Background: an optimization exercise with open tools, aiming at small area. Do not read the settings as production practice. Where RTL was checked, it was by simulation tests only, not by an equivalence proof against the original. The series may have gaps, and a smaller design here may also do less where the tests do not look. Only the layout flow was run in runs 2 to 7; the RTL was not checked for function there. Power is estimated from default activity; no workload was simulated.

==> design/flow/fonts.mem <==
00000000
00000000
00000000
00000000
00000000
00000000
00000000
00000000
00000000
00000000
00000000
00000000
00000000
00000000
00000000
00000000
00000000
00000000
00000000
00000000
00000000
00000000
00000000
00000000
00000000
00000000
00000000
00000000
00000000
00000000
00000000
00000000
00000000
00000000
00000000
00000000
00ffff00
00ffff00
03f00fc0
03f00fc0
03f03fc0
03f03fc0
03f0ffc0
03f0ffc0
03f0ffc0
03f0ffc0
03f3cfc0
03f3cfc0
03f3cfc0
03f3cfc0
03ff0fc0
03ff0fc0
03ff0fc0
03ff0fc0
03fc0fc0
03fc0fc0
03f00fc0
03f00fc0
00ffff00
00ffff00
00000000
00000000
00000000
00000000
00000000
00000000
00000000
00000000
0003c000
0003c000
0003c000
0003c000
000fc000
000fc000
03ffc000
03ffc000
03ffc000
03ffc000
000fc000
000fc000
000fc000
000fc000
000fc000
000fc000
000fc000
000fc000
000fc000
000fc000
000fc000
000fc000
03ffff00
03ffff00
00000000
00000000
00000000
00000000
00000000
00000000
00000000
00000000
00fffc00
00fffc00
03f03f00
03f03f00
03f00fc0
03f00fc0
00000fc0
00000fc0
00003f00
00003f00
0000fc00
0000fc00
0003f000
0003f000
000fc000
000fc000
003f0000
003f0000
00fc0fc0
00fc0fc0
03f00fc0
03f00fc0
03ffffc0
03ffffc0
00000000
00000000
00000000
00000000
00000000
00000000
00000000
00000000
00fffc00
00fffc00
03f03f00
03f03f00
03f00fc0
03f00fc0
00000fc0
00000fc0
00003f00
00003f00
000ff000
000ff000
000ff000
000ff000
00003f00
00003f00
00000fc0
00000fc0
03f00fc0
03f00fc0
03f03f00
03f03f00
00fffc00
00fffc00
00000000
00000000
00000000
00000000
00000000
00000000
00000000
00000000
0000fc00
0000fc00
0003fc00
0003fc00
000ffc00
000ffc00
003cfc00
003cfc00
00f0fc00
00f0fc00
03c0fc00
03c0fc00
03ffffc0
03ffffc0
03ffffc0
03ffffc0
0000fc00
0000fc00
0000fc00
0000fc00
0000fc00
0000fc00
000fffc0
000fffc0
00000000
00000000
00000000
00000000
00000000
00000000
00000000
00000000
03ffffc0
03ffffc0
03f00000
03f00000
03f00000
03f00000
03f00000
03f00000
03f00000
03f00000
03fffc00
03fffc00
03ffff00
03ffff00
00003fc0
00003fc0
00000fc0
00000fc0
03f00fc0
03f00fc0
03f03f00
03f03f00
00fffc00
00fffc00
00000000
00000000
00000000
00000000
00000000
00000000
00000000
00000000
000ffc00
000ffc00
003f0000
003f0000
00fc0000
00fc0000
03f00000
03f00000
03f00000
03f00000
03ffff00
03ffff00
03ffffc0
03ffffc0
03f00fc0
03f00fc0
03f00fc0
03f00fc0
03f00fc0
03f00fc0
03f00fc0
03f00fc0
00ffff00
00ffff00
00000000
00000000
00000000
00000000
00000000
00000000
00000000
00000000
03fffff0
03fffff0
03f003f0
03f003f0
03f003f0
03f003f0
03f003f0
03f003f0
000003f0
000003f0
00000fc0
00000fc0
00003f00
00003f00
0000fc00
0000fc00
0003f000
0003f000
000fc000
000fc000
000fc000
000fc000
000fc000
000fc000
00000000
00000000
00000000
00000000
00000000
00000000
00000000
00000000
00ffff00
00ffff00
03f00fc0
03f00fc0
03f00fc0
03f00fc0
03f00fc0
03f00fc0
03ff0fc0
03ff0fc0
003ffc00
003ffc00
003ffc00
003ffc00
03f0ffc0
03f0ffc0
03f00fc0
03f00fc0
03f00fc0
03f00fc0
03f00fc0
03f00fc0
00ffff00
00ffff00
00000000
00000000
00000000
00000000
00000000
00000000
00000000
00000000
00ffff00
00ffff00
03f00fc0
03f00fc0
03f00fc0
03f00fc0
03f00fc0
03f00fc0
03f00fc0
03f00fc0
03ffffc0
03ffffc0
00ffffc0
00ffffc0
00000fc0
00000fc0
00000fc0
00000fc0
00003f00
00003f00
0000fc00
0000fc00
003ff000
003ff000
00000000
00000000
00000000
00000000
00000000
00000000
00000000
00000000
000ff000
000ff000
003ffc00
003ffc00
00fc3f00
00fc3f00
03f00fc0
03f00fc0
03f00fc0
03f00fc0
03f00fc0
03f00fc0
03f00fc0
03f00fc0
03ffffc0
03ffffc0
03f00fc0
03f00fc0
03f00fc0
03f00fc0
03f00fc0
03f00fc0
03f00fc0
03f00fc0
00000000
00000000
00000000
00000000
00000000
00000000
00000000
00000000
03ffff00
03ffff00
00fc0fc0
00fc0fc0
00fc0fc0
00fc0fc0
00fc0fc0
00fc0fc0
00fc0fc0
00fc0fc0
00ffff00
00ffff00
00ffff00
00ffff00
00fc0fc0
00fc0fc0
00fc0fc0
00fc0fc0
00fc0fc0
00fc0fc0
00fc0fc0
00fc0fc0
03ffff00
03ffff00
00000000
00000000
00000000
00000000
00000000
00000000
00000000
00000000
003fff00
003fff00
00fc0fc0
00fc0fc0
03f00fc0
03f00fc0
03f00000
03f00000
03f00000
03f00000
03f00000
03f00000
03f00000
03f00000
03f00000
03f00000
03f00000
03f00000
03f00fc0
03f00fc0
00fc0fc0
00fc0fc0
003fff00
003fff00
00000000
00000000
00000000
00000000
00000000
00000000
00000000
00000000
03fffc00
03fffc00
00fc3f00
00fc3f00
00fc0fc0
00fc0fc0
00fc0fc0
00fc0fc0
00fc0fc0
00fc0fc0
00fc0fc0
00fc0fc0
00fc0fc0
00fc0fc0
00fc0fc0
00fc0fc0
00fc0fc0
00fc0fc0
00fc0fc0
00fc0fc0
00fc3f00
00fc3f00
03fffc00
03fffc00
00000000
00000000
00000000
00000000
00000000
00000000
00000000
00000000
03ffffc0
03ffffc0
00fc03c0
00fc03c0
00fc00c0
00fc00c0
00fc0000
00fc0000
00fc0f00
00fc0f00
00ffff00
00ffff00
00ffff00
00ffff00
00fc0f00
00fc0f00
00fc0000
00fc0000
00fc00c0
00fc00c0
00fc03c0
00fc03c0
03ffffc0
03ffffc0
00000000
00000000
00000000
00000000
00000000
00000000
00000000
00000000
03ffffc0
03ffffc0
00fc03c0
00fc03c0
00fc00c0
00fc00c0
00fc0000
00fc0000
00fc0f00
00fc0f00
00ffff00
00ffff00
00ffff00
00ffff00
00fc0f00
00fc0f00
00fc0000
00fc0000
00fc0000
00fc0000
00fc0000
00fc0000
03ff0000
03ff0000
00000000
00000000
00000000
00000000
00000000
00000000
00000000
00000000
003fff00
003fff00
00fc0fc0
00fc0fc0
03f00fc0
03f00fc0
03f00fc0
03f00fc0
03f00000
03f00000
03f00000
03f00000
03f00000
03f00000
03f0ffc0
03f0ffc0
03f00fc0
03f00fc0
03f00fc0
03f00fc0
00fc0fc0
00fc0fc0
003fffc0
003fffc0
00000000
00000000
00000000
00000000
00000000
00000000
00000000
00000000
03f03f00
03f03f00
03f03f00
03f03f00
03f03f00
03f03f00
03f03f00
03f03f00
03f03f00
03f03f00
03ffff00
03ffff00
03ffff00
03ffff00
03f03f00
03f03f00
03f03f00
03f03f00
03f03f00
03f03f00
03f03f00
03f03f00
03f03f00
03f03f00
00000000
00000000
00000000
00000000
00000000
00000000
00000000
00000000
00fffc00
00fffc00
000fc000
000fc000
000fc000
000fc000
000fc000
000fc000
000fc000
000fc000
000fc000
000fc000
000fc000
000fc000
000fc000
000fc000
000fc000
000fc000
000fc000
000fc000
000fc000
000fc000
00fffc00
00fffc00
00000000
00000000
00000000
00000000
00000000
00000000
00000000
00000000
0003fff0
0003fff0
00003f00
00003f00
00003f00
00003f00
00003f00
00003f00
00003f00
00003f00
00003f00
00003f00
00003f00
00003f00
0fc03f00
0fc03f00
0fc03f00
0fc03f00
0fc03f00
0fc03f00
0fc03f00
0fc03f00
00fffc00
00fffc00
00000000
00000000
00000000
00000000
00000000
00000000
00000000
00000000
03fc0fc0
03fc0fc0
00fc0fc0
00fc0fc0
00fc3f00
00fc3f00
00fcfc00
00fcfc00
00fff000
00fff000
00ffc000
00ffc000
00ffc000
00ffc000
00fff000
00fff000
00fcfc00
00fcfc00
00fc3f00
00fc3f00
00fc0fc0
00fc0fc0
03fc0fc0
03fc0fc0
00000000
00000000
00000000
00000000
00000000
00000000
00000000
00000000
03ff0000
03ff0000
00fc0000
00fc0000
00fc0000
00fc0000
00fc0000
00fc0000
00fc0000
00fc0000
00fc0000
00fc0000
00fc0000
00fc0000
00fc0000
00fc0000
00fc00c0
00fc00c0
00fc03c0
00fc03c0
00fc0fc0
00fc0fc0
03ffffc0
03ffffc0
00000000
00000000
00000000
00000000
00000000
00000000
00000000
00000000
03f003f0
03f003f0
03fc0ff0
03fc0ff0
03ff3ff0
03ff3ff0
03fffff0
03fffff0
03fffff0
03fffff0
03f3f3f0
03f3f3f0
03f0c3f0
03f0c3f0
03f003f0
03f003f0
03f003f0
03f003f0
03f003f0
03f003f0
03f003f0
03f003f0
03f003f0
03f003f0
00000000
00000000
00000000
00000000
00000000
00000000
00000000
00000000
03f003f0
03f003f0
03f003f0
03f003f0
03fc03f0
03fc03f0
03ff03f0
03ff03f0
03ffc3f0
03ffc3f0
03f3f3f0
03f3f3f0
03f0fff0
03f0fff0
03f03ff0
03f03ff0
03f00ff0
03f00ff0
03f003f0
03f003f0
03f003f0
03f003f0
03f003f0
03f003f0
00000000
00000000
00000000
00000000
00000000
00000000
00000000
00000000
000ffc00
000ffc00
003fff00
003fff00
00fc0fc0
00fc0fc0
03f003f0
03f003f0
03f003f0
03f003f0
03f003f0
03f003f0
03f003f0
03f003f0
03f003f0
03f003f0
03f003f0
03f003f0
00fc0fc0
00fc0fc0
003fff00
003fff00
000ffc00
000ffc00
00000000
00000000
00000000
00000000
00000000
00000000
00000000
00000000
03ffff00
03ffff00
00fc0fc0
00fc0fc0
00fc0fc0
00fc0fc0
00fc0fc0
00fc0fc0
00fc0fc0
00fc0fc0
00ffff00
00ffff00
00ffff00
00ffff00
00fc0000
00fc0000
00fc0000
00fc0000
00fc0000
00fc0000
00fc0000
00fc0000
03ff0000
03ff0000
00000000
00000000
00000000
00000000
00000000
00000000
00000000
00000000
000ffc00
000ffc00
00ff3fc0
00ff3fc0
00fc0fc0
00fc0fc0
03f003f0
03f003f0
03f003f0
03f003f0
03f003f0
03f003f0
03f003f0
03f003f0
03f03ff0
03f03ff0
03f0fff0
03f0fff0
00ffffc0
00ffffc0
00ffffc0
00ffffc0
00000fc0
00000fc0
0000fff0
0000fff0
00000000
00000000
00000000
00000000
00000000
00000000
03ffff00
03ffff00
00fc0fc0
00fc0fc0
00fc0fc0
00fc0fc0
00fc0fc0
00fc0fc0
00fc0fc0
00fc0fc0
00ffff00
00ffff00
00ffff00
00ffff00
00fc3f00
00fc3f00
00fc0fc0
00fc0fc0
00fc0fc0
00fc0fc0
00fc0fc0
00fc0fc0
03fc0fc0
03fc0fc0
00000000
00000000
00000000
00000000
00000000
00000000
00000000
00000000
00ffff00
00ffff00
03f00fc0
03f00fc0
03f00fc0
03f00fc0
03f00fc0
03f00fc0
03f00000
03f00000
00fffc00
00fffc00
003fff00
003fff00
00000fc0
00000fc0
03f00fc0
03f00fc0
03f00fc0
03f00fc0
03f00fc0
03f00fc0
00ffff00
00ffff00
00000000
00000000
00000000
00000000
00000000
00000000
00000000
00000000
03fffff0
03fffff0
03c3f0f0
03c3f0f0
0303f030
0303f030
0003f000
0003f000
0003f000
0003f000
0003f000
0003f000
0003f000
0003f000
0003f000
0003f000
0003f000
0003f000
0003f000
0003f000
0003f000
0003f000
003fff00
003fff00
00000000
00000000
00000000
00000000
00000000
00000000
00000000
00000000
03f03f00
03f03f00
03f03f00
03f03f00
03f03f00
03f03f00
03f03f00
03f03f00
03f03f00
03f03f00
03f03f00
03f03f00
03f03f00
03f03f00
03f03f00
03f03f00
03f03f00
03f03f00
03f03f00
03f03f00
03f03f00
03f03f00
00fffc00
00fffc00
00000000
00000000
00000000
00000000
00000000
00000000
00000000
00000000
03f03f00
03f03f00
03f03f00
03f03f00
03f03f00
03f03f00
03f03f00
03f03f00
03f03f00
03f03f00
03f03f00
03f03f00
03f03f00
03f03f00
03f03f00
03f03f00
03f03f00
03f03f00
00fcfc00
00fcfc00
003ff000
003ff000
000fc000
000fc000
00000000
00000000
00000000
00000000
00000000
00000000
00000000
00000000
03f003f0
03f003f0
03f003f0
03f003f0
03f003f0
03f003f0
03f003f0
03f003f0
03f003f0
03f003f0
03f0c3f0
03f0c3f0
03f0c3f0
03f0c3f0
03f0c3f0
03f0c3f0
00ffffc0
00ffffc0
00ffffc0
00ffffc0
003f3f00
003f3f00
003f3f00
003f3f00
00000000
00000000
00000000
00000000
00000000
00000000
00000000
00000000
03f03f00
03f03f00
03f03f00
03f03f00
03f03f00
03f03f00
00fcfc00
00fcfc00
003ff000
003ff000
000fc000
000fc000
000fc000
000fc000
003ff000
003ff000
00fcfc00
00fcfc00
03f03f00
03f03f00
03f03f00
03f03f00
03f03f00
03f03f00
00000000
00000000
00000000
00000000
00000000
00000000
00000000
00000000
03f03f00
03f03f00
03f03f00
03f03f00
03f03f00
03f03f00
03f03f00
03f03f00
03f03f00
03f03f00
00fcfc00
00fcfc00
003ff000
003ff000
000fc000
000fc000
000fc000
000fc000
000fc000
000fc000
000fc000
000fc000
00fffc00
00fffc00
00000000
00000000
00000000
00000000
00000000
00000000
00000000
00000000
03ffffc0
03ffffc0
03f00fc0
03f00fc0
03c00fc0
03c00fc0
03003f00
03003f00
0000fc00
0000fc00
0003f000
0003f000
000fc000
000fc000
003f0000
003f0000
00fc00c0
00fc00c0
03f003c0
03f003c0
03f00fc0
03f00fc0
03ffffc0
03ffffc0
00000000
00000000
00000000
00000000
00000000
00000000
00000000
00000000
003f0000
003f0000
00ffc000
00ffc000
00ffc000
00ffc000
00ffc000
00ffc000
00ffc000
00ffc000
00ffc000
00ffc000
003f0000
003f0000
003f0000
003f0000
00000000
00000000
00000000
00000000
003f0000
003f0000
003f0000
003f0000
003f0000
003f0000
00000000
00000000
00000000
00000000
000ff000
000ff000
00ffff00
00ffff00
03fc3fc0
03fc3fc0
03c00fc0
03c00fc0
00000fc0
00000fc0
00003f00
00003f00
0000fc00
0000fc00
0003f000
0003f000
0003f000
0003f000
00000000
00000000
00000000
00000000
0003f000
0003f000
0003f000
0003f000
0003f000
0003f000
00000000
00000000
00000000
00000000
00f00f00
00f00f00
00f00f00
00f00f00
00f00f00
00f00f00
3ffffffc
3ffffffc
3ffffffc
3ffffffc
00f00f00
00f00f00
00f00f00
00f00f00
00f00f00
00f00f00
00f00f00
00f00f00
3ffffffc
3ffffffc
3ffffffc
3ffffffc
00f00f00
00f00f00
00f00f00
00f00f00
00f00f00
00f00f00
00000000
00000000
00000000
00000000
000c3000
000c3000
000c3000
000c3000
00ffffc0
00ffffc0
03ffffc0
03ffffc0
03cc3000
03cc3000
03cc3000
03cc3000
03ffff00
03ffff00
00ffffc0
00ffffc0
000c33c0
000c33c0
000c33c0
000c33c0
03ffffc0
03ffffc0
03ffff00
03ffff00
000c3000
000c3000
000c3000
000c3000
00000000
00000000
00000000
00000000
00000000
00000000
00000000
00000000
00fc0300
00fc0300
00fc0f00
00fc0f00
00fc3f00
00fc3f00
0000fc00
0000fc00
0003f000
0003f000
000fc000
000fc000
003f0000
003f0000
00fc3f00
00fc3f00
00f03f00
00f03f00
00c03f00
00c03f00
00000000
00000000
00000000
00000000
00000000
00000000
00000000
00000000
00000000
00000000
00ff0000
00ff0000
03c3c000
03c3c000
03c3c000
03c3c000
03c3c000
03c3c000
00ff0000
00ff0000
00ff00c0
00ff00c0
00ffc3c0
00ffc3c0
03c3ffc0
03c3ffc0
03c0ff00
03c0ff00
03c0fc00
03c0fc00
03c3ff00
03c3ff00
00ffc3c0
00ffc3c0
00000000
00000000
00000000
00000000
00000000
00000000
00000000
00000000
0000ff00
0000ff00
0003f000
0003f000
000fc000
000fc000
003f0000
003f0000
00fc0000
00fc0000
00fc0000
00fc0000
00fc0000
00fc0000
00fc0000
00fc0000
003f0000
003f0000
000fc000
000fc000
0003f000
0003f000
0000ff00
0000ff00
00000000
00000000
00000000
00000000
00000000
00000000
00000000
00000000
00ff0000
00ff0000
000fc000
000fc000
0003f000
0003f000
0000fc00
0000fc00
00003f00
00003f00
00003f00
00003f00
00003f00
00003f00
00003f00
00003f00
0000fc00
0000fc00
0003f000
0003f000
000fc000
000fc000
00ff0000
00ff0000
00000000
00000000
00000000
00000000
00000000
00000000
00000000
00000000
003fff00
003fff00
003f0000
003f0000
003f0000
003f0000
003f0000
003f0000
003f0000
003f0000
003f0000
003f0000
003f0000
003f0000
003f0000
003f0000
003f0000
003f0000
003f0000
003f0000
003f0000
003f0000
003fff00
003fff00
00000000
00000000
00000000
00000000
00000000
00000000
00000000
00000000
003fff00
003fff00
00003f00
00003f00
00003f00
00003f00
00003f00
00003f00
00003f00
00003f00
00003f00
00003f00
00003f00
00003f00
00003f00
00003f00
00003f00
00003f00
00003f00
00003f00
00003f00
00003f00
003fff00
003fff00
00000000
00000000
00000000
00000000
00000000
00000000
00000000
00000000
0003ffc0
0003ffc0
000fc000
000fc000
000fc000
000fc000
000fc000
000fc000
003f0000
003f0000
03f00000
03f00000
03f00000
03f00000
003f0000
003f0000
000fc000
000fc000
000fc000
000fc000
000fc000
000fc000
0003ffc0
0003ffc0
00000000
00000000
00000000
00000000
00000000
00000000
00000000
00000000
00000000
00000000
00000000
00000000
000fc000
000fc000
000fc000
000fc000
000fc000
000fc000
00000000
00000000
00000000
00000000
000fc000
000fc000
000fc000
000fc000
000fc000
000fc000
00000000
00000000
00000000
00000000
00000000
00000000
00000000
00000000
00000000
00000000
00000000
00000000
03ffc000
03ffc000
0003f000
0003f000
0003f000
0003f000
0003f000
0003f000
0000fc00
0000fc00
00000fc0
00000fc0
00000fc0
00000fc0
0000fc00
0000fc00
0003f000
0003f000
0003f000
0003f000
0003f000
0003f000
03ffc000
03ffc000
00000000
00000000
00000000
00000000
00000000
00000000
00000000
00000000
0003c000
0003c000
0303c0c0
0303c0c0
00c3c300
00c3c300
003ffc00
003ffc00
003ffc00
003ffc00
0ffffff0
0ffffff0
0ffffff0
0ffffff0
003ffc00
003ffc00
003ffc00
003ffc00
00c3c300
00c3c300
0303c0c0
0303c0c0
0003c000
0003c000
00000000
00000000
00000000
00000000
00000000
00000000
00000000
00000000
00000000
00000000
00000000
00000000
0003c000
0003c000
0003c000
0003c000
0003c000
0003c000
00ffff00
00ffff00
00ffff00
00ffff00
0003c000
0003c000
0003c000
0003c000
0003c000
0003c000
00000000
00000000
00000000
00000000
00000000
00000000
00000000
00000000
00000000
00000000
00000000
00000000
00000000
00000000
00000000
00000000
00000000
00000000
00000000
00000000
00000000
00000000
03ffffc0
03ffffc0
03ffffc0
03ffffc0
00000000
00000000
00000000
00000000
00000000
00000000
00000000
00000000
00000000
00000000
00000000
00000000
00000000
00000000
00000000
00000000
00000000
00000000
0000000c
0000000c
0000003c
0000003c
000000fc
000000fc
000003f0
000003f0
00000fc0
00000fc0
00003f00
00003f00
0000fc00
0000fc00
0003f000
0003f000
000fc000
000fc000
003f0000
003f0000
00fc0000
00fc0000
03f00000
03f00000
00000000
00000000
00000000
00000000
00000000
00000000
00003f00
00003f00
0000fc00
0000fc00
0003f000
0003f000
000fc000
000fc000
003f0000
003f0000
00fc0000
00fc0000
03f00000
03f00000
03f00000
03f00000
00fc0000
00fc0000
003f0000
003f0000
000fc000
000fc000
0003f000
0003f000
0000fc00
0000fc00
00003f00
00003f00
00000000
00000000
00000000
00000000
00000000
00000000
00000000
00000000
00000000
00000000
00000000
00000000
0ffffff0
0ffffff0
0ffffff0
0ffffff0
00000000
00000000
00000000
00000000
0ffffff0
0ffffff0
0ffffff0
0ffffff0
00000000
00000000
00000000
00000000
00000000
00000000
00000000
00000000
00000000
00000000
00000000
00000000
03f00000
03f00000
00fc0000
00fc0000
003f0000
003f0000
000fc000
000fc000
0003f000
0003f000
0000fc00
0000fc00
00003f00
00003f00
00003f00
00003f00
0000fc00
0000fc00
0003f000
0003f000
000fc000
000fc000
003f0000
003f0000
00fc0000
00fc0000
03f00000
03f00000
00000000
00000000
00000000
00000000
00000000
00000000
00C00000
00C00000
00FC0000
00FC0000
00C3C000
00C3C000
00C03C00
00C03FC0
3FDC03C0
3FC0003C
00C0003F
00C00003
00C0003C
00C0003C
00C803C0
3FDC03C0
3FC83C00
00C03C00
00C3C000
00C3C000
00FC0000
00FC0000
00C00000
00C00000
00000000
00000000
00000000
00000000
00000000
00000000
001FF87F
001FF87F
01FFFF9E
01FFFF9E
0781FE06
0781FE06
1E007E18
1E007E18
18001FF8
18001FF8
78001FFE
78001FFE
78001FFE
78001FFE
7E007FFE
7E007FFE
7F81FFFE
7F81FFFE
7FFFFFFE
7FFFFFFE
1FFFFFF8
1FFFFFF8
1FFFFFF8
1FFFFFF8
07FFFFE0
07FFFFE0
01FFFF80
01FFFF80
001FF800
001FF800
007FF800
007FFE00
01800600
01800180
06000180
0603C060
0603C060
060C3060
060C3060
060C3060
060C3060
0603C060
0603C060
06030060
018001F8
018001F8
067FFF86
067FFF86
06600606
06600606
18600006
18600006
181FFFF8
181FFFF8
18180180
18180180
181FE060
079FE060
078061E0
01F86060
01F81F80
00001F80
00030000
000FC000
000CC000
00FCFC00
00FCFC00
03030300
0F0303C0
0C0000C0
0C0000C0
0C3030C0
0C3030C0
0C3030C0
0C3030C0
0C3030C0
0C0000C0
0C0000C0
03000300
03000300
0CFFFCC0
0CFFFCC0
0CC00CC0
30C00C30
30C00C30
30F03C30
30F03C30
30C00C30
300FC030
0F0FC3C0
0F0CC3C0
0C0CC0C0
0FF03FC0
0FF03FC0
00000000
00002000
00005000
00002000
00003000
00003000
00033000
00033000
0003F000
0003F000
00030000
00030000
00030000
08330000
17330000
0BF31000
03F31800
0033FC00
0033FC00
00031800
00031600
00030600
00030600
00000600
00000600
00000600
00000200
00000500
00000200
00000000
00000000
00000000
00000000
00002000
00005000
00002000
00003000
00003000
00033000
00033000
0003F000
0003F000
00030000
00030000
00030000
08330000
17330000
0BF31000
03F31800
0033FC00
0033FC00
00031800
00031600
00030600
00030600
00000600
00000600
00000600
00000200
00000500
00000200
00000000
00000000
00000000
00000000
00002000
00005000
00002000
00003000
00003000
00033000
00033000
0003F000
0003F000
00030000
00030000
00030000
08330000
17330000
0BF31000
03F31800
0033FC00
0033FC00
00031800
00031600
00030600
00030600
00000600
00000600
00000600
00000200
00000500
00000200
00000000
00000000
00000000
==> design/flow/run.sh <==
#!/bin/bash
# synth_recipe.tcl (not shown) runs the flow's synth.tcl, then flattens the netlist and writes it again
# the make line also repeats each setting of config.mk as NAME=value (left out here)
make -C /OpenROAD-flow-scripts/flow DESIGN_CONFIG=/design/flow/config.mk WORK_HOME=/design/flow/orfs CLKGATE_MAP_FILE= SYNTH_SCRIPT=/design/flow/synth_recipe.tcl finish
==> design/flow/config.mk <==
export PLATFORM = sky130hd
export DESIGN_NAME = BRAM_GPU
export DESIGN_NICKNAME = BRAM_GPU
export VERILOG_FILES = /design/flow/design.v
export SDC_FILE = /design/flow/constraint.sdc
export NUM_CORES = 4
export LEC_CHECK = 0
export CAP_MARGIN = 20
export CORE_MARGIN = 2
export CORE_UTILIZATION = 40
export SLEW_MARGIN = 20
export SYNTH_MEMORY_MAX_BITS = 131072
==> design/flow/constraint.sdc <==
create_clock -name core_clock -period 10.0 [get_ports {vga_clk}]
set_input_delay 2.0000 -clock core_clock [delete_from_list [all_inputs] [get_ports {vga_clk}]]
set_output_delay 2.0000 -clock core_clock [all_outputs]
set_load 0.01 [all_outputs]
==> design/flow/design.v <==
`timescale 1ns / 1ps
module TIMING_GEN(
    input wire clk,
    input wire rst,
    output reg hsync_out,
    output reg vsync_out,
    output wire [11:0] rgb_out,
    output wire [10:0] vcount_out,
    output wire [10:0] hcount_out,
    output reg vblank_out,
    output reg hblank_out
    );
localparam
    X_AREA = 1024,
    X_LINE = 1344,
    SYNCL_X = 136,
    SYNCP_X = 24,
    Y_AREA = 768,
    Y_LINE = 806,
    SYNCL_Y = 6,
    SYNCP_Y = 3;
reg vs_nxt, hs_nxt, hblank_nxt, vblank_nxt;
reg [10:0] hcount;
reg [10:0] vcount;
reg [10:0] hcount_nxt, vcount_nxt;
always @(posedge clk)
begin
    if (rst)
    begin
        vsync_out <= 0;
        hsync_out <= 0;
        hblank_out <= 0;
        vblank_out <= 0;
        hcount <= 0;
        vcount <= 0;
    end
    else
    begin
        vsync_out <= vs_nxt;
        hsync_out <= hs_nxt;
        hblank_out <= hblank_nxt;
        vblank_out <= vblank_nxt;
        hcount <= hcount_nxt;
        vcount <= vcount_nxt;
    end
end
always @*
begin
    if ((hcount + 1) <= X_LINE)
        begin
            hcount_nxt = hcount + 1;
            vcount_nxt = vcount;
        end
    else
        begin
            hcount_nxt = 0;
            if ((vcount + 1) < Y_LINE)
                vcount_nxt =  vcount + 1;
            else
                vcount_nxt = 0;
        end
end
always @*
begin
    if ((hcount >= (X_AREA + SYNCP_X)) && (hcount < (X_AREA + SYNCP_X + SYNCL_X)))
        hs_nxt = 1'b1;
    else
        hs_nxt = 1'b0;
    if ((vcount >= (Y_AREA + SYNCP_Y)) && (vcount < (Y_AREA + SYNCP_Y + SYNCL_Y)))
        vs_nxt = 1'b1;
    else
        vs_nxt = 1'b0;
end
always @*
begin
    if (((hcount + 1) >= X_AREA) && (hcount < X_LINE))
        hblank_nxt = 1'b1;
    else
        hblank_nxt = 1'b0;
end
always @*
begin
    if ((vcount >= Y_AREA) && ((vcount + 1) < Y_LINE))
        vblank_nxt = 1'b1;
    else
        vblank_nxt = 1'b0;
end
assign vcount_out = vcount_nxt;
assign hcount_out = hcount;
assign rgb_out = 12'h000;
endmodule
`timescale 1ns / 1ps
module GRAM_DECODER(
    input wire [10:0] hcount,
    input wire [10:0] vcount,
    input wire [15:0] block_data,
    output wire [11:0] block_addr,
    output wire [5:0] char_number,
    output wire [2:0] char_color,
    output wire [2:0] texture_number,
    output wire inversion
    );
assign char_number = block_data[5:0];
assign char_color = block_data[10:8];
assign texture_number = block_data[14:12];
assign inversion = block_data[15];
assign block_addr = (((vcount/32)*32 + (hcount/32))*4);
endmodule
`timescale 1ns / 1ps
module CLOCKER
#(parameter WIDTH = 32)
(
    input wire clk,
    input wire rst,
    input wire [WIDTH-1:0] in,
    output reg [WIDTH-1:0] out
);
always @(posedge clk)
begin
    if(rst)
        out <= 0;
    else
        out <= in;
end
endmodule
`timescale 1ns / 1ps
module FRAME_GENERATOR(
    input wire clk,
    input wire rst,
    input wire hsync,
    input wire vsync,
    input wire [10:0] vcount,
    input wire [10:0] hcount,
    input wire vblank,
    input wire hblank,
    output reg hsync_out,
    output reg vsync_out,
    output reg [11:0] rgb_out,
    output reg [10:0] vcount_out,
    output reg [10:0] hcount_out,
    output reg vblank_out,
    output reg hblank_out
    );
reg [11:0] rgb_out_nxt;
always @*
    if(hblank||vblank)
        rgb_out_nxt = 12'h000;
    else 
    begin
        if (((hcount == 0) || (hcount == 1023) || (vcount == 0) || (vcount == 767)))
            rgb_out_nxt = 12'h0f0;
        else
            rgb_out_nxt = 12'h000;
    end
always @(posedge clk)
begin
    if (rst)
    begin
    vsync_out <= 0;
    hsync_out <= 0;
    hblank_out <= 0;
    vblank_out <= 0;
    vcount_out <= 0;
    hcount_out <= 0;
    rgb_out <= 0;
    end
    else
    begin
    vsync_out <= vsync;
    hsync_out <= hsync;
    hblank_out <= hblank;
    vblank_out <= vblank;
    vcount_out <= vcount;
    hcount_out <= hcount;
    rgb_out <= rgb_out_nxt;
    end
end
endmodule
module BLOCK_GEN(
    input wire clk,
    input wire rst,
    input wire hsync,
    input wire vsync,
    input wire [10:0] vcount,
    input wire [10:0] hcount,
    input wire vblank,
    input wire hblank,
    input wire [11:0] rgb_in,
    output reg hsync_out,
    output reg vsync_out,
    output reg [11:0] rgb_out,
    output reg [10:0] vcount_out,
    output reg [10:0] hcount_out,
    output reg vblank_out,
    output reg hblank_out,
    input wire [2:0] texture_number,
    input wire inversion,
    output wire [12:0] texture_addr,
    input wire [11:0] texture_rgb
    );
reg [11:0] rgb_out_nxt;
always @*
begin
    if(hblank||vblank)
        rgb_out_nxt = 12'h000;
    else 
        if (rgb_in != 12'h0f0)
            if (inversion)
                rgb_out_nxt = ~texture_rgb;
            else
             rgb_out_nxt = texture_rgb;
        else
            rgb_out_nxt = 12'h0f0;
end
always @(posedge clk)
begin
    if (rst)
    begin
    vsync_out <= 0;
    hsync_out <= 0;
    hblank_out <= 0;
    vblank_out <= 0;
    vcount_out <= 0;
    hcount_out <= 0;
    rgb_out <= 0;
    end
    else
    begin
    vsync_out <= vsync;
    hsync_out <= hsync;
    hblank_out <= hblank;
    vblank_out <= vblank;
    vcount_out <= vcount;
    hcount_out <= hcount;
    rgb_out <= rgb_out_nxt;
    end
end
assign texture_addr[9:0] = ((vcount%32)*32 + (hcount%32));
assign texture_addr[12:10] = texture_number;
endmodule
`timescale 1ns / 1ps
module CHAR_ROM
#(parameter
    DATA_WIDTH = 32,
    ADDR_WIDTH = 11
)
(
    input wire [5:0] char_number,
    input wire [4:0] char_line,
    output wire [31:0] line_data
);
wire [ADDR_WIDTH:0] addr;
reg [DATA_WIDTH-1:0] font[0:2**ADDR_WIDTH-1];
initial $readmemh("fonts.mem",font);    
assign addr = char_number*32 + char_line;
assign line_data = font[addr];
endmodule
module TEXT_GEN(
    input wire clk,
    input wire rst,
    input wire hsync,
    input wire vsync,
    input wire [11:0] rgb,
    input wire [10:0] vcount,
    input wire [10:0] hcount,
    input wire vblank,
    input wire hblank,
    output reg hsync_out,
    output reg vsync_out,
    output reg [11:0] rgb_out,
    output reg [10:0] vcount_out,
    output reg [10:0] hcount_out,
    output reg vblank_out,
    output reg hblank_out,
    output wire [4:0] char_line,
    input wire [31:0] line_data,
    input wire [2:0] color
    );
reg [11:0] rgb_out_nxt;
wire [4:0] pixel_addr;
reg [11:0] font_color;
always @*
begin
    if(color[2])
        font_color[11:8] = 4'hf;
    else
        font_color[11:8] = 4'h0;
    if(color[1])
        font_color[7:4] = 4'hf;
    else
        font_color[7:4] = 4'h0;
    if(color[0])
        font_color[3:0] = 4'hf;
    else
        font_color[3:0] = 4'h0;
end
always @*
begin
    if(hblank||vblank)
        rgb_out_nxt = 12'h000;
    else 
        if (line_data[pixel_addr])
            rgb_out_nxt = font_color;
        else
            rgb_out_nxt = rgb;
end
always @(posedge clk)
begin
    if (rst)
    begin
    vsync_out <= 0;
    hsync_out <= 0;
    hblank_out <= 0;
    vblank_out <= 0;
    vcount_out <= 0;
    hcount_out <= 0;
    rgb_out <= 0;
    end
    else
    begin
    vsync_out <= vsync;
    hsync_out <= hsync;
    hblank_out <= hblank;
    vblank_out <= vblank;
    vcount_out <= vcount;
    hcount_out <= hcount;
    rgb_out <= rgb_out_nxt;
    end
end
assign pixel_addr = (31 - (hcount % 32));
assign char_line = vcount % 32;
endmodule
module BRAM_GPU(
        input wire vga_clk,
        input wire rst,
        output wire [3:0] r,
        output wire [3:0] g,
        output wire [3:0] b,
        output wire hs,
        output wire vs,
        output wire [11:0] bram_addr_blk,
        input wire [15:0] bram_rdata_blk,
        output wire [12:0] bram_addr_txtr,
        input wire [11:0] bram_rdata_txtr
);
wire [15:0] block_data;
wire [12:0] texture_addr;
wire [11:0] pixel;
wire [11:0] block_addr;
wire hsync_timing, vsync_timing;
wire [11:0] rgb_timing;
wire [10:0] vcount_timing, hcount_timing; 
wire vblank_timing, hblank_timing;   
TIMING_GEN timing_generator(
    .clk(vga_clk),
    .rst(rst),
    .hsync_out(hsync_timing),
    .vsync_out(vsync_timing),
    .rgb_out(rgb_timing),
    .vblank_out(vblank_timing),
    .hblank_out(hblank_timing),
    .vcount_out(vcount_timing),
    .hcount_out(hcount_timing)
);
wire hsync_block, vsync_block;
wire [11:0] rgb_block;
wire [10:0] vcount_block, hcount_block; 
wire vblank_block, hblank_block;  
wire [5:0] char_number;
wire [2:0] char_color;
wire [2:0] texture_number;
wire inversion;
GRAM_DECODER block_decoder(
    .hcount(hcount_timing),
    .vcount(vcount_timing),
    .block_data(block_data),
    .block_addr(block_addr),
    .char_number(char_number),
    .char_color(char_color),
    .texture_number(texture_number),
    .inversion(inversion)
);
wire [5:0] char_number_clocked;
wire [2:0] char_color_clocked;
CLOCKER #(.WIDTH(6)) number_clocker
(
    .clk(vga_clk),
    .rst(rst),
    .in(char_number),
    .out(char_number_clocked)
);
CLOCKER #(.WIDTH(3)) color_clocker
(
    .clk(vga_clk),
    .rst(rst),
    .in(char_color),
    .out(char_color_clocked)
);
wire hsync_frame, vsync_frame;
wire [10:0] vcount_frame, hcount_frame; 
wire vblank_frame, hblank_frame;
wire [11:0] rgb_frame;  
FRAME_GENERATOR FRAME_GEN(
    .clk(vga_clk),
    .rst(rst),
    .hsync(hsync_timing),
    .vsync(vsync_timing),
    .vblank(vblank_timing),
    .hblank(hblank_timing),
    .vcount(vcount_timing),
    .hcount(hcount_timing),
    .hsync_out(hsync_frame),
    .vsync_out(vsync_frame),
    .vblank_out(vblank_frame),
    .hblank_out(hblank_frame),
    .vcount_out(vcount_frame),
    .hcount_out(hcount_frame),
    .rgb_out(rgb_frame)
);
BLOCK_GEN block_generator(
    .clk(vga_clk),
    .rst(rst),
    .rgb_in(rgb_frame),
    .hsync(hsync_frame),
    .vsync(vsync_frame),
    .vblank(vblank_frame),
    .hblank(hblank_frame),
    .vcount(vcount_frame),
    .hcount(hcount_frame),
    .hsync_out(hsync_block),
    .vsync_out(vsync_block),
    .rgb_out(rgb_block),
    .vblank_out(vblank_block),
    .hblank_out(hblank_block),
    .vcount_out(vcount_block),
    .hcount_out(hcount_block),
    .texture_number(texture_number),
    .inversion(inversion),
    .texture_addr(texture_addr),
    .texture_rgb(pixel)
);
wire [4:0] char_line;
wire [31:0] line_data;
CHAR_ROM character_rom(
    .char_number(char_number_clocked),
    .char_line(char_line),
    .line_data(line_data)
);
TEXT_GEN text_generator(
    .clk(vga_clk),
    .rst(rst),
    .hsync(hsync_block),
    .vsync(vsync_block),
    .rgb(rgb_block),
    .vblank(vblank_block),
    .hblank(hblank_block),
    .vcount(vcount_block),
    .hcount(hcount_block),
    .hsync_out(hs),
    .vsync_out(vs),
    .rgb_out({r,g,b}),
    .vblank_out(),
    .hblank_out(),
    .vcount_out(),
    .hcount_out(),
    .color(char_color_clocked),
    .char_line(char_line),
    .line_data(line_data)
);
assign block_data = bram_rdata_blk;
assign bram_addr_blk = block_addr;
assign pixel = bram_rdata_txtr;
assign bram_addr_txtr = texture_addr;
endmodule
==> impl_metrics.csv, run 1 <==
group,metric,value,unit
cells_and_area,clkbuf_count,9,
place,dp_hpwl,55600,um
yosys,synthTopCellsByArea,"dfxtp_1, a21oi_1, o21ai_0, nor2b_1, nand2_1",
setup_path,end_kind,"output port",
yosys,yosys-top-cells-count,"a21oi_1, nand2_1, nor2_1, o21ai_0, clkbuf_1",
yosys,synth_top_family_by_area,"compound AO/OA/AOI/OAI gates",
floorplanning,die-area,32100,um2
place,routabilityCongestion,1.13,
cells_and_area,area_growth,5.60,%
cells_and_area,n_fill_cell,3235,
flow_run,maxCapViolCount,0,
pwr,p_leak,4.20,nW
yosys,synth.distinct_cells,104,
cells_and_area,nFlopsAndLatches,85,
yosys,synth-xor-area-share,0.0200,
clock_network,cts_resized,0,
yosys,synth-adder-area-share,0.0294,
floorplanning,num_io_pins,69,
setup_path,cp_common_cell,"ha_1",
clock_network,cts_hold_buf,0,
run_status,status,"finished clean",
setup_path,critPathKind,"flip-flop to output port",
sta,rsz0062_at_grt,"false",
yosys,synth-simple-area-share,0.281,
yosys,yosys.cell_count.top_type,"a21oi_1",
cells_and_area,final_util,0.427,
cells_and_area,antenna_cells,5,
clock_network,clk_pin_slew,80,ps
yosys,synthFlopType,"dfxtp_1",
drt,drt-pass1-iter-count,11,
setup_path,critical_path_arrival,4270,ps
cells_and_area,seq-cell-share,0.133,
setup_path,crit_chain,"nand4_1 -> or4b_2 -> a32oi_1 -> a221o_1 -> nor2_1 -> a22oi_1 -> inv_1 -> ha_1 -> ha_1 -> nand3b_1 -> xnor2_1 -> clkdlybuf4s50_1",
sta,finalHoldViolations,0,
clock_network,cts_root_buf,"clkbuf_16",
yosys,synthMuxAreaShare,0.0256,
floorplanning,rows,64,
## run 1: cell families (layout without fill, tap and decap cells)
| family | Yosys count | count (layout) |
|---|---|---|
| buffers and inverters | 254 | 172 |
| other | 1 | 7 |
| XOR/XNOR | 28 | 28 |
| AND/OR/NAND/NOR | 658 | 658 |
| flip-flops | 85 | 85 |
| multiplexers | 26 | 26 |
| AO/OA/AOI/OAI | 701 | 701 |
| adder cells (fa/ha/maj) | 29 | 29 |
## run 1: placed cells by master (no fill, tap or decap), types with 17 or more instances in the layout
cell	Yosys	final
nor2b_1	80	78
a311oi_1	18	18
nand4_1	17	17
inv_1	34	34
clkdlybuf4s50_1	0	56
o22ai_1	21	21
a21oi_1	139	139
and2_1	18	18
dfxtp_1	85	79
nand2_1	133	133
o211ai_1	50	50
a211oi_1	31	31
a31oi_1	50	50
nand2b_1	50	50
o2111ai_1	20	20
o21ai_0	129	128
ha_1	28	27
o21ai_1	18	18
nor3_1	56	56
nand3_1	56	56
a221oi_1	17	17
nor2_1	130	130
xnor2_1	19	19
or3_1	17	17
buf_4	22	60
## run 1: state kept, by name, summed over array words and instances, names as in the netlist, 3 cells and up
name,flops
FRAME_GEN.vcount_out,11
color_clocker.out,3
number_clocker.out,6
block_generator.vcount_out,5
FRAME_GEN.hcount_out,5
block_generator.rgb_out,12
timing_generator.hcount,11
block_generator.hcount_out,5
text_generator.rgb_out,12
## run 1: worst paths after layout
kind / start / to / slack, ps / depth (start not counted)
max reg2reg: block_generator.vcount_out[2] / text_generator.rgb_out[1] / 4010 / 14
min: timing_generator.hsync_out / FRAME_GEN.hsync_out / 450 / 1
min reg2reg: timing_generator.hsync_out / FRAME_GEN.hsync_out / 450 / 1
max: timing_generator.hcount[6] / bram_addr_blk[11] / 3730 / 12
## run 1: power by group
part | internal (mW) | switching (mW) | total [mW]
Combinational | 0.0673 | 0.164 | 0.232
Clock | 0.177 | 0.158 | 0.335
Sequential | 0.347 | 0.0123 | 0.360
Total | 0.592 | 0.335 | 0.926
## run 1: layer usage
| layer | part of all wire | GRT usage | vias up | wire (um) |
|---|---|---|---|---|
| met1 | 0.37 | 0.615 | 7649 | 29400 |
| met3 | 0.17 | 0.234 | 537 | 13400 |
| met2 | 0.37 | 0.651 | 1655 | 29600 |
| li1 | - | - | 6577 | - |
| met5 | 0.00076 | 0 | - | 61 |
| met4 | 0.10 | 0.363 | 10 | 8050 |
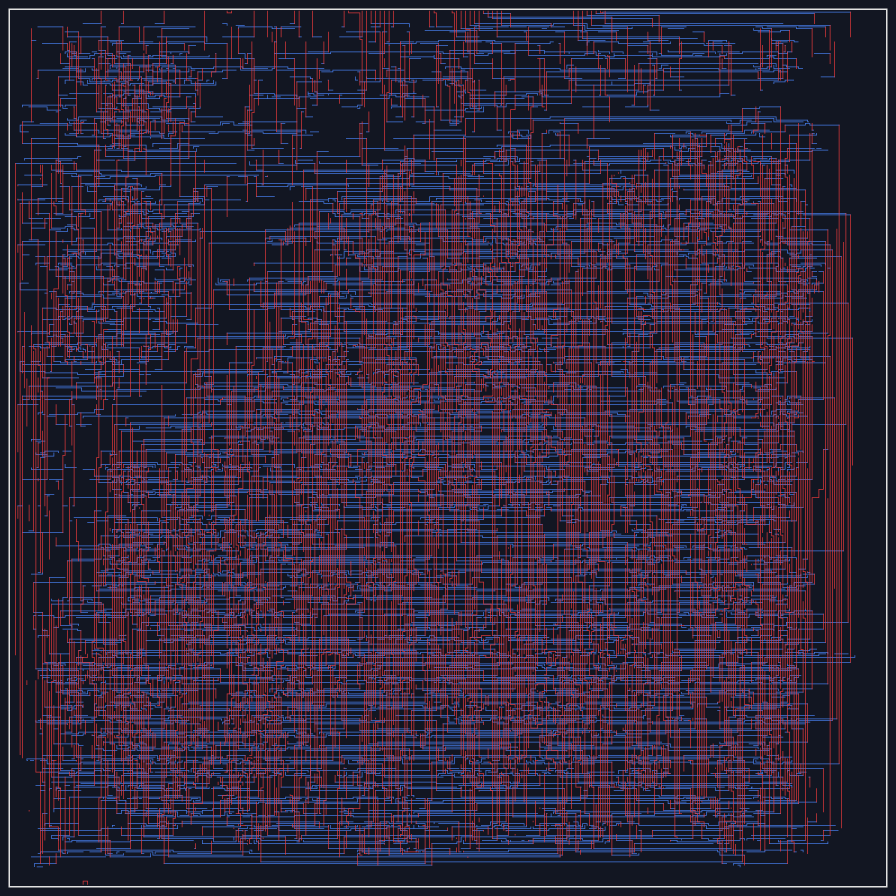
(run_1/metal_stack.png)
Two of the layers only.
color	layer	wire length
blue	met1	29.4 mm
red	met2	29.6 mm

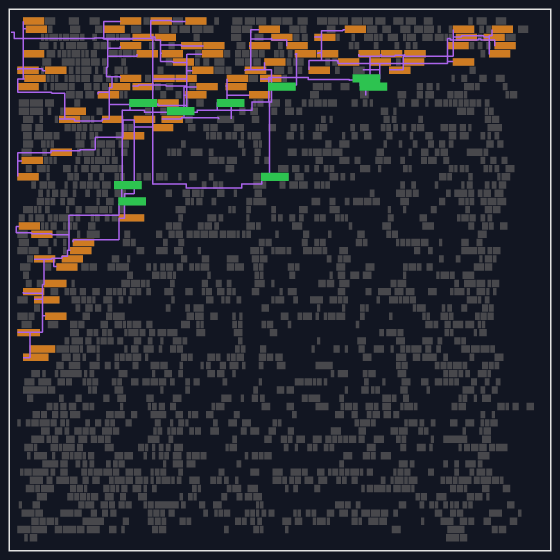
(run_1/clock_map.png)
[green] cells driving clock nets | count: 9
[purple] clock wires | length: 1180 um
[orange] flip-flops | count: 85
routed clock nets	10

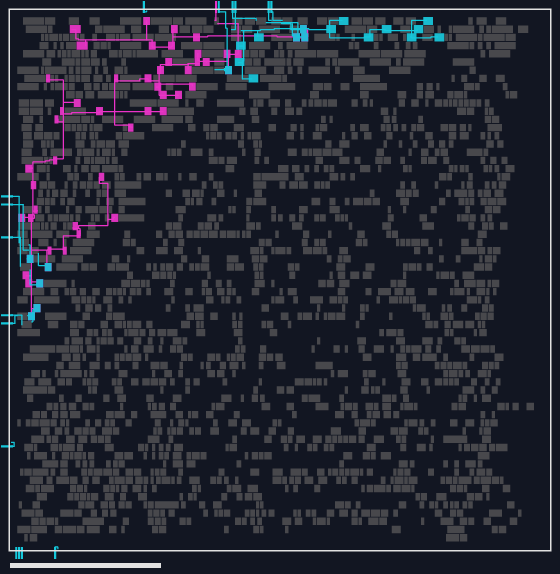
(run_1/port_nets.png)
Bar = 50 um.
color	port	bits	direction	end cells	buffers	wire
cyan	`bram_rdata_blk`	16	input	21	10	300 um
magenta	`rst`	1	input	52	1	448 um

--- run 2 (changed files replaced; the others as in run 1) ---
removed: design/flow/fonts.mem
removed: design/flow/run.sh
==> design/flow/design.v <==
module CHAR_ROM(
    input wire [5:0] char_number,
    input wire [4:0] char_line,
    input wire [4:0] column,
    output wire pixel
);
wire [15:0] a = {char_number, char_line, column};
wire y;
wire n0, n1, n2, n3, n4, n5, n6, n7, n8, n9, n10, n11, n12, n13, n14, n15, n16, n17, n18, n19, n20, n21, n22, n23, n24, n25, n26, n27, n28, n29, n30, n31, n32, n33, n34, n35, n36, n37, n38, n39, n40, n41, n42, n43, n44, n45, n46, n47, n48, n49, n50, n51, n52, n53, n54, n55, n56, n57, n58, n59, n60, n61, n62, n63, n64, n65, n66, n67, n68, n69, n70, n71, n72, n73, n74, n75, n76, n77, n78, n79, n80, n81, n82, n83, n84, n85, n86, n87, n88, n89, n90, n91, n92, n93, n94, n95, n96, n97, n98, n99, n100, n101, n102, n103, n104, n105, n106, n107, n108, n109, n110, n111, n112, n113, n114, n115, n116, n117, n118, n119, n120, n121, n122, n123, n124, n125, n126, n127, n128, n129, n130, n131, n132, n133, n134, n135, n136, n137, n138, n139, n140, n141, n142, n143, n144, n145, n146, n147, n148, n149, n150, n151, n152, n153, n154, n155, n156, n157, n158, n159, n160, n161, n162, n163, n164, n165, n166, n167, n168, n169, n170, n171, n172, n173, n174, n175, n176, n177, n178, n179, n180, n181, n182, n183, n184, n185, n186, n187, n188, n189, n190, n191, n192, n193, n194, n195, n196, n197, n198, n199, n200, n201, n202, n203, n204, n205, n206, n207, n208, n209, n210, n211, n212, n213, n214, n215, n216, n217, n218, n219, n220, n221, n222, n223, n224, n225, n226, n227, n228, n229, n230, n231, n232, n233, n234, n235, n236, n237, n238, n239, n240, n241, n242, n243, n244, n245, n246, n247, n248, n249, n250, n251, n252, n253, n254, n255, n256, n257, n258, n259, n260, n261, n262, n263, n264, n265, n266, n267, n268, n269, n270, n271, n272, n273, n274, n275, n276, n277, n278, n279, n280, n281, n282, n283, n284, n285, n286, n287, n288, n289, n290, n291, n292, n293, n294, n295, n296, n297, n298, n299, n300, n301, n302, n303, n304, n305, n306, n307, n308, n309, n310, n311, n312, n313, n314, n315, n316, n317, n318, n319, n320, n321, n322, n323, n324, n325, n326, n327, n328, n329, n330, n331, n332, n333, n334, n335, n336, n337, n338, n339, n340, n341, n342, n343, n344, n345, n346, n347, n348, n349, n350, n351, n352, n353, n354, n355, n356, n357, n358, n359, n360, n361, n362, n363, n364, n365, n366, n367, n368, n369, n370, n371, n372, n373, n374, n375, n376, n377, n378, n379, n380, n381, n382, n383, n384, n385, n386, n387, n388, n389, n390, n391, n392, n393, n394, n395, n396, n397, n398, n399, n400, n401, n402, n403, n404, n405, n406, n407, n408, n409, n410, n411, n412, n413, n414, n415, n416, n417, n418, n419, n420, n421, n422, n423, n424, n425, n426, n427, n428, n429, n430, n431, n432, n433, n434, n435, n436, n437, n438, n439, n440, n441, n442, n443, n444, n445, n446, n447, n448, n449, n450, n451, n452, n453, n454, n455, n456, n457, n458, n459, n460, n461, n462, n463, n464, n465, n466, n467, n468, n469, n470, n471, n472, n473, n474, n475, n476, n477, n478, n479, n480, n481, n482, n483, n484, n485, n486, n487, n488, n489, n490, n491, n492, n493, n494, n495, n496, n497, n498, n499, n500, n501, n502, n503, n504, n505, n506, n507, n508, n509, n510, n511, n512, n513, n514, n515, n516, n517, n518, n519, n520, n521, n522, n523, n524, n525, n526, n527, n528, n529, n530, n531, n532, n533, n534, n535, n536, n537, n538, n539, n540, n541, n542, n543, n544, n545, n546, n547, n548, n549, n550, n551, n552, n553, n554, n555, n556, n557, n558, n559, n560, n561, n562, n563, n564, n565, n566, n567, n568, n569, n570, n571, n572, n573, n574, n575, n576, n577, n578, n579, n580, n581, n582, n583, n584, n585, n586, n587, n588, n589, n590, n591, n592, n593, n594, n595, n596, n597, n598, n599, n600, n601, n602, n603, n604, n605, n606, n607, n608, n609, n610, n611, n612, n613, n614, n615, n616, n617, n618, n619, n620, n621, n622, n623, n624, n625, n626, n627, n628, n629, n630, n631, n632, n633, n634, n635, n636, n637, n638, n639, n640, n641, n642, n643, n644, n645, n646, n647, n648, n649, n650, n651, n652, n653, n654, n655, n656, n657, n658, n659, n660, n661, n662, n663, n664, n665, n666, n667, n668, n669, n670, n671, n672, n673, n674, n675, n676, n677, n678, n679, n680, n681, n682, n683, n684, n685, n686, n687, n688, n689, n690, n691, n692, n693, n694, n695, n696, n697, n698, n699, n700, n701, n702, n703, n704, n705, n706, n707, n708, n709, n710, n711, n712, n713, n714, n715, n716, n717, n718, n719, n720, n721, n722, n723, n724, n725, n726, n727, n728, n729, n730, n731, n732, n733, n734, n735, n736, n737, n738, n739, n740, n741, n742, n743, n744, n745, n746, n747, n748, n749, n750, n751, n752, n753, n754, n755, n756, n757, n758, n759, n760, n761, n762, n763, n764, n765, n766, n767, n768, n769, n770, n771, n772, n773, n774, n775, n776, n777, n778, n779, n780, n781, n782, n783, n784, n785, n786, n787, n788, n789, n790, n791, n792, n793, n794, n795, n796, n797, n798, n799, n800, n801, n802, n803, n804, n805, n806, n807, n808, n809, n810, n811, n812, n813, n814, n815, n816, n817, n818, n819, n820, n821, n822, n823, n824, n825, n826, n827, n828, n829, n830, n831, n832, n833, n834, n835, n836, n837, n838, n839, n840, n841, n842, n843, n844, n845, n846, n847, n848, n849, n850, n851, n852, n853, n854, n855, n856, n857, n858, n859, n860, n861, n862, n863, n864, n865, n866, n867, n868, n869, n870, n871, n872, n873, n874, n875, n876, n877, n878, n879, n880, n881, n882, n883, n884, n885, n886, n887, n888, n889, n890, n891, n892, n893, n894, n895, n896, n897, n898, n899, n900, n901, n902, n903, n904, n905, n906, n907, n908, n909, n910, n911, n912, n913, n914, n915, n916, n917, n918, n919, n920, n921, n922, n923, n924, n925, n926, n927, n928, n929, n930, n931, n932, n933, n934, n935, n936, n937, n938, n939, n940, n941, n942, n943, n944, n945, n946, n947, n948, n949, n950, n951, n952, n953, n954, n955, n956, n957, n958, n959, n960, n961, n962, n963, n964, n965, n966, n967, n968, n969, n970, n971, n972, n973, n974, n975, n976, n977, n978, n979, n980, n981, n982, n983, n984, n985, n986, n987, n988, n989, n990, n991, n992, n993, n994, n995, n996, n997, n998, n999, n1000, n1001, n1002, n1003, n1004, n1005, n1006, n1007, n1008, n1009, n1010, n1011, n1012, n1013, n1014, n1015, n1016, n1017, n1018, n1019, n1020, n1021, n1022, n1023, n1024, n1025, n1026, n1027, n1028, n1029, n1030, n1031, n1032, n1033, n1034, n1035, n1036, n1037, n1038, n1039, n1040, n1041, n1042, n1043, n1044, n1045, n1046, n1047, n1048, n1049, n1050, n1051, n1052, n1053, n1054, n1055, n1056, n1057, n1058, n1059, n1060, n1061, n1062, n1063, n1064, n1065, n1066, n1067, n1068, n1069, n1070, n1071, n1072, n1073, n1074, n1075, n1076, n1077, n1078, n1079, n1080, n1081, n1082, n1083, n1084, n1085, n1086, n1087, n1088, n1089, n1090, n1091, n1092, n1093, n1094, n1095, n1096, n1097, n1098, n1099, n1100, n1101, n1102, n1103, n1104, n1105, n1106, n1107, n1108, n1109, n1110, n1111, n1112, n1113, n1114, n1115, n1116, n1117, n1118, n1119, n1120, n1121, n1122, n1123, n1124, n1125, n1126, n1127, n1128, n1129, n1130, n1131, n1132, n1133, n1134, n1135, n1136, n1137, n1138, n1139, n1140, n1141, n1142, n1143, n1144, n1145, n1146, n1147, n1148, n1149, n1150, n1151, n1152;
assign n0 = (a[6]&a[7]);
assign n1 = (~a[8]&n0);
assign n2 = (~a[6]&~a[7]);
assign n3 = (a[8]&n2);
assign n4 = (~n1&~n3);
assign n5 = (~a[1]&~a[2]);
assign n6 = (a[3]&n5);
assign n7 = (~a[3]&a[4]);
assign n8 = (a[2]&n7);
assign n9 = (~n6&~n8);
assign n10 = (~n4&~n9);
assign n11 = (a[3]&~a[4]);
assign n12 = (~n7&~n11);
assign n13 = (~a[6]&~a[8]);
assign n14 = (a[6]&a[8]);
assign n15 = (~n13&~n14);
assign n16 = (~a[7]&~a[9]);
assign n17 = (a[7]&a[9]);
assign n18 = (~n16&~n17);
assign n19 = (~n15&n18);
assign n20 = (~n12&n19);
assign n21 = (a[1]&a[2]);
assign n22 = (~a[3]&~n21);
assign n23 = (~a[4]&~n22);
assign n24 = (a[7]&~a[8]);
assign n25 = (~a[9]&n24);
assign n26 = (~a[6]&n25);
assign n27 = (a[8]&a[9]);
assign n28 = (a[6]&~a[7]);
assign n29 = (n27&n28);
assign n30 = (~n26&~n29);
assign n31 = (a[7]&a[8]);
assign n32 = (a[9]&n31);
assign n33 = (~a[7]&~a[8]);
assign n34 = (~a[9]&n33);
assign n35 = (~n32&~n34);
assign n36 = (~n21&n35);
assign n37 = (n30&~n36);
assign n38 = (n23&~n37);
assign n39 = (~n20&~n38);
assign n40 = (~a[8]&~a[9]);
assign n41 = (~n27&~n40);
assign n42 = (a[3]&~n5);
assign n43 = (n23&~n42);
assign n44 = (n19&n43);
assign n45 = (~n41&~n44);
assign n46 = (~n39&n45);
assign n47 = (a[10]&~a[11]);
assign n48 = (~a[3]&n21);
assign n49 = (~a[2]&a[3]);
assign n50 = (~n48&~n49);
assign n51 = (~a[4]&n41);
assign n52 = (~n50&n51);
assign n53 = (n47&~n52);
assign n54 = (~n46&n53);
assign n55 = (~n10&n54);
assign n56 = (n6&~n19);
assign n57 = (~n8&~n56);
assign n58 = (n35&~n57);
assign n59 = (n5&n7);
assign n60 = (a[2]&a[3]);
assign n61 = (~a[4]&n60);
assign n62 = (~n59&~n61);
assign n63 = (a[11]&n62);
assign n64 = (~a[10]&~n63);
assign n65 = (~n58&n64);
assign n66 = (~n0&~n2);
assign n67 = (n41&n66);
assign n68 = (~a[7]&a[8]);
assign n69 = (~n24&~n68);
assign n70 = (~n67&~n69);
assign n71 = (n6&n70);
assign n72 = (a[10]&a[11]);
assign n73 = (~a[1]&~n66);
assign n74 = (n8&n18);
assign n75 = (~n73&n74);
assign n76 = (n72&~n75);
assign n77 = (~n71&n76);
assign n78 = (~n65&~n77);
assign n79 = (n39&~n78);
assign n80 = (~a[10]&a[11]);
assign n81 = (~n38&n80);
assign n82 = (n6&n41);
assign n83 = (~a[7]&n27);
assign n84 = (~n25&~n83);
assign n85 = (a[4]&n22);
assign n86 = (~n84&n85);
assign n87 = (~n82&~n86);
assign n88 = (n4&~n41);
assign n89 = (n8&~n88);
assign n90 = (n87&~n89);
assign n91 = (n81&n90);
assign n92 = (a[13]&~a[14]);
assign n93 = (~n91&n92);
assign n94 = (~n79&n93);
assign n95 = (~n55&n94);
assign n96 = (n20&n68);
assign n97 = (~n48&n96);
assign n98 = (~n5&n7);
assign n99 = (n35&n98);
assign n100 = (~n96&n99);
assign n101 = (~n97&~n100);
assign n102 = (~a[2]&n11);
assign n103 = (a[6]&n27);
assign n104 = (n48&~n103);
assign n105 = (~n102&~n104);
assign n106 = (n101&n105);
assign n107 = (a[11]&n35);
assign n108 = (~a[7]&a[9]);
assign n109 = (~a[6]&a[8]);
assign n110 = (n108&~n109);
assign n111 = (a[3]&a[4]);
assign n112 = (n5&n111);
assign n113 = (~n8&~n112);
assign n114 = (n110&~n113);
assign n115 = (a[8]&~a[9]);
assign n116 = (~a[9]&n0);
assign n117 = (~n115&~n116);
assign n118 = (n2&n115);
assign n119 = (a[1]&n25);
assign n120 = (~n118&~n119);
assign n121 = (~a[1]&n28);
assign n122 = (n120&~n121);
assign n123 = (~n117&~n122);
assign n124 = (~n110&~n123);
assign n125 = (n61&~n124);
assign n126 = (~n114&~n125);
assign n127 = (~n107&n126);
assign n128 = (~n106&~n127);
assign n129 = (a[10]&~n128);
assign n130 = (~a[2]&n7);
assign n131 = (~n61&~n130);
assign n132 = (~a[1]&a[9]);
assign n133 = (~n130&n132);
assign n134 = (~n131&~n133);
assign n135 = (n27&n134);
assign n136 = (~n39&~n135);
assign n137 = (a[8]&n0);
assign n138 = (~n33&~n137);
assign n139 = (~a[9]&n13);
assign n140 = (~n32&~n139);
assign n141 = (~n9&n140);
assign n142 = (n138&n141);
assign n143 = (~a[8]&n108);
assign n144 = (n98&n143);
assign n145 = (~a[11]&~n144);
assign n146 = (~n142&n145);
assign n147 = (~n136&n146);
assign n148 = (n11&n35);
assign n149 = (~n82&n148);
assign n150 = (a[8]&n5);
assign n151 = (~n5&~n21);
assign n152 = (n30&n151);
assign n153 = (~n150&~n152);
assign n154 = (n149&n153);
assign n155 = (~a[2]&a[4]);
assign n156 = (n118&n151);
assign n157 = (~n25&~n156);
assign n158 = (n155&~n157);
assign n159 = (a[2]&~a[4]);
assign n160 = (a[1]&n159);
assign n161 = (~n120&n160);
assign n162 = (~n158&~n161);
assign n163 = (n7&~n30);
assign n164 = (n35&n130);
assign n165 = (n80&~n164);
assign n166 = (~n163&n165);
assign n167 = (n162&n166);
assign n168 = (~n154&n167);
assign n169 = (~n147&~n168);
assign n170 = (~n129&n169);
assign n171 = (~a[8]&a[9]);
assign n172 = (~n2&n171);
assign n173 = (~n1&~n68);
assign n174 = (~n172&n173);
assign n175 = (~n113&~n174);
assign n176 = (~n19&~n175);
assign n177 = (n4&~n67);
assign n178 = (~n6&~n48);
assign n179 = (~n177&~n178);
assign n180 = (a[7]&~a[9]);
assign n181 = (n14&n180);
assign n182 = (~n110&~n181);
assign n183 = (~n26&n182);
assign n184 = (n130&~n183);
assign n185 = (~n179&~n184);
assign n186 = (a[2]&~n19);
assign n187 = (~n31&n186);
assign n188 = (n149&~n187);
assign n189 = (n8&~n37);
assign n190 = (~n188&~n189);
assign n191 = (n185&n190);
assign n192 = (~n176&~n191);
assign n193 = (~a[3]&n19);
assign n194 = (n35&~n50);
assign n195 = (~a[4]&~n33);
assign n196 = (n194&n195);
assign n197 = (~n193&n196);
assign n198 = (~n192&~n197);
assign n199 = (n47&~n198);
assign n200 = (~n170&~n199);
assign n201 = (a[14]&~n200);
assign n202 = (a[13]&~n201);
assign n203 = (a[1]&n130);
assign n204 = (n108&n203);
assign n205 = (n19&n61);
assign n206 = (~a[10]&~n205);
assign n207 = (~n204&n206);
assign n208 = (~n17&n195);
assign n209 = (a[9]&n2);
assign n210 = (n0&n171);
assign n211 = (~n209&~n210);
assign n212 = (~n208&n211);
assign n213 = (~n105&~n212);
assign n214 = (a[4]&~n178);
assign n215 = (~n26&~n172);
assign n216 = (n214&~n215);
assign n217 = (~n213&~n216);
assign n218 = (n207&n217);
assign n219 = (~a[8]&n2);
assign n220 = (~n137&~n219);
assign n221 = (~n27&n220);
assign n222 = (~n191&~n221);
assign n223 = (~n8&~n102);
assign n224 = (~a[9]&n2);
assign n225 = (~n178&~n224);
assign n226 = (n223&~n225);
assign n227 = (~n41&~n108);
assign n228 = (n116&n178);
assign n229 = (n227&~n228);
assign n230 = (~n226&~n229);
assign n231 = (a[6]&~a[8]);
assign n232 = (n108&n231);
assign n233 = (n157&~n232);
assign n234 = (~n131&~n233);
assign n235 = (~n230&~n234);
assign n236 = (n11&n70);
assign n237 = (n7&n19);
assign n238 = (~n236&~n237);
assign n239 = (~n235&~n238);
assign n240 = (a[4]&~a[9]);
assign n241 = (n41&~n240);
assign n242 = (~n226&n241);
assign n243 = (a[10]&~n242);
assign n244 = (~n239&n243);
assign n245 = (~n222&n244);
assign n246 = (~n218&~n245);
assign n247 = (a[2]&~a[3]);
assign n248 = (~n43&~n247);
assign n249 = (n177&n248);
assign n250 = (~n162&n249);
assign n251 = (a[9]&~n177);
assign n252 = (~n248&n251);
assign n253 = (~n250&~n252);
assign n254 = (~n19&n253);
assign n255 = (n85&~n254);
assign n256 = (~n246&~n255);
assign n257 = (a[11]&~n256);
assign n258 = (~n0&n102);
assign n259 = (~n43&~n258);
assign n260 = (~n143&~n181);
assign n261 = (n4&n41);
assign n262 = (n11&n261);
assign n263 = (~a[1]&~n69);
assign n264 = (~n21&~n263);
assign n265 = (n262&n264);
assign n266 = (a[8]&n265);
assign n267 = (n260&~n266);
assign n268 = (~n259&~n267);
assign n269 = (n7&n35);
assign n270 = (~n21&n269);
assign n271 = (a[10]&~n270);
assign n272 = (n126&n271);
assign n273 = (~n268&n272);
assign n274 = (n180&n203);
assign n275 = (~n120&~n185);
assign n276 = (~n274&~n275);
assign n277 = (~a[2]&~n238);
assign n278 = (n276&~n277);
assign n279 = (~n67&~n263);
assign n280 = (~n113&~n279);
assign n281 = (n5&n18);
assign n282 = (n280&~n281);
assign n283 = (~n4&n48);
assign n284 = (n207&~n283);
assign n285 = (~n282&n284);
assign n286 = (n278&n285);
assign n287 = (~a[11]&~n286);
assign n288 = (~n273&n287);
assign n289 = (~a[14]&~n288);
assign n290 = (~n257&n289);
assign n291 = (~n202&~n290);
assign n292 = (~n95&~n291);
assign n293 = (n101&n253);
assign n294 = (~a[10]&~n293);
assign n295 = (~a[11]&~n294);
assign n296 = (a[9]&~n69);
assign n297 = (a[2]&~n66);
assign n298 = (n17&~n297);
assign n299 = (n48&~n298);
assign n300 = (n8&~n17);
assign n301 = (~n6&~n300);
assign n302 = (~n299&n301);
assign n303 = (a[4]&~n302);
assign n304 = (~n163&~n303);
assign n305 = (n296&~n304);
assign n306 = (n81&~n305);
assign n307 = (~a[1]&n0);
assign n308 = (n115&~n307);
assign n309 = (a[2]&n308);
assign n310 = (a[6]&~a[9]);
assign n311 = (~a[1]&a[2]);
assign n312 = (n24&n311);
assign n313 = (n310&n312);
assign n314 = (~n309&~n313);
assign n315 = (~n12&~n314);
assign n316 = (n115&n203);
assign n317 = (~n115&~n219);
assign n318 = (n2&~n132);
assign n319 = (n130&~n318);
assign n320 = (~n317&n319);
assign n321 = (~n316&~n320);
assign n322 = (a[10]&~n194);
assign n323 = (n321&n322);
assign n324 = (~n315&n323);
assign n325 = (~n306&~n324);
assign n326 = (~n295&n325);
assign n327 = (~a[13]&a[14]);
assign n328 = (n11&n21);
assign n329 = (~n59&~n328);
assign n330 = (~n4&~n329);
assign n331 = (~n84&n130);
assign n332 = (~n330&~n331);
assign n333 = (n7&n332);
assign n334 = (~a[3]&~a[4]);
assign n335 = (n21&~n30);
assign n336 = (n334&n335);
assign n337 = (~n333&~n336);
assign n338 = (a[2]&~n33);
assign n339 = (n15&n338);
assign n340 = (n37&~n339);
assign n341 = (a[1]&~n220);
assign n342 = (a[2]&n69);
assign n343 = (~n341&~n342);
assign n344 = (~n340&n343);
assign n345 = (~n337&n344);
assign n346 = (~n69&~n329);
assign n347 = (n148&~n346);
assign n348 = (n6&~n84);
assign n349 = (~n347&~n348);
assign n350 = (~n345&n349);
assign n351 = (n47&~n350);
assign n352 = (n327&~n351);
assign n353 = (~n326&n352);
assign n354 = (~a[15]&~n353);
assign n355 = (~n292&n354);
assign n356 = (a[1]&~n4);
assign n357 = (n41&~n356);
assign n358 = (~n227&~n308);
assign n359 = (~n357&n358);
assign n360 = (n75&~n359);
assign n361 = (~n192&~n359);
assign n362 = (a[4]&~n75);
assign n363 = (~n361&n362);
assign n364 = (~n360&~n363);
assign n365 = (~a[9]&~n191);
assign n366 = (~n364&n365);
assign n367 = (n11&n25);
assign n368 = (n126&n367);
assign n369 = (n15&~n35);
assign n370 = (~n108&~n369);
assign n371 = (n134&~n370);
assign n372 = (~a[10]&~n371);
assign n373 = (n276&n372);
assign n374 = (~n368&n373);
assign n375 = (~n366&n374);
assign n376 = (~n0&~n40);
assign n377 = (~n24&~n376);
assign n378 = (~n310&n377);
assign n379 = (~n223&~n378);
assign n380 = (~n18&~n69);
assign n381 = (~a[1]&a[4]);
assign n382 = (~n159&~n381);
assign n383 = (~n151&n382);
assign n384 = (n380&~n383);
assign n385 = (a[10]&~n384);
assign n386 = (~n379&n385);
assign n387 = (a[11]&~n386);
assign n388 = (~n375&n387);
assign n389 = (~a[10]&~a[11]);
assign n390 = (n31&~n178);
assign n391 = (a[3]&~n2);
assign n392 = (n16&n391);
assign n393 = (n138&~n392);
assign n394 = (~n390&n393);
assign n395 = (~n302&n394);
assign n396 = (~n5&~n115);
assign n397 = (~a[2]&n219);
assign n398 = (n396&~n397);
assign n399 = (~n21&~n398);
assign n400 = (~n18&n21);
assign n401 = (~n339&~n400);
assign n402 = (n148&n401);
assign n403 = (~n399&n402);
assign n404 = (~n121&n320);
assign n405 = (~n163&~n404);
assign n406 = (~n403&n405);
assign n407 = (~n395&n406);
assign n408 = (n389&~n407);
assign n409 = (~a[13]&~a[14]);
assign n410 = (~a[9]&~n13);
assign n411 = (n5&n410);
assign n412 = (~a[4]&~n5);
assign n413 = (~n411&~n412);
assign n414 = (a[8]&~n0);
assign n415 = (~n18&~n414);
assign n416 = (~n12&n47);
assign n417 = (~n415&n416);
assign n418 = (~n413&n417);
assign n419 = (n409&~n418);
assign n420 = (~n408&n419);
assign n421 = (~n388&n420);
assign n422 = (a[13]&a[14]);
assign n423 = (a[0]&a[1]);
assign n424 = (~n260&n423);
assign n425 = (n2&n171);
assign n426 = (a[1]&n40);
assign n427 = (~a[0]&n426);
assign n428 = (~n425&~n427);
assign n429 = (~n424&n428);
assign n430 = (a[5]&~n429);
assign n431 = (~a[1]&~a[6]);
assign n432 = (~n0&~n431);
assign n433 = (~a[5]&~a[8]);
assign n434 = (a[0]&n433);
assign n435 = (~n139&n434);
assign n436 = (n432&n435);
assign n437 = (n120&~n436);
assign n438 = (~n430&n437);
assign n439 = (n130&~n438);
assign n440 = (a[1]&~n109);
assign n441 = (n69&n440);
assign n442 = (~n423&~n441);
assign n443 = (~n14&~n442);
assign n444 = (~a[0]&n14);
assign n445 = (~n31&~n444);
assign n446 = (a[5]&~n445);
assign n447 = (a[9]&n8);
assign n448 = (~a[0]&~a[1]);
assign n449 = (~n33&n448);
assign n450 = (~n137&~n449);
assign n451 = (n447&n450);
assign n452 = (~n446&n451);
assign n453 = (a[5]&a[6]);
assign n454 = (~a[8]&~n453);
assign n455 = (a[0]&n69);
assign n456 = (~n454&n455);
assign n457 = (a[0]&~a[5]);
assign n458 = (~n14&~n219);
assign n459 = (n457&~n458);
assign n460 = (~n456&~n459);
assign n461 = (n452&n460);
assign n462 = (~n443&n461);
assign n463 = (~n0&n171);
assign n464 = (n117&~n463);
assign n465 = (n0&n433);
assign n466 = (n464&~n465);
assign n467 = (n328&~n466);
assign n468 = (~n181&~n425);
assign n469 = (n21&n334);
assign n470 = (~n468&n469);
assign n471 = (a[7]&n115);
assign n472 = (~n143&~n471);
assign n473 = (n102&~n472);
assign n474 = (~n470&~n473);
assign n475 = (~a[5]&~a[6]);
assign n476 = (a[1]&~n475);
assign n477 = (~n453&~n476);
assign n478 = (a[8]&~n477);
assign n479 = (a[1]&a[3]);
assign n480 = (~n475&~n479);
assign n481 = (n454&~n480);
assign n482 = (~n478&~n481);
assign n483 = (~n474&~n482);
assign n484 = (a[5]&n448);
assign n485 = (n14&n457);
assign n486 = (~n484&~n485);
assign n487 = (~n5&n334);
assign n488 = (n471&n487);
assign n489 = (~n486&n488);
assign n490 = (a[6]&n108);
assign n491 = (n130&n490);
assign n492 = (n433&n491);
assign n493 = (~n389&~n492);
assign n494 = (~n489&n493);
assign n495 = (~n483&n494);
assign n496 = (~n467&n495);
assign n497 = (~n462&n496);
assign n498 = (~n439&n497);
assign n499 = (~a[5]&a[7]);
assign n500 = (~a[6]&n499);
assign n501 = (a[6]&~n499);
assign n502 = (~n500&~n501);
assign n503 = (n25&n502);
assign n504 = (n27&n499);
assign n505 = (n27&n453);
assign n506 = (~n425&~n505);
assign n507 = (~n504&n506);
assign n508 = (~n503&n507);
assign n509 = (a[1]&~n508);
assign n510 = (a[2]&~n509);
assign n511 = (~n40&n500);
assign n512 = (~n232&~n511);
assign n513 = (~n31&n117);
assign n514 = (~n505&n513);
assign n515 = (n512&n514);
assign n516 = (~a[1]&~n515);
assign n517 = (~a[7]&n453);
assign n518 = (n296&~n517);
assign n519 = (~a[6]&n433);
assign n520 = (a[1]&~n519);
assign n521 = (n518&n520);
assign n522 = (~n516&~n521);
assign n523 = (~n510&~n522);
assign n524 = (a[3]&~n523);
assign n525 = (~n500&~n517);
assign n526 = (n40&n525);
assign n527 = (a[8]&n66);
assign n528 = (n317&~n527);
assign n529 = (~n526&n528);
assign n530 = (~a[1]&n529);
assign n531 = (n510&~n530);
assign n532 = (a[5]&~n180);
assign n533 = (~n27&~n66);
assign n534 = (~n532&n533);
assign n535 = (~n0&~n115);
assign n536 = (a[1]&~n535);
assign n537 = (~n534&n536);
assign n538 = (n132&n527);
assign n539 = (~a[8]&n517);
assign n540 = (~a[2]&~a[3]);
assign n541 = (~n232&n540);
assign n542 = (~n539&n541);
assign n543 = (~n538&n542);
assign n544 = (~a[1]&n34);
assign n545 = (~n519&n544);
assign n546 = (~n132&n475);
assign n547 = (~n84&n546);
assign n548 = (~n545&~n547);
assign n549 = (n543&n548);
assign n550 = (~n537&n549);
assign n551 = (a[4]&~n550);
assign n552 = (~n531&n551);
assign n553 = (~n524&n552);
assign n554 = (n510&~n516);
assign n555 = (~a[2]&~n521);
assign n556 = (n334&~n555);
assign n557 = (~n554&n556);
assign n558 = (~n259&n529);
assign n559 = (~n537&~n558);
assign n560 = (~a[6]&a[9]);
assign n561 = (~n440&~n476);
assign n562 = (n560&~n561);
assign n563 = (n102&~n562);
assign n564 = (~n559&n563);
assign n565 = (n426&n502);
assign n566 = (~n27&~n433);
assign n567 = (a[7]&n431);
assign n568 = (~n566&n567);
assign n569 = (~n490&~n568);
assign n570 = (~n545&n569);
assign n571 = (~n565&n570);
assign n572 = (~a[6]&n171);
assign n573 = (n61&~n572);
assign n574 = (~n571&n573);
assign n575 = (n389&~n574);
assign n576 = (~n564&n575);
assign n577 = (~n557&n576);
assign n578 = (~n553&n577);
assign n579 = (~n498&~n578);
assign n580 = (n422&~n579);
assign n581 = (~n3&~n411);
assign n582 = (n431&~n581);
assign n583 = (~a[2]&n356);
assign n584 = (~a[2]&n68);
assign n585 = (~n312&~n584);
assign n586 = (~n583&n585);
assign n587 = (~n582&n586);
assign n588 = (~a[4]&a[9]);
assign n589 = (~n240&~n588);
assign n590 = (a[3]&~n589);
assign n591 = (~n587&n590);
assign n592 = (a[7]&~n431);
assign n593 = (n130&n171);
assign n594 = (~n336&~n593);
assign n595 = (~n592&~n594);
assign n596 = (n172&n328);
assign n597 = (n151&~n468);
assign n598 = (a[8]&~n2);
assign n599 = (~a[9]&n598);
assign n600 = (a[2]&~n121);
assign n601 = (n599&n600);
assign n602 = (~n597&~n601);
assign n603 = (n7&~n602);
assign n604 = (~n596&~n603);
assign n605 = (~n595&n604);
assign n606 = (~n591&n605);
assign n607 = (n47&~n606);
assign n608 = (n265&~n297);
assign n609 = (n151&n163);
assign n610 = (n61&n380);
assign n611 = (n332&~n610);
assign n612 = (n98&n369);
assign n613 = (~n470&~n612);
assign n614 = (n611&n613);
assign n615 = (~n609&n614);
assign n616 = (~n608&n615);
assign n617 = (n80&~n616);
assign n618 = (~n103&~n139);
assign n619 = (~n178&n618);
assign n620 = (n12&~n619);
assign n621 = (n389&~n468);
assign n622 = (~n620&n621);
assign n623 = (~n155&~n159);
assign n624 = (~n49&~n247);
assign n625 = (n623&n624);
assign n626 = (n67&n72);
assign n627 = (~n625&n626);
assign n628 = (n327&~n627);
assign n629 = (~n622&n628);
assign n630 = (~n617&n629);
assign n631 = (~n607&n630);
assign n632 = (n4&n5);
assign n633 = (~n5&n472);
assign n634 = (~n632&~n633);
assign n635 = (~n121&~n584);
assign n636 = (n115&~n635);
assign n637 = (~n21&~n40);
assign n638 = (n24&n637);
assign n639 = (~n339&n638);
assign n640 = (~n636&~n639);
assign n641 = (~n634&n640);
assign n642 = (n389&n641);
assign n643 = (n7&~n642);
assign n644 = (~a[2]&~n4);
assign n645 = (~n357&~n644);
assign n646 = (n389&~n645);
assign n647 = (n149&~n646);
assign n648 = (~n643&~n647);
assign n649 = (a[10]&~n42);
assign n650 = (~a[11]&~n649);
assign n651 = (~n163&~n650);
assign n652 = (~n648&~n651);
assign n653 = (~n56&~n474);
assign n654 = (n177&n280);
assign n655 = (n61&~n177);
assign n656 = (~n346&~n655);
assign n657 = (~n654&n656);
assign n658 = (~n653&n657);
assign n659 = (n72&~n658);
assign n660 = (~n12&~n30);
assign n661 = (~n269&~n660);
assign n662 = (~n5&n80);
assign n663 = (~n661&n662);
assign n664 = (n92&~n663);
assign n665 = (~n659&n664);
assign n666 = (~n652&n665);
assign n667 = (a[15]&~n666);
assign n668 = (~n631&n667);
assign n669 = (~n580&n668);
assign n670 = (~n421&n669);
assign n671 = (~n355&~n670);
assign n672 = (a[12]&~n671);
assign n673 = (n21&n246);
assign n674 = (~n14&n358);
assign n675 = (n398&n674);
assign n676 = (n5&~n358);
assign n677 = (n269&~n676);
assign n678 = (~n675&n677);
assign n679 = (~n673&n678);
assign n680 = (n468&n469);
assign n681 = (a[2]&~n358);
assign n682 = (n11&~n681);
assign n683 = (~n680&~n682);
assign n684 = (~a[9]&~n33);
assign n685 = (~n60&~n684);
assign n686 = (~n192&n685);
assign n687 = (~n683&~n686);
assign n688 = (n72&~n687);
assign n689 = (~n679&n688);
assign n690 = (a[9]&~n407);
assign n691 = (~n101&~n690);
assign n692 = (~n50&n261);
assign n693 = (~a[11]&n5);
assign n694 = (n11&~n693);
assign n695 = (~n4&n694);
assign n696 = (~n692&~n695);
assign n697 = (~n328&~n696);
assign n698 = (~n69&~n359);
assign n699 = (~n697&~n698);
assign n700 = (~n105&~n699);
assign n701 = (~n68&~n210);
assign n702 = (a[1]&n231);
assign n703 = (~n16&~n702);
assign n704 = (~n62&n703);
assign n705 = (~n701&n704);
assign n706 = (n389&~n705);
assign n707 = (~n700&n706);
assign n708 = (~n691&n707);
assign n709 = (n15&n653);
assign n710 = (~n263&~n342);
assign n711 = (n262&~n710);
assign n712 = (~n102&~n203);
assign n713 = (~n69&~n712);
assign n714 = (n80&~n283);
assign n715 = (~n713&n714);
assign n716 = (~n711&n715);
assign n717 = (~n709&n716);
assign n718 = (~n345&n717);
assign n719 = (~n5&~n12);
assign n720 = (~n69&n719);
assign n721 = (n5&~n68);
assign n722 = (~n334&n721);
assign n723 = (~n720&~n722);
assign n724 = (n358&~n723);
assign n725 = (n194&~n296);
assign n726 = (n47&~n725);
assign n727 = (~n724&n726);
assign n728 = (n409&~n727);
assign n729 = (~n718&n728);
assign n730 = (~n708&n729);
assign n731 = (~n689&n730);
assign n732 = (a[5]&~a[6]);
assign n733 = (~n191&n732);
assign n734 = (n115&~n525);
assign n735 = (~n29&~n465);
assign n736 = (~n734&n735);
assign n737 = (~n733&n736);
assign n738 = (~n329&~n737);
assign n739 = (~n376&~n526);
assign n740 = (~n209&~n504);
assign n741 = (~n739&n740);
assign n742 = (n423&~n741);
assign n743 = (~n448&n475);
assign n744 = (~n453&~n743);
assign n745 = (~a[9]&~n744);
assign n746 = (~n423&~n448);
assign n747 = (~n431&~n746);
assign n748 = (n33&~n747);
assign n749 = (~n745&n748);
assign n750 = (~n742&~n749);
assign n751 = (n8&~n750);
assign n752 = (~n518&~n746);
assign n753 = (a[2]&~n448);
assign n754 = (n518&n753);
assign n755 = (a[5]&n32);
assign n756 = (~a[2]&~n423);
assign n757 = (n334&~n756);
assign n758 = (~n377&n757);
assign n759 = (~n755&n758);
assign n760 = (~n754&n759);
assign n761 = (~n752&n760);
assign n762 = (a[5]&n1);
assign n763 = (n16&~n231);
assign n764 = (~n517&n763);
assign n765 = (~n762&~n764);
assign n766 = (n151&~n765);
assign n767 = (~n210&~n219);
assign n768 = (~n766&n767);
assign n769 = (~n131&~n768);
assign n770 = (n43&~n746);
assign n771 = (a[7]&~n453);
assign n772 = (~n517&~n771);
assign n773 = (n27&~n772);
assign n774 = (n69&n310);
assign n775 = (~n773&~n774);
assign n776 = (n770&~n775);
assign n777 = (~n0&~n746);
assign n778 = (~n66&~n423);
assign n779 = (n27&n130);
assign n780 = (~n778&n779);
assign n781 = (~n777&n780);
assign n782 = (n0&n447);
assign n783 = (n72&~n782);
assign n784 = (~n781&n783);
assign n785 = (~n776&n784);
assign n786 = (~n769&n785);
assign n787 = (~n761&n786);
assign n788 = (~n751&n787);
assign n789 = (n5&~n741);
assign n790 = (n0&n41);
assign n791 = (~n746&~n790);
assign n792 = (~n789&n791);
assign n793 = (~a[2]&~n448);
assign n794 = (n0&n27);
assign n795 = (~n527&n535);
assign n796 = (~n503&n795);
assign n797 = (~n794&~n796);
assign n798 = (n793&~n797);
assign n799 = (~n463&n753);
assign n800 = (n111&~n799);
assign n801 = (~n798&n800);
assign n802 = (~n792&n801);
assign n803 = (n359&~n756);
assign n804 = (n32&n502);
assign n805 = (~n423&n463);
assign n806 = (~n219&~n805);
assign n807 = (~n804&n806);
assign n808 = (~n803&n807);
assign n809 = (~n753&~n756);
assign n810 = (a[8]&n809);
assign n811 = (~n793&~n810);
assign n812 = (~n96&n811);
assign n813 = (n11&~n812);
assign n814 = (~n808&n813);
assign n815 = (~n802&~n814);
assign n816 = (n788&n815);
assign n817 = (~n738&n816);
assign n818 = (n317&n770);
assign n819 = (~n624&~n793);
assign n820 = (~n224&n819);
assign n821 = (~n809&~n820);
assign n822 = (~a[7]&~n151);
assign n823 = (a[6]&~n41);
assign n824 = (~n822&n823);
assign n825 = (~n821&~n824);
assign n826 = (a[2]&~n701);
assign n827 = (~n118&~n826);
assign n828 = (a[3]&~n827);
assign n829 = (~a[2]&n40);
assign n830 = (n746&~n829);
assign n831 = (~n34&~n830);
assign n832 = (~a[3]&n599);
assign n833 = (~n831&~n832);
assign n834 = (~n828&n833);
assign n835 = (~n825&~n834);
assign n836 = (a[4]&~n835);
assign n837 = (~n818&~n836);
assign n838 = (n310&~n819);
assign n839 = (n560&n819);
assign n840 = (~n35&~n839);
assign n841 = (~n838&n840);
assign n842 = (~n837&~n841);
assign n843 = (~a[9]&~n753);
assign n844 = (n598&~n843);
assign n845 = (a[0]&n21);
assign n846 = (~n40&~n845);
assign n847 = (~n756&n846);
assign n848 = (~n844&n847);
assign n849 = (n472&~n572);
assign n850 = (n793&~n849);
assign n851 = (a[6]&n753);
assign n852 = (~n84&n851);
assign n853 = (~n850&~n852);
assign n854 = (~n848&n853);
assign n855 = (n334&~n854);
assign n856 = (n7&~n753);
assign n857 = (~n393&n756);
assign n858 = (n18&n231);
assign n859 = (~n845&n858);
assign n860 = (n11&~n859);
assign n861 = (~n857&n860);
assign n862 = (~n856&~n861);
assign n863 = (n317&~n862);
assign n864 = (n80&~n863);
assign n865 = (~n855&n864);
assign n866 = (~n842&n865);
assign n867 = (n456&~n525);
assign n868 = (n4&~n867);
assign n869 = (n18&~n21);
assign n870 = (~n400&~n869);
assign n871 = (~n868&~n870);
assign n872 = (n448&~n512);
assign n873 = (~n5&~n872);
assign n874 = (~n871&n873);
assign n875 = (n148&~n874);
assign n876 = (~n632&~n869);
assign n877 = (~a[3]&~n876);
assign n878 = (a[4]&~n877);
assign n879 = (n261&~n391);
assign n880 = (a[5]&~n21);
assign n881 = (~a[6]&n471);
assign n882 = (n880&n881);
assign n883 = (n181&~n880);
assign n884 = (~n5&~n883);
assign n885 = (~n882&n884);
assign n886 = (~n879&n885);
assign n887 = (~a[8]&n21);
assign n888 = (n178&~n887);
assign n889 = (~n232&~n734);
assign n890 = (~n888&n889);
assign n891 = (~n886&~n890);
assign n892 = (n878&n891);
assign n893 = (a[5]&n69);
assign n894 = (~n499&~n893);
assign n895 = (n67&n487);
assign n896 = (~n894&n895);
assign n897 = (n47&~n896);
assign n898 = (~n892&n897);
assign n899 = (~n875&n898);
assign n900 = (n7&~n472);
assign n901 = (n185&n900);
assign n902 = (~n259&n369);
assign n903 = (n203&n261);
assign n904 = (n389&~n903);
assign n905 = (~n902&n904);
assign n906 = (~n901&n905);
assign n907 = (~n20&n329);
assign n908 = (n41&~n907);
assign n909 = (a[4]&~n19);
assign n910 = (n908&n909);
assign n911 = (n11&~n69);
assign n912 = (~n335&n911);
assign n913 = (n641&n912);
assign n914 = (~n910&~n913);
assign n915 = (n906&n914);
assign n916 = (n422&~n915);
assign n917 = (~n899&n916);
assign n918 = (~n866&n917);
assign n919 = (~n817&n918);
assign n920 = (~a[10]&~n336);
assign n921 = (~n908&~n920);
assign n922 = (a[2]&~n4);
assign n923 = (n30&~n922);
assign n924 = (~a[1]&~n923);
assign n925 = (n19&~n623);
assign n926 = (n12&n41);
assign n927 = (~n925&n926);
assign n928 = (~n924&~n927);
assign n929 = (~n130&~n928);
assign n930 = (n66&n383);
assign n931 = (~n41&n382);
assign n932 = (n107&~n931);
assign n933 = (~n930&n932);
assign n934 = (~n583&n933);
assign n935 = (~n929&n934);
assign n936 = (~n921&n935);
assign n937 = (n47&n164);
assign n938 = (n41&n389);
assign n939 = (~n62&n938);
assign n940 = (~n937&~n939);
assign n941 = (~n19&~n940);
assign n942 = (n23&~n30);
assign n943 = (n112&~n468);
assign n944 = (~n346&~n943);
assign n945 = (~n942&n944);
assign n946 = (~n901&n945);
assign n947 = (n47&~n946);
assign n948 = (~n941&~n947);
assign n949 = (~n936&n948);
assign n950 = (n327&~n949);
assign n951 = (a[8]&n154);
assign n952 = (~n143&~n180);
assign n953 = (~n951&n952);
assign n954 = (~n21&n231);
assign n955 = (n11&~n954);
assign n956 = (~n953&n955);
assign n957 = (n182&~n911);
assign n958 = (n6&~n957);
assign n959 = (~n7&~n179);
assign n960 = (~n108&n174);
assign n961 = (n151&~n458);
assign n962 = (~n6&~n961);
assign n963 = (~n960&n962);
assign n964 = (~n959&n963);
assign n965 = (~n958&~n964);
assign n966 = (~a[9]&~n5);
assign n967 = (n0&n21);
assign n968 = (~n966&~n967);
assign n969 = (a[4]&~n968);
assign n970 = (~n965&~n969);
assign n971 = (n80&~n970);
assign n972 = (~n956&n971);
assign n973 = (~n3&~n115);
assign n974 = (~n210&n973);
assign n975 = (n43&~n974);
assign n976 = (~n1&~n171);
assign n977 = (~n118&n976);
assign n978 = (n214&~n977);
assign n979 = (~n12&~n66);
assign n980 = (~n131&n151);
assign n981 = (~n979&~n980);
assign n982 = (~n978&n981);
assign n983 = (~n975&n982);
assign n984 = (~n378&~n983);
assign n985 = (n389&~n984);
assign n986 = (a[2]&n33);
assign n987 = (n703&~n986);
assign n988 = (n150&n560);
assign n989 = (a[6]&~n637);
assign n990 = (~n988&~n989);
assign n991 = (n987&n990);
assign n992 = (~n298&n991);
assign n993 = (n347&~n992);
assign n994 = (~n380&n973);
assign n995 = (~n283&n994);
assign n996 = (a[2]&~n592);
assign n997 = (~n396&~n996);
assign n998 = (n7&~n997);
assign n999 = (~n995&n998);
assign n1000 = (n47&~n404);
assign n1001 = (~n999&n1000);
assign n1002 = (~n993&n1001);
assign n1003 = (n72&~n163);
assign n1004 = (~n265&n1003);
assign n1005 = (n611&n1004);
assign n1006 = (n92&~n1005);
assign n1007 = (~n1002&n1006);
assign n1008 = (~n985&n1007);
assign n1009 = (~n972&n1008);
assign n1010 = (~n950&~n1009);
assign n1011 = (~n919&n1010);
assign n1012 = (~n731&n1011);
assign n1013 = (a[15]&~n1012);
assign n1014 = (~a[3]&~n364);
assign n1015 = (~n425&~n684);
assign n1016 = (~n154&n1015);
assign n1017 = (n11&~n186);
assign n1018 = (~n1016&n1017);
assign n1019 = (~n178&~n588);
assign n1020 = (~n464&n1019);
assign n1021 = (n80&~n1020);
assign n1022 = (~n1018&n1021);
assign n1023 = (~n1014&n1022);
assign n1024 = (a[6]&~n901);
assign n1025 = (~a[6]&n145);
assign n1026 = (~n660&n1025);
assign n1027 = (~n1024&~n1026);
assign n1028 = (a[9]&n329);
assign n1029 = (a[4]&n115);
assign n1030 = (~n440&n1029);
assign n1031 = (n69&~n1030);
assign n1032 = (~a[9]&n50);
assign n1033 = (~n1031&~n1032);
assign n1034 = (~n1028&n1033);
assign n1035 = (n66&n593);
assign n1036 = (n706&~n1035);
assign n1037 = (~n1034&n1036);
assign n1038 = (~n1027&n1037);
assign n1039 = (n47&n191);
assign n1040 = (n72&n235);
assign n1041 = (~a[14]&~n1040);
assign n1042 = (~n1039&n1041);
assign n1043 = (~n1038&n1042);
assign n1044 = (~n1023&n1043);
assign n1045 = (n7&n27);
assign n1046 = (~n57&n684);
assign n1047 = (n39&~n1046);
assign n1048 = (~n1045&~n1047);
assign n1049 = (n80&~n1048);
assign n1050 = (n22&n24);
assign n1051 = (~n31&n479);
assign n1052 = (~n13&~n60);
assign n1053 = (~n1051&n1052);
assign n1054 = (~n599&n1053);
assign n1055 = (~n377&n1054);
assign n1056 = (~n1050&~n1055);
assign n1057 = (~a[11]&~n297);
assign n1058 = (a[4]&~n1057);
assign n1059 = (n87&~n1058);
assign n1060 = (~n33&~n310);
assign n1061 = (~a[1]&~n1060);
assign n1062 = (~n14&~n115);
assign n1063 = (~n1061&n1062);
assign n1064 = (a[11]&n540);
assign n1065 = (~n1063&n1064);
assign n1066 = (~n1059&~n1065);
assign n1067 = (~n1056&n1066);
assign n1068 = (~n14&~n84);
assign n1069 = (~a[11]&n83);
assign n1070 = (a[11]&n1);
assign n1071 = (~n1069&~n1070);
assign n1072 = (~n1068&n1071);
assign n1073 = (n61&~n1072);
assign n1074 = (a[10]&~n1073);
assign n1075 = (~n697&n1074);
assign n1076 = (~n1067&n1075);
assign n1077 = (~n321&~n432);
assign n1078 = (n11&n308);
assign n1079 = (~n356&n1078);
assign n1080 = (n8&n572);
assign n1081 = (~n144&n389);
assign n1082 = (~n1080&n1081);
assign n1083 = (~n194&n1082);
assign n1084 = (~n1079&n1083);
assign n1085 = (~n1077&n1084);
assign n1086 = (a[14]&~n1085);
assign n1087 = (~n1076&n1086);
assign n1088 = (~n1049&n1087);
assign n1089 = (a[13]&~n1088);
assign n1090 = (~n1044&n1089);
assign n1091 = (n21&n108);
assign n1092 = (~n407&n1091);
assign n1093 = (~n2&n703);
assign n1094 = (n513&n1093);
assign n1095 = (n149&n1094);
assign n1096 = (~n113&~n701);
assign n1097 = (n8&n180);
assign n1098 = (~n491&~n1097);
assign n1099 = (~n440&~n1098);
assign n1100 = (~n1096&~n1099);
assign n1101 = (~n1095&n1100);
assign n1102 = (n278&n1101);
assign n1103 = (~n1092&n1102);
assign n1104 = (n72&~n1103);
assign n1105 = (n60&~n441);
assign n1106 = (~n1094&n1105);
assign n1107 = (~n341&~n458);
assign n1108 = (a[1]&n16);
assign n1109 = (~a[6]&n180);
assign n1110 = (n540&~n1109);
assign n1111 = (~n1108&n1110);
assign n1112 = (~n1107&n1111);
assign n1113 = (n35&n47);
assign n1114 = (~n620&n1113);
assign n1115 = (~n1112&n1114);
assign n1116 = (~n1106&n1115);
assign n1117 = (n23&n527);
assign n1118 = (~n40&n61);
assign n1119 = (n329&~n1118);
assign n1120 = (~n1117&n1119);
assign n1121 = (~n96&n1120);
assign n1122 = (n35&n80);
assign n1123 = (~n1121&n1122);
assign n1124 = (n409&~n1123);
assign n1125 = (~n1116&n1124);
assign n1126 = (~n1104&n1125);
assign n1127 = (~n48&n660);
assign n1128 = (n35&~n62);
assign n1129 = (a[11]&~n1128);
assign n1130 = (~n1127&n1129);
assign n1131 = (~a[9]&n71);
assign n1132 = (~a[10]&~n1131);
assign n1133 = (~n360&n1132);
assign n1134 = (~n1130&~n1133);
assign n1135 = (~a[11]&~n1045);
assign n1136 = (~n39&n1135);
assign n1137 = (~n1134&~n1136);
assign n1138 = (~n175&~n491);
assign n1139 = (n54&n1138);
assign n1140 = (~n1137&~n1139);
assign n1141 = (n35&n62);
assign n1142 = (n468&~n1141);
assign n1143 = (n12&~n48);
assign n1144 = (n80&~n1143);
assign n1145 = (~n1142&n1144);
assign n1146 = (n327&~n1145);
assign n1147 = (~n1140&n1146);
assign n1148 = (~a[15]&~n1147);
assign n1149 = (~n1126&n1148);
assign n1150 = (~n1090&n1149);
assign n1151 = (~n1013&~n1150);
assign n1152 = (~a[12]&~n1151);
assign y = ~((~n672&~n1152));
assign pixel = y;
endmodule
module BRAM_GPU(
        input wire vga_clk,
        input wire rst,
        output wire [3:0] r,
        output wire [3:0] g,
        output wire [3:0] b,
        output wire hs,
        output wire vs,
        output wire [11:0] bram_addr_blk,
        input wire [15:0] bram_rdata_blk,
        output wire [12:0] bram_addr_txtr,
        input wire [11:0] bram_rdata_txtr
);
reg [10:0] hc;       
reg [9:0] vc;        
reg first;           
reg [11:0] npix;     
reg [11:0] rgb;
wire h_last = hc[10] & hc[8] & hc[6];                   
wire h_pre  = hc[10] & hc[8] & (&hc[5:0]);              
wire v_last = vc[9] & vc[8] & vc[5] & vc[2] & vc[0];     
wire [10:0] hc_nxt = h_last ? 11'd0 : hc + 11'd1;
wire [9:0]  vc_nxt = h_pre ? (v_last ? 10'd0 : vc + 10'd1) : vc;
always @(posedge vga_clk)
    if (rst) begin
        hc <= 11'd1344;
        vc <= 10'd0;
    end else begin
        hc <= hc_nxt;
        vc <= vc_nxt;
    end
always @(posedge vga_clk)
    first <= rst;
assign bram_addr_blk = {vc_nxt[9:5] + {4'd0, hc_nxt[10]}, hc_nxt[9:5], 2'b00};
assign bram_addr_txtr = {bram_rdata_blk[14:12], vc[4:0], hc[4:0]};
wire h0 = ~|hc;
wire vtop = vc[9] & vc[8] & ~|vc[7:4];                  
assign hs = hc[10] & ~hc[9] & ~hc[8] & (hc[7:0] >= 8'd27) & (hc[7:0] < 8'd163);
wire vs_prev = (~|hc[10:2] & ~(hc[1] & hc[0])) | h_last;   
assign vs = vtop & (vs_prev ? (vc[3:0] >= 4'd4 && vc[3:0] <= 4'd9)
                            : (vc[3:0] >= 4'd3 && vc[3:0] <= 4'd8));
wire v768 = vtop & ~|vc[3:0];
wire vblank = vc[9] & vc[8] & ~(h0 ? v768 : v_last);
wire blank = ((hc[10] | vblank) & ~first) | rst;
wire border = (h0 || (~hc[10] & &hc[9:0]) || ~|vc || vc == 10'd767) & ~first;
wire glyph;
CHAR_ROM character_rom(
    .char_number(bram_rdata_blk[5:0]),
    .char_line(vc[4:0]),
    .column(hc[4:0]),
    .pixel(glyph)
);
wire inv = bram_rdata_blk[15];
wire m_glyph = glyph & ~blank;
wire m_tex = ~glyph & ~border & ~blank;
wire m_border = ~glyph & border & ~blank;
wire tp = m_tex & ~inv;           
wire tn = m_tex & inv;            
wire [2:0] fc = {3{m_glyph}} & bram_rdata_blk[10:8];
wire [2:0] on  = fc | {1'b0, m_border, 1'b0};
wire [2:0] p1 = on | {3{tp}};
wire [2:0] p0 = on | {3{tn}};
genvar i;
generate for (i = 0; i < 12; i = i + 1) begin : px
    always @(posedge vga_clk)
        npix[i] <= ~(bram_rdata_txtr[i] ? p1[i/4] : p0[i/4]);
end endgenerate
always @(posedge vga_clk)
    rgb <= ~(npix | {12{rst}});
assign {r, g, b} = rgb;
endmodule
==> design/flow/flow/run.sh <==
#!/bin/bash
# The standard layout (standard.sh) with two changes:
#  - synthesis maps the logic with an area-oriented ABC script (flow/abc_area.script:
#    map -a, no ABC buffering or resizing) and leaves adders to ABC instead of
#    extracting half/full adder cells; registers are mapped exactly as standard.sh does;
#  - the port buffers inserted at global placement are sky130_fd_sc_hd__buf_1.
# Each step's full log stays under orfs/logs; make's own output goes to *.log here.
set -euo pipefail
W=$(pwd)
rm -rf "$W/scripts"
cp -r "$FLOW_HOME/scripts" "$W/scripts"
cp "$W/flow/abc_area.script" "$W/scripts/abc_area.script"
bash standard.sh SCRIPTS_DIR="$W/scripts" ADDER_MAP_FILE= synth > make_synth.log 2>&1
bash standard.sh BUFFER_PORTS_ARGS="-buffer_cell sky130_fd_sc_hd__buf_1" finish > make_finish.log 2>&1
==> design/flow/flow/abc_area.script <==
strash
dc2
dch -f
map -a
topo
stime -c
==> design/flow/standard.sh <==
#!/bin/bash
# synth_recipe.tcl (not shown) runs the flow's synth.tcl, then flattens the netlist and writes it again
# the make line also repeats each setting of config.mk as NAME=value (left out here)
make -C /OpenROAD-flow-scripts/flow DESIGN_CONFIG=/design/flow/config.mk WORK_HOME=/design/flow/orfs CLKGATE_MAP_FILE= SYNTH_SCRIPT=/design/flow/synth_recipe.tcl "${@:-finish}"
==> design/flow/config.mk <==
export PLATFORM = sky130hd
export DESIGN_NAME = BRAM_GPU
export DESIGN_NICKNAME = BRAM_GPU
export VERILOG_FILES = /design/flow/design.v
export SDC_FILE = /design/flow/constraint.sdc
export NUM_CORES = 4
export LEC_CHECK = 0
export ABC_AREA = 1
export CAP_MARGIN = 20
export CORE_MARGIN = 2
export CORE_UTILIZATION = 70
export SLEW_MARGIN = 20
export SYNTH_MEMORY_MAX_BITS = 131072
==> run 2 against run 1 <==
  * Area after synthesis fell by 54%
  * Synthesized cell count fell by 42%
  * The run now fails in global routing
==> impl_metrics.csv, run 2 <==
group,metric,value,unit
yosys,async_flop_share,0,
clock_network,clock-sinks,46,
clock_network,cts_root_buf,"clkbuf_8",
clock_network,cts_hold_buf,0,
clock_network,cts_max_path_buffers,2,
place,routabilityCongestion,1.56,
floorplanning,die_x,93.9,um
yosys,synthTopCellsByArea,"nor2_1, dfxtp_1, clkinv_1, a21oi_1, nand2_1",
place,dp_hpwl,21300,um
yosys,synth-edff-count,0,
yosys,synth_warnings,1,
global_routing,grt_pass1_wl,49300,um
global_routing,grt_pass1_vias,9085,
run_status,status,"stopped before the end",
yosys,yosys-top-cells-count,"nor2_1, clkinv_1, nand2_1, a21oi_1, o21ai_0",
yosys,synth.top_cell.area_share,0.182,
global_routing,grt_overflow,7,
run_status,stop_error,"[ERROR GRT-0116] Global routing finished with congestion. Check the congestion regions in the DRC Viewer.",
yosys,synth.distinct_cells,41,
global_routing,grt_max_degree,24,
yosys,synthFlopType,"dfxtp_1",
clock_network,cts_resized,0,
yosys,yosys.cell_count.top_type,"nor2_1",
yosys,netlist.top_cell.by_area,"nor2_1",
yosys,seq_area_frac_synth,0.163,
yosys,synth.avg_cell_area,5.48,um2
yosys,syn_area,5660,um2
clock_network,cts_htree_levels,2,
place,pre_cts_ws,2880,ps
floorplanning,num_io_pins,69,
global_routing,grt_usage,0.739,
run_status,lastStage,"global routing",
clock_network,post_cts_buffers,0,
clock_network,cts_buffers,5,
floorplanning,die_y,93.9,um
yosys,synth_seq_cells,46,
floorplanning,initial_core_util,0.728,
place,port_buffers,57,
yosys,netlist_instances,1032,
floorplanning,rows,32,
==> run 2: cell count changes after synthesis, sizes merged, moves of 35 or more <==
cell	before	now
nor2	131	274
nand2b	50	0
nor2b	80	0
buf	124	20
clkinv	1	152
a21oi	139	94
a31oi	50	12
o21ai	147	79
inv	35	0
dfxtp	85	46
clkbuf	94	0
==> run 2: metal layers <==
layer  overflow  track usage
met2          3        0.871
met1          0        0.760
met5          0        0.365
met3          2        0.648
met4          2        0.628
==> run 2: power groups by stage <==
stage          combinational [mW]  sequential, mW  clock (mW)
4_1_cts                     0.123           0.200       0.141
2_1_floorplan              0.0795           0.206           0
3_5_place_dp                0.121           0.204           0
3_3_place_gp                0.120           0.204           0
==> run 2: worst max-delay path by stage <==
| stage | end | slack [ps] | depth (start not counted) |
|---|---|---|---|
| floorplan | bram_addr_blk[11] | 3300 | 26 |
| global placement | bram_addr_blk[11] | 3090 | 29 |
| detailed placement | bram_addr_blk[11] | 2880 | 29 |
| CTS | bram_addr_blk[11] | 2490 | 29 |
==> run 2: logic make-up after synthesis <==
family | count (synthesis) | synth area share
compound gates | 305 | 0.338
xor+xnor | 2 | 0.00310
buf+inv | 172 | 0.127
flops | 46 | 0.163
other cells | 1 | 0.000663
simple gates | 506 | 0.368
==> run 2: per-stage QoR <==
step                hold slack (ps)   util  instance area (um2)  total power, mW  instances
CTS                             378  0.782                 6080            0.463       1195
detailed placement              366  0.768                 5960            0.325       1187
global placement                363  0.768                 5960            0.324       1187
floorplan                       363      -                 5660            0.286       1033
==> run 2 -> run 3 <==
--- a/design/flow/config.mk
+++ b/design/flow/config.mk
@@ -8,6 +8,6 @@
 export ABC_AREA = 1
 export CAP_MARGIN = 20
 export CORE_MARGIN = 2
-export CORE_UTILIZATION = 70
+export CORE_UTILIZATION = 40
 export SLEW_MARGIN = 20
 export SYNTH_MEMORY_MAX_BITS = 131072
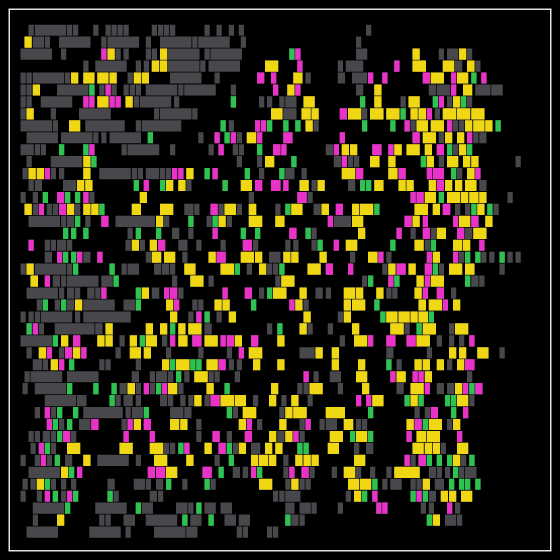
(run_3/gate_families.png)
color	family	cells	most used	where
magenta	NAND gates	175	nand2_1	spread over the die
yellow	inverting AOI/OAI gates	296	a21oi_1	spread over the die
green	inverters	152	clkinv_1	spread over the die

==> run 3 against run 2 <==
  * Now clean on timing, DRC and antenna
  * Synthesized cell count stayed put
  * Area after synthesis is the same
==> impl_metrics.csv, run 3 <==
group,metric,value,unit
global_routing,grt_overflow,0,
yosys,synth.avg_cell_area,5.48,um2
clock_network,cts_root_buf,"clkbuf_16",
yosys,netlist_instances,1032,
clock_network,cts_htree_levels,2,
yosys,synth_seq_cells,46,
yosys,synth-edff-count,0,
pwr,comb_power_share,0.271,
setup_path,reg2reg_from,"vc[1]",
pwr,seqPwrFrac,0.377,
clock_network,clock-sinks,46,
run_status,status,"finished clean",
setup_path,crit_path_start,"hc[3]",
cells_and_area,area_growth,12.1,%
sta,rsz0062_at_grt,"false",
yosys,synthFlopType,"dfxtp_1",
pwr,switching_power,0.180,mW
clock_network,cts_hold_buf,0,
yosys,synth.distinct_cells,41,
yosys,yosys-top-cells-count,"nor2_1, clkinv_1, nand2_1, a21oi_1, o21ai_0",
yosys,async_flop_share,0,
pwr,p_leak,2.14,nW
setup_path,critical_path_arrival,5250,ps
setup_path,r2r_slack,2800,ps
floorplanning,initial_core_util,0.409,
clock_network,clk_pin_slew,60,ps
cells_and_area,n_fill_cell,1533,
flow_run,maxCapViolCount,0,
yosys,yosys.cell_count.top_type,"nor2_1",
drt,drt-pass1-iter-count,17,
global_routing,grt_usage,0.547,
clock_network,cts_max_path_buffers,2,
yosys,synth_warnings,1,
pwr,switching_share,0.340,
place,dp_hpwl,27800,um
worst_hold_path,holdCritStartpoint,"npix[1]",
cells_and_area,final_cell_mix,"nor2_1, clkinv_1, nand2_1, a21oi_1, o21ai_0",
floorplanning,die_y,123,um
setup_path,crit_chain,"buf_4 -> clkinv_1 -> nor2_1 -> clkinv_1 -> nor2_1 -> clkinv_1 -> nor2_1 -> clkinv_1 -> nor2_1 -> clkinv_1 -> nor2_1 -> clkinv_1 -> nor3_1 -> nor2_1 -> nor3_1 -> clkinv_1 -> nor2_1 -> nand2_1 -> nor3_1 -> a21oi_1 -> a21oi_1 -> buf_1",
global_routing,grt_pass1_wl,58600,um
floorplanning,die_x,123,um
clock_network,cts_buffers,5,
floorplanning,num_io_pins,69,
yosys,synth.top_cell.area_share,0.182,
floorplanning,rows,43,
pwr,clockPowerShare,0.351,
place,port_buffers,57,
clock_network,post_cts_buffers,0,
pwr,intPower,0.350,mW
setup_path,critPathKind,"flip-flop to output port",
clock_network,cts_resized,0,
yosys,syn_area,5660,um2
yosys,netlist.top_cell.by_area,"nor2_1",
setup_path,start_kind,"flip-flop",
cells_and_area,top_regs,"npix (12), rgb (12), hc (11)",
setup_path,end_kind,"output port",
place,routabilityCongestion,1.26,
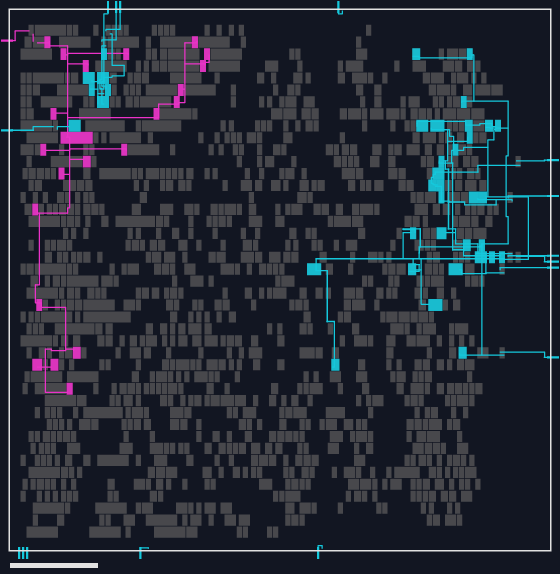
(run_3/port_nets.png)
Bar = 20 um.
color	port	bits	direction	end cells	buffers	wire
magenta	`rst`	1	input	22	2	229 um
cyan	`bram_rdata_blk`	16	input	38	10	661 um

-- run 3: cell counts after synthesis --
No cell type changed its count.
-- run 3: cells by family after synthesis --
| family | synth area share |
|---|---|
| buffers and inverters | 0.127 |
| AO/OA/AOI/OAI | 0.338 |
| flip-flops | 0.163 |
| XOR/XNOR | 0.00310 |
| other | 0.000663 |
| AND/OR/NAND/NOR | 0.368 |
-- run 3: worst paths after layout --
| kind | to | depth (start not counted) |
|---|---|---|
| min | rgb[1] | 1 |
| max reg2reg | npix[4] | 21 |
| min reg2reg | rgb[1] | 1 |
| max | bram_addr_blk[11] | 22 |
-- run 3: final cells by class --
type | instances | area share
inverter | 152 | 0.0900
clock inverter | 2 | 0.00592
antenna | 4 | 0.00158
tap | 180 | 0.0355
multi-input combinational | 815 | 0.636
timing repair buffer | 84 | 0.0657
sequential | 46 | 0.145
clock buffer | 6 | 0.0203
-- run 3: power groups by stage --
stage | Sequential [mW] | Clock [mW] | Combinational [mW]
final | 0.200 | 0.186 | 0.144
after global routing | 0.201 | 0.194 | 0.150
after CTS | 0.200 | 0.189 | 0.132
after detailed placement | 0.204 | 0 | 0.131
after global placement | 0.204 | 0 | 0.133
after floorplan | 0.206 | 0 | 0.0795
-- run 3: metal layers --
layer  vias up  track usage  part of all wire
li1       3770            -                 -
met4         4        0.454              0.12
met1      4110        0.577              0.32
met2      1088        0.693              0.36
met3       451        0.417              0.19
met5         -        0.125            0.0022
-- run 3: stage by stage --
step / hold WS [ps] / util / setup slack (ps) / instances / instance area, um2
after floorplan: 363 / - / 3300 / 1033 / 5660
after global routing: 385 / 0.458 / 2320 / 1288 / 6340
after global placement: 364 / 0.444 / 3290 / 1276 / 6140
after detailed placement: 365 / 0.444 / 3300 / 1276 / 6140
final: 373 / 0.459 / 2750 / 1289 / 6340
after CTS: 373 / 0.456 / 2960 / 1284 / 6310
-- run 3: worst reg2reg max path: stages (launching register included) --
cell and delay (ps):
dfxtp_1 850, clkinv_1 830, nor2_1 790, nor2_1 240, nor2_1 570, clkinv_1 470, nor2_1 380, nand2_1 210
o21ai_0 720, a22oi_1 200, nor2_1 150, o32ai_1 130, nand2_1 90, o21ai_0 90, o21ai_0 220, nand3_1 110
nand2_1 240, nand2_1 120, o211ai_1 120, a21boi_0 410, nor2_1 80, a21oi_1 120
## Run 4: files that changed since run 3, shown whole
==> design/flow/design.v <==
module CHAR_ROM(
    input wire [5:0] char_number,
    input wire [4:0] char_line,
    input wire [4:0] column,
    output wire pixel
);
wire [15:0] a = {char_number, char_line, column};
wire y;
wire n0, n1, n2, n3, n4, n5, n6, n7, n8, n9, n10, n11, n12, n13, n14, n15, n16, n17, n18, n19, n20, n21, n22, n23, n24, n25, n26, n27, n28, n29, n30, n31, n32, n33, n34, n35, n36, n37, n38, n39, n40, n41, n42, n43, n44, n45, n46, n47, n48, n49, n50, n51, n52, n53, n54, n55, n56, n57, n58, n59, n60, n61, n62, n63, n64, n65, n66, n67, n68, n69, n70, n71, n72, n73, n74, n75, n76, n77, n78, n79, n80, n81, n82, n83, n84, n85, n86, n87, n88, n89, n90, n91, n92, n93, n94, n95, n96, n97, n98, n99, n100, n101, n102, n103, n104, n105, n106, n107, n108, n109, n110, n111, n112, n113, n114, n115, n116, n117, n118, n119, n120, n121, n122, n123, n124, n125, n126, n127, n128, n129, n130, n131, n132, n133, n134, n135, n136, n137, n138, n139, n140, n141, n142, n143, n144, n145, n146, n147, n148, n149, n150, n151, n152, n153, n154, n155, n156, n157, n158, n159, n160, n161, n162, n163, n164, n165, n166, n167, n168, n169, n170, n171, n172, n173, n174, n175, n176, n177, n178, n179, n180, n181, n182, n183, n184, n185, n186, n187, n188, n189, n190, n191, n192, n193, n194, n195, n196, n197, n198, n199, n200, n201, n202, n203, n204, n205, n206, n207, n208, n209, n210, n211, n212, n213, n214, n215, n216, n217, n218, n219, n220, n221, n222, n223, n224, n225, n226, n227, n228, n229, n230, n231, n232, n233, n234, n235, n236, n237, n238, n239, n240, n241, n242, n243, n244, n245, n246, n247, n248, n249, n250, n251, n252, n253, n254, n255, n256, n257, n258, n259, n260, n261, n262, n263, n264, n265, n266, n267, n268, n269, n270, n271, n272, n273, n274, n275, n276, n277, n278, n279, n280, n281, n282, n283, n284, n285, n286, n287, n288, n289, n290, n291, n292, n293, n294, n295, n296, n297, n298, n299, n300, n301, n302, n303, n304, n305, n306, n307, n308, n309, n310, n311, n312, n313, n314, n315, n316, n317, n318, n319, n320, n321, n322, n323, n324, n325, n326, n327, n328, n329, n330, n331, n332, n333, n334, n335, n336, n337, n338, n339, n340, n341, n342, n343, n344, n345, n346, n347, n348, n349, n350, n351, n352, n353, n354, n355, n356, n357, n358, n359, n360, n361, n362, n363, n364, n365, n366, n367, n368, n369, n370, n371, n372, n373, n374, n375, n376, n377, n378, n379, n380, n381, n382, n383, n384, n385, n386, n387, n388, n389, n390, n391, n392, n393, n394, n395, n396, n397, n398, n399, n400, n401, n402, n403, n404, n405, n406, n407, n408, n409, n410, n411, n412, n413, n414, n415, n416, n417, n418, n419, n420, n421, n422, n423, n424, n425, n426, n427, n428, n429, n430, n431, n432, n433, n434, n435, n436, n437, n438, n439, n440, n441, n442, n443, n444, n445, n446, n447, n448, n449, n450, n451, n452, n453, n454, n455, n456, n457, n458, n459, n460, n461, n462, n463, n464, n465, n466, n467, n468, n469, n470, n471, n472, n473, n474, n475, n476, n477, n478, n479, n480, n481, n482, n483, n484, n485, n486, n487, n488, n489, n490, n491, n492, n493, n494, n495, n496, n497, n498, n499, n500, n501, n502, n503, n504, n505, n506, n507, n508, n509, n510, n511, n512, n513, n514, n515, n516, n517, n518, n519, n520, n521, n522, n523, n524, n525, n526, n527, n528, n529, n530, n531, n532, n533, n534, n535, n536, n537, n538, n539, n540, n541, n542, n543, n544, n545, n546, n547, n548, n549, n550, n551, n552, n553, n554, n555, n556, n557, n558, n559, n560, n561, n562, n563, n564, n565, n566, n567, n568, n569, n570, n571, n572, n573, n574, n575, n576, n577, n578, n579, n580, n581, n582, n583, n584, n585, n586, n587, n588, n589, n590, n591, n592, n593, n594, n595, n596, n597, n598, n599, n600, n601, n602, n603, n604, n605, n606, n607, n608, n609, n610, n611, n612, n613, n614, n615, n616, n617, n618, n619, n620, n621, n622, n623, n624, n625, n626, n627, n628, n629, n630, n631, n632, n633, n634, n635, n636, n637, n638, n639, n640, n641, n642, n643, n644, n645, n646, n647, n648, n649, n650, n651, n652, n653, n654, n655, n656, n657, n658, n659, n660, n661, n662, n663, n664, n665, n666, n667, n668, n669, n670, n671, n672, n673, n674, n675, n676, n677, n678, n679, n680, n681, n682, n683, n684, n685, n686, n687, n688, n689, n690, n691, n692, n693, n694, n695, n696, n697, n698, n699, n700, n701, n702, n703, n704, n705, n706, n707, n708, n709, n710, n711, n712, n713, n714, n715, n716, n717, n718, n719, n720, n721, n722, n723, n724, n725, n726, n727, n728, n729, n730, n731, n732, n733, n734, n735, n736, n737, n738, n739, n740, n741, n742, n743, n744, n745, n746, n747, n748, n749, n750, n751, n752, n753, n754, n755, n756, n757, n758, n759, n760, n761, n762, n763, n764, n765, n766, n767, n768, n769, n770, n771, n772, n773, n774, n775, n776, n777, n778, n779, n780, n781, n782, n783, n784, n785, n786, n787, n788, n789, n790, n791, n792, n793, n794, n795, n796, n797, n798, n799, n800, n801, n802, n803, n804, n805, n806, n807, n808, n809, n810, n811, n812, n813, n814, n815, n816, n817, n818, n819, n820, n821, n822, n823, n824, n825, n826, n827, n828, n829, n830, n831, n832, n833, n834, n835, n836, n837, n838, n839, n840, n841, n842, n843, n844, n845, n846, n847, n848, n849, n850, n851, n852, n853, n854, n855, n856, n857, n858, n859, n860, n861, n862, n863, n864, n865, n866, n867, n868, n869, n870, n871, n872, n873, n874, n875, n876, n877, n878, n879, n880, n881, n882, n883, n884, n885, n886, n887, n888, n889, n890, n891, n892, n893, n894, n895, n896, n897, n898, n899, n900, n901, n902, n903, n904, n905, n906, n907, n908, n909, n910, n911, n912, n913, n914, n915, n916, n917, n918, n919, n920, n921, n922, n923, n924, n925, n926, n927, n928, n929, n930, n931, n932, n933, n934, n935, n936, n937, n938, n939, n940, n941, n942, n943, n944, n945, n946, n947, n948, n949, n950, n951, n952, n953, n954, n955, n956, n957, n958, n959, n960, n961, n962, n963, n964, n965, n966, n967, n968, n969, n970, n971, n972, n973, n974, n975, n976, n977, n978, n979, n980, n981, n982, n983, n984, n985, n986;
assign n0 = (~a[13]&a[14]);
assign n1 = (a[3]&~a[4]);
assign n2 = (a[2]&n1);
assign n3 = (~a[1]&~a[2]);
assign n4 = (a[1]&a[2]);
assign n5 = (~n3&~n4);
assign n6 = (~a[3]&a[4]);
assign n7 = (~a[2]&n6);
assign n8 = (~n2&~n7);
assign n9 = (~n5&~n8);
assign n10 = (~n2&~n9);
assign n11 = (a[7]&a[8]);
assign n12 = (a[9]&~n11);
assign n13 = (~a[7]&~a[8]);
assign n14 = (~a[9]&~n13);
assign n15 = (~n12&~n14);
assign n16 = (n6&~n15);
assign n17 = (~a[6]&a[7]);
assign n18 = (a[6]&~a[7]);
assign n19 = (~n17&~n18);
assign n20 = (a[3]&n3);
assign n21 = (~a[3]&n4);
assign n22 = (~n20&~n21);
assign n23 = (~n19&~n22);
assign n24 = (n16&~n23);
assign n25 = (a[6]&a[7]);
assign n26 = (~a[8]&~n25);
assign n27 = (~n11&~n26);
assign n28 = (a[6]&a[8]);
assign n29 = (n27&~n28);
assign n30 = (~a[8]&a[9]);
assign n31 = (a[8]&~a[9]);
assign n32 = (~n30&~n31);
assign n33 = (~n19&~n32);
assign n34 = (~n29&~n33);
assign n35 = (~a[7]&a[9]);
assign n36 = (a[7]&~a[9]);
assign n37 = (~n35&~n36);
assign n38 = (~n1&~n6);
assign n39 = (~n37&~n38);
assign n40 = (n34&n39);
assign n41 = (n1&~n15);
assign n42 = (~n4&n41);
assign n43 = (~a[6]&a[9]);
assign n44 = (~a[3]&~a[8]);
assign n45 = (n43&n44);
assign n46 = (~n11&~n13);
assign n47 = (~n22&n46);
assign n48 = (~n45&n47);
assign n49 = (~n2&~n34);
assign n50 = (a[2]&~a[3]);
assign n51 = (~n20&~n50);
assign n52 = (a[4]&~n51);
assign n53 = (~n4&n46);
assign n54 = (~n33&~n53);
assign n55 = (n52&~n54);
assign n56 = (n34&~n55);
assign n57 = (~n49&~n56);
assign n58 = (~n26&n57);
assign n59 = (~a[6]&~a[7]);
assign n60 = (~a[8]&~n59);
assign n61 = (a[8]&a[9]);
assign n62 = (~n60&~n61);
assign n63 = (~a[2]&n62);
assign n64 = (n9&n46);
assign n65 = (n41&~n64);
assign n66 = (~a[4]&~n4);
assign n67 = (~a[2]&~a[4]);
assign n68 = (a[2]&a[4]);
assign n69 = (~n67&~n68);
assign n70 = (~n66&n69);
assign n71 = (~n5&~n70);
assign n72 = (~n32&n46);
assign n73 = (~n71&n72);
assign n74 = (~n8&~n25);
assign n75 = (~n73&n74);
assign n76 = (~n65&~n75);
assign n77 = (~n63&~n76);
assign n78 = (n3&~n32);
assign n79 = (n41&~n78);
assign n80 = (n77&n79);
assign n81 = (~n58&n80);
assign n82 = (~n48&~n81);
assign n83 = (~a[6]&~a[9]);
assign n84 = (a[6]&a[9]);
assign n85 = (~n83&~n84);
assign n86 = (n32&~n85);
assign n87 = (~a[4]&n86);
assign n88 = (~n82&n87);
assign n89 = (~n42&~n88);
assign n90 = (~n40&n89);
assign n91 = (~a[3]&~n90);
assign n92 = (~n24&~n91);
assign n93 = (a[1]&~n90);
assign n94 = (~a[2]&~n93);
assign n95 = (~n46&~n94);
assign n96 = (~n92&~n95);
assign n97 = (n9&n29);
assign n98 = (n24&n32);
assign n99 = (~n52&n98);
assign n100 = (~n97&~n99);
assign n101 = (n96&n100);
assign n102 = (~a[2]&a[3]);
assign n103 = (~n21&~n102);
assign n104 = (~a[4]&~n103);
assign n105 = (~n32&n104);
assign n106 = (~a[7]&n30);
assign n107 = (n28&n36);
assign n108 = (~a[8]&~a[9]);
assign n109 = (n17&n108);
assign n110 = (~n107&~n109);
assign n111 = (~n106&n110);
assign n112 = (n7&~n111);
assign n113 = (~n22&~n34);
assign n114 = (~n112&~n113);
assign n115 = (~n46&n114);
assign n116 = (n105&n115);
assign n117 = (~n85&n116);
assign n118 = (n19&n21);
assign n119 = (~a[2]&~n38);
assign n120 = (~n9&n119);
assign n121 = (~n118&~n120);
assign n122 = (n46&~n121);
assign n123 = (~n117&~n122);
assign n124 = (~n101&n123);
assign n125 = (~n22&n29);
assign n126 = (~n55&~n125);
assign n127 = (a[3]&~n37);
assign n128 = (~n126&~n127);
assign n129 = (~n9&n114);
assign n130 = (~n52&~n104);
assign n131 = (~n108&~n130);
assign n132 = (n5&n29);
assign n133 = (~n38&n132);
assign n134 = (~n131&~n133);
assign n135 = (~n7&~n134);
assign n136 = (n114&~n135);
assign n137 = (a[9]&n28);
assign n138 = (~n136&~n137);
assign n139 = (n38&~n138);
assign n140 = (~n15&~n139);
assign n141 = (a[4]&~n3);
assign n142 = (~n137&~n141);
assign n143 = (n140&~n142);
assign n144 = (~a[1]&~a[6]);
assign n145 = (a[8]&n144);
assign n146 = (n28&n37);
assign n147 = (~n145&~n146);
assign n148 = (n143&~n147);
assign n149 = (a[1]&~a[8]);
assign n150 = (~a[7]&~a[9]);
assign n151 = (~n149&~n150);
assign n152 = (n7&n151);
assign n153 = (n62&n152);
assign n154 = (~n148&~n153);
assign n155 = (~n129&~n154);
assign n156 = (~n15&~n103);
assign n157 = (~n155&~n156);
assign n158 = (~n128&~n157);
assign n159 = (~a[7]&n157);
assign n160 = (~a[9]&~n159);
assign n161 = (~n158&n160);
assign n162 = (~n124&n161);
assign n163 = (~a[4]&~n29);
assign n164 = (~a[2]&~n163);
assign n165 = (~n90&n164);
assign n166 = (~n162&~n165);
assign n167 = (~n40&~n143);
assign n168 = (n77&~n167);
assign n169 = (~a[10]&~a[11]);
assign n170 = (~n128&n169);
assign n171 = (~n168&n170);
assign n172 = (n166&n171);
assign n173 = (~n10&n172);
assign n174 = (n22&~n38);
assign n175 = (~n19&~n174);
assign n176 = (a[11]&~n132);
assign n177 = (~n175&n176);
assign n178 = (~n173&~n177);
assign n179 = (a[10]&~n40);
assign n180 = (~n9&n179);
assign n181 = (~n104&~n174);
assign n182 = (~n6&n181);
assign n183 = (~a[10]&a[11]);
assign n184 = (~n15&n183);
assign n185 = (~n182&n184);
assign n186 = (n9&n185);
assign n187 = (~n32&~n38);
assign n188 = (~n37&n38);
assign n189 = (n69&n188);
assign n190 = (~n187&~n189);
assign n191 = (~n186&n190);
assign n192 = (~n180&~n191);
assign n193 = (~n178&n192);
assign n194 = (a[10]&~a[11]);
assign n195 = (~n32&n52);
assign n196 = (n115&n195);
assign n197 = (n7&~n34);
assign n198 = (~n64&~n197);
assign n199 = (~n196&n198);
assign n200 = (~n88&n199);
assign n201 = (n194&~n200);
assign n202 = (~n193&~n201);
assign n203 = (n0&~n202);
assign n204 = (n8&n12);
assign n205 = (n38&n59);
assign n206 = (~a[9]&~n205);
assign n207 = (~n204&~n206);
assign n208 = (~n134&~n207);
assign n209 = (~n37&n60);
assign n210 = (~n8&n209);
assign n211 = (~n208&~n210);
assign n212 = (a[10]&n211);
assign n213 = (a[4]&~a[9]);
assign n214 = (~n84&~n213);
assign n215 = (n179&~n214);
assign n216 = (~n212&~n215);
assign n217 = (a[1]&~n86);
assign n218 = (n143&~n217);
assign n219 = (n6&n12);
assign n220 = (~n5&~n25);
assign n221 = (n219&n220);
assign n222 = (~n11&~n34);
assign n223 = (~n181&n222);
assign n224 = (~n221&~n223);
assign n225 = (a[2]&~n224);
assign n226 = (n79&~n225);
assign n227 = (n114&~n226);
assign n228 = (~n218&n227);
assign n229 = (a[6]&n134);
assign n230 = (a[9]&~n229);
assign n231 = (n28&n134);
assign n232 = (~n230&~n231);
assign n233 = (~n228&~n232);
assign n234 = (~n216&~n233);
assign n235 = (n4&n137);
assign n236 = (n10&n235);
assign n237 = (~n10&~n137);
assign n238 = (~n182&~n237);
assign n239 = (~n236&n238);
assign n240 = (~n37&n214);
assign n241 = (~a[4]&n46);
assign n242 = (~n17&n241);
assign n243 = (~n240&~n242);
assign n244 = (n239&~n243);
assign n245 = (a[6]&~a[9]);
assign n246 = (n60&~n245);
assign n247 = (n52&n246);
assign n248 = (~a[10]&~n247);
assign n249 = (~n244&n248);
assign n250 = (~n168&n249);
assign n251 = (~n234&~n250);
assign n252 = (n4&n251);
assign n253 = (n211&n251);
assign n254 = (n143&~n219);
assign n255 = (~n28&n143);
assign n256 = (n219&~n255);
assign n257 = (~n254&~n256);
assign n258 = (~n253&n257);
assign n259 = (~n252&~n258);
assign n260 = (a[10]&a[11]);
assign n261 = (~a[4]&a[9]);
assign n262 = (a[8]&n25);
assign n263 = (a[2]&n262);
assign n264 = (~n13&~n263);
assign n265 = (n104&n264);
assign n266 = (~n261&~n265);
assign n267 = (a[4]&~n11);
assign n268 = (~a[3]&n13);
assign n269 = (n267&~n268);
assign n270 = (~n34&~n269);
assign n271 = (~n228&~n270);
assign n272 = (a[9]&~n271);
assign n273 = (~n57&n272);
assign n274 = (~n266&~n273);
assign n275 = (n260&~n274);
assign n276 = (~n259&n275);
assign n277 = (n3&n29);
assign n278 = (~n3&~n37);
assign n279 = (a[2]&n132);
assign n280 = (n53&~n279);
assign n281 = (~n278&~n280);
assign n282 = (~n32&~n281);
assign n283 = (~n277&~n282);
assign n284 = (n2&~n283);
assign n285 = (n183&~n284);
assign n286 = (n124&n285);
assign n287 = (a[1]&n29);
assign n288 = (~n32&~n287);
assign n289 = (~n14&~n288);
assign n290 = (a[1]&~a[2]);
assign n291 = (n29&n290);
assign n292 = (n289&~n291);
assign n293 = (n239&~n292);
assign n294 = (n27&~n108);
assign n295 = (n151&n294);
assign n296 = (~n10&n295);
assign n297 = (n169&~n296);
assign n298 = (~n293&n297);
assign n299 = (~a[13]&~a[14]);
assign n300 = (n78&~n114);
assign n301 = (a[9]&n46);
assign n302 = (a[9]&n3);
assign n303 = (~n38&~n302);
assign n304 = (~n187&~n303);
assign n305 = (n301&~n304);
assign n306 = (~n14&~n106);
assign n307 = (~n103&~n306);
assign n308 = (n194&~n307);
assign n309 = (~n305&n308);
assign n310 = (~n300&n309);
assign n311 = (n299&~n310);
assign n312 = (~n298&n311);
assign n313 = (~n286&n312);
assign n314 = (~n276&n313);
assign n315 = (~a[4]&n32);
assign n316 = (n7&~n32);
assign n317 = (n15&n104);
assign n318 = (~n316&~n317);
assign n319 = (~n196&n318);
assign n320 = (n19&~n278);
assign n321 = (~n277&n320);
assign n322 = (~n319&~n321);
assign n323 = (~n30&n129);
assign n324 = (~n82&~n323);
assign n325 = (n79&n283);
assign n326 = (~n324&n325);
assign n327 = (~n322&~n326);
assign n328 = (~a[4]&~n327);
assign n329 = (~n19&~n47);
assign n330 = (~n90&n329);
assign n331 = (~n328&~n330);
assign n332 = (~n315&~n331);
assign n333 = (n100&~n332);
assign n334 = (~n46&~n66);
assign n335 = (~n241&~n334);
assign n336 = (n40&n335);
assign n337 = (n260&~n336);
assign n338 = (n333&n337);
assign n339 = (a[9]&~n13);
assign n340 = (~n28&n339);
assign n341 = (~n125&~n340);
assign n342 = (n143&~n341);
assign n343 = (~a[9]&n27);
assign n344 = (~n324&~n343);
assign n345 = (n65&~n344);
assign n346 = (n194&~n345);
assign n347 = (~n342&n346);
assign n348 = (n154&n347);
assign n349 = (n19&~n188);
assign n350 = (~a[4]&a[8]);
assign n351 = (a[4]&~a[8]);
assign n352 = (~n350&~n351);
assign n353 = (~n22&~n352);
assign n354 = (~n86&n353);
assign n355 = (~n349&~n354);
assign n356 = (n140&~n355);
assign n357 = (n5&~n8);
assign n358 = (n355&n357);
assign n359 = (n169&~n358);
assign n360 = (~n356&n359);
assign n361 = (n65&n224);
assign n362 = (~a[9]&n4);
assign n363 = (~a[3]&a[9]);
assign n364 = (~n3&~n363);
assign n365 = (~n362&n364);
assign n366 = (~n224&~n365);
assign n367 = (~n28&~n30);
assign n368 = (n3&~n367);
assign n369 = (~n9&~n368);
assign n370 = (n127&~n369);
assign n371 = (n183&~n370);
assign n372 = (~n366&n371);
assign n373 = (~n361&n372);
assign n374 = (a[13]&~a[14]);
assign n375 = (~n373&n374);
assign n376 = (~n360&n375);
assign n377 = (~n348&n376);
assign n378 = (~n338&n377);
assign n379 = (~n228&n339);
assign n380 = (n6&~n43);
assign n381 = (~a[0]&~a[1]);
assign n382 = (n23&n381);
assign n383 = (~a[6]&n382);
assign n384 = (n245&~n382);
assign n385 = (~n6&~n384);
assign n386 = (~n383&n385);
assign n387 = (~n380&~n386);
assign n388 = (n15&~n387);
assign n389 = (a[2]&~n381);
assign n390 = (~n26&~n389);
assign n391 = (~a[9]&~n390);
assign n392 = (~n29&n391);
assign n393 = (a[0]&n4);
assign n394 = (~a[3]&~n393);
assign n395 = (a[0]&a[1]);
assign n396 = (~a[2]&~n395);
assign n397 = (n27&n396);
assign n398 = (n394&~n397);
assign n399 = (~n392&n398);
assign n400 = (~a[4]&~n399);
assign n401 = (~n381&~n395);
assign n402 = (n6&~n59);
assign n403 = (~n108&~n402);
assign n404 = (~a[2]&~n403);
assign n405 = (n401&~n404);
assign n406 = (~n15&~n405);
assign n407 = (a[2]&n294);
assign n408 = (~a[9]&n59);
assign n409 = (~n407&~n408);
assign n410 = (a[3]&~n409);
assign n411 = (~n406&~n410);
assign n412 = (a[3]&~n381);
assign n413 = (~a[3]&~n395);
assign n414 = (~n59&~n413);
assign n415 = (~n412&n414);
assign n416 = (~n389&~n396);
assign n417 = (~n415&~n416);
assign n418 = (a[6]&n32);
assign n419 = (~n417&~n418);
assign n420 = (a[9]&~n22);
assign n421 = (~n419&~n420);
assign n422 = (~n411&n421);
assign n423 = (~n400&~n422);
assign n424 = (~n388&n423);
assign n425 = (n6&~n389);
assign n426 = (~a[0]&n20);
assign n427 = (~n393&~n426);
assign n428 = (~n37&~n427);
assign n429 = (a[3]&n37);
assign n430 = (~n396&n429);
assign n431 = (~a[6]&~n394);
assign n432 = (~n430&~n431);
assign n433 = (~n428&n432);
assign n434 = (~a[4]&~n433);
assign n435 = (~n425&~n434);
assign n436 = (~n62&~n435);
assign n437 = (n183&~n436);
assign n438 = (~n424&n437);
assign n439 = (~n379&n438);
assign n440 = (~n1&~n425);
assign n441 = (a[8]&n389);
assign n442 = (~n440&~n441);
assign n443 = (~n143&~n442);
assign n444 = (~a[8]&n59);
assign n445 = (~a[5]&a[6]);
assign n446 = (a[5]&~a[6]);
assign n447 = (~n445&~n446);
assign n448 = (n11&n447);
assign n449 = (n26&~n396);
assign n450 = (n261&~n449);
assign n451 = (~n448&n450);
assign n452 = (~n444&~n451);
assign n453 = (~n27&~n381);
assign n454 = (n104&~n395);
assign n455 = (~n453&n454);
assign n456 = (~n452&~n455);
assign n457 = (~n443&n456);
assign n458 = (n25&n419);
assign n459 = (a[5]&n18);
assign n460 = (~a[5]&n17);
assign n461 = (~n459&~n460);
assign n462 = (~n22&n108);
assign n463 = (~n461&n462);
assign n464 = (~n401&~n463);
assign n465 = (a[9]&n26);
assign n466 = (a[2]&a[3]);
assign n467 = (~n465&n466);
assign n468 = (~n464&~n467);
assign n469 = (~a[5]&n11);
assign n470 = (~n19&~n469);
assign n471 = (n420&~n470);
assign n472 = (~n468&~n471);
assign n473 = (~n458&n472);
assign n474 = (a[1]&n11);
assign n475 = (~n469&~n474);
assign n476 = (n83&~n475);
assign n477 = (a[8]&n459);
assign n478 = (n108&~n447);
assign n479 = (a[7]&n478);
assign n480 = (~n477&~n479);
assign n481 = (~n476&n480);
assign n482 = (n19&n61);
assign n483 = (~n26&~n482);
assign n484 = (~a[2]&n401);
assign n485 = (~n483&n484);
assign n486 = (n481&n485);
assign n487 = (~a[9]&n447);
assign n488 = (n13&~n487);
assign n489 = (n394&~n488);
assign n490 = (a[4]&~n489);
assign n491 = (~n486&n490);
assign n492 = (~n473&n491);
assign n493 = (n9&~n481);
assign n494 = (a[5]&~a[7]);
assign n495 = (~n469&~n494);
assign n496 = (n61&~n495);
assign n497 = (~a[9]&n13);
assign n498 = (~a[6]&n61);
assign n499 = (~n107&~n498);
assign n500 = (~n497&n499);
assign n501 = (~n496&n500);
assign n502 = (n104&n415);
assign n503 = (~n501&n502);
assign n504 = (a[7]&a[9]);
assign n505 = (~n396&n504);
assign n506 = (n380&n505);
assign n507 = (n260&~n506);
assign n508 = (~n503&n507);
assign n509 = (~n493&n508);
assign n510 = (a[5]&a[6]);
assign n511 = (n35&n510);
assign n512 = (n389&~n469);
assign n513 = (~n511&n512);
assign n514 = (n306&n513);
assign n515 = (~a[3]&~n262);
assign n516 = (~n514&n515);
assign n517 = (n301&~n459);
assign n518 = (~n401&~n517);
assign n519 = (~a[4]&~n396);
assign n520 = (a[4]&~n26);
assign n521 = (a[9]&~n59);
assign n522 = (n396&n521);
assign n523 = (n520&n522);
assign n524 = (~n519&~n523);
assign n525 = (~n518&~n524);
assign n526 = (n516&n525);
assign n527 = (n343&n357);
assign n528 = (n481&n527);
assign n529 = (~n526&~n528);
assign n530 = (n509&n529);
assign n531 = (~n492&n530);
assign n532 = (~n457&n531);
assign n533 = (~a[5]&a[8]);
assign n534 = (a[5]&~a[8]);
assign n535 = (~n533&~n534);
assign n536 = (a[0]&~n535);
assign n537 = (~n461&n536);
assign n538 = (n32&n85);
assign n539 = (~n3&~n538);
assign n540 = (~n537&n539);
assign n541 = (~n89&~n540);
assign n542 = (~n46&~n319);
assign n543 = (a[4]&a[9]);
assign n544 = (n460&~n543);
assign n545 = (~a[7]&n543);
assign n546 = (~n459&~n545);
assign n547 = (~n544&n546);
assign n548 = (a[3]&~n547);
assign n549 = (n3&~n548);
assign n550 = (~a[3]&n17);
assign n551 = (~n18&~n550);
assign n552 = (n174&~n551);
assign n553 = (n11&n38);
assign n554 = (n547&~n553);
assign n555 = (~n552&n554);
assign n556 = (~n549&~n555);
assign n557 = (~n97&~n556);
assign n558 = (~n18&~n460);
assign n559 = (~n3&~n558);
assign n560 = (~n4&~n510);
assign n561 = (a[6]&~n5);
assign n562 = (~n560&~n561);
assign n563 = (~n559&~n562);
assign n564 = (~n59&~n381);
assign n565 = (~a[4]&~n564);
assign n566 = (a[3]&~n565);
assign n567 = (~n563&n566);
assign n568 = (~a[4]&n28);
assign n569 = (~n32&~n568);
assign n570 = (~n567&n569);
assign n571 = (~n557&n570);
assign n572 = (~n542&n571);
assign n573 = (n194&~n572);
assign n574 = (~n541&n573);
assign n575 = (n169&n327);
assign n576 = (a[13]&a[14]);
assign n577 = (~n575&n576);
assign n578 = (~n574&n577);
assign n579 = (~n532&n578);
assign n580 = (~n439&n579);
assign n581 = (~a[12]&~n580);
assign n582 = (~n378&n581);
assign n583 = (~n314&n582);
assign n584 = (~n203&n583);
assign n585 = (~n19&~n101);
assign n586 = (~n60&n101);
assign n587 = (n7&~n586);
assign n588 = (~n585&n587);
assign n589 = (a[10]&n140);
assign n590 = (~n588&n589);
assign n591 = (~n3&n590);
assign n592 = (n166&~n288);
assign n593 = (~n590&n592);
assign n594 = (~n591&~n593);
assign n595 = (~a[11]&n79);
assign n596 = (~n594&n595);
assign n597 = (n169&n283);
assign n598 = (~n19&n40);
assign n599 = (~n169&~n598);
assign n600 = (n6&~n599);
assign n601 = (~n597&n600);
assign n602 = (~n57&~n64);
assign n603 = (~n116&n602);
assign n604 = (n260&~n603);
assign n605 = (~n16&~n598);
assign n606 = (~n3&n183);
assign n607 = (~n605&n606);
assign n608 = (~n604&~n607);
assign n609 = (~n601&n608);
assign n610 = (~n596&n609);
assign n611 = (n374&~n610);
assign n612 = (n124&~n471);
assign n613 = (~n124&n481);
assign n614 = (n4&~n613);
assign n615 = (~n612&n614);
assign n616 = (n19&~n446);
assign n617 = (~a[1]&a[8]);
assign n618 = (~n339&~n617);
assign n619 = (~n616&n618);
assign n620 = (a[8]&~n213);
assign n621 = (~n19&n620);
assign n622 = (n10&~n621);
assign n623 = (a[1]&~n533);
assign n624 = (~n510&n623);
assign n625 = (n339&~n624);
assign n626 = (n622&n625);
assign n627 = (~n619&~n626);
assign n628 = (~n4&~n38);
assign n629 = (~n444&n628);
assign n630 = (~n478&n629);
assign n631 = (~n627&n630);
assign n632 = (~n460&n517);
assign n633 = (~n290&n632);
assign n634 = (~n21&~n51);
assign n635 = (~n632&~n634);
assign n636 = (n26&~n521);
assign n637 = (n38&~n636);
assign n638 = (~n635&n637);
assign n639 = (~n633&n638);
assign n640 = (a[1]&n479);
assign n641 = (a[7]&~n145);
assign n642 = (n521&~n641);
assign n643 = (~a[5]&n144);
assign n644 = (a[1]&a[6]);
assign n645 = (n497&~n644);
assign n646 = (~n643&n645);
assign n647 = (~n642&~n646);
assign n648 = (~n640&n647);
assign n649 = (~n10&~n648);
assign n650 = (n169&~n649);
assign n651 = (~n639&n650);
assign n652 = (~n631&n651);
assign n653 = (~n615&n652);
assign n654 = (~n271&~n535);
assign n655 = (n116&~n654);
assign n656 = (~n381&~n445);
assign n657 = (~a[5]&n381);
assign n658 = (~n32&~n657);
assign n659 = (~n656&n658);
assign n660 = (n36&n519);
assign n661 = (n659&n660);
assign n662 = (~n1&~n661);
assign n663 = (n289&~n659);
assign n664 = (~n662&~n663);
assign n665 = (n89&n664);
assign n666 = (a[6]&n36);
assign n667 = (a[0]&~n666);
assign n668 = (a[5]&~n667);
assign n669 = (~a[8]&~n150);
assign n670 = (~n632&n669);
assign n671 = (~n668&~n670);
assign n672 = (~a[0]&~n108);
assign n673 = (a[1]&~n672);
assign n674 = (~n671&n673);
assign n675 = (a[0]&n13);
assign n676 = (n445&n675);
assign n677 = (n106&~n447);
assign n678 = (a[8]&n408);
assign n679 = (~n677&~n678);
assign n680 = (~n676&n679);
assign n681 = (~n674&n680);
assign n682 = (n7&~n681);
assign n683 = (a[0]&n477);
assign n684 = (~n28&n46);
assign n685 = (~n395&n684);
assign n686 = (~a[0]&~n623);
assign n687 = (~a[1]&~a[8]);
assign n688 = (~n447&n687);
assign n689 = (~n686&~n688);
assign n690 = (~n685&n689);
assign n691 = (~n683&n690);
assign n692 = (a[9]&~n262);
assign n693 = (a[2]&n6);
assign n694 = (~n13&n381);
assign n695 = (n693&~n694);
assign n696 = (n692&n695);
assign n697 = (~n691&n696);
assign n698 = (~n169&~n697);
assign n699 = (~n682&n698);
assign n700 = (~n665&n699);
assign n701 = (~n655&n700);
assign n702 = (n576&~n701);
assign n703 = (~n653&n702);
assign n704 = (n213&~n228);
assign n705 = (n183&~n704);
assign n706 = (a[9]&~n70);
assign n707 = (~n31&~n706);
assign n708 = (~n76&n707);
assign n709 = (n705&~n708);
assign n710 = (~n553&~n709);
assign n711 = (~n162&~n710);
assign n712 = (n32&n55);
assign n713 = (~a[1]&n28);
assign n714 = (~n82&~n713);
assign n715 = (~n598&~n714);
assign n716 = (n154&n715);
assign n717 = (~n712&n716);
assign n718 = (~n86&~n169);
assign n719 = (n717&~n718);
assign n720 = (~n38&~n69);
assign n721 = (n260&~n720);
assign n722 = (~n73&n721);
assign n723 = (~a[2]&n144);
assign n724 = (~n37&~n723);
assign n725 = (~a[8]&~n724);
assign n726 = (~n141&n303);
assign n727 = (~n725&n726);
assign n728 = (n194&~n727);
assign n729 = (n299&~n728);
assign n730 = (~n722&n729);
assign n731 = (~n719&n730);
assign n732 = (~n711&n731);
assign n733 = (n96&n520);
assign n734 = (~a[2]&n27);
assign n735 = (~a[1]&n684);
assign n736 = (~n734&~n735);
assign n737 = (~n55&n736);
assign n738 = (n92&n737);
assign n739 = (a[6]&n737);
assign n740 = (a[3]&n261);
assign n741 = (~n213&~n740);
assign n742 = (a[3]&~n3);
assign n743 = (~a[8]&~n742);
assign n744 = (~n741&~n743);
assign n745 = (~n739&~n744);
assign n746 = (~n738&~n745);
assign n747 = (~n9&~n59);
assign n748 = (~n4&n6);
assign n749 = (n59&~n748);
assign n750 = (n30&~n749);
assign n751 = (~n747&n750);
assign n752 = (~n746&~n751);
assign n753 = (~n733&~n752);
assign n754 = (n194&~n753);
assign n755 = (~n3&n6);
assign n756 = (n85&n755);
assign n757 = (n15&n756);
assign n758 = (n183&~n757);
assign n759 = (~n116&n758);
assign n760 = (n333&n759);
assign n761 = (~n262&~n444);
assign n762 = (n140&~n761);
assign n763 = (n169&~n762);
assign n764 = (n38&~n69);
assign n765 = (n33&~n764);
assign n766 = (n260&~n765);
assign n767 = (n0&~n766);
assign n768 = (~n763&n767);
assign n769 = (~n760&n768);
assign n770 = (~n754&n769);
assign n771 = (a[12]&~n770);
assign n772 = (~n732&n771);
assign n773 = (~n703&n772);
assign n774 = (~n611&n773);
assign n775 = (~n584&~n774);
assign n776 = (a[15]&~n775);
assign n777 = (n140&n265);
assign n778 = (~n271&~n777);
assign n779 = (n194&~n778);
assign n780 = (~n65&~n101);
assign n781 = (n61&n780);
assign n782 = (~n90&~n781);
assign n783 = (n141&n465);
assign n784 = (~n228&n783);
assign n785 = (n52&n111);
assign n786 = (~a[11]&~n785);
assign n787 = (~n784&n786);
assign n788 = (~n782&n787);
assign n789 = (~a[9]&~n100);
assign n790 = (~a[9]&~n65);
assign n791 = (~n2&~n52);
assign n792 = (~a[7]&~n791);
assign n793 = (~n790&n792);
assign n794 = (~n789&~n793);
assign n795 = (~n498&~n794);
assign n796 = (n194&~n795);
assign n797 = (~n9&~n598);
assign n798 = (~n3&~n797);
assign n799 = (~n20&~n70);
assign n800 = (~a[9]&~n799);
assign n801 = (~n288&n800);
assign n802 = (~n7&n183);
assign n803 = (~n801&n802);
assign n804 = (~n798&n803);
assign n805 = (a[10]&~n239);
assign n806 = (~n15&~n805);
assign n807 = (~n804&n806);
assign n808 = (~n796&n807);
assign n809 = (~n788&n808);
assign n810 = (~n779&~n809);
assign n811 = (n576&~n810);
assign n812 = (~n4&n16);
assign n813 = (n34&n812);
assign n814 = (a[11]&~n813);
assign n815 = (~n251&n814);
assign n816 = (n31&n228);
assign n817 = (~n106&~n816);
assign n818 = (n104&~n817);
assign n819 = (~n77&n330);
assign n820 = (n796&~n812);
assign n821 = (~n819&n820);
assign n822 = (~n818&n821);
assign n823 = (n299&~n822);
assign n824 = (~n815&n823);
assign n825 = (~n172&n824);
assign n826 = (n47&n127);
assign n827 = (n194&~n826);
assign n828 = (n780&n827);
assign n829 = (~n34&~n51);
assign n830 = (n272&n829);
assign n831 = (n143&n239);
assign n832 = (n70&n109);
assign n833 = (~n239&n832);
assign n834 = (n169&~n833);
assign n835 = (~n831&n834);
assign n836 = (~n830&n835);
assign n837 = (n89&n183);
assign n838 = (a[4]&n339);
assign n839 = (~n717&n838);
assign n840 = (n837&~n839);
assign n841 = (~a[1]&n19);
assign n842 = (a[8]&~n841);
assign n843 = (~n279&~n842);
assign n844 = (~a[9]&~n38);
assign n845 = (~n843&n844);
assign n846 = (n260&~n845);
assign n847 = (n157&n846);
assign n848 = (n0&~n847);
assign n849 = (~n840&n848);
assign n850 = (~n836&n849);
assign n851 = (~n828&n850);
assign n852 = (n29&n52);
assign n853 = (n23&n104);
assign n854 = (n32&~n853);
assign n855 = (~n90&n854);
assign n856 = (~n105&n194);
assign n857 = (~n855&n856);
assign n858 = (~n852&n857);
assign n859 = (n20&n46);
assign n860 = (~n33&n859);
assign n861 = (~n37&n50);
assign n862 = (~n132&n861);
assign n863 = (~n860&~n862);
assign n864 = (a[4]&~n863);
assign n865 = (n260&~n864);
assign n866 = (~a[1]&~n34);
assign n867 = (~n169&~n866);
assign n868 = (~n34&n52);
assign n869 = (~n867&~n868);
assign n870 = (~n865&~n869);
assign n871 = (n90&~n870);
assign n872 = (~n98&~n195);
assign n873 = (n837&n872);
assign n874 = (n374&~n873);
assign n875 = (~n871&n874);
assign n876 = (~n858&n875);
assign n877 = (a[12]&~n876);
assign n878 = (~n851&n877);
assign n879 = (~n825&n878);
assign n880 = (~n811&n879);
assign n881 = (~n260&~n590);
assign n882 = (n4&n35);
assign n883 = (~n716&n882);
assign n884 = (n79&~n93);
assign n885 = (~a[11]&~n884);
assign n886 = (~a[8]&n143);
assign n887 = (~n6&~n143);
assign n888 = (~n886&~n887);
assign n889 = (~n228&n888);
assign n890 = (n246&~n644);
assign n891 = (n79&n890);
assign n892 = (n52&n294);
assign n893 = (~n891&~n892);
assign n894 = (~n889&n893);
assign n895 = (~n885&n894);
assign n896 = (~n883&n895);
assign n897 = (n166&n896);
assign n898 = (~n881&~n897);
assign n899 = (n5&n108);
assign n900 = (~n622&~n899);
assign n901 = (n185&n900);
assign n902 = (~a[14]&~n901);
assign n903 = (~n898&n902);
assign n904 = (~a[11]&~n90);
assign n905 = (~n864&~n904);
assign n906 = (~n838&~n905);
assign n907 = (~a[10]&~n906);
assign n908 = (n267&~n444);
assign n909 = (~n136&n908);
assign n910 = (n857&~n909);
assign n911 = (n40&n53);
assign n912 = (~n10&~n15);
assign n913 = (a[11]&~n912);
assign n914 = (~n911&n913);
assign n915 = (~n910&~n914);
assign n916 = (~n907&n915);
assign n917 = (~n10&n761);
assign n918 = (n185&~n917);
assign n919 = (a[14]&~n918);
assign n920 = (~n916&n919);
assign n921 = (~a[13]&~n920);
assign n922 = (~n903&n921);
assign n923 = (~n131&n778);
assign n924 = (~n40&~n52);
assign n925 = (n13&~n924);
assign n926 = (a[9]&~n925);
assign n927 = (~n923&~n926);
assign n928 = (n219&~n288);
assign n929 = (~n271&~n928);
assign n930 = (n863&~n929);
assign n931 = (n183&~n930);
assign n932 = (~n927&n931);
assign n933 = (~n30&~n263);
assign n934 = (~n327&~n933);
assign n935 = (a[4]&~n229);
assign n936 = (n11&~n935);
assign n937 = (~n156&~n598);
assign n938 = (~a[9]&~n937);
assign n939 = (~n936&n938);
assign n940 = (n297&~n939);
assign n941 = (~n934&n940);
assign n942 = (n194&n228);
assign n943 = (a[11]&n212);
assign n944 = (n374&~n943);
assign n945 = (~n942&n944);
assign n946 = (~n941&n945);
assign n947 = (~n932&n946);
assign n948 = (a[11]&n543);
assign n949 = (~n19&n948);
assign n950 = (~n90&~n949);
assign n951 = (n705&~n950);
assign n952 = (n147&~n474);
assign n953 = (~a[9]&n1);
assign n954 = (~n952&n953);
assign n955 = (n169&~n954);
assign n956 = (~n784&n955);
assign n957 = (n157&n956);
assign n958 = (a[1]&n267);
assign n959 = (a[3]&~n958);
assign n960 = (~n149&~n504);
assign n961 = (n6&~n960);
assign n962 = (~n959&~n961);
assign n963 = (a[6]&a[11]);
assign n964 = (~n5&~n963);
assign n965 = (~a[4]&~n964);
assign n966 = (~a[2]&a[11]);
assign n967 = (~n965&~n966);
assign n968 = (~n962&~n967);
assign n969 = (~n693&~n968);
assign n970 = (~n29&~n949);
assign n971 = (~n969&~n970);
assign n972 = (n39&~n963);
assign n973 = (n103&n972);
assign n974 = (~n288&n973);
assign n975 = (~n103&n288);
assign n976 = (a[10]&~n975);
assign n977 = (~n974&n976);
assign n978 = (~n971&n977);
assign n979 = (n576&~n978);
assign n980 = (~n957&n979);
assign n981 = (~n951&n980);
assign n982 = (~a[12]&~n981);
assign n983 = (~n947&n982);
assign n984 = (~n922&n983);
assign n985 = (~n880&~n984);
assign n986 = (~a[15]&~n985);
assign y = (~n776&~n986);
assign pixel = y;
endmodule
module BRAM_GPU(
        input wire vga_clk,
        input wire rst,
        output wire [3:0] r,
        output wire [3:0] g,
        output wire [3:0] b,
        output wire hs,
        output wire vs,
        output wire [11:0] bram_addr_blk,
        input wire [15:0] bram_rdata_blk,
        output wire [12:0] bram_addr_txtr,
        input wire [11:0] bram_rdata_txtr
);
reg [10:0] hc;       
reg [9:0] vc;        
reg first;           
reg [11:0] npix;     
reg [11:0] rgb;
wire h_last = hc[10] & hc[8] & hc[6];                   
wire h_pre  = hc[10] & hc[8] & (&hc[5:0]);              
wire v_last = vc[9] & vc[8] & vc[5] & vc[2] & vc[0];     
wire [10:0] hc_nxt = h_last ? 11'd0 : hc + 11'd1;
wire [9:0]  vc_nxt = h_pre ? (v_last ? 10'd0 : vc + 10'd1) : vc;
always @(posedge vga_clk)
    if (rst) begin
        hc <= 11'd1344;
        vc <= 10'd0;
    end else begin
        hc <= hc_nxt;
        vc <= vc_nxt;
    end
always @(posedge vga_clk)
    first <= rst;
assign bram_addr_blk = {vc_nxt[9:5] + {4'd0, hc_nxt[10]}, hc_nxt[9:5], 2'b00};
assign bram_addr_txtr = {bram_rdata_blk[14:12], vc[4:0], hc[4:0]};
wire h0 = ~|hc;
wire vtop = vc[9] & vc[8] & ~|vc[7:4];                  
assign hs = hc[10] & ~hc[9] & ~hc[8] & (hc[7:0] >= 8'd27) & (hc[7:0] < 8'd163);
wire vs_prev = (~|hc[10:2] & ~(hc[1] & hc[0])) | h_last;   
assign vs = vtop & (vs_prev ? (vc[3:0] >= 4'd4 && vc[3:0] <= 4'd9)
                            : (vc[3:0] >= 4'd3 && vc[3:0] <= 4'd8));
wire v768 = vtop & ~|vc[3:0];
wire vblank = vc[9] & vc[8] & ~(h0 ? v768 : v_last);
wire blank = ((hc[10] | vblank) & ~first) | rst;
wire border = (h0 || (~hc[10] & &hc[9:0]) || ~|vc || vc == 10'd767) & ~first;
wire glyph;
CHAR_ROM character_rom(
    .char_number(bram_rdata_blk[5:0]),
    .char_line(vc[4:0]),
    .column(hc[4:0]),
    .pixel(glyph)
);
wire inv = bram_rdata_blk[15];
wire m_glyph = glyph & ~blank;
wire m_tex = ~glyph & ~border & ~blank;
wire m_border = ~glyph & border & ~blank;
wire tp = m_tex & ~inv;           
wire tn = m_tex & inv;            
wire [2:0] fc = {3{m_glyph}} & bram_rdata_blk[10:8];
wire [2:0] on  = fc | {1'b0, m_border, 1'b0};
wire [2:0] p1 = on | {3{tp}};
wire [2:0] p0 = on | {3{tn}};
genvar i;
generate for (i = 0; i < 12; i = i + 1) begin : px
    always @(posedge vga_clk)
        npix[i] <= ~(bram_rdata_txtr[i] ? p1[i/4] : p0[i/4]);
end endgenerate
always @(posedge vga_clk)
    rgb <= ~(npix | {12{rst}});
assign {r, g, b} = rgb;
endmodule
==> design/flow/flow/run.sh <==
#!/bin/bash
# The standard layout (standard.sh) with two changes:
#  - synthesis maps the logic with an area-oriented ABC script (flow/abc_area.script:
#    map -a, no ABC buffering or resizing) and leaves adders to ABC instead of
#    extracting half/full adder cells; registers are mapped exactly as standard.sh does;
#  - the port buffers inserted at global placement are sky130_fd_sc_hd__buf_1.
# Each step's full log stays under orfs/logs; make's own output goes to *.log here.
set -euo pipefail
W=$(pwd)
rm -rf "$W/scripts"
cp -r "$FLOW_HOME/scripts" "$W/scripts"
cp "$W/flow/abc_area.script" "$W/scripts/abc_area.script"
bash standard.sh SCRIPTS_DIR="$W/scripts" ADDER_MAP_FILE= SYNTH_INSBUF=0 synth > make_synth.log 2>&1
bash standard.sh BUFFER_PORTS_ARGS="-buffer_cell sky130_fd_sc_hd__buf_1" finish > make_finish.log 2>&1
==> design/flow/flow/abc_area.script <==
&get -n
&st
&dch -f
&nf -p -R 1000 -F 8 -A 8
&put
topo
stime -c
==> design/flow/config.mk <==
export PLATFORM = sky130hd
export DESIGN_NAME = BRAM_GPU
export DESIGN_NICKNAME = BRAM_GPU
export VERILOG_FILES = /design/flow/design.v
export SDC_FILE = /design/flow/constraint.sdc
export NUM_CORES = 4
export LEC_CHECK = 0
export ABC_AREA = 1
export CAP_MARGIN = 20
export CORE_MARGIN = 2
export CORE_UTILIZATION = 40
export CTS_BUF_LIST = sky130_fd_sc_hd__clkbuf_8
export GPL_TIMING_DRIVEN = 0
export SLEW_MARGIN = 20
export SYNTH_MEMORY_MAX_BITS = 131072
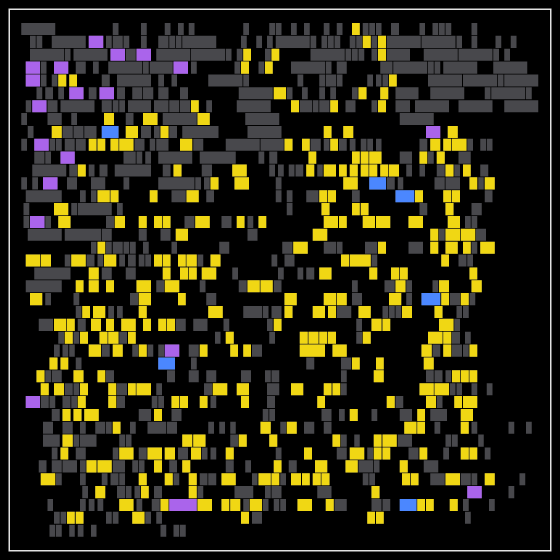
(run_4/gate_families.png)
fraction of area in multi-input gates: 0.722
Layout Cells excl Fill: 991
commonest non-fill, non-tap cell in the layout: nor2_1

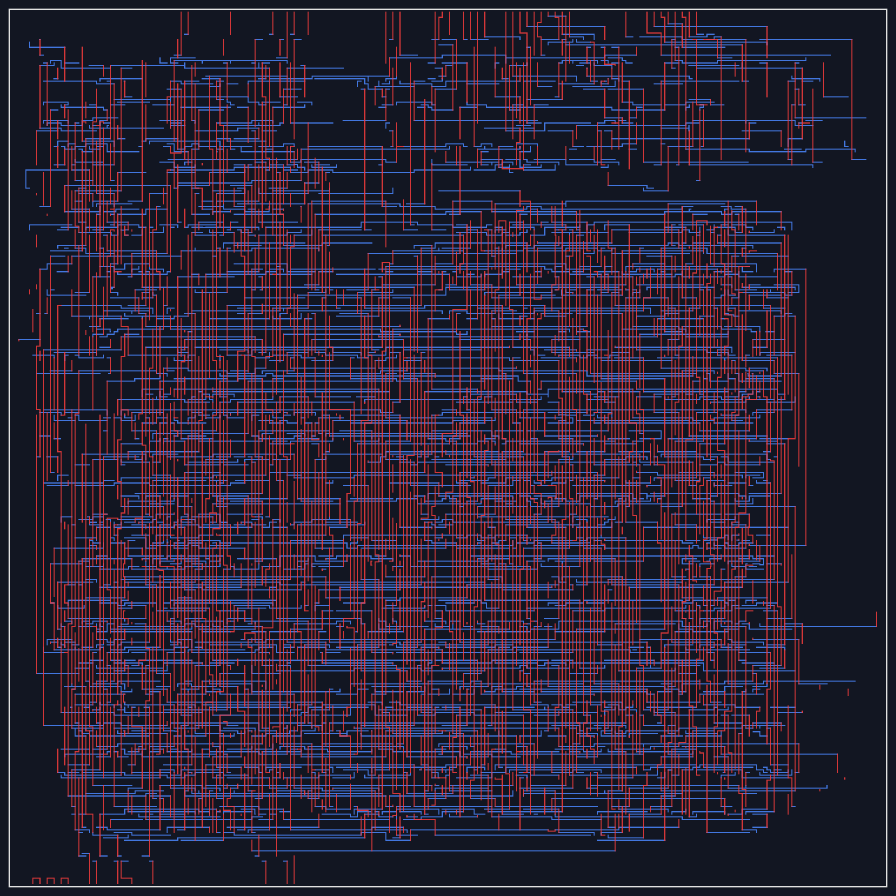
(run_4/metal_stack.png)
Two of the layers only.
color	layer	wire length
red	met2	11300 um
blue	met1	10600 um

==> run 4 against run 3 <==
  * Core utilization up 0.085 points
  * Clock-buffer cell count down 1
  * Synthesized cell count down 25%
  * Sequential power up 8%
  * Non-clock buffer count down 23
  * Global-route usage down 12 points
  * Routed wire length down 30%
  * Clock power down 37%
  * Die area down 14%
  * Critical path type is now flip-flop to flip-flop
  * Critical endpoint is now npix[3]
==> impl_metrics.csv, run 4 <==
group,metric,value,unit
yosys,synth.top_cell.area_share,0.190,
sta,rsz0062_at_grt,"false",
cells_and_area,final_cell_mix,"nor2_1, nand2_1, a21oi_1, o21ai_0, buf_1",
yosys,synth_top_family_by_area,"compound AO/OA/AOI/OAI gates",
yosys,synth.avg_cell_area,6.27,um2
clock_network,cts_htree_levels,2,
global_routing,grt_pass1_vias,6594,
pwr,switching_share,0.382,
clock_network,cts_resized,2,
yosys,seq_area_frac_synth,0.190,
clock_network,clock-sinks,46,
yosys,yosys-top-cells-count,"nor2_1, nand2_1, a21oi_1, o21ai_0, dfxtp_1",
clock_network,clk_pin_slew,90,ps
yosys,synthFlopType,"dfxtp_1",
floorplanning,num_io_pins,69,
yosys,synth-edff-count,0,
global_routing,grt_usage,0.424,
cells_and_area,top_regs,"npix (12), rgb (12), hc (11)",
setup_path,cp_common_cell,"o21ai_0",
yosys,yosys.cell_count.top_type,"nor2_1",
run_status,status,"finished clean",
yosys,synth-adder-area-share,0,
place,port_buffers,57,
clock_network,cts_buffers,5,
yosys,async_flop_share,0,
floorplanning,die-area,13000,um2
flow_run,maxCapViolCount,0,
setup_path,critical_path_arrival,9920,ps
global_routing,grt_pass1_wl,41600,um
yosys,netlist.top_cell.by_area,"dfxtp_1",
yosys,netlist_instances,774,
place,dpl_cell_area,5350,um2
global_routing,grt_max_degree,39,
cells_and_area,final_area,5470,um2
setup_path,end_kind,"flip-flop",
setup_path,start_kind,"flip-flop",
cells_and_area,final_util,0.459,
sta,finalHoldViolations,0,
setup_path,r2r_slack,260,ps
yosys,synth-xor-area-share,0.0343,
yosys,syn_area,4860,um2
pwr,comb_power_share,0.263,
clock_network,cts_hold_buf,0,
floorplanning,die_x,114,um
cells_and_area,area_growth,12.7,%
floorplanning,rows,40,
setup_path,critPathKind,"flip-flop to flip-flop",
global_routing,grt_overflow,0,
drt,drt-pass1-iter-count,8,
floorplanning,initial_core_util,0.408,
yosys,synth_warnings,1,
place,pre_cts_ws,-549,ps
run 4: worst paths after layout:
kind                            startpoint  endpoint  cells past startpoint
worst min register to register     npix[7]    rgb[7]                      1
worst max-delay path                 hc[3]   npix[3]                     29
worst min-delay path               npix[7]    rgb[7]                      1
worst max register to register       hc[3]   npix[3]                     29
run 4: layout make-up:
type | count | area (um2)
tap | 147 | 184
inverter | 8 | 33.8
sequential | 46 | 931
clock buffer | 5 | 68.8
timing repair buffer | 61 | 278
multi-input combinational | 721 | 3950
fill | 1309 | 6440
clock inverter | 3 | 23.8
run 4: routing by layer:
metal | GRT usage | share of wire
met2 | 0.593 | 0.40
met1 | 0.576 | 0.38
met4 | 0.215 | 0.065
met5 | 0 | 0
met3 | 0.145 | 0.15
run 4: worst max-delay path: cells and delay by family (launching register included):
family / cells / cell delay (ps)
AOI/OAI and AO/OA: 14 / 4190
buffers and inverters: 2 / 760
DFF: 1 / 800
and+or+nand+nor: 13 / 3840
run 4: cells by family after synthesis:
| group | count (synthesis) |
|---|---|
| other | 1 |
| AO/OA/AOI/OAI | 313 |
| AND/OR/NAND/NOR | 381 |
| XOR/XNOR | 19 |
| multiplexers | 6 |
| buffers and inverters | 8 |
| flip-flops | 46 |
run 4: metrics by stage:
step	setup TNS, ps	hold WS, ps
2_1_floorplan	0	363
3_3_place_gp	-12300	363
3_5_place_dp	-6390	365
4_1_cts	0	372
5_1_grt	0	387
6_report	0	372
run 4: power by group through the flow:
| stage | clock, mW | combinational, mW | sequential (mW) |
|---|---|---|---|
| global route | 0.128 | 0.127 | 0.218 |
| finish | 0.118 | 0.119 | 0.217 |
| global placement | 0 | 0.112 | 0.219 |
| floorplan | 0 | 0.0678 | 0.214 |
| detailed placement | 0 | 0.111 | 0.220 |
| CTS | 0.120 | 0.112 | 0.215 |
==> run 4 -> run 5 <==
--- a/design/flow/config.mk
+++ b/design/flow/config.mk
@@ -11,5 +11,6 @@
 export CORE_UTILIZATION = 40
 export CTS_BUF_LIST = sky130_fd_sc_hd__clkbuf_8
 export GPL_TIMING_DRIVEN = 0
+export SETUP_SLACK_MARGIN = 0.8
 export SLEW_MARGIN = 20
 export SYNTH_MEMORY_MAX_BITS = 131072
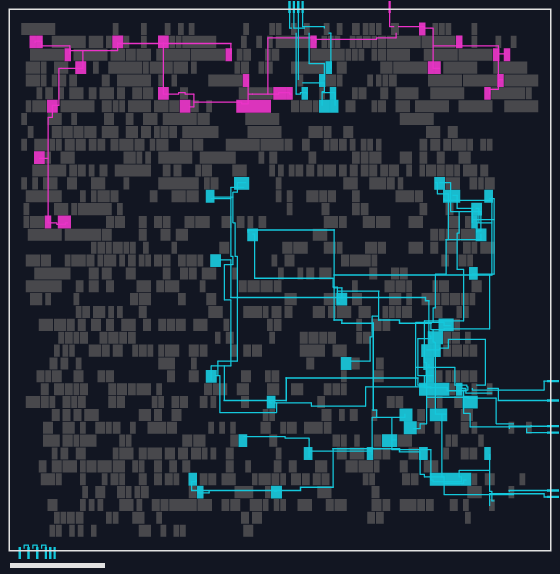
(run_5/port_nets.png)
Bar = 20 um.
color	port	bits	direction	end cells	buffers	wire
magenta	`rst`	1	input	26	1	239 um
cyan	`bram_rdata_blk`	16	input	47	10	1220 um

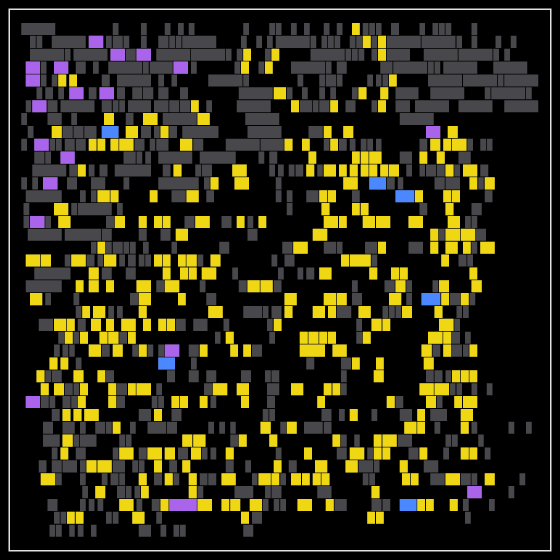
(run_5/gate_families.png)
color	family	cells	most used
blue	multiplexers	6	mux2i_1
purple	XOR/XNOR gates	19	xnor2_1
yellow	inverting AOI/OAI gates	303	a21oi_1

==> run 5 against run 4 <==
  * Still clean
  * Clock power about the same
  * Core utilization is 0.22 points higher
  * Combinational power hardly changed
  * Fmax grew 6.8%
  * Register-to-register slack better by 620 ps
  * Largest cell class unchanged
==> impl_metrics.csv, run 5 <==
group,metric,value,unit
yosys,synthTopCellsByArea,"dfxtp_1, a21oi_1, nor2_1, nand2_1, o21ai_0",
cells_and_area,final_cell_mix,"nor2_1, nand2_1, a21oi_1, o21ai_0, buf_1",
floorplanning,initial_core_util,0.408,
sta,finalHoldViolations,0,
global_routing,grt_pass1_vias,6578,
cells_and_area,final_util,0.462,
yosys,syn_area,4860,um2
floorplanning,num_io_pins,69,
yosys,synthFlopType,"dfxtp_1",
floorplanning,die_y,114,um
pwr,p_leak,1.70,nW
global_routing,grt_use_met1,0.576,
run_status,status,"finished clean",
clock_network,cts_htree_levels,2,
setup_path,rr_worst_depth,28,
floorplanning,rows,40,
setup_path,end_kind,"flip-flop",
yosys,synth_warnings,1,
global_routing,gr-usage-met3,0.137,
setup_path,start_kind,"flip-flop",
yosys,yosys.cell_count.top_type,"nor2_1",
cells_and_area,antenna_cells,0,
clock_network,clk_pin_slew,100,ps
yosys,netlist.top_cell.by_area,"dfxtp_1",
place,dp.cells,983,
drt,drt-pass1-iter-count,8,
sta,worst_hold_slack,372,ps
==> run 5: cell counts after synthesis <==
Identical to the previous run, type by type.
==> run 5: final timing paths <==
kind / startpoint / to / slack (ps)
worst max-delay path: hc[2] / npix[3] / 880
worst min-delay path: npix[7] / rgb[7] / 370
worst max register to register: hc[2] / npix[3] / 880
worst min register to register: npix[7] / rgb[7] / 370
==> run 5: cell type report <==
type,instances,area [um2]
timing repair buffer,61,278
multi-input combinational,721,3970
sequential,46,933
tap,147,184
clock buffer,5,68.8
inverter,8,37.5
fill,1309,6410
clock inverter,3,23.8
==> run 5: metal layers <==
layer	part of all wire	vias to the layer above
met2	0.40	655
li1	-	3128
met5	0	-
met1	0.38	3353
met4	0.069	0
met3	0.15	165
==> run 5: stage by stage <==
stage / setup slack (ps) / TNS, ps
global route: 878 / 0
CTS: 960 / 0
detailed placement: -549 / -6390
global placement: -1050 / -12300
floorplan: 3760 / 0
finish: 876 / 0
==> run 5: worst max-delay path, delay by kind of cell (launching register included) <==
family                 cells  cell delay (ps)
buffers and inverters      2              770
and+or+nand+nor           10             2630
AOI/OAI and AO/OA         16             4770
DFF                        1              790
==> run 5: where the power goes <==
group          switching, mW  internal (mW)
Combinational         0.0839         0.0353
Sequential            0.0214          0.195
Clock                 0.0672         0.0500
Total                  0.172          0.281
==> run 5: what timing repair did <==
action | in CTS | in global routing
buffers inserted | 0 | 0
pin swaps | 0 | 0
setup endpoints to repair | 12 | 12
gates resized for setup | 7 | 13
==> run 5: cells by family (layout without fill, tap and decap cells) <==
kind of cell | after synthesis | count (layout) | share of synthesized area
AO/OA/AOI/OAI | 313 | 313 | 0.392
XOR/XNOR | 19 | 19 | 0.0343
buffers and inverters | 8 | 77 | 0.00618
flip-flops | 46 | 46 | 0.190
multiplexers | 6 | 6 | 0.0129
other | 1 | 2 | 0.000772
AND/OR/NAND/NOR | 381 | 381 | 0.364
==> run_5/clock_map.png <==
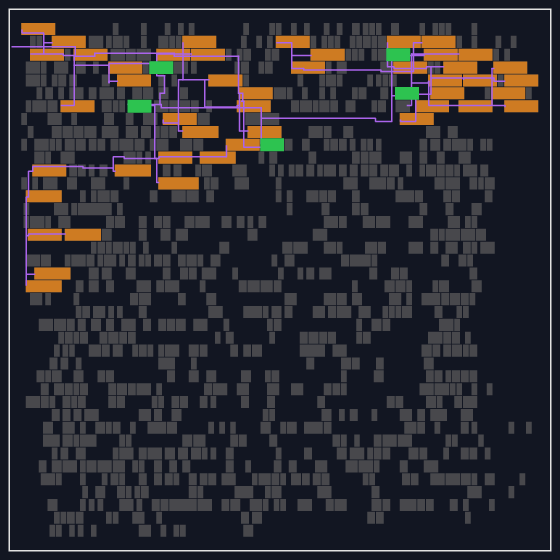

==> run 5 -> run 6 <==
--- a/design/flow/config.mk
+++ b/design/flow/config.mk
@@ -11,6 +11,6 @@
 export CORE_UTILIZATION = 40
 export CTS_BUF_LIST = sky130_fd_sc_hd__clkbuf_8
 export GPL_TIMING_DRIVEN = 0
-export SETUP_SLACK_MARGIN = 0.8
+export SETUP_SLACK_MARGIN = 0.4
 export SLEW_MARGIN = 20
 export SYNTH_MEMORY_MAX_BITS = 131072
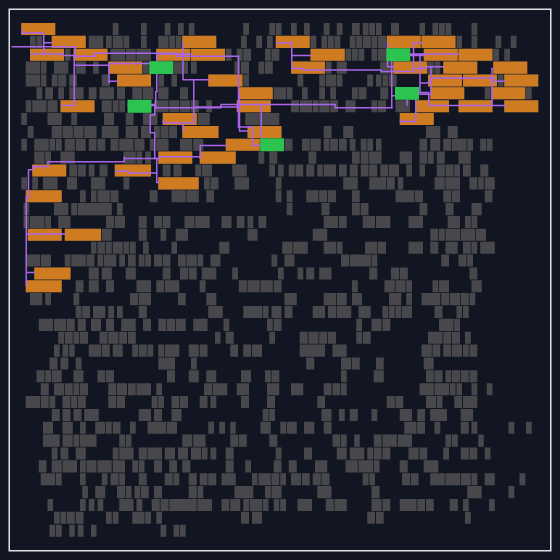
(run_6/clock_map.png)
[purple] clock wires | length: 563 um
[green] cells driving clock nets | count: 5
[orange] flip-flops | count: 46
routed clock nets	6

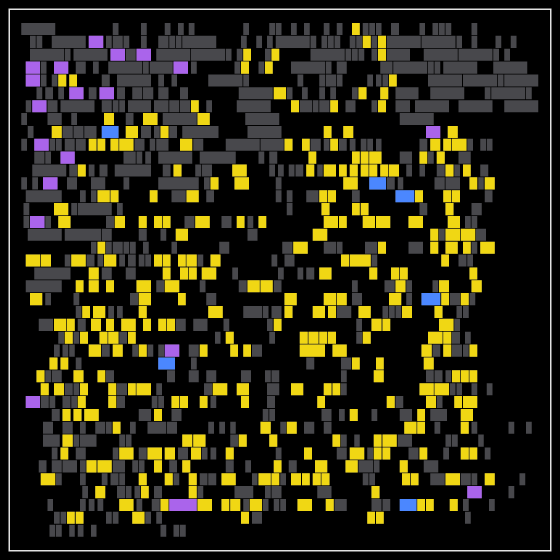
(run_6/gate_families.png)
color	family	cells	most used
blue	multiplexers	6	mux2i_1
yellow	inverting AOI/OAI gates	303	a21oi_1
purple	XOR/XNOR gates	19	xnor2_1

==> run 6 against run 5 <==
  * Global-route usage increased by 0.17 points
  * Design area decreased by 0.48%
  * Still clean
  * Worst hold slack better by 0.86 ps
  * Largest power group unchanged
  * Highest routed layer unchanged
  * Largest cell class unchanged
  * Non-clock buffer count did not move
  * Area after synthesis did not move
  * Critical endpoint unchanged
  * Critical path type unchanged
==> impl_metrics.csv, run 6 <==
group,metric,value,unit
run_status,status,"finished clean",
floorplanning,num_io_pins,69,
pwr,switching_share,0.382,
clock_network,clock-sinks,46,
pwr,switching_power,0.174,mW
pwr,comb_power_share,0.263,
cells_and_area,layout_commonest_cell,"nor2_1",
setup_path,reg2reg_from,"hc[1]",
setup_path,rr_worst_depth,29,
worst_hold_path,holdPathStages,1,
yosys,seq_area_frac_synth,0.190,
yosys,synth.avg_cell_area,6.27,um2
yosys,async_flop_share,0,
cells_and_area,area_growth,12.7,%
yosys,yosys.cell_count.top_type,"nor2_1",
cells_and_area,n_fill_cell,1309,
yosys,syn_area,4860,um2
yosys,yosys-top-cells-count,"nor2_1, nand2_1, a21oi_1, o21ai_0, dfxtp_1",
yosys,netlist.top_cell.by_area,"dfxtp_1",
place,port_buffers,57,
setup_path,critical_path_arrival,9670,ps
setup_path,end_kind,"flip-flop",
clock_network,cts_htree_levels,2,
pwr,clockPowerShare,0.261,
pwr,intPower,0.280,mW
cells_and_area,final_cell_mix,"nor2_1, nand2_1, a21oi_1, o21ai_0, buf_1",
clock_network,cts_buffers,5,
flow_run,maxCapViolCount,0,
yosys,synth-edff-count,0,
yosys,synth_warnings,1,
place,dp.cells,983,
sta,rsz0062_at_grt,"false",
drt,drt-pass1-iter-count,7,
pwr,p_leak,1.70,nW
setup_path,cp_common_cell,"nand2_1",
global_routing,grt_pass1_wl,41600,um
yosys,synth_seq_cells,46,
yosys,synth.distinct_cells,51,
worst_hold_path,min_to,"rgb[7]",
floorplanning,initial_core_util,0.408,
place,pre_cts_ws,-549,ps
worst_hold_path,holdCritStartpoint,"npix[7]",
clock_network,clk_pin_slew,90,ps
floorplanning,rows,40,
setup_path,start_kind,"flip-flop",
cells_and_area,stdcell_count,991,
setup_path,critPathKind,"flip-flop to flip-flop",
yosys,netlist_instances,774,
place,dp_hpwl,19500,um
clock_network,cts_resized,3,
setup_path,r2r_end,"npix[3]",
floorplanning,die_x,114,um
[run 6: cell counts after synthesis]
No cell type changed its count.
[run 6: cell families (layout without fill, tap and decap cells)]
logic type	count (synthesis)	count (layout)	synth area share
simple gates	381	381	0.364
compound gates	313	313	0.392
flops	46	46	0.190
xor+xnor	19	19	0.0343
buf+inv	8	77	0.00618
mux	6	6	0.0129
other cells	1	2	0.000772
[run 6: per-stage QoR]
stage,area (um2),util,hold slack (ps),setup TNS (ps),power [mW]
6_report,5470,0.459,373,0,0.454
5_1_grt,5470,0.459,387,0,0.473
4_1_cts,5450,0.457,372,0,0.448
3_5_place_dp,5350,0.449,365,-6390,0.331
3_3_place_gp,5260,0.441,363,-12300,0.332
2_1_floorplan,4860,-,363,0,0.282
[run 6: area by class of cell]
type	instances	area, um2	share of cell area
Clock inverter	3	23.8	0.00434
Multi-Input combinational cell	721	3950	0.722
Clock buffer	5	68.8	0.0126
Tap cell	147	184	0.0336
Sequential cell	46	933	0.171
Inverter	8	33.8	0.00617
Timing Repair Buffer	61	278	0.0508
[run 6: critical path, delay by kind of cell (launching register included)]
kind | cells | cell delay, ps
flip-flops | 1 | 550
AO/OA/AOI/OAI | 16 | 4550
AND/OR/NAND/NOR | 12 | 4020
buffers and inverters | 1 | 220
[run 6: metal layers]
| layer | vias to the layer above | share of wire | wire [um] | GRT usage |
|---|---|---|---|---|
| met5 | - | 0 | 0 | 0 |
| met4 | 0 | 0.065 | 1830 | 0.216 |
| met3 | 152 | 0.16 | 4370 | 0.141 |
| met2 | 702 | 0.40 | 11300 | 0.592 |
| met1 | 3297 | 0.38 | 10600 | 0.577 |
| li1 | 3124 | - | - | - |
[run 6: power by group through the flow]
| stage | clock (mW) | sequential (mW) | combinational [mW] |
|---|---|---|---|
| floorplan | 0 | 0.214 | 0.0678 |
| global placement | 0 | 0.219 | 0.112 |
| detailed placement | 0 | 0.220 | 0.111 |
| CTS | 0.120 | 0.215 | 0.112 |
| global route | 0.128 | 0.218 | 0.127 |
| finish | 0.118 | 0.216 | 0.119 |
[run 6: worst max-delay path by stage]
stage	from	endpoint	slack, ps	cells past startpoint
floorplan	hc[4]	npix[4]	3760	29
global placement	hc[2]	npix[3]	-1050	29
detailed placement	hc[2]	npix[4]	-550	29
CTS	vc[1]	npix[3]	600	28
global route	vc[3]	npix[6]	470	29
finish	hc[1]	npix[3]	510	29
==> run 6 -> run 7 <==
==> design/flow/config.mk (replaced) <==
export PLATFORM = sky130hd
export DESIGN_NAME = BRAM_GPU
export DESIGN_NICKNAME = BRAM_GPU
export VERILOG_FILES = /design/flow/design.v
export SDC_FILE = /design/flow/constraint.sdc
export NUM_CORES = 4
export LEC_CHECK = 0
export ABC_AREA = 1
export CAP_MARGIN = 0
export CORE_MARGIN = 2
export CORE_UTILIZATION = 40
export CTS_BUF_LIST = sky130_fd_sc_hd__clkbuf_8
export SLEW_MARGIN = 0
export SYNTH_MEMORY_MAX_BITS = 131072
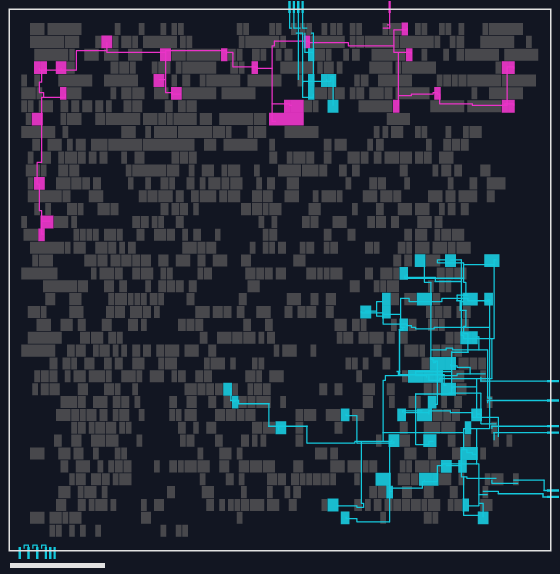
(run_7/port_nets.png)
Bar = 20 um.
color	port	bits	direction	end cells	buffers	wire
cyan	`bram_rdata_blk`	16	input	47	11	846 um
magenta	`rst`	1	input	26	2	237 um

==> run 7 against run 6 <==
  * Total power grew 5.3%
  * Clock power grew about 20%
  * Clock-buffer cell count is the same
  * Routed wire length shrank 0.31%
  * Via count grew 1.3%
  * Still clean on timing, DRC and antenna
  * Critical path depth grew 1
  * First-iteration DRC count grew 6.3%
  * Worst hold slack is essentially flat
  * Fmax grew 15%
  * Design area grew 3.4%
  * Clock skew shrank 3.1 ps
  * Flip-flop and latch count is the same
==> impl_metrics.csv, run 7 <==
group,metric,value,unit
run_status,status,"finished clean",
setup_path,start_kind,"flip-flop",
flow_run,maxCapViolCount,0,
cells_and_area,layout_commonest_cell,"nor2_1",
floorplanning,die-area,13000,um2
global_routing,grt_pass1_vias,6620,
floorplanning,die_y,114,um
clock_network,cts_resized,0,
setup_path,critical_path_arrival,8430,ps
floorplanning,rows,40,
setup_path,cp_common_cell,"o21ai_0",
setup_path,rr_worst_depth,30,
cells_and_area,area_growth,16.5,%
yosys,syn_area,4860,um2
clock_network,cts_htree_levels,2,
place,dp.cells,1017,
setup_path,critPathKind,"flip-flop to flip-flop",
yosys,netlist_instances,774,
floorplanning,initial_core_util,0.408,
global_routing,grt_max_degree,49,
clock_network,clk_pin_slew,90,ps
floorplanning,die_x,114,um
yosys,netlist.top_cell.by_area,"dfxtp_1",
clock_network,cts_buffers,5,
clock_network,clock-sinks,46,
setup_path,end_kind,"flip-flop",
yosys,synth.avg_cell_area,6.27,um2
floorplanning,num_io_pins,69,
global_routing,grt_overflow,0,
yosys,synthFlopType,"dfxtp_1",
place,port_buffers,57,
yosys,synth.top_cell.area_share,0.190,
yosys,synthTopCellsByArea,"dfxtp_1, a21oi_1, nor2_1, nand2_1, o21ai_0",
yosys,async_flop_share,0,
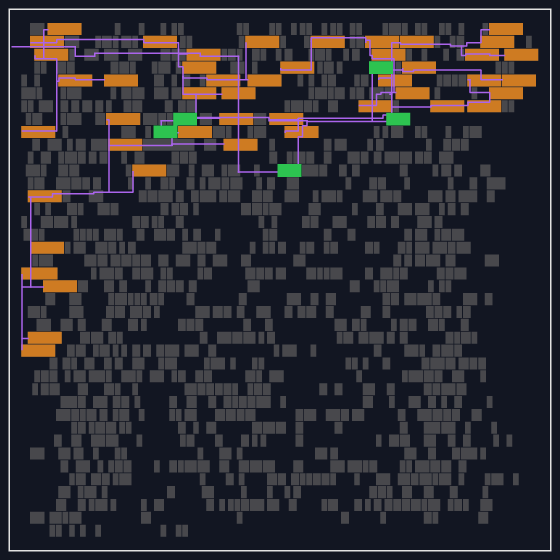
(run_7/clock_map.png)
[green] cells driving clock nets | count: 5
[purple] clock wires | length: 612 um
[orange] flip-flops | count: 46
routed clock nets	6

run 7: cell counts after synthesis:
No cell type changed its count.
run 7: critical path, delay by kind of cell (launching register included):
kind	cells	cell delay (ps)
buffers and inverters	3	710
flip-flops	1	340
AND/OR/NAND/NOR	13	3600
AO/OA/AOI/OAI	14	3440
run 7: cell type report:
class / count / area, um2 / area share
clock buffers: 5 / 68.8 / 0.0122
flip-flops and latches: 46 / 922 / 0.163
inverters: 8 / 30.0 / 0.00531
repair buffers: 95 / 499 / 0.0883
multi-input cells: 721 / 3910 / 0.691
well taps: 147 / 184 / 0.0325
clock inverters: 3 / 43.8 / 0.00774
run 7: power breakdown:
part           switching, mW  internal, mW
Combinational         0.0904        0.0381
Clock                 0.0669        0.0750
Sequential            0.0123         0.195
run 7: final timing paths:
path / slack, ps / start / end
setup / recovery: 1770 / hc[3] / npix[3]
hold / removal: 370 / npix[7] / rgb[7]
setup reg to reg: 1770 / hc[3] / npix[3]
hold reg to reg: 370 / npix[7] / rgb[7]
run 7: through the flow:
step                hold WS, ps  utilization  area, um2  power, mW  setup WS, ps
finish                      372        0.475       5660      0.478          1770
global route                388        0.475       5660      0.500          1470
CTS                         374        0.475       5660      0.474          2330
detailed placement          366        0.465       5540      0.333          2390
global placement            363        0.465       5540      0.334          2310
floorplan                   363            -       4860      0.282          3760
run 7: logic make-up (layout without fill, tap and decap cells):
logic type / count (synthesis) / in the layout / synth area share
DFF: 46 / 46 / 0.190
buffers and inverters: 8 / 111 / 0.00618
muxes: 6 / 6 / 0.0129
and+or+nand+nor: 381 / 381 / 0.364
xor gates and xnor gates: 19 / 19 / 0.0343
AOI/OAI and AO/OA: 313 / 313 / 0.392
other: 1 / 2 / 0.000772
run 7: per-layer routing:
metal,up-vias,track usage,part of all wire
met5,-,0,0
met4,0,0.242,0.084
met3,197,0.137,0.16
met2,741,0.587,0.38
met1,3243,0.565,0.37
li1,3188,-,-
==> run 8: a larger rewrite; changed files in full <==
==> design/flow/design.v <==
module CHAR_ROM(
    input wire [5:0] char_number,
    input wire [4:0] char_line,
    input wire [4:0] column,
    output wire pixel
);
wire [15:0] a = {char_number, char_line, column};
wire y;
wire n0, n1, n2, n3, n4, n5, n6, n7, n8, n9, n10, n11, n12, n13, n14, n15, n16, n17, n18, n19, n20, n21, n22, n23, n24, n25, n26, n27, n28, n29, n30, n31, n32, n33, n34, n35, n36, n37, n38, n39, n40, n41, n42, n43, n44, n45, n46, n47, n48, n49, n50, n51, n52, n53, n54, n55, n56, n57, n58, n59, n60, n61, n62, n63, n64, n65, n66, n67, n68, n69, n70, n71, n72, n73, n74, n75, n76, n77, n78, n79, n80, n81, n82, n83, n84, n85, n86, n87, n88, n89, n90, n91, n92, n93, n94, n95, n96, n97, n98, n99, n100, n101, n102, n103, n104, n105, n106, n107, n108, n109, n110, n111, n112, n113, n114, n115, n116, n117, n118, n119, n120, n121, n122, n123, n124, n125, n126, n127, n128, n129, n130, n131, n132, n133, n134, n135, n136, n137, n138, n139, n140, n141, n142, n143, n144, n145, n146, n147, n148, n149, n150, n151, n152, n153, n154, n155, n156, n157, n158, n159, n160, n161, n162, n163, n164, n165, n166, n167, n168, n169, n170, n171, n172, n173, n174, n175, n176, n177, n178, n179, n180, n181, n182, n183, n184, n185, n186, n187, n188, n189, n190, n191, n192, n193, n194, n195, n196, n197, n198, n199, n200, n201, n202, n203, n204, n205, n206, n207, n208, n209, n210, n211, n212, n213, n214, n215, n216, n217, n218, n219, n220, n221, n222, n223, n224, n225, n226, n227, n228, n229, n230, n231, n232, n233, n234, n235, n236, n237, n238, n239, n240, n241, n242, n243, n244, n245, n246, n247, n248, n249, n250, n251, n252, n253, n254, n255, n256, n257, n258, n259, n260, n261, n262, n263, n264, n265, n266, n267, n268, n269, n270, n271, n272, n273, n274, n275, n276, n277, n278, n279, n280, n281, n282, n283, n284, n285, n286, n287, n288, n289, n290, n291, n292, n293, n294, n295, n296, n297, n298, n299, n300, n301, n302, n303, n304, n305, n306, n307, n308, n309, n310, n311, n312, n313, n314, n315, n316, n317, n318, n319, n320, n321, n322, n323, n324, n325, n326, n327, n328, n329, n330, n331, n332, n333, n334, n335, n336, n337, n338, n339, n340, n341, n342, n343, n344, n345, n346, n347, n348, n349, n350, n351, n352, n353, n354, n355, n356, n357, n358, n359, n360, n361, n362, n363, n364, n365, n366, n367, n368, n369, n370, n371, n372, n373, n374, n375, n376, n377, n378, n379, n380, n381, n382, n383, n384, n385, n386, n387, n388, n389, n390, n391, n392, n393, n394, n395, n396, n397, n398, n399, n400, n401, n402, n403, n404, n405, n406, n407, n408, n409, n410, n411, n412, n413, n414, n415, n416, n417, n418, n419, n420, n421, n422, n423, n424, n425, n426, n427, n428, n429, n430, n431, n432, n433, n434, n435, n436, n437, n438, n439, n440, n441, n442, n443, n444, n445, n446, n447, n448, n449, n450, n451, n452, n453, n454, n455, n456, n457, n458, n459, n460, n461, n462, n463, n464, n465, n466, n467, n468, n469, n470, n471, n472, n473, n474, n475, n476, n477, n478, n479, n480, n481, n482, n483, n484, n485, n486, n487, n488, n489, n490, n491, n492, n493, n494, n495, n496, n497, n498, n499, n500, n501, n502, n503, n504, n505, n506, n507, n508, n509, n510, n511, n512, n513, n514, n515, n516, n517, n518, n519, n520, n521, n522, n523, n524, n525, n526, n527, n528, n529, n530, n531, n532, n533, n534, n535, n536, n537, n538, n539, n540, n541, n542, n543, n544, n545, n546, n547, n548, n549, n550, n551, n552, n553, n554, n555, n556, n557, n558, n559, n560, n561, n562, n563, n564, n565, n566, n567, n568, n569, n570, n571, n572, n573, n574, n575, n576, n577, n578, n579, n580, n581, n582, n583, n584, n585, n586, n587, n588, n589, n590, n591, n592, n593, n594, n595, n596, n597, n598, n599, n600, n601, n602, n603, n604, n605, n606, n607, n608, n609, n610, n611, n612, n613, n614, n615, n616, n617, n618, n619, n620, n621, n622, n623, n624, n625, n626, n627, n628, n629, n630, n631, n632, n633, n634, n635, n636, n637, n638, n639, n640, n641, n642, n643, n644, n645, n646, n647, n648, n649, n650, n651, n652, n653, n654, n655, n656, n657, n658, n659, n660, n661, n662, n663, n664, n665, n666, n667, n668, n669, n670, n671, n672, n673, n674, n675, n676, n677, n678, n679, n680, n681, n682, n683, n684, n685, n686, n687, n688, n689, n690, n691, n692, n693, n694, n695, n696, n697, n698, n699, n700, n701, n702, n703, n704, n705, n706, n707, n708, n709, n710, n711, n712, n713, n714, n715, n716, n717, n718, n719, n720, n721, n722, n723, n724, n725, n726, n727, n728, n729, n730, n731, n732, n733, n734, n735, n736, n737, n738, n739, n740, n741, n742, n743, n744, n745, n746, n747, n748, n749, n750, n751, n752, n753, n754, n755, n756, n757, n758, n759, n760, n761, n762, n763, n764, n765, n766, n767, n768, n769, n770, n771, n772, n773, n774, n775, n776, n777, n778, n779, n780, n781, n782, n783, n784, n785, n786, n787, n788, n789, n790, n791, n792, n793, n794, n795, n796, n797, n798, n799, n800, n801, n802, n803, n804, n805, n806, n807, n808, n809, n810, n811, n812, n813, n814, n815, n816, n817, n818, n819, n820, n821, n822, n823, n824, n825, n826, n827, n828, n829, n830, n831, n832, n833, n834, n835, n836, n837, n838, n839, n840, n841, n842, n843, n844, n845, n846, n847, n848, n849, n850, n851, n852, n853, n854, n855, n856, n857, n858, n859, n860, n861, n862, n863, n864, n865, n866, n867, n868, n869, n870, n871, n872, n873, n874, n875, n876, n877, n878, n879, n880, n881, n882, n883, n884, n885, n886, n887, n888, n889, n890, n891, n892, n893, n894, n895, n896, n897, n898, n899, n900, n901, n902, n903, n904, n905, n906, n907, n908, n909, n910, n911, n912, n913, n914, n915, n916, n917, n918, n919, n920, n921, n922, n923, n924, n925, n926, n927, n928, n929, n930, n931, n932, n933, n934, n935, n936, n937, n938, n939, n940, n941, n942, n943, n944, n945, n946, n947, n948, n949, n950, n951, n952, n953, n954, n955, n956, n957, n958, n959, n960, n961, n962, n963, n964, n965, n966, n967, n968, n969, n970, n971, n972, n973, n974, n975, n976, n977, n978, n979, n980, n981, n982, n983, n984, n985, n986, n987, n988, n989, n990, n991, n992, n993, n994, n995, n996, n997, n998, n999;
assign n0 = (a[8]&a[9]);
assign n1 = (~a[8]&~a[9]);
assign n2 = (~n0&~n1);
assign n3 = (~a[3]&a[4]);
assign n4 = (~a[2]&n3);
assign n5 = (a[7]&a[9]);
assign n6 = (~a[7]&~a[9]);
assign n7 = (~n5&~n6);
assign n8 = (n4&n7);
assign n9 = (~n2&n8);
assign n10 = (a[6]&a[7]);
assign n11 = (~a[8]&~n10);
assign n12 = (~a[6]&~a[7]);
assign n13 = (a[8]&~n12);
assign n14 = (~n11&~n13);
assign n15 = (a[3]&~a[4]);
assign n16 = (a[2]&n15);
assign n17 = (~n4&~n16);
assign n18 = (~a[1]&~a[2]);
assign n19 = (a[1]&a[2]);
assign n20 = (~n18&~n19);
assign n21 = (~n17&~n20);
assign n22 = (n14&n21);
assign n23 = (~n9&~n22);
assign n24 = (~a[6]&a[7]);
assign n25 = (a[6]&~a[7]);
assign n26 = (~n24&~n25);
assign n27 = (n2&~n26);
assign n28 = (~n14&~n27);
assign n29 = (n7&n28);
assign n30 = (~n3&~n15);
assign n31 = (n29&~n30);
assign n32 = (a[7]&a[8]);
assign n33 = (a[9]&~n32);
assign n34 = (~a[7]&~a[8]);
assign n35 = (~a[9]&~n34);
assign n36 = (~n33&~n35);
assign n37 = (n15&~n36);
assign n38 = (~n19&n37);
assign n39 = (~a[3]&~n19);
assign n40 = (~a[4]&~n39);
assign n41 = (~n32&~n34);
assign n42 = (a[6]&~a[9]);
assign n43 = (~a[6]&a[9]);
assign n44 = (~n42&~n43);
assign n45 = (~n2&n44);
assign n46 = (n41&n45);
assign n47 = (n40&n46);
assign n48 = (~n38&~n47);
assign n49 = (~n31&n48);
assign n50 = (a[1]&~n49);
assign n51 = (n2&n50);
assign n52 = (a[3]&n18);
assign n53 = (~a[3]&n19);
assign n54 = (~n52&~n53);
assign n55 = (~n26&~n54);
assign n56 = (~a[2]&n2);
assign n57 = (~n41&~n56);
assign n58 = (~n55&~n57);
assign n59 = (~n3&n58);
assign n60 = (~n50&~n58);
assign n61 = (~n59&~n60);
assign n62 = (~n51&n61);
assign n63 = (n23&n62);
assign n64 = (a[4]&~n32);
assign n65 = (~a[3]&n34);
assign n66 = (n64&~n65);
assign n67 = (~n28&~n66);
assign n68 = (a[6]&a[8]);
assign n69 = (~n11&~n68);
assign n70 = (n8&~n69);
assign n71 = (~n28&~n54);
assign n72 = (~n70&~n71);
assign n73 = (n4&n26);
assign n74 = (n14&n20);
assign n75 = (n1&~n74);
assign n76 = (~a[9]&n12);
assign n77 = (~n17&n20);
assign n78 = (n76&n77);
assign n79 = (n17&~n30);
assign n80 = (~n54&~n76);
assign n81 = (~n79&~n80);
assign n82 = (~n78&n81);
assign n83 = (~n75&~n82);
assign n84 = (~n73&n83);
assign n85 = (n72&~n84);
assign n86 = (n30&n85);
assign n87 = (a[6]&a[9]);
assign n88 = (a[8]&n87);
assign n89 = (n30&n88);
assign n90 = (~n36&~n89);
assign n91 = (~n86&n90);
assign n92 = (n3&~n18);
assign n93 = (~n88&~n92);
assign n94 = (n91&~n93);
assign n95 = (a[1]&~n45);
assign n96 = (n94&~n95);
assign n97 = (n2&~n52);
assign n98 = (n3&~n19);
assign n99 = (~n36&n98);
assign n100 = (~n2&~n99);
assign n101 = (~n97&~n100);
assign n102 = (n37&~n101);
assign n103 = (~n40&~n98);
assign n104 = (~n28&~n103);
assign n105 = (a[9]&~n10);
assign n106 = (n3&~n20);
assign n107 = (n105&n106);
assign n108 = (~n104&~n107);
assign n109 = (~n32&~n108);
assign n110 = (a[2]&n109);
assign n111 = (n102&~n110);
assign n112 = (n72&~n111);
assign n113 = (~n96&n112);
assign n114 = (~n67&~n113);
assign n115 = (a[2]&a[3]);
assign n116 = (~n35&~n115);
assign n117 = (~n114&n116);
assign n118 = (n63&n117);
assign n119 = (~n63&n73);
assign n120 = (a[10]&n91);
assign n121 = (~n119&n120);
assign n122 = (~n118&n121);
assign n123 = (~a[2]&n14);
assign n124 = (a[1]&n14);
assign n125 = (n2&~n124);
assign n126 = (~n123&~n125);
assign n127 = (~n122&~n126);
assign n128 = (~n54&n122);
assign n129 = (~a[11]&n102);
assign n130 = (~n128&n129);
assign n131 = (~n127&n130);
assign n132 = (a[10]&a[11]);
assign n133 = (~n39&~n115);
assign n134 = (~a[4]&n133);
assign n135 = (n2&n134);
assign n136 = (n7&n135);
assign n137 = (n72&n136);
assign n138 = (n16&~n28);
assign n139 = (a[2]&~a[3]);
assign n140 = (~n52&~n139);
assign n141 = (a[4]&~n140);
assign n142 = (~a[1]&n41);
assign n143 = (~n27&~n142);
assign n144 = (n141&~n143);
assign n145 = (n28&n144);
assign n146 = (~n138&~n145);
assign n147 = (n21&n41);
assign n148 = (n146&~n147);
assign n149 = (~n137&n148);
assign n150 = (n132&~n149);
assign n151 = (~a[10]&a[11]);
assign n152 = (~n36&n151);
assign n153 = (~n15&~n21);
assign n154 = (a[8]&~a[9]);
assign n155 = (~a[2]&~n154);
assign n156 = (~a[1]&~n42);
assign n157 = (n155&n156);
assign n158 = (~n153&~n157);
assign n159 = (n45&n158);
assign n160 = (~n92&~n159);
assign n161 = (n152&~n160);
assign n162 = (~a[10]&~a[11]);
assign n163 = (~n26&n31);
assign n164 = (~n162&~n163);
assign n165 = (a[2]&n14);
assign n166 = (n2&n41);
assign n167 = (~n19&n166);
assign n168 = (~n165&n167);
assign n169 = (n2&~n18);
assign n170 = (~n41&n169);
assign n171 = (n14&n18);
assign n172 = (~n170&~n171);
assign n173 = (~n168&n172);
assign n174 = (n162&n173);
assign n175 = (n3&~n174);
assign n176 = (~n164&n175);
assign n177 = (a[13]&~a[14]);
assign n178 = (~n176&n177);
assign n179 = (~n161&n178);
assign n180 = (~n150&n179);
assign n181 = (~n131&n180);
assign n182 = (~n16&~n21);
assign n183 = (~a[5]&n24);
assign n184 = (~n25&~n183);
assign n185 = (a[5]&a[6]);
assign n186 = (a[1]&n1);
assign n187 = (~n185&n186);
assign n188 = (n184&n187);
assign n189 = (a[9]&~n26);
assign n190 = (a[1]&~a[6]);
assign n191 = (~a[8]&n24);
assign n192 = (~n190&~n191);
assign n193 = (n189&n192);
assign n194 = (~n188&~n193);
assign n195 = (~n182&~n194);
assign n196 = (a[9]&n3);
assign n197 = (~n13&n196);
assign n198 = (~n94&n197);
assign n199 = (n94&~n197);
assign n200 = (~n198&~n199);
assign n201 = (~n1&~n113);
assign n202 = (~n200&n201);
assign n203 = (~n79&~n92);
assign n204 = (~n19&~n203);
assign n205 = (~a[5]&~a[6]);
assign n206 = (~n185&~n205);
assign n207 = (~n26&~n206);
assign n208 = (n1&n207);
assign n209 = (n34&~n208);
assign n210 = (~n87&n209);
assign n211 = (n204&~n210);
assign n212 = (~a[9]&~n19);
assign n213 = (~n182&n212);
assign n214 = (~n211&~n213);
assign n215 = (n2&n10);
assign n216 = (~n35&~n215);
assign n217 = (~n205&~n216);
assign n218 = (n191&n217);
assign n219 = (~n11&~n32);
assign n220 = (~a[9]&n219);
assign n221 = (~a[5]&a[7]);
assign n222 = (n220&n221);
assign n223 = (~n218&~n222);
assign n224 = (a[1]&~a[8]);
assign n225 = (n5&n224);
assign n226 = (~n76&~n225);
assign n227 = (~a[5]&~n226);
assign n228 = (a[7]&~a[9]);
assign n229 = (n185&n228);
assign n230 = (n32&~n44);
assign n231 = (~n229&~n230);
assign n232 = (~n227&n231);
assign n233 = (n223&n232);
assign n234 = (~n214&n233);
assign n235 = (~n202&n234);
assign n236 = (~n195&~n235);
assign n237 = (~a[1]&n154);
assign n238 = (a[9]&~n205);
assign n239 = (n190&n238);
assign n240 = (~n237&~n239);
assign n241 = (~n236&n240);
assign n242 = (~a[8]&n12);
assign n243 = (a[9]&n242);
assign n244 = (~n218&~n243);
assign n245 = (n19&~n244);
assign n246 = (n0&n185);
assign n247 = (n19&~n246);
assign n248 = (n11&~n189);
assign n249 = (~n247&~n248);
assign n250 = (n0&n221);
assign n251 = (~n222&~n250);
assign n252 = (~n249&n251);
assign n253 = (~n245&n252);
assign n254 = (a[9]&n41);
assign n255 = (~a[7]&a[8]);
assign n256 = (n185&n255);
assign n257 = (n254&~n256);
assign n258 = (~n183&n257);
assign n259 = (~a[1]&n258);
assign n260 = (n140&~n258);
assign n261 = (n30&~n260);
assign n262 = (~n53&~n261);
assign n263 = (~n259&~n262);
assign n264 = (~n253&n263);
assign n265 = (n162&~n264);
assign n266 = (~n241&n265);
assign n267 = (~a[5]&~a[8]);
assign n268 = (a[5]&a[8]);
assign n269 = (~n267&~n268);
assign n270 = (~n114&n269);
assign n271 = (n137&~n270);
assign n272 = (~a[0]&a[5]);
assign n273 = (~a[7]&~n272);
assign n274 = (n1&~n273);
assign n275 = (~a[8]&a[9]);
assign n276 = (~n258&n275);
assign n277 = (~n229&~n276);
assign n278 = (a[0]&~n277);
assign n279 = (~n274&~n278);
assign n280 = (a[1]&~n279);
assign n281 = (n12&n154);
assign n282 = (a[0]&~a[5]);
assign n283 = (~a[9]&~n282);
assign n284 = (n34&n206);
assign n285 = (~n283&n284);
assign n286 = (~n281&~n285);
assign n287 = (~n280&n286);
assign n288 = (n4&~n287);
assign n289 = (~a[0]&~a[1]);
assign n290 = (a[6]&n5);
assign n291 = (a[3]&~n290);
assign n292 = (a[5]&~n291);
assign n293 = (~n289&n292);
assign n294 = (n289&~n292);
assign n295 = (a[0]&a[1]);
assign n296 = (~a[2]&~n295);
assign n297 = (~a[4]&~n296);
assign n298 = (~n35&~n275);
assign n299 = (n32&~n205);
assign n300 = (~a[3]&~n299);
assign n301 = (~n298&~n300);
assign n302 = (n297&n301);
assign n303 = (~n294&n302);
assign n304 = (~n293&n303);
assign n305 = (n48&n304);
assign n306 = (a[2]&~n289);
assign n307 = (~n13&~n295);
assign n308 = (n306&~n307);
assign n309 = (n28&n282);
assign n310 = (~n308&~n309);
assign n311 = (a[0]&~n45);
assign n312 = (~n272&~n282);
assign n313 = (~n311&n312);
assign n314 = (~n310&~n313);
assign n315 = (n133&~n225);
assign n316 = (~n298&n315);
assign n317 = (a[0]&~n41);
assign n318 = (n207&n317);
assign n319 = (a[8]&n10);
assign n320 = (a[2]&~n319);
assign n321 = (~n34&n289);
assign n322 = (n196&~n321);
assign n323 = (n320&n322);
assign n324 = (~n318&n323);
assign n325 = (~n316&n324);
assign n326 = (~n314&n325);
assign n327 = (~n162&~n326);
assign n328 = (~n305&n327);
assign n329 = (~n288&n328);
assign n330 = (~n271&n329);
assign n331 = (~n266&~n330);
assign n332 = (a[14]&~n331);
assign n333 = (a[13]&~n332);
assign n334 = (a[10]&~a[11]);
assign n335 = (a[7]&~n18);
assign n336 = (~a[8]&n105);
assign n337 = (a[4]&~n336);
assign n338 = (~n335&~n337);
assign n339 = (n62&~n338);
assign n340 = (n142&n335);
assign n341 = (~n255&~n340);
assign n342 = (n42&~n341);
assign n343 = (a[2]&~a[7]);
assign n344 = (~a[1]&~n24);
assign n345 = (~n343&n344);
assign n346 = (n154&~n345);
assign n347 = (~n342&~n346);
assign n348 = (~n86&~n347);
assign n349 = (~a[1]&n14);
assign n350 = (a[2]&~n349);
assign n351 = (n219&~n350);
assign n352 = (~n340&~n351);
assign n353 = (~n348&n352);
assign n354 = (~a[8]&n18);
assign n355 = (a[4]&~a[9]);
assign n356 = (a[9]&n15);
assign n357 = (~n355&~n356);
assign n358 = (~n354&~n357);
assign n359 = (~n353&n358);
assign n360 = (n29&n98);
assign n361 = (n19&n275);
assign n362 = (~n146&n361);
assign n363 = (~n360&~n362);
assign n364 = (~n62&n363);
assign n365 = (~n359&n364);
assign n366 = (~n339&~n365);
assign n367 = (n334&~n366);
assign n368 = (~n242&~n319);
assign n369 = (n91&~n368);
assign n370 = (n162&~n369);
assign n371 = (~n88&~n182);
assign n372 = (n19&n88);
assign n373 = (n153&n372);
assign n374 = (~n3&~n40);
assign n375 = (~n373&~n374);
assign n376 = (~n371&n375);
assign n377 = (n29&~n376);
assign n378 = (n48&n163);
assign n379 = (n125&~n142);
assign n380 = (~n48&n379);
assign n381 = (~n378&~n380);
assign n382 = (~n19&~n381);
assign n383 = (~n377&n382);
assign n384 = (n16&n166);
assign n385 = (n23&~n384);
assign n386 = (~n26&n36);
assign n387 = (n92&n386);
assign n388 = (n151&~n387);
assign n389 = (~n137&n388);
assign n390 = (n385&n389);
assign n391 = (~n383&n390);
assign n392 = (~a[2]&a[4]);
assign n393 = (~n139&~n392);
assign n394 = (n30&n393);
assign n395 = (n27&~n394);
assign n396 = (n132&~n395);
assign n397 = (~a[13]&a[14]);
assign n398 = (~n396&n397);
assign n399 = (~n391&n398);
assign n400 = (~n370&n399);
assign n401 = (~n367&n400);
assign n402 = (n54&n144);
assign n403 = (n154&n402);
assign n404 = (n41&~n54);
assign n405 = (n26&n404);
assign n406 = (~n144&n405);
assign n407 = (~n403&~n406);
assign n408 = (~n63&n173);
assign n409 = (n37&~n147);
assign n410 = (~n10&~n17);
assign n411 = (~n166&n410);
assign n412 = (~n409&~n411);
assign n413 = (a[2]&~n69);
assign n414 = (n155&~n242);
assign n415 = (~n413&~n414);
assign n416 = (~n412&~n415);
assign n417 = (n173&~n416);
assign n418 = (~n319&~n417);
assign n419 = (~n408&~n418);
assign n420 = (n4&n419);
assign n421 = (~n36&n133);
assign n422 = (~n420&~n421);
assign n423 = (~a[4]&n125);
assign n424 = (n348&n423);
assign n425 = (n422&~n424);
assign n426 = (a[7]&n425);
assign n427 = (n407&~n426);
assign n428 = (a[1]&n27);
assign n429 = (~n41&~n428);
assign n430 = (~n204&n407);
assign n431 = (~n429&~n430);
assign n432 = (~n63&~n431);
assign n433 = (~a[9]&~n432);
assign n434 = (~n427&n433);
assign n435 = (~n113&n355);
assign n436 = (a[3]&n32);
assign n437 = (n435&~n436);
assign n438 = (~a[4]&n19);
assign n439 = (~n392&~n438);
assign n440 = (a[9]&n439);
assign n441 = (~n154&~n440);
assign n442 = (~n412&n441);
assign n443 = (n151&~n442);
assign n444 = (~n437&n443);
assign n445 = (~n434&n444);
assign n446 = (~a[2]&n32);
assign n447 = (a[6]&n6);
assign n448 = (~n446&~n447);
assign n449 = (n94&~n448);
assign n450 = (~n420&~n449);
assign n451 = (n190&n275);
assign n452 = (n404&~n451);
assign n453 = (n102&n416);
assign n454 = (~n452&~n453);
assign n455 = (~n163&n454);
assign n456 = (~a[1]&a[6]);
assign n457 = (n154&n456);
assign n458 = (~n455&~n457);
assign n459 = (n450&~n458);
assign n460 = (~n275&n402);
assign n461 = (n459&~n460);
assign n462 = (~n45&~n162);
assign n463 = (n461&~n462);
assign n464 = (~a[8]&~n7);
assign n465 = (n158&~n464);
assign n466 = (n334&~n465);
assign n467 = (~n20&n439);
assign n468 = (n166&~n467);
assign n469 = (~n79&n132);
assign n470 = (~n468&n469);
assign n471 = (~a[14]&~n470);
assign n472 = (~n466&n471);
assign n473 = (~n463&n472);
assign n474 = (~n445&n473);
assign n475 = (~n401&~n474);
assign n476 = (~n333&n475);
assign n477 = (~n181&~n476);
assign n478 = (a[12]&~n477);
assign n479 = (n152&~n374);
assign n480 = (n21&n479);
assign n481 = (n2&~n30);
assign n482 = (n7&n30);
assign n483 = (~n394&n482);
assign n484 = (~n481&~n483);
assign n485 = (a[10]&~n21);
assign n486 = (~n31&n485);
assign n487 = (~n484&~n486);
assign n488 = (~n480&~n487);
assign n489 = (~n4&~n123);
assign n490 = (~n49&~n489);
assign n491 = (~n434&~n490);
assign n492 = (~n31&~n94);
assign n493 = (n416&~n492);
assign n494 = (a[3]&n7);
assign n495 = (n144&~n494);
assign n496 = (n162&~n495);
assign n497 = (n407&n496);
assign n498 = (~n493&n497);
assign n499 = (n491&n498);
assign n500 = (~n182&n499);
assign n501 = (~n26&n30);
assign n502 = (~n55&~n501);
assign n503 = (a[11]&~n74);
assign n504 = (n502&n503);
assign n505 = (~n500&~n504);
assign n506 = (~n488&~n505);
assign n507 = (~n41&n141);
assign n508 = (n72&n507);
assign n509 = (n2&n508);
assign n510 = (n4&~n28);
assign n511 = (~n47&~n147);
assign n512 = (~n510&n511);
assign n513 = (~n509&n512);
assign n514 = (n334&~n513);
assign n515 = (~n506&~n514);
assign n516 = (n397&~n515);
assign n517 = (~n0&n368);
assign n518 = (~n113&~n517);
assign n519 = (a[9]&~n25);
assign n520 = (~a[8]&~n519);
assign n521 = (~n17&n520);
assign n522 = (~n83&~n521);
assign n523 = (~n36&~n522);
assign n524 = (a[2]&n319);
assign n525 = (~n275&~n524);
assign n526 = (~n115&n525);
assign n527 = (~n33&~n526);
assign n528 = (a[9]&n12);
assign n529 = (~a[4]&~n216);
assign n530 = (~n528&~n529);
assign n531 = (n376&~n530);
assign n532 = (~n527&~n531);
assign n533 = (n523&~n532);
assign n534 = (~n82&n275);
assign n535 = (a[10]&~n534);
assign n536 = (~n533&n535);
assign n537 = (~n518&n536);
assign n538 = (~a[8]&~n12);
assign n539 = (~n42&n538);
assign n540 = (n141&n539);
assign n541 = (~a[10]&~n540);
assign n542 = (~n531&n541);
assign n543 = (~n493&n542);
assign n544 = (~n537&~n543);
assign n545 = (n19&n544);
assign n546 = (~n523&n544);
assign n547 = (n200&~n546);
assign n548 = (~n545&~n547);
assign n549 = (n40&~n527);
assign n550 = (~n117&n549);
assign n551 = (n132&~n550);
assign n552 = (~n548&n551);
assign n553 = (n94&n461);
assign n554 = (a[11]&~n190);
assign n555 = (~n20&~n554);
assign n556 = (n14&n15);
assign n557 = (~n555&n556);
assign n558 = (~n35&~n125);
assign n559 = (~n557&n558);
assign n560 = (n376&~n559);
assign n561 = (~a[8]&~n349);
assign n562 = (n33&~n182);
assign n563 = (~n561&n562);
assign n564 = (n162&~n563);
assign n565 = (~n560&n564);
assign n566 = (~n553&n565);
assign n567 = (n16&~n173);
assign n568 = (n151&~n567);
assign n569 = (n432&n568);
assign n570 = (~a[13]&~a[14]);
assign n571 = (n62&n215);
assign n572 = (~n18&~n34);
assign n573 = (~n354&~n572);
assign n574 = (~n30&n33);
assign n575 = (~n573&n574);
assign n576 = (n334&~n575);
assign n577 = (~n316&n576);
assign n578 = (~n571&n577);
assign n579 = (n570&~n578);
assign n580 = (~n569&n579);
assign n581 = (~n566&n580);
assign n582 = (~n552&n581);
assign n583 = (~n21&~n275);
assign n584 = (n72&n583);
assign n585 = (~n454&~n584);
assign n586 = (~n220&~n585);
assign n587 = (n409&~n586);
assign n588 = (~a[6]&n0);
assign n589 = (~n5&~n588);
assign n590 = (n407&n589);
assign n591 = (n94&~n590);
assign n592 = (n334&~n591);
assign n593 = (~n587&n592);
assign n594 = (n450&n593);
assign n595 = (n26&~n482);
assign n596 = (a[4]&~a[8]);
assign n597 = (~a[4]&a[8]);
assign n598 = (~n596&~n597);
assign n599 = (~n54&~n598);
assign n600 = (~n45&n599);
assign n601 = (~n595&~n600);
assign n602 = (n91&~n601);
assign n603 = (n77&n601);
assign n604 = (n162&~n603);
assign n605 = (~n602&n604);
assign n606 = (n132&n385);
assign n607 = (n381&n606);
assign n608 = (~n19&~n154);
assign n609 = (~a[4]&~n608);
assign n610 = (~n68&~n275);
assign n611 = (n18&~n610);
assign n612 = (~n609&~n611);
assign n613 = (~n31&n612);
assign n614 = (n494&~n613);
assign n615 = (a[3]&a[9]);
assign n616 = (~n212&~n615);
assign n617 = (~n18&~n616);
assign n618 = (n109&~n617);
assign n619 = (n151&~n618);
assign n620 = (~n614&n619);
assign n621 = (n177&~n620);
assign n622 = (~n607&n621);
assign n623 = (~n605&n622);
assign n624 = (~n594&n623);
assign n625 = (~n141&~n238);
assign n626 = (a[9]&n141);
assign n627 = (n206&~n626);
assign n628 = (~n43&~n627);
assign n629 = (~n625&~n628);
assign n630 = (~n502&~n629);
assign n631 = (a[4]&~n44);
assign n632 = (n184&~n631);
assign n633 = (n502&~n632);
assign n634 = (~n630&~n633);
assign n635 = (~a[3]&n18);
assign n636 = (~n634&n635);
assign n637 = (~n147&n634);
assign n638 = (~n19&~n221);
assign n639 = (~n10&~n638);
assign n640 = (a[6]&n638);
assign n641 = (~n639&~n640);
assign n642 = (~n12&~n289);
assign n643 = (~a[4]&~n642);
assign n644 = (a[3]&~n18);
assign n645 = (~n643&n644);
assign n646 = (~n641&n645);
assign n647 = (~a[4]&n42);
assign n648 = (n2&~n647);
assign n649 = (~n8&n648);
assign n650 = (~n646&n649);
assign n651 = (~n508&n650);
assign n652 = (~n637&n651);
assign n653 = (~n636&n652);
assign n654 = (~n18&n45);
assign n655 = (~n169&~n654);
assign n656 = (~n318&~n655);
assign n657 = (~n48&~n656);
assign n658 = (n334&~n657);
assign n659 = (~n653&n658);
assign n660 = (n102&n173);
assign n661 = (~n585&n660);
assign n662 = (~n173&n508);
assign n663 = (n134&n386);
assign n664 = (n4&n125);
assign n665 = (~n377&n664);
assign n666 = (~n663&~n665);
assign n667 = (~n662&n666);
assign n668 = (~n661&n667);
assign n669 = (n162&n668);
assign n670 = (~a[1]&a[5]);
assign n671 = (n24&n154);
assign n672 = (~n670&n671);
assign n673 = (~n256&~n672);
assign n674 = (n223&n673);
assign n675 = (n77&n220);
assign n676 = (n674&n675);
assign n677 = (n36&~n221);
assign n678 = (~n257&~n677);
assign n679 = (~n42&~n678);
assign n680 = (n298&~n679);
assign n681 = (~n230&~n680);
assign n682 = (~n289&~n295);
assign n683 = (~a[4]&~n682);
assign n684 = (~n54&n683);
assign n685 = (~n681&n684);
assign n686 = (n12&~n17);
assign n687 = (~a[9]&~n13);
assign n688 = (n17&~n687);
assign n689 = (n296&~n688);
assign n690 = (~n686&n689);
assign n691 = (~n11&n690);
assign n692 = (n306&~n678);
assign n693 = (~a[3]&n297);
assign n694 = (~n692&n693);
assign n695 = (~n691&~n694);
assign n696 = (~a[2]&~a[9]);
assign n697 = (n682&~n696);
assign n698 = (~n257&~n697);
assign n699 = (~n319&~n698);
assign n700 = (~n695&n699);
assign n701 = (~n685&~n700);
assign n702 = (~n676&n701);
assign n703 = (a[0]&n19);
assign n704 = (~n209&~n703);
assign n705 = (~n250&~n319);
assign n706 = (~n528&n705);
assign n707 = (~n208&n706);
assign n708 = (~a[0]&n456);
assign n709 = (n205&~n289);
assign n710 = (~n295&~n709);
assign n711 = (~n708&n710);
assign n712 = (n707&~n711);
assign n713 = (n3&~n712);
assign n714 = (~n704&n713);
assign n715 = (n18&~n707);
assign n716 = (~n215&~n682);
assign n717 = (~n715&n716);
assign n718 = (n306&~n336);
assign n719 = (a[3]&a[4]);
assign n720 = (~n718&n719);
assign n721 = (~n717&n720);
assign n722 = (~n714&~n721);
assign n723 = (~n10&n13);
assign n724 = (n155&~n289);
assign n725 = (~n723&n724);
assign n726 = (~n217&n725);
assign n727 = (~n722&~n726);
assign n728 = (~a[0]&n18);
assign n729 = (~n306&~n728);
assign n730 = (a[3]&n25);
assign n731 = (~n728&n730);
assign n732 = (~n729&~n731);
assign n733 = (n15&~n732);
assign n734 = (n11&n296);
assign n735 = (n32&n206);
assign n736 = (~n734&~n735);
assign n737 = (n733&~n736);
assign n738 = (~n3&~n37);
assign n739 = (n10&~n738);
assign n740 = (n255&n733);
assign n741 = (~n739&~n740);
assign n742 = (~n296&~n741);
assign n743 = (~n737&~n742);
assign n744 = (a[9]&~n743);
assign n745 = (n21&~n674);
assign n746 = (n17&~n733);
assign n747 = (n242&~n746);
assign n748 = (n132&~n747);
assign n749 = (~n745&n748);
assign n750 = (~n744&n749);
assign n751 = (~n727&n750);
assign n752 = (n702&n751);
assign n753 = (n115&~n228);
assign n754 = (~n11&n753);
assign n755 = (n682&~n754);
assign n756 = (~n690&n755);
assign n757 = (a[6]&~n2);
assign n758 = (~n58&n757);
assign n759 = (~n20&~n80);
assign n760 = (~n682&~n757);
assign n761 = (~n759&n760);
assign n762 = (~n758&~n761);
assign n763 = (~n756&n762);
assign n764 = (~n45&n308);
assign n765 = (n45&~n308);
assign n766 = (n219&n296);
assign n767 = (~a[3]&~n766);
assign n768 = (~n765&n767);
assign n769 = (~n764&n768);
assign n770 = (~a[4]&~n769);
assign n771 = (n24&~n729);
assign n772 = (n36&~n731);
assign n773 = (~n771&n772);
assign n774 = (~n770&~n773);
assign n775 = (~n763&n774);
assign n776 = (n684&~n758);
assign n777 = (n3&~n306);
assign n778 = (~n7&~n296);
assign n779 = (a[6]&~n703);
assign n780 = (~n254&n779);
assign n781 = (~n778&n780);
assign n782 = (n15&~n781);
assign n783 = (~n777&~n782);
assign n784 = (~n776&n783);
assign n785 = (~n154&~n242);
assign n786 = (~n784&n785);
assign n787 = (n151&~n786);
assign n788 = (~n775&n787);
assign n789 = (a[13]&a[14]);
assign n790 = (~n788&n789);
assign n791 = (~n752&n790);
assign n792 = (~n669&n791);
assign n793 = (~n659&n792);
assign n794 = (~a[12]&~n793);
assign n795 = (~n624&n794);
assign n796 = (~n582&n795);
assign n797 = (~n516&n796);
assign n798 = (~n478&~n797);
assign n799 = (a[15]&~n798);
assign n800 = (~n122&~n132);
assign n801 = (n19&n105);
assign n802 = (~n459&n801);
assign n803 = (~n50&n102);
assign n804 = (~a[11]&~n803);
assign n805 = (~a[1]&n87);
assign n806 = (~n191&~n805);
assign n807 = (n102&~n806);
assign n808 = (n219&~n228);
assign n809 = (n141&n808);
assign n810 = (~n807&~n809);
assign n811 = (~n804&n810);
assign n812 = (~n202&n811);
assign n813 = (~n802&n812);
assign n814 = (n491&n813);
assign n815 = (~n800&~n814);
assign n816 = (~n355&n723);
assign n817 = (n182&~n816);
assign n818 = (n1&n20);
assign n819 = (n479&~n818);
assign n820 = (~n817&n819);
assign n821 = (~a[14]&~n820);
assign n822 = (~n815&n821);
assign n823 = (n92&n336);
assign n824 = (~n113&n823);
assign n825 = (n162&~n824);
assign n826 = (n425&n825);
assign n827 = (a[4]&n254);
assign n828 = (~n49&~n827);
assign n829 = (n151&~n828);
assign n830 = (~n435&n829);
assign n831 = (n7&~n17);
assign n832 = (~n101&~n831);
assign n833 = (a[6]&a[11]);
assign n834 = (~n125&~n833);
assign n835 = (~n832&n834);
assign n836 = (~n41&n133);
assign n837 = (~n5&~n224);
assign n838 = (~a[3]&~n837);
assign n839 = (n140&~n838);
assign n840 = (~n836&n839);
assign n841 = (~a[11]&~n165);
assign n842 = (~n14&~n189);
assign n843 = (a[4]&~n842);
assign n844 = (~n841&n843);
assign n845 = (~n840&n844);
assign n846 = (n125&n133);
assign n847 = (a[10]&~n557);
assign n848 = (~n846&n847);
assign n849 = (~n845&n848);
assign n850 = (~n835&n849);
assign n851 = (a[14]&~n850);
assign n852 = (~n830&n851);
assign n853 = (~n826&n852);
assign n854 = (a[13]&~n853);
assign n855 = (~n14&n139);
assign n856 = (~n452&~n855);
assign n857 = (~n7&~n171);
assign n858 = (~n856&~n857);
assign n859 = (a[4]&~n254);
assign n860 = (n858&n859);
assign n861 = (~a[10]&~n860);
assign n862 = (~n19&n163);
assign n863 = (~n36&~n182);
assign n864 = (a[11]&~n863);
assign n865 = (~n862&n864);
assign n866 = (~n861&~n865);
assign n867 = (~a[11]&n828);
assign n868 = (~n866&~n867);
assign n869 = (~n58&n134);
assign n870 = (~n2&~n869);
assign n871 = (~n49&n870);
assign n872 = (~n135&n334);
assign n873 = (~n871&n872);
assign n874 = (n64&~n242);
assign n875 = (~n85&n874);
assign n876 = (n873&~n875);
assign n877 = (~n868&~n876);
assign n878 = (~n182&n368);
assign n879 = (n479&~n878);
assign n880 = (n397&~n879);
assign n881 = (~n877&n880);
assign n882 = (~n854&~n881);
assign n883 = (~n822&n882);
assign n884 = (~n133&~n458);
assign n885 = (n35&~n884);
assign n886 = (a[4]&~n419);
assign n887 = (n32&~n886);
assign n888 = (n885&~n887);
assign n889 = (~n525&~n668);
assign n890 = (n564&~n889);
assign n891 = (~n888&n890);
assign n892 = (n197&n666);
assign n893 = (~n31&~n892);
assign n894 = (~n114&n893);
assign n895 = (~n858&~n894);
assign n896 = (~n507&~n885);
assign n897 = (n91&~n896);
assign n898 = (n151&~n897);
assign n899 = (~n895&n898);
assign n900 = (n113&n334);
assign n901 = (n132&~n523);
assign n902 = (n177&~n901);
assign n903 = (~n900&n902);
assign n904 = (~n899&n903);
assign n905 = (~n891&n904);
assign n906 = (~a[12]&~n905);
assign n907 = (~n883&n906);
assign n908 = (a[11]&~n360);
assign n909 = (~n544&n908);
assign n910 = (~n34&~n113);
assign n911 = (n135&~n910);
assign n912 = (n27&n204);
assign n913 = (n454&n912);
assign n914 = (~a[9]&~n23);
assign n915 = (~a[9]&~n409);
assign n916 = (~n16&~n141);
assign n917 = (~a[7]&~n916);
assign n918 = (~n915&n917);
assign n919 = (~n914&~n918);
assign n920 = (~n588&~n919);
assign n921 = (n334&~n920);
assign n922 = (~n99&n921);
assign n923 = (~n913&n922);
assign n924 = (~n911&n923);
assign n925 = (n570&~n924);
assign n926 = (~n909&n925);
assign n927 = (~n499&n926);
assign n928 = (~n41&~n154);
assign n929 = (n134&~n928);
assign n930 = (~n419&n929);
assign n931 = (~n114&~n930);
assign n932 = (n334&~n931);
assign n933 = (n21&n87);
assign n934 = (~n255&~n910);
assign n935 = (n141&~n934);
assign n936 = (~n824&~n828);
assign n937 = (~n935&n936);
assign n938 = (~n933&~n937);
assign n939 = (~a[11]&~n938);
assign n940 = (a[10]&~n376);
assign n941 = (~a[9]&n354);
assign n942 = (~n654&~n941);
assign n943 = (~n30&~n942);
assign n944 = (~a[9]&~n439);
assign n945 = (~n125&n944);
assign n946 = (~n4&n151);
assign n947 = (~n21&n946);
assign n948 = (~n945&n947);
assign n949 = (~n943&n948);
assign n950 = (~n36&~n949);
assign n951 = (~n940&n950);
assign n952 = (~n921&n951);
assign n953 = (~n939&n952);
assign n954 = (~n932&~n953);
assign n955 = (n789&~n954);
assign n956 = (n48&n151);
assign n957 = (~n461&n827);
assign n958 = (n956&~n957);
assign n959 = (n132&~n348);
assign n960 = (n422&n959);
assign n961 = (a[9]&~n140);
assign n962 = (~n28&n961);
assign n963 = (~n114&n962);
assign n964 = (n94&~n377);
assign n965 = (n377&n945);
assign n966 = (n162&~n965);
assign n967 = (~n964&n966);
assign n968 = (~n963&n967);
assign n969 = (n404&n494);
assign n970 = (n334&~n969);
assign n971 = (~n409&n970);
assign n972 = (~n63&n971);
assign n973 = (n397&~n972);
assign n974 = (~n968&n973);
assign n975 = (~n960&n974);
assign n976 = (~n958&n975);
assign n977 = (~n101&n956);
assign n978 = (~n171&n873);
assign n979 = (~n977&~n978);
assign n980 = (a[11]&n2);
assign n981 = (~n14&~n980);
assign n982 = (n79&~n981);
assign n983 = (~n979&~n982);
assign n984 = (~n132&~n171);
assign n985 = (n141&~n984);
assign n986 = (n858&n985);
assign n987 = (~n28&n141);
assign n988 = (n162&~n987);
assign n989 = (n984&~n988);
assign n990 = (n49&~n989);
assign n991 = (~n986&n990);
assign n992 = (n177&~n991);
assign n993 = (~n983&n992);
assign n994 = (a[12]&~n993);
assign n995 = (~n976&n994);
assign n996 = (~n955&n995);
assign n997 = (~n927&n996);
assign n998 = (~n907&~n997);
assign n999 = (~a[15]&~n998);
assign y = (~n799&~n999);
assign pixel = y;
endmodule
module BRAM_GPU(
        input wire vga_clk,
        input wire rst,
        output wire [3:0] r,
        output wire [3:0] g,
        output wire [3:0] b,
        output wire hs,
        output wire vs,
        output wire [11:0] bram_addr_blk,
        input wire [15:0] bram_rdata_blk,
        output wire [12:0] bram_addr_txtr,
        input wire [11:0] bram_rdata_txtr
);
reg [10:0] hc;       
reg [9:0] vc;        
reg first;           
reg [11:0] npix;     
reg [11:0] rgb;
wire h_last = hc[10] & hc[8] & hc[6];                   
wire h_pre  = hc[10] & hc[8] & (&hc[5:0]);              
wire v_last = vc[9] & vc[8] & vc[5] & vc[2] & vc[0];     
wire [10:0] hc_nxt = h_last ? 11'd0 : hc + 11'd1;
wire [9:0]  vc_nxt = h_pre ? (v_last ? 10'd0 : vc + 10'd1) : vc;
always @(posedge vga_clk)
    if (rst) begin
        hc <= 11'd1344;
        vc <= 10'd0;
    end else begin
        hc <= hc_nxt;
        vc <= vc_nxt;
    end
always @(posedge vga_clk)
    first <= rst;
assign bram_addr_blk = {vc_nxt[9:5] + {4'd0, hc_nxt[10]}, hc_nxt[9:5], 2'b00};
assign bram_addr_txtr = {bram_rdata_blk[14:12], vc[4:0], hc[4:0]};
wire h0 = ~|hc;
wire vtop = vc[9] & vc[8] & ~|vc[7:4];                  
assign hs = hc[10] & ~hc[9] & ~hc[8] & (hc[7:0] >= 8'd27) & (hc[7:0] < 8'd163);
wire vs_prev = (~|hc[10:2] & ~(hc[1] & hc[0])) | h_last;   
assign vs = vtop & (vs_prev ? (vc[3:0] >= 4'd4 && vc[3:0] <= 4'd9)
                            : (vc[3:0] >= 4'd3 && vc[3:0] <= 4'd8));
wire v768 = vtop & ~|vc[3:0];
wire vblank = vc[9] & vc[8] & ~(h0 ? v768 : v_last);
wire blank = ((hc[10] | vblank) & ~first) | rst;
wire border = (h0 || (~hc[10] & &hc[9:0]) || ~|vc || vc == 10'd767) & ~first;
wire glyph;
CHAR_ROM character_rom(
    .char_number(bram_rdata_blk[5:0]),
    .char_line(vc[4:0]),
    .column(hc[4:0]),
    .pixel(glyph)
);
wire inv = bram_rdata_blk[15];
wire m_glyph = glyph & ~blank;
wire m_tex = ~glyph & ~border & ~blank;
wire m_border = ~glyph & border & ~blank;
wire tp = m_tex & ~inv;           
wire tn = m_tex & inv;            
wire [2:0] fc = {3{m_glyph}} & bram_rdata_blk[10:8];
wire [2:0] on  = fc | {1'b0, m_border, 1'b0};
wire [2:0] p1 = on | {3{tp}};
wire [2:0] p0 = on | {3{tn}};
genvar i;
generate for (i = 0; i < 12; i = i + 1) begin : px
    always @(posedge vga_clk)
        npix[i] <= ~(bram_rdata_txtr[i] ? p1[i/4] : p0[i/4]);
end endgenerate
always @(posedge vga_clk)
    rgb <= ~(npix | {12{rst}});
assign {r, g, b} = rgb;
endmodule
==> design/flow/flow/run.sh <==
#!/bin/bash
# The standard layout (standard.sh) with two changes:
#  - synthesis maps the logic with an area-oriented ABC script (flow/abc_area.script:
#    map -a, no ABC buffering or resizing) and leaves adders to ABC instead of
#    extracting half/full adder cells; registers are mapped exactly as standard.sh does;
#  - the port buffers inserted at global placement are sky130_fd_sc_hd__buf_1.
# Each step's full log stays under orfs/logs; make's own output goes to *.log here.
set -euo pipefail
W=$(pwd)
rm -rf "$W/scripts"
cp -r "$FLOW_HOME/scripts" "$W/scripts"
cp "$W/flow/abc_area.script" "$W/scripts/abc_area.script"
bash standard.sh SCRIPTS_DIR="$W/scripts" ADDER_MAP_FILE= synth > make_synth.log 2>&1
bash standard.sh BUFFER_PORTS_ARGS="-buffer_cell sky130_fd_sc_hd__buf_1" finish > make_finish.log 2>&1
==> design/flow/config.mk <==
export PLATFORM = sky130hd
export DESIGN_NAME = BRAM_GPU
export DESIGN_NICKNAME = BRAM_GPU
export VERILOG_FILES = /design/flow/design.v
export SDC_FILE = /design/flow/constraint.sdc
export NUM_CORES = 4
export LEC_CHECK = 0
export ABC_AREA = 1
export CAP_MARGIN = 20
export CORE_MARGIN = 2
export CORE_UTILIZATION = 40
export CTS_BUF_LIST = sky130_fd_sc_hd__clkbuf_8
export SLEW_MARGIN = 20
export SYNTH_MEMORY_MAX_BITS = 131072
==> run 8 against run 7 <==
  * First-iteration DRC count fell by 6.9%
  * Clock skew fell by 4.7 ps
  * Area after synthesis rose by 4.5%
  * Register-to-register slack improved by 550 ps
  * Synthesized cell count rose by 3.6%
  * Critical endpoint is now npix[5]
  * Worst hold slack improved by 6.5 ps
  * Cell count rose by 3.4%
  * Global-route usage rose by 4.0 points
  * Via count rose by 4.3%
  * Sequential power barely moved
  * Combinational power rose by 6%
  * Highest routed layer unchanged
==> impl_metrics.csv, run 8 <==
group,metric,value,unit
yosys,yosys-top-cells-count,"nor2_1, a21oi_1, nand2_1, o21ai_0, dfxtp_1",
yosys,synth-edff-count,0,
yosys,netlist.top_cell.by_area,"dfxtp_1",
setup_path,rr_worst_depth,27,
yosys,synth_warnings,1,
clock_network,clock-sinks,46,
yosys,synthTopCellsByArea,"dfxtp_1, a21oi_1, nor2_1, o21ai_0, nand2_1",
cells_and_area,layout_commonest_cell,"nor2_1",
global_routing,grt_overflow,0,
global_routing,grt_pass1_vias,7136,
place,dpl_cell_area,5660,um2
drt,drt-pass1-iter-count,6,
setup_path,start_kind,"flip-flop",
worst_hold_path,holdPathStages,1,
sta,finalHoldViolations,0,
floorplanning,die_y,117,um
sta,rsz0062_at_grt,"false",
clock_network,cts_htree_levels,2,
yosys,synthFlopType,"dfxtp_1",
drt,top_layer,"met4",
setup_path,reg2reg_from,"vc[1]",
floorplanning,rows,41,
cells_and_area,final_util,0.461,
worst_hold_path,holdCritStartpoint,"npix[6]",
yosys,async_flop_share,0,
yosys,synth.avg_cell_area,6.33,um2
clock_network,cts_resized,0,
clock_network,cts_root_buf,"clkbuf_8",
clock_network,cts_hold_buf,0,
floorplanning,die-area,13600,um2
yosys,seq_area_frac_synth,0.182,
pwr,p_leak,1.92,nW
cells_and_area,final_cell_mix,"nor2_1, a21oi_1, nand2_1, o21ai_0, buf_1",
setup_path,critPathKind,"flip-flop to flip-flop",
floorplanning,initial_core_util,0.405,
cells_and_area,antenna_cells,0,
worst_hold_path,min_to,"rgb[6]",
place,dp_hpwl,22000,um
flow_run,maxCapViolCount,0,
yosys,netlist_instances,802,
setup_path,r2r_slack,2320,ps
pwr,finalPower,0.485,mW
run_status,status,"finished clean",
setup_path,critical_path_arrival,7880,ps
cells_and_area,final_area,5770,um2
clock_network,clk_pin_slew,80,ps
run 8: stage by stage:
stage	instances	setup slack, ps
finish	1060	2320
floorplan	803	4250
global route	1060	2210
CTS	1060	2880
global placement	1052	2640
detailed placement	1052	2880
run 8: logic make-up after synthesis:
logic type / count (synthesis) / synth area share
AND/OR/NAND/NOR: 397 / 0.367
AO/OA/AOI/OAI: 309 / 0.376
flip-flops: 46 / 0.182
buffers and inverters: 27 / 0.0348
XOR/XNOR: 14 / 0.0242
multiplexers: 8 / 0.0160
other: 1 / 0.000739
run 8: where the power goes:
part           internal, mW  switching, mW
registers             0.196         0.0118
clock network        0.0736         0.0671
logic                0.0429         0.0941
run 8: routing by layer:
layer  GRT usage  vias to the layer above
met5           0                        -
met4       0.332                        0
met3       0.196                      269
met2       0.647                      765
met1       0.562                     3434
li1            -                     3221
run 8: critical path, stage by stage, from the launching register on:
cell       delay (ps)
dfxtp_1           880
or2_0             530
nand2_1           140
nand2_1           460
nand2_1           340
nor2_1            270
nand2_1           150
nand2_1           290
nand2_1           160
o22ai_1           180
a21o_1            180
nand2b_1          280
a21o_1            220
nor3_1             80
a21o_1            190
a31oi_1           200
nand2_1            80
a211oi_1          510
a2111oi_0         110
a2111oi_0         730
a21oi_1           170
o21ai_0           190
nand2_1            70
o32ai_1           330
nor2b_1           370
a21oi_1           150
nand2b_1          170
mux2i_1           120
run 8: cell type report:
| cell class | instances | area (um2) |
|---|---|---|
| fillers | 1426 | 6750 |
| multi-input cells | 730 | 3980 |
| flip-flops and latches | 46 | 922 |
| repair buffers | 97 | 514 |
| well taps | 172 | 215 |
| clock buffers | 5 | 68.8 |
| clock inverters | 3 | 41.3 |
| inverters | 7 | 26.3 |
run 8: worst max path at each step:
| stage | from | to | slack, ps |
|---|---|---|---|
| floorplan | vc[4] | npix[4] | 4250 |
| global placement | vc[1] | npix[5] | 2640 |
| detailed placement | vc[1] | npix[5] | 2880 |
| CTS | vc[1] | npix[5] | 2880 |
| global route | vc[1] | npix[5] | 2210 |
| finish | vc[1] | npix[5] | 2320 |
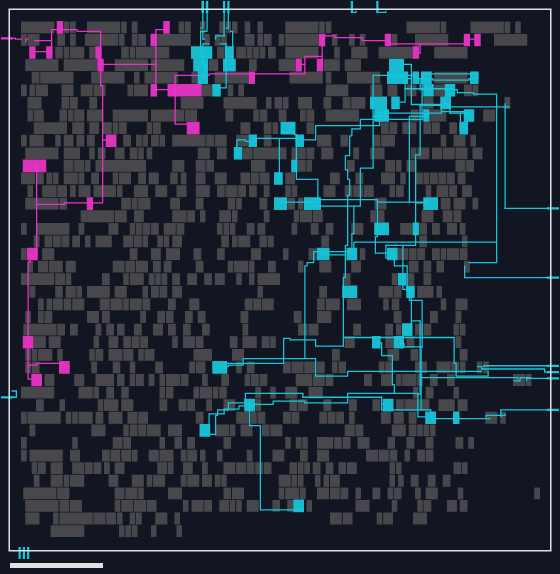
(run_8/port_nets.png)
Bar = 20 um.
color	port	bits	direction	end cells	buffers	wire
cyan	`bram_rdata_blk`	16	input	49	12	1200 um
magenta	`rst`	1	input	27	2	273 um

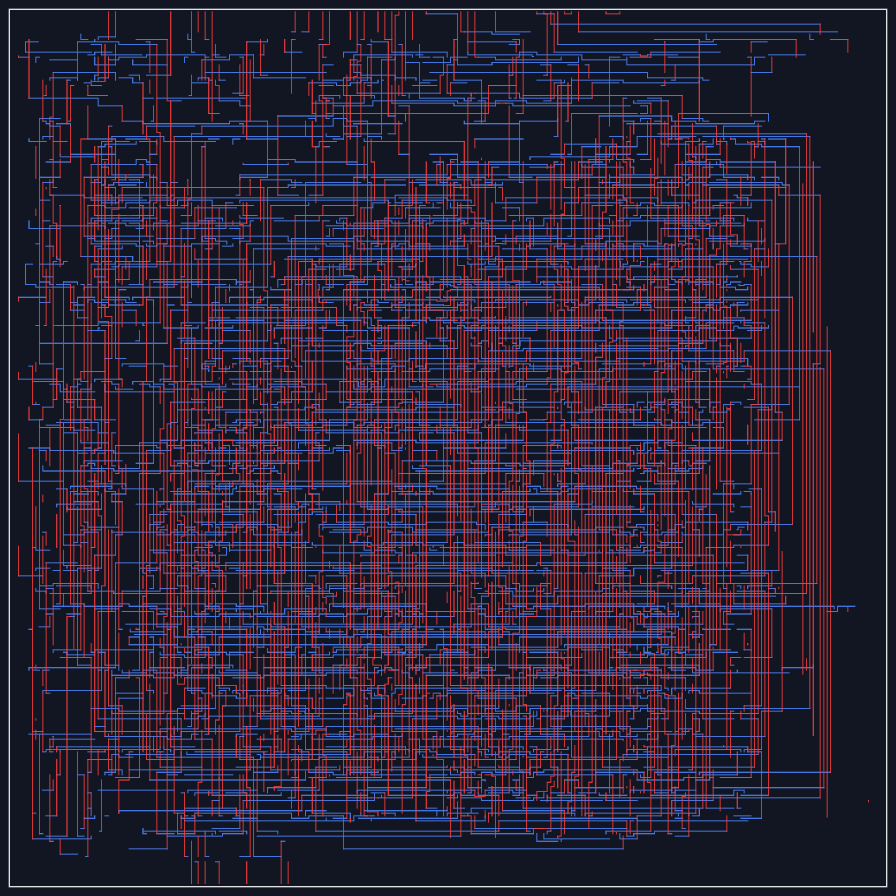
(run_8/metal_stack.png)
Two of the layers only.
color	layer	wire length
red	met2	12500 um
blue	met1	11000 um

==> run 8 -> run 9 <==
==> design/flow/flow/abc_area.script (replaced) <==
strash
dc2
dch -f
map -a
topo
stime -c
--- a/design/flow/config.mk
+++ b/design/flow/config.mk
@@ -9,6 +9,5 @@
 export CAP_MARGIN = 20
 export CORE_MARGIN = 2
 export CORE_UTILIZATION = 40
-export CTS_BUF_LIST = sky130_fd_sc_hd__clkbuf_8
 export SLEW_MARGIN = 20
 export SYNTH_MEMORY_MAX_BITS = 131072
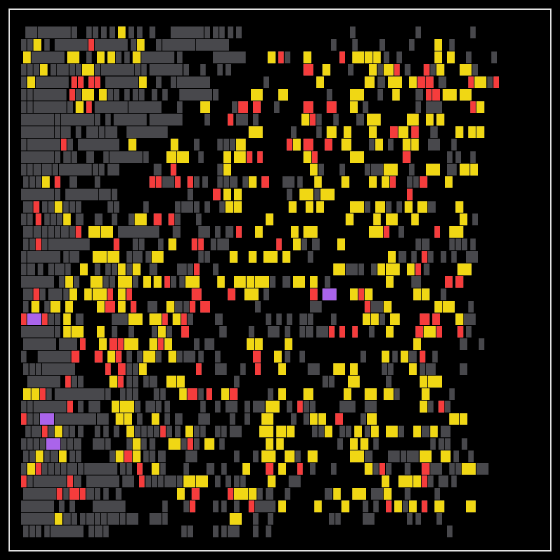
(run_9/gate_families.png)
color	family	cells	most used
red	NAND gates	137	nand2_1
yellow	inverting AOI/OAI gates	280	a21oi_1
purple	XOR/XNOR gates	4	xor2_1

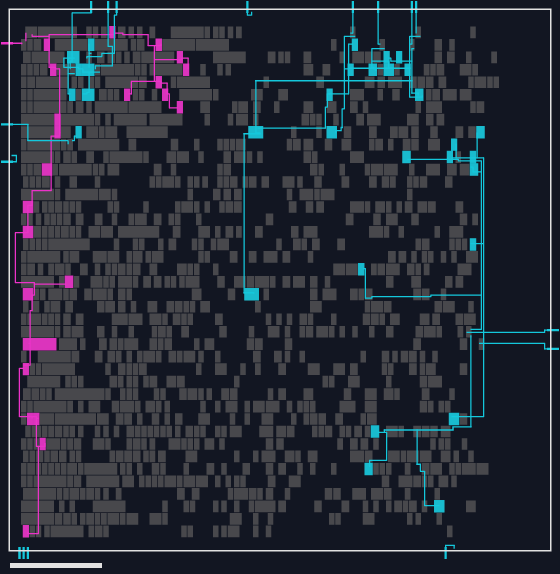
(run_9/port_nets.png)
Bar = 20 um.
color	port	bits	direction	end cells	buffers	wire
magenta	`rst`	1	input	23	2	217 um
cyan	`bram_rdata_blk`	16	input	31	10	635 um

==> run 9 against run 8 <==
  * Core utilization up 1.2 points
  * Routed wire length up 7.8%
  * Non-clock buffer count up 4
  * Via count up 5.3%
  * Clock skew down 1.2 ps
  * Design area up 3.4%
  * Synthesized cell count up 17%
  * Critical path type unchanged
  * Critical endpoint is now npix[1]
==> impl_metrics.csv, run 9 <==
group,metric,value,unit
flow_run,maxCapViolCount,0,
sta,rsz0062_at_grt,"false",
cells_and_area,final_area,5970,um2
cells_and_area,layout_commonest_cell,"nor2_1",
yosys,yosys-top-cells-count,"nor2_1, clkinv_1, a21oi_1, nand2_1, o21ai_0",
yosys,syn_area,5180,um2
floorplanning,die_y,118,um
floorplanning,num_io_pins,69,
place,port_buffers,57,
setup_path,crit_slowest_cell,"a21boi_0",
clock_network,cts_max_path_buffers,2,
setup_path,end_kind,"flip-flop",
clock_network,post_cts_buffers,0,
yosys,async_flop_share,0,
cells_and_area,top_regs,"npix (12), rgb (12), hc (11)",
setup_path,critPathKind,"flip-flop to flip-flop",
place,dp.cells,1192,
run_status,status,"finished clean",
clock_network,cts_resized,0,
global_routing,grt_pass1_wl,48100,um
yosys,synthFlopType,"dfxtp_1",
pwr,p_leak,2.03,nW
global_routing,grt_pass1_vias,7489,
sta,setup_tns,0,ps
floorplanning,die_x,118,um
yosys,seq_area_frac_synth,0.178,
setup_path,slowest_delay,980,ps
drt,drt-pass1-iter-count,8,
yosys,netlist_instances,938,
place,dp_hpwl,25300,um
pwr,finalPower,0.511,mW
floorplanning,die-area,13900,um2
yosys,synth.top_cell.area_share,0.178,
clock_network,cts_htree_levels,2,
clock_network,cts_root_buf,"clkbuf_16",
cells_and_area,final_util,0.473,
yosys,synth_warnings,1,
floorplanning,initial_core_util,0.410,
yosys,synth_seq_cells,46,
place,dpl_cell_area,5790,um2
setup_path,cp_common_cell,"nand2_1",
run 9: report_power, final:
group	internal (mW)	total, mW	switching, mW
logic	0.0337	0.119	0.0856
registers	0.194	0.203	0.00900
clock network	0.118	0.189	0.0704
run 9: final cells by class:
type	count	area, um2
Sequential cell	46	921
Clock buffer	5	125
Timing Repair Buffer	101	544
Fill cell	1425	6650
Multi-Input combinational cell	728	3570
Tap cell	172	215
Clock inverter	3	43.8
Antenna cell	1	2.50
Inverter	145	544
run 9: metal layers:
layer | track usage | wire (um) | vias up
met2 | 0.698 | 13500 | 807
met3 | 0.161 | 5090 | 281
met1 | 0.537 | 11200 | 3572
li1 | - | - | 3433
met4 | 0.389 | 3690 | 2
met5 | 0 | 13 | -
run 9: worst paths after layout:
check	from	to	slack [ps]	depth (start not counted)
setup reg to reg	hc[3]	npix[1]	1880	32
setup / recovery	hc[3]	npix[1]	1880	32
hold reg to reg	npix[0]	rgb[0]	380	1
hold / removal	npix[0]	rgb[0]	380	1
run 9: cell families (layout without fill, tap and decap cells):
kind of cell / count (synthesis) / count (layout) / share of synthesized area
and+or+nand+nor: 437 / 437 / 0.351
AOI/OAI and AO/OA: 285 / 285 / 0.329
buffers and inverters: 165 / 254 / 0.134
DFF: 46 / 46 / 0.178
xor gates and xnor gates: 4 / 4 / 0.00677
other: 1 / 3 / 0.000724
run 9: worst max-delay path: cells and delay by family, from the launching register on:
family / cells / cell delay, ps
buf+inv: 6 / 1390
simple gates: 18 / 3270
compound gates: 8 / 2530
flops: 1 / 770
run 9: stage by stage:
step | setup WS [ps] | hold slack [ps]
4_1_cts | 2590 | 380
3_5_place_dp | 2650 | 370
3_3_place_gp | 2610 | 364
6_report | 1880 | 378
2_1_floorplan | 4430 | 363
5_1_grt | 1710 | 390
--- run 10: outline of the changes from run 9 ---
design/flow/design.v: 1083 -> 1036 lines; modules unchanged: 1
  CHAR_ROM: edited, 1012 -> 965 lines
==> design/flow/flow/run.sh (replaced) <==
#!/bin/bash
# The standard layout (standard.sh) with these changes:
#  - synthesis maps the logic with an area-oriented ABC script (flow/abc_area.script:
#    &nf area mapping, no ABC buffering or resizing), leaves adders to ABC instead of
#    extracting half/full adder cells, and inserts no buffers on pass-through wires;
#    registers are mapped exactly as standard.sh does;
#  - the port buffers inserted at global placement are sky130_fd_sc_hd__buf_1.
# Each step's full log stays under orfs/logs; make's own output goes to make_*.log here.
set -euo pipefail
W=$(pwd)
rm -rf "$W/scripts"
cp -r "$FLOW_HOME/scripts" "$W/scripts"
cp "$W/flow/abc_area.script" "$W/scripts/abc_area.script"
bash standard.sh SCRIPTS_DIR="$W/scripts" ADDER_MAP_FILE= SYNTH_INSBUF=0 synth > make_synth.log 2>&1
bash standard.sh BUFFER_PORTS_ARGS="-buffer_cell sky130_fd_sc_hd__buf_1" CTS_ARGS="-sink_clustering_enable -repair_clock_nets -buf_list sky130_fd_sc_hd__clkbuf_8 -sink_clustering_size 24 -dont_use_dummy_load" finish > make_finish.log 2>&1
==> design/flow/flow/abc_area.script (replaced) <==
&get -n
&st
&dch -f
&nf -p -R 1000 -F 8 -A 8
&put
topo
stime -c
--- a/design/flow/config.mk
+++ b/design/flow/config.mk
@@ -9,5 +9,8 @@
 export CAP_MARGIN = 20
 export CORE_MARGIN = 2
-export CORE_UTILIZATION = 40
+export CORE_UTILIZATION = 35
+export CTS_BUF_LIST = sky130_fd_sc_hd__clkbuf_8
+export GPL_TIMING_DRIVEN = 0
+export SETUP_SLACK_MARGIN = 0.5
 export SLEW_MARGIN = 20
 export SYNTH_MEMORY_MAX_BITS = 131072
==> run 10 against run 9 <==
  * Critical path depth down 7
  * Routed wire length down 12%
  * Worst hold slack worse by 0.61 ps
  * Still clean on timing, DRC and antenna
  * Sequential power up 6%
  * Largest cell class unchanged
  * Synthesized cell count down 19%
  * Design area down 10%
  * Area after synthesis down 8.5%
  * Flip-flop and latch count unchanged
  * Total power down 12%
==> impl_metrics.csv, run 10 <==
group,metric,value,unit
run_status,status,"finished clean",
global_routing,grt_max_degree,35,
cells_and_area,register_area,933,um2
sta,worst_slack,466,ps
global_routing,grt_pass1_wl,42600,um
sta,finalHoldViolations,0,
floorplanning,rows,42,
cells_and_area,final_cell_mix,"nor2_1, nand2_1, a21oi_1, o21ai_0, buf_1",
drt,top_layer,"met4",
cells_and_area,area_growth,13.4,%
yosys,synth_top_family_by_area,"compound AO/OA/AOI/OAI gates",
clock_network,clk_pin_slew,90,ps
clock_network,cts_htree_levels,2,
floorplanning,num_io_pins,69,
yosys,synth_warnings,1,
clock_network,cts_buffers,5,
yosys,async_flop_share,0,
global_routing,grt_overflow,0,
place,port_buffers,57,
clock_network,post_cts_buffers,0,
clock_network,cts_root_buf,"clkbuf_8",
cells_and_area,antenna_cells,0,
worst_hold_path,holdPathStages,1,
flow_run,maxCapViolCount,0,
yosys,synth_seq_cells,46,
cells_and_area,stdcell_count,999,
-- run 10: through the flow --
stage                     power [mW]  cell area (um2)  hold slack [ps]
after floorplan                0.283             4740              363
after global placement         0.338             5170              363
after detailed placement       0.337             5230              365
after CTS                      0.441             5310              379
after global routing           0.465             5370              389
final                          0.449             5370              378
-- run 10: cells by family (layout without fill, tap and decap cells) --
logic type               count (synthesis)  count (layout)
AND/OR/NAND/NOR                        386             386
AO/OA/AOI/OAI                          290             290
flip-flops                              46              46
XOR/XNOR                                17              17
buffers and inverters                   10              75
multiplexers                             6               6
adder cells (fa/ha/maj)                  1               1
other                                    1               2
-- run 10: cell type report --
type | count | area share
Multi-Input combinational cell | 702 | 0.717
Sequential cell | 46 | 0.174
Timing Repair Buffer | 60 | 0.0478
Tap cell | 176 | 0.0410
Clock buffer | 5 | 0.0128
Inverter | 10 | 0.00722
-- run 10: per-layer routing --
layer,global-route usage,vias up
met3,0.150,185
met2,0.542,698
met1,0.538,3262
met4,0.199,0
met5,0,-
li1,-,3036
-- run 10: final timing paths --
path                 from      end  slack, ps
hold / removal    npix[8]   rgb[8]        380
setup reg to reg    vc[2]  npix[6]        470
setup / recovery    vc[2]  npix[6]        470
hold reg to reg   npix[8]   rgb[8]        380
-- run 10: where the power goes --
part	total (mW)	internal, mW	leakage [nW]	switching (mW)
logic	0.125	0.0360	1.32	0.0887
clock network	0.108	0.0453	0.0359	0.0629
registers	0.216	0.195	0.379	0.0208
total	0.449	0.277	1.74	0.172
-- run 10: worst max-delay path, stage by stage (launching register included) --
cell	delay (ps)
dfxtp_1	970
nand2_1	510
nand2b_1	690
nand3_1	560
nand2_1	700
o21ai_0	430
nor2_1	180
nor3b_1	70
nor2_1	410
nor3_1	220
a21oi_4	410
and2_0	400
a221oi_2	180
and2_0	260
a31oi_1	540
or3_1	220
o21ai_0	160
nor4_1	590
a32oi_1	90
o22ai_1	220
a221oi_1	160
o31ai_2	700
nor2b_1	370
a21oi_1	140
nand2b_1	150
mux2i_1	90
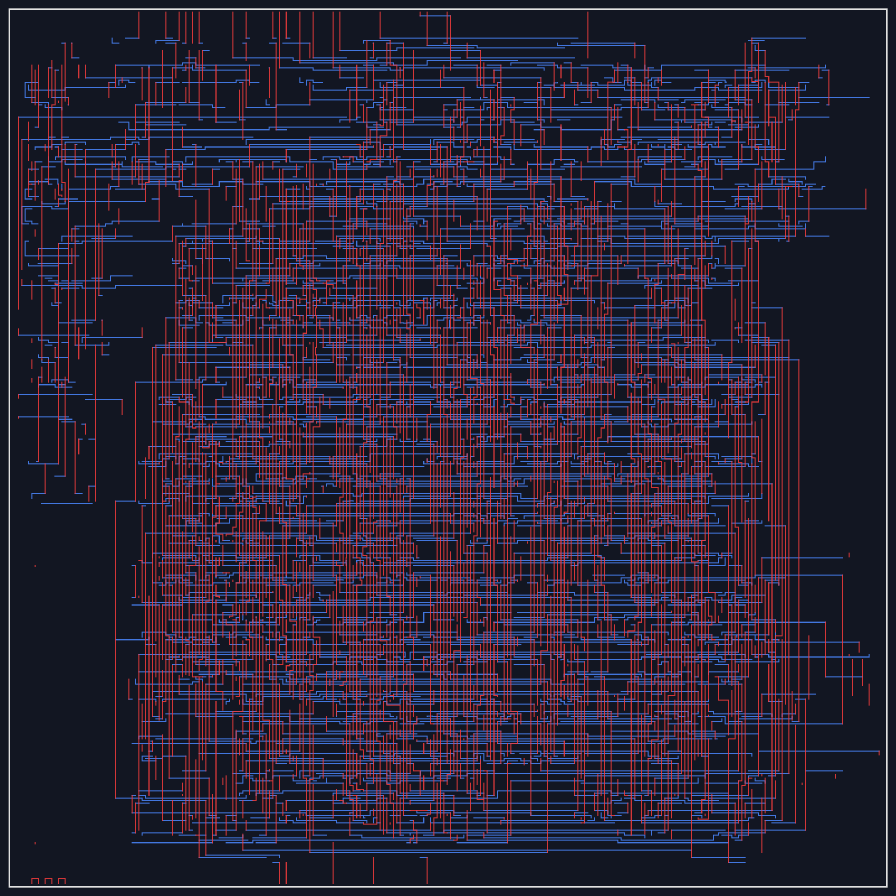
(run_10/metal_stack.png)
Two of the layers only.
color	layer	wire length
blue	met1	11500 um
red	met2	11300 um

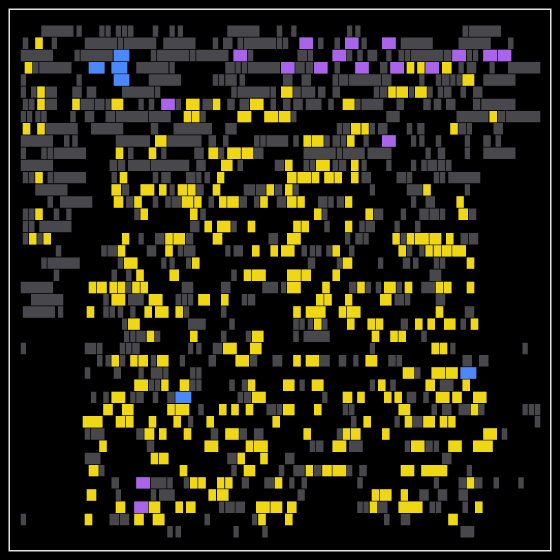
(run_10/gate_families.png)
color	family	cells	most used
blue	multiplexers	6	mux2i_1
purple	XOR/XNOR gates	17	xor2_1
yellow	inverting AOI/OAI gates	276	a21oi_1

==> run 10 -> run 11 <==
--- a/design/flow/flow/run.sh
+++ b/design/flow/flow/run.sh
@@ -12,4 +12,4 @@
 cp -r "$FLOW_HOME/scripts" "$W/scripts"
 cp "$W/flow/abc_area.script" "$W/scripts/abc_area.script"
 bash standard.sh SCRIPTS_DIR="$W/scripts" ADDER_MAP_FILE= SYNTH_INSBUF=0 synth > make_synth.log 2>&1
-bash standard.sh BUFFER_PORTS_ARGS="-buffer_cell sky130_fd_sc_hd__buf_1" CTS_ARGS="-sink_clustering_enable -repair_clock_nets -buf_list sky130_fd_sc_hd__clkbuf_8 -sink_clustering_size 24 -dont_use_dummy_load" finish > make_finish.log 2>&1
+bash standard.sh BUFFER_PORTS_ARGS="-buffer_cell sky130_fd_sc_hd__buf_1" finish > make_finish.log 2>&1
--- a/design/flow/config.mk
+++ b/design/flow/config.mk
@@ -8,9 +8,9 @@
 export ABC_AREA = 1
 export CAP_MARGIN = 20
 export CORE_MARGIN = 2
-export CORE_UTILIZATION = 35
+export CORE_UTILIZATION = 40
 export CTS_BUF_LIST = sky130_fd_sc_hd__clkbuf_8
 export GPL_TIMING_DRIVEN = 0
-export SETUP_SLACK_MARGIN = 0.5
+export SETUP_SLACK_MARGIN = 0.8
 export SLEW_MARGIN = 20
 export SYNTH_MEMORY_MAX_BITS = 131072
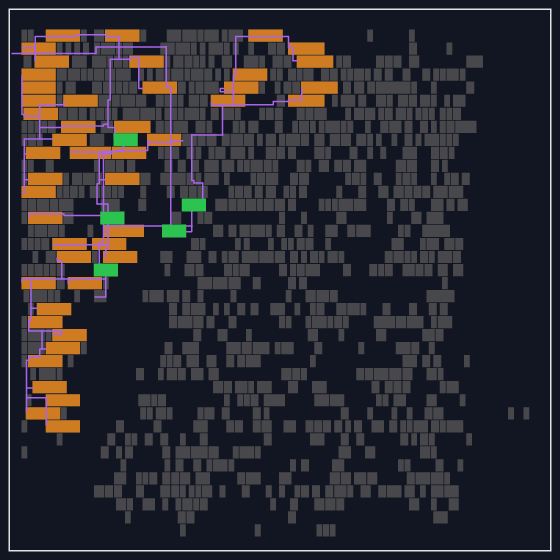
(run_11/clock_map.png)
Clock Power: 0.123 mW
Clock power frac: 0.267

==> run 11 against run 10 <==
  * Sequential share of layout area up 0.12 points
  * Still clean on timing, DRC and antenna
  * Fmax up 1.4%
  * Clock power up 14%
==> impl_metrics.csv, run 11 <==
group,metric,value,unit
setup_path,cp_common_cell,"nand2_1",
global_routing,grt_pass1_wl,43400,um
clock_network,cts_htree_levels,2,
yosys,synthMuxAreaShare,0.0127,
floorplanning,die-area,12700,um2
floorplanning,die_x,113,um
global_routing,grt_pass1_vias,6937,
place,dpl_cell_area,5180,um2
clock_network,cts_hold_buf,0,
global_routing,grt_max_degree,35,
clock_network,cts_buffers,5,
yosys,synth_compound_gate_area_share,0.381,
pwr,p_leak,1.75,nW
setup_path,start_kind,"flip-flop",
yosys,synth_top_family_by_area,"compound AO/OA/AOI/OAI gates",
yosys,async_flop_share,0,
yosys,yosys.cell_count.top_type,"nor2_1",
yosys,synth-simple-area-share,0.369,
clock_network,clock-sinks,46,
place,pre_cts_ws,-72.7,ps
worst_hold_path,holdPathStages,1,
yosys,synth.distinct_cells,50,
setup_path,crit_slowest_cell,"nor3_2",
flow_run,maxCapViolCount,0,
clock_network,cts_max_path_buffers,2,
yosys,synth_seq_cells,46,
setup_path,slowest_delay,800,ps
sta,finalHoldViolations,0,
place,dp_hpwl,20300,um
yosys,seq_area_frac_synth,0.195,
run_status,status,"finished clean",
clock_network,cts_resized,7,
global_routing,grt_overflow,0,
yosys,yosys-top-cells-count,"nor2_1, nand2_1, a21oi_1, o21ai_0, dfxtp_1",
drt,drt-pass1-iter-count,21,
cells_and_area,final_cell_mix,"nor2_1, nand2_1, a21oi_1, o21ai_0, buf_1",
setup_path,rr_worst_depth,28,
cells_and_area,final_area,5340,um2
yosys,synth-edff-count,0,
global_routing,grt_usage,0.451,
yosys,synth-xor-area-share,0.0314,
clock_network,cts_root_buf,"clkbuf_8",
setup_path,critPathKind,"flip-flop to flip-flop",
floorplanning,die_y,113,um
yosys,netlist_instances,757,
yosys,synth.top_cell.area_share,0.195,
floorplanning,initial_core_util,0.413,
cells_and_area,final_util,0.466,
yosys,synth.avg_cell_area,6.25,um2
setup_path,end_kind,"flip-flop",
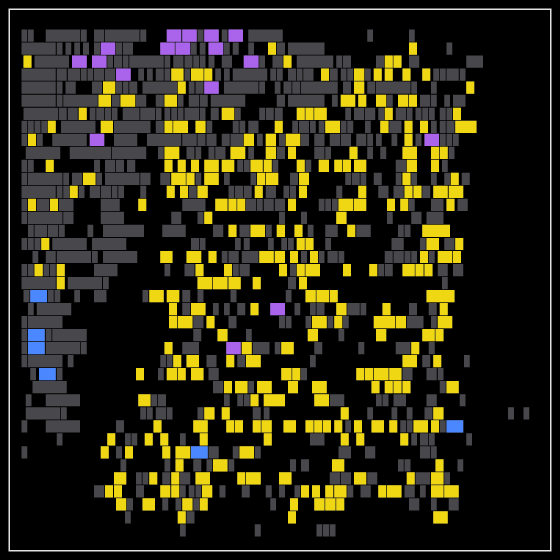
(run_11/gate_families.png)
Layout Cells excl Fill: 969
fraction of area in multi-input gates: 0.720

==> run 11: cell counts after synthesis <==
No cell type changed its count.
==> run 11: cells by family after synthesis <==
| group | after synthesis |
|---|---|
| muxes | 6 |
| DFF | 46 |
| other | 1 |
| xor gates and xnor gates | 17 |
| and+or+nand+nor | 386 |
| AOI/OAI and AO/OA | 290 |
| adders and majority gates | 1 |
| buffers and inverters | 10 |
==> run 11: final cells by class <==
cell class	count	area (um2)	area share
Antenna cell	1	2.50	0.000469
Clock inverter	3	27.5	0.00515
Sequential cell	46	935	0.175
Multi-Input combinational cell	702	3840	0.720
Clock buffer	5	68.8	0.0129
Timing Repair Buffer	59	241	0.0452
Inverter	10	42.5	0.00797
Tap cell	143	179	0.0335
==> run 11: critical path: cells and delay by family (launching register included) <==
family	cells	cell delay (ps)
AO/OA/AOI/OAI	11	2590
buffers and inverters	1	470
flip-flops	1	700
multiplexers	1	110
AND/OR/NAND/NOR	15	5390
==> run 11: final timing paths <==
check | start | end | slack, ps
max | hc[2] | npix[4] | 590
min | npix[4] | rgb[4] | 380
max reg2reg | hc[2] | npix[4] | 590
min reg2reg | npix[4] | rgb[4] | 380
==> run 11: routing by layer <==
layer | vias to the layer above | GRT usage | share of wire
li1 | 3034 | - | -
met1 | 3378 | 0.527 | 0.33
met2 | 893 | 0.641 | 0.39
met3 | 310 | 0.247 | 0.18
met4 | 2 | 0.276 | 0.10
met5 | - | 0 | 0.0014
==> run 11: per-stage QoR <==
step                setup TNS, ps  power (mW)  hold WS [ps]  instances
floorplan                       0       0.283           363        758
global placement           -16960       0.331           370        958
detailed placement           -220       0.331           367        959
CTS                             0       0.449           385        967
global route                    0       0.475           389        968
finish                          0       0.461           384        969
==> run 11: power by group <==
part,internal [mW],switching (mW)
combinational,0.0361,0.0852
sequential,0.195,0.0220
clock,0.0519,0.0710
total,0.283,0.178
==> run 11 -> run 12 <==
--- a/design/flow/flow/run.sh
+++ b/design/flow/flow/run.sh
@@ -12,4 +12,4 @@
 cp -r "$FLOW_HOME/scripts" "$W/scripts"
 cp "$W/flow/abc_area.script" "$W/scripts/abc_area.script"
 bash standard.sh SCRIPTS_DIR="$W/scripts" ADDER_MAP_FILE= SYNTH_INSBUF=0 synth > make_synth.log 2>&1
-bash standard.sh BUFFER_PORTS_ARGS="-buffer_cell sky130_fd_sc_hd__buf_1" finish > make_finish.log 2>&1
+bash standard.sh BUFFER_PORTS_ARGS="-buffer_cell sky130_fd_sc_hd__buf_1" CTS_ARGS="-sink_clustering_enable -repair_clock_nets -buf_list sky130_fd_sc_hd__clkbuf_8 -dont_use_dummy_load" finish > make_finish.log 2>&1
--- a/design/flow/config.mk
+++ b/design/flow/config.mk
@@ -8,9 +8,9 @@
 export ABC_AREA = 1
 export CAP_MARGIN = 20
 export CORE_MARGIN = 2
-export CORE_UTILIZATION = 40
+export CORE_UTILIZATION = 35
 export CTS_BUF_LIST = sky130_fd_sc_hd__clkbuf_8
 export GPL_TIMING_DRIVEN = 0
-export SETUP_SLACK_MARGIN = 0.8
+export SETUP_SLACK_MARGIN = 0.5
 export SLEW_MARGIN = 20
 export SYNTH_MEMORY_MAX_BITS = 131072
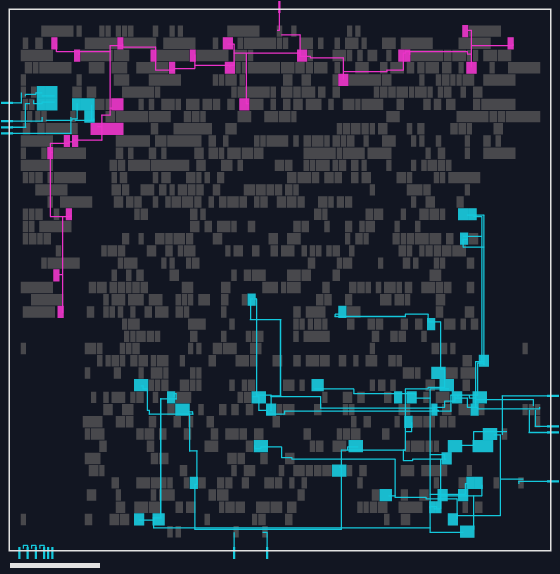
(run_12/port_nets.png)
Bar = 20 um.
port bufs: 57
IO Count: 69

==> run 12 against run 11 <==
  * Clock-buffer cell count did not move
  * Sequential power is essentially flat
  * Worst setup slack got worse by 130 ps
  * Highest routed layer is now met4
  * First-iteration DRC count fell by 30%
  * Register-to-register slack got worse by 130 ps
  * Largest power group unchanged
  * Flip-flop and latch count unchanged
  * Worst hold slack lost 6.5 ps
==> impl_metrics.csv, run 12 <==
group,metric,value,unit
clock_network,cts_htree_levels,2,
floorplanning,initial_core_util,0.358,
setup_path,start_kind,"flip-flop",
cells_and_area,layout_commonest_cell,"nor2_1",
yosys,seq_area_frac_synth,0.195,
setup_path,crit_slowest_cell,"dfxtp_1",
global_routing,grt_overflow,0,
floorplanning,die_x,120,um
global_routing,grt_use_met1,0.538,
sta,rsz0062_at_grt,"false",
yosys,synth-edff-count,0,
setup_path,r2r_slack,470,ps
cells_and_area,antenna_cells,0,
global_routing,use_met2,0.542,
yosys,synth.top_cell.area_share,0.195,
global_routing,grt_usage,0.396,
global_routing,grt_pass1_wl,42600,um
yosys,netlist.top_cell.by_area,"dfxtp_1",
yosys,async_flop_share,0,
drt,drt-pass1-iter-count,9,
place,dpl_cell_area,5230,um2
global_routing,grt_busiest_layer,"met2",
yosys,synth_warnings,1,
clock_network,cts_max_path_buffers,2,
cells_and_area,top_regs,"npix (12), rgb (12), hc (11)",
yosys,synth_seq_cells,46,
yosys,netlist_instances,757,
yosys,yosys.cell_count.top_type,"nor2_1",
cells_and_area,final_cell_mix,"nor2_1, nand2_1, a21oi_1, o21ai_0, buf_1",
clock_network,cts_buffers,5,
clock_network,cts_root_buf,"clkbuf_8",
cells_and_area,area_growth,13.4,%
sta,worst_hold_slack,378,ps
pwr,finalPower,0.449,mW
setup_path,slowest_delay,970,ps
yosys,syn_area,4730,um2
floorplanning,rows,42,
global_routing,grt_max_degree,35,
run_status,status,"finished clean",
yosys,synth.distinct_cells,50,
pwr,p_leak,1.74,nW
place,routabilityCongestion,1.07,
floorplanning,die_y,120,um
setup_path,critical_path_arrival,9730,ps
global_routing,grt_pass1_vias,6470,
global_routing,gr-usage-met3,0.150,
floorplanning,die-area,14500,um2
place,dp_hpwl,21400,um
setup_path,critPathKind,"flip-flop to flip-flop",
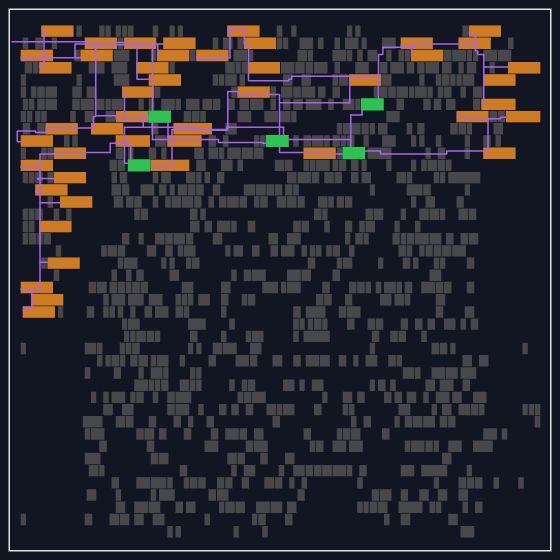
(run_12/clock_map.png)
[green] cells driving clock nets | count: 5
[orange] flip-flops | count: 46
[purple] clock wires | length: 654 um
routed clock nets	6

==> run 12: changes by cell type in the layout (fill, tap and decap cells not counted), sizes merged <==
cell / previous run / this run
inv: 2 / 0
clkinv: 9 / 10
clkinvlp: 2 / 0
buf: 59 / 60
diode: 1 / 0
==> run 12: power by group <==
part | total, mW | internal, mW | switching [mW] | leakage (nW)
combinational | 0.125 | 0.0360 | 0.0887 | 1.32
sequential | 0.216 | 0.195 | 0.0208 | 0.379
clock | 0.108 | 0.0453 | 0.0629 | 0.0359
==> run 12: metrics by stage <==
| stage | worst slack [ps] | std cells | utilization | setup TNS (ps) |
|---|---|---|---|---|
| 2_1_floorplan | 3480 | 758 | - | 0 |
| 3_5_place_dp | -149 | 992 | 0.395 | -1580 |
| 3_3_place_gp | -2050 | 991 | 0.391 | -24270 |
| 5_1_grt | 549 | 999 | 0.405 | 0 |
| 4_1_cts | 523 | 997 | 0.401 | 0 |
| 6_report | 466 | 999 | 0.405 | 0 |
==> run 12: what timing repair did <==
action	in CTS	in global routing
setup endpoints to repair	12	12
hold buffers	0	0
gates resized for setup	4	10
==> run 12: layout make-up <==
cell class / instances / area share
Timing Repair Buffer: 60 / 0.0478
Inverter: 10 / 0.00722
Clock buffer: 5 / 0.0128
Sequential cell: 46 / 0.174
Tap cell: 176 / 0.0410
Multi-Input combinational cell: 702 / 0.717
==> run 12: cell families after synthesis <==
family / after synthesis / synth area share
AO/OA/AOI/OAI: 290 / 0.381
XOR/XNOR: 17 / 0.0314
adder cells (fa/ha/maj): 1 / 0.00211
buffers and inverters: 10 / 0.00793
flip-flops: 46 / 0.195
multiplexers: 6 / 0.0127
other: 1 / 0.000792
AND/OR/NAND/NOR: 386 / 0.369
==> run 12: routing by layer <==
layer	share of wire	wire [um]
met1	0.39	11500
met2	0.38	11300
met3	0.16	4650
met4	0.068	2020
met5	0	0
==> run 12: critical path: cells and delay by family (launching register included) <==
kind / cells / cell delay [ps]
flops: 1 / 970
mux: 1 / 90
compound gates: 10 / 3030
simple gates: 14 / 5330
==> run 12: final timing paths <==
check / to / cells after the start / start
setup reg to reg: npix[6] / 25 / vc[2]
setup / recovery: npix[6] / 25 / vc[2]
hold reg to reg: rgb[8] / 1 / npix[8]
hold / removal: rgb[8] / 1 / npix[8]
==> run 12 -> run 13 <==
--- a/design/flow/flow/run.sh
+++ b/design/flow/flow/run.sh
@@ -4,7 +4,8 @@
 #    &nf area mapping, no ABC buffering or resizing), leaves adders to ABC instead of
 #    extracting half/full adder cells, and inserts no buffers on pass-through wires;
 #    registers are mapped exactly as standard.sh does;
-#  - the port buffers inserted at global placement are sky130_fd_sc_hd__buf_1.
+#  - the port buffers inserted at global placement are sky130_fd_sc_hd__buf_1;
+#  - clock tree synthesis uses clkbuf_8 buffers and inserts no dummy loads.
 # Each step's full log stays under orfs/logs; make's own output goes to make_*.log here.
 set -euo pipefail
 W=$(pwd)
==> run 13 against run 12 <==
  * Critical endpoint unchanged
  * Die area is the same
  * Flip-flop and latch count stayed put
  * Non-clock buffer count did not move
  * Routed wire length is the same
  * Worst setup slack stayed put
  * Clock power about the same
==> impl_metrics.csv, run 13 <==
group,metric,value,unit
run_status,status,"finished clean",
yosys,seq_area_frac_synth,0.195,
cells_and_area,multi_input_area,3850,um2
pwr,p_leak,1.74,nW
floorplanning,initial_core_util,0.358,
setup_path,crit_path_end,"npix[6]",
sta,worst_hold_slack,378,ps
sta,finalHoldViolations,0,
clock_network,cts_buffers,5,
yosys,netlist_instances,757,
yosys,syn_area,4730,um2
floorplanning,rows,42,
clock_network,post_cts_buffers,0,
cells_and_area,layout_commonest_cell,"nor2_1",
cells_and_area,top_regs,"npix (12), rgb (12), hc (11)",
setup_path,critical_path_arrival,9730,ps
yosys,yosys-top-cells-count,"nor2_1, nand2_1, a21oi_1, o21ai_0, dfxtp_1",
place,routabilityCongestion,1.07,
global_routing,grt_pass1_vias,6470,
yosys,synth_seq_cells,46,
setup_path,r2r_end,"npix[6]",
clock_network,cts_root_buf,"clkbuf_8",
yosys,synth.distinct_cells,50,
yosys,synthFlopType,"dfxtp_1",
floorplanning,num_io_pins,69,
yosys,netlist.top_cell.by_area,"dfxtp_1",
flow_run,maxCapViolCount,0,
yosys,async_flop_share,0,
yosys,yosys.cell_count.top_type,"nor2_1",
clock_network,cts_hold_buf,0,
[run 13: cell counts after synthesis]
Identical to the previous run, type by type.
[run 13: area by class of cell]
cell class / count / share of cell area
multi-input cells: 702 / 0.717
flip-flops and latches: 46 / 0.174
repair buffers: 60 / 0.0478
well taps: 176 / 0.0410
clock buffers: 5 / 0.0128
inverters: 10 / 0.00722
[run 13: routing by layer]
layer | track usage | routed length, um
met5 | 0 | 0
met3 | 0.150 | 4650
met4 | 0.199 | 2020
met2 | 0.542 | 11300
met1 | 0.538 | 11500
[run 13: kinds of logic after synthesis]
kind of cell	synth area share
and+or+nand+nor	0.369
AOI/OAI and AO/OA	0.381
DFF	0.195
xor gates and xnor gates	0.0314
buffers and inverters	0.00793
muxes	0.0127
adders and majority gates	0.00211
other	0.000792
[run 13: worst max-delay path, cell delays in order, from the launching register on]
cell      delay, ps
dfxtp_1         970
nand2_1         510
nand2b_1        690
nand3_1         560
nand2_1         700
o21ai_0         430
nor2_1          180
nor3b_1          70
nor2_1          410
nor3_1          220
a21oi_4         410
and2_0          400
a221oi_2        180
and2_0          260
a31oi_1         540
or3_1           220
o21ai_0         160
nor4_1          590
a32oi_1          90
o22ai_1         220
a221oi_1        160
o31ai_2         700
nor2b_1         370
a21oi_1         140
nand2b_1        150
mux2i_1          90
[run 13: through the flow]
step / utilization / setup TNS (ps) / setup slack [ps] / area [um2]
after floorplan: - / 0 / 3480 / 4740
after global placement: 0.391 / -24270 / -2050 / 5170
after detailed placement: 0.395 / -1580 / -149 / 5230
after CTS: 0.401 / 0 / 523 / 5310
after global routing: 0.405 / 0 / 549 / 5370
final: 0.405 / 0 / 466 / 5370
[run 13: where the power goes]
part / switching [mW] / internal (mW) / total (mW)
registers: 0.0208 / 0.195 / 0.216
logic: 0.0887 / 0.0360 / 0.125
clock network: 0.0629 / 0.0453 / 0.108
total: 0.172 / 0.277 / 0.449
[run 13: how the worst min path moves through the flow]
stage                        end  cells after the start     from  slack [ps]
after CTS                 rgb[5]                      1  npix[5]         380
after global routing      rgb[5]                      1  npix[5]         390
after floorplan           rgb[0]                      1  npix[0]         360
after global placement    rgb[9]                      1  npix[9]         360
after detailed placement  rgb[6]                      1  npix[6]         370
final                     rgb[8]                      1  npix[8]         380

re-timing with driven ports:
No port has a modelled driver above. Below, the same layouts with a new extraction and two added sets of constraints. Step 1 assumes that a clkbuf_16 drives the clock port and a buf_2 every other input. Step 2 times the ports against the registers' clock, not the clock port: input delays grow and output delays shrink by t, the midpoint of the rising clock arrivals with the driver on. Slacks: ideal ports / drivers / drivers and shift; pairs: ideal ports / drivers.
run | shift t [ns] | setup WS [ns] | latest minus earliest clock arrival (ns) | worst register clock-pin slew, ns
run 1 | 0.387 | 3.727 / 3.679 / 4.012 | 0.016 / 0.016 | 0.08 / 0.08
run 3 | 0.319 | 2.746 / 2.715 / 2.799 | 0.004 / 0.005 | 0.06 / 0.06
run 4 | 0.331 | 0.258 / 0.258 / 0.258 | 0.014 / 0.014 | 0.10 / 0.10
run 5 | 0.330 | 0.876 / 0.876 / 0.876 | 0.013 / 0.013 | 0.10 / 0.10
run 6 | 0.332 | 0.514 / 0.514 / 0.514 | 0.014 / 0.014 | 0.10 / 0.10
run 7 | 0.330 | 1.767 / 1.767 / 1.767 | 0.011 / 0.011 | 0.10 / 0.10
run 8 | 0.359 | 2.321 / 2.321 / 2.321 | 0.005 / 0.005 | 0.09 / 0.09
run 9 | 0.325 | 1.882 / 1.882 / 1.882 | 0.005 / 0.005 | 0.06 / 0.06
run 10 | 0.328 | 0.466 / 0.466 / 0.466 | 0.020 / 0.020 | 0.10 / 0.10
run 11 | 0.329 | 0.594 / 0.594 / 0.594 | 0.015 / 0.016 | 0.10 / 0.10
run 12 | 0.328 | 0.466 / 0.466 / 0.466 | 0.020 / 0.020 | 0.10 / 0.10
run 13 | 0.328 | 0.466 / 0.466 / 0.466 | 0.020 / 0.020 | 0.10 / 0.10
After both steps setup and hold are still met in every run listed.
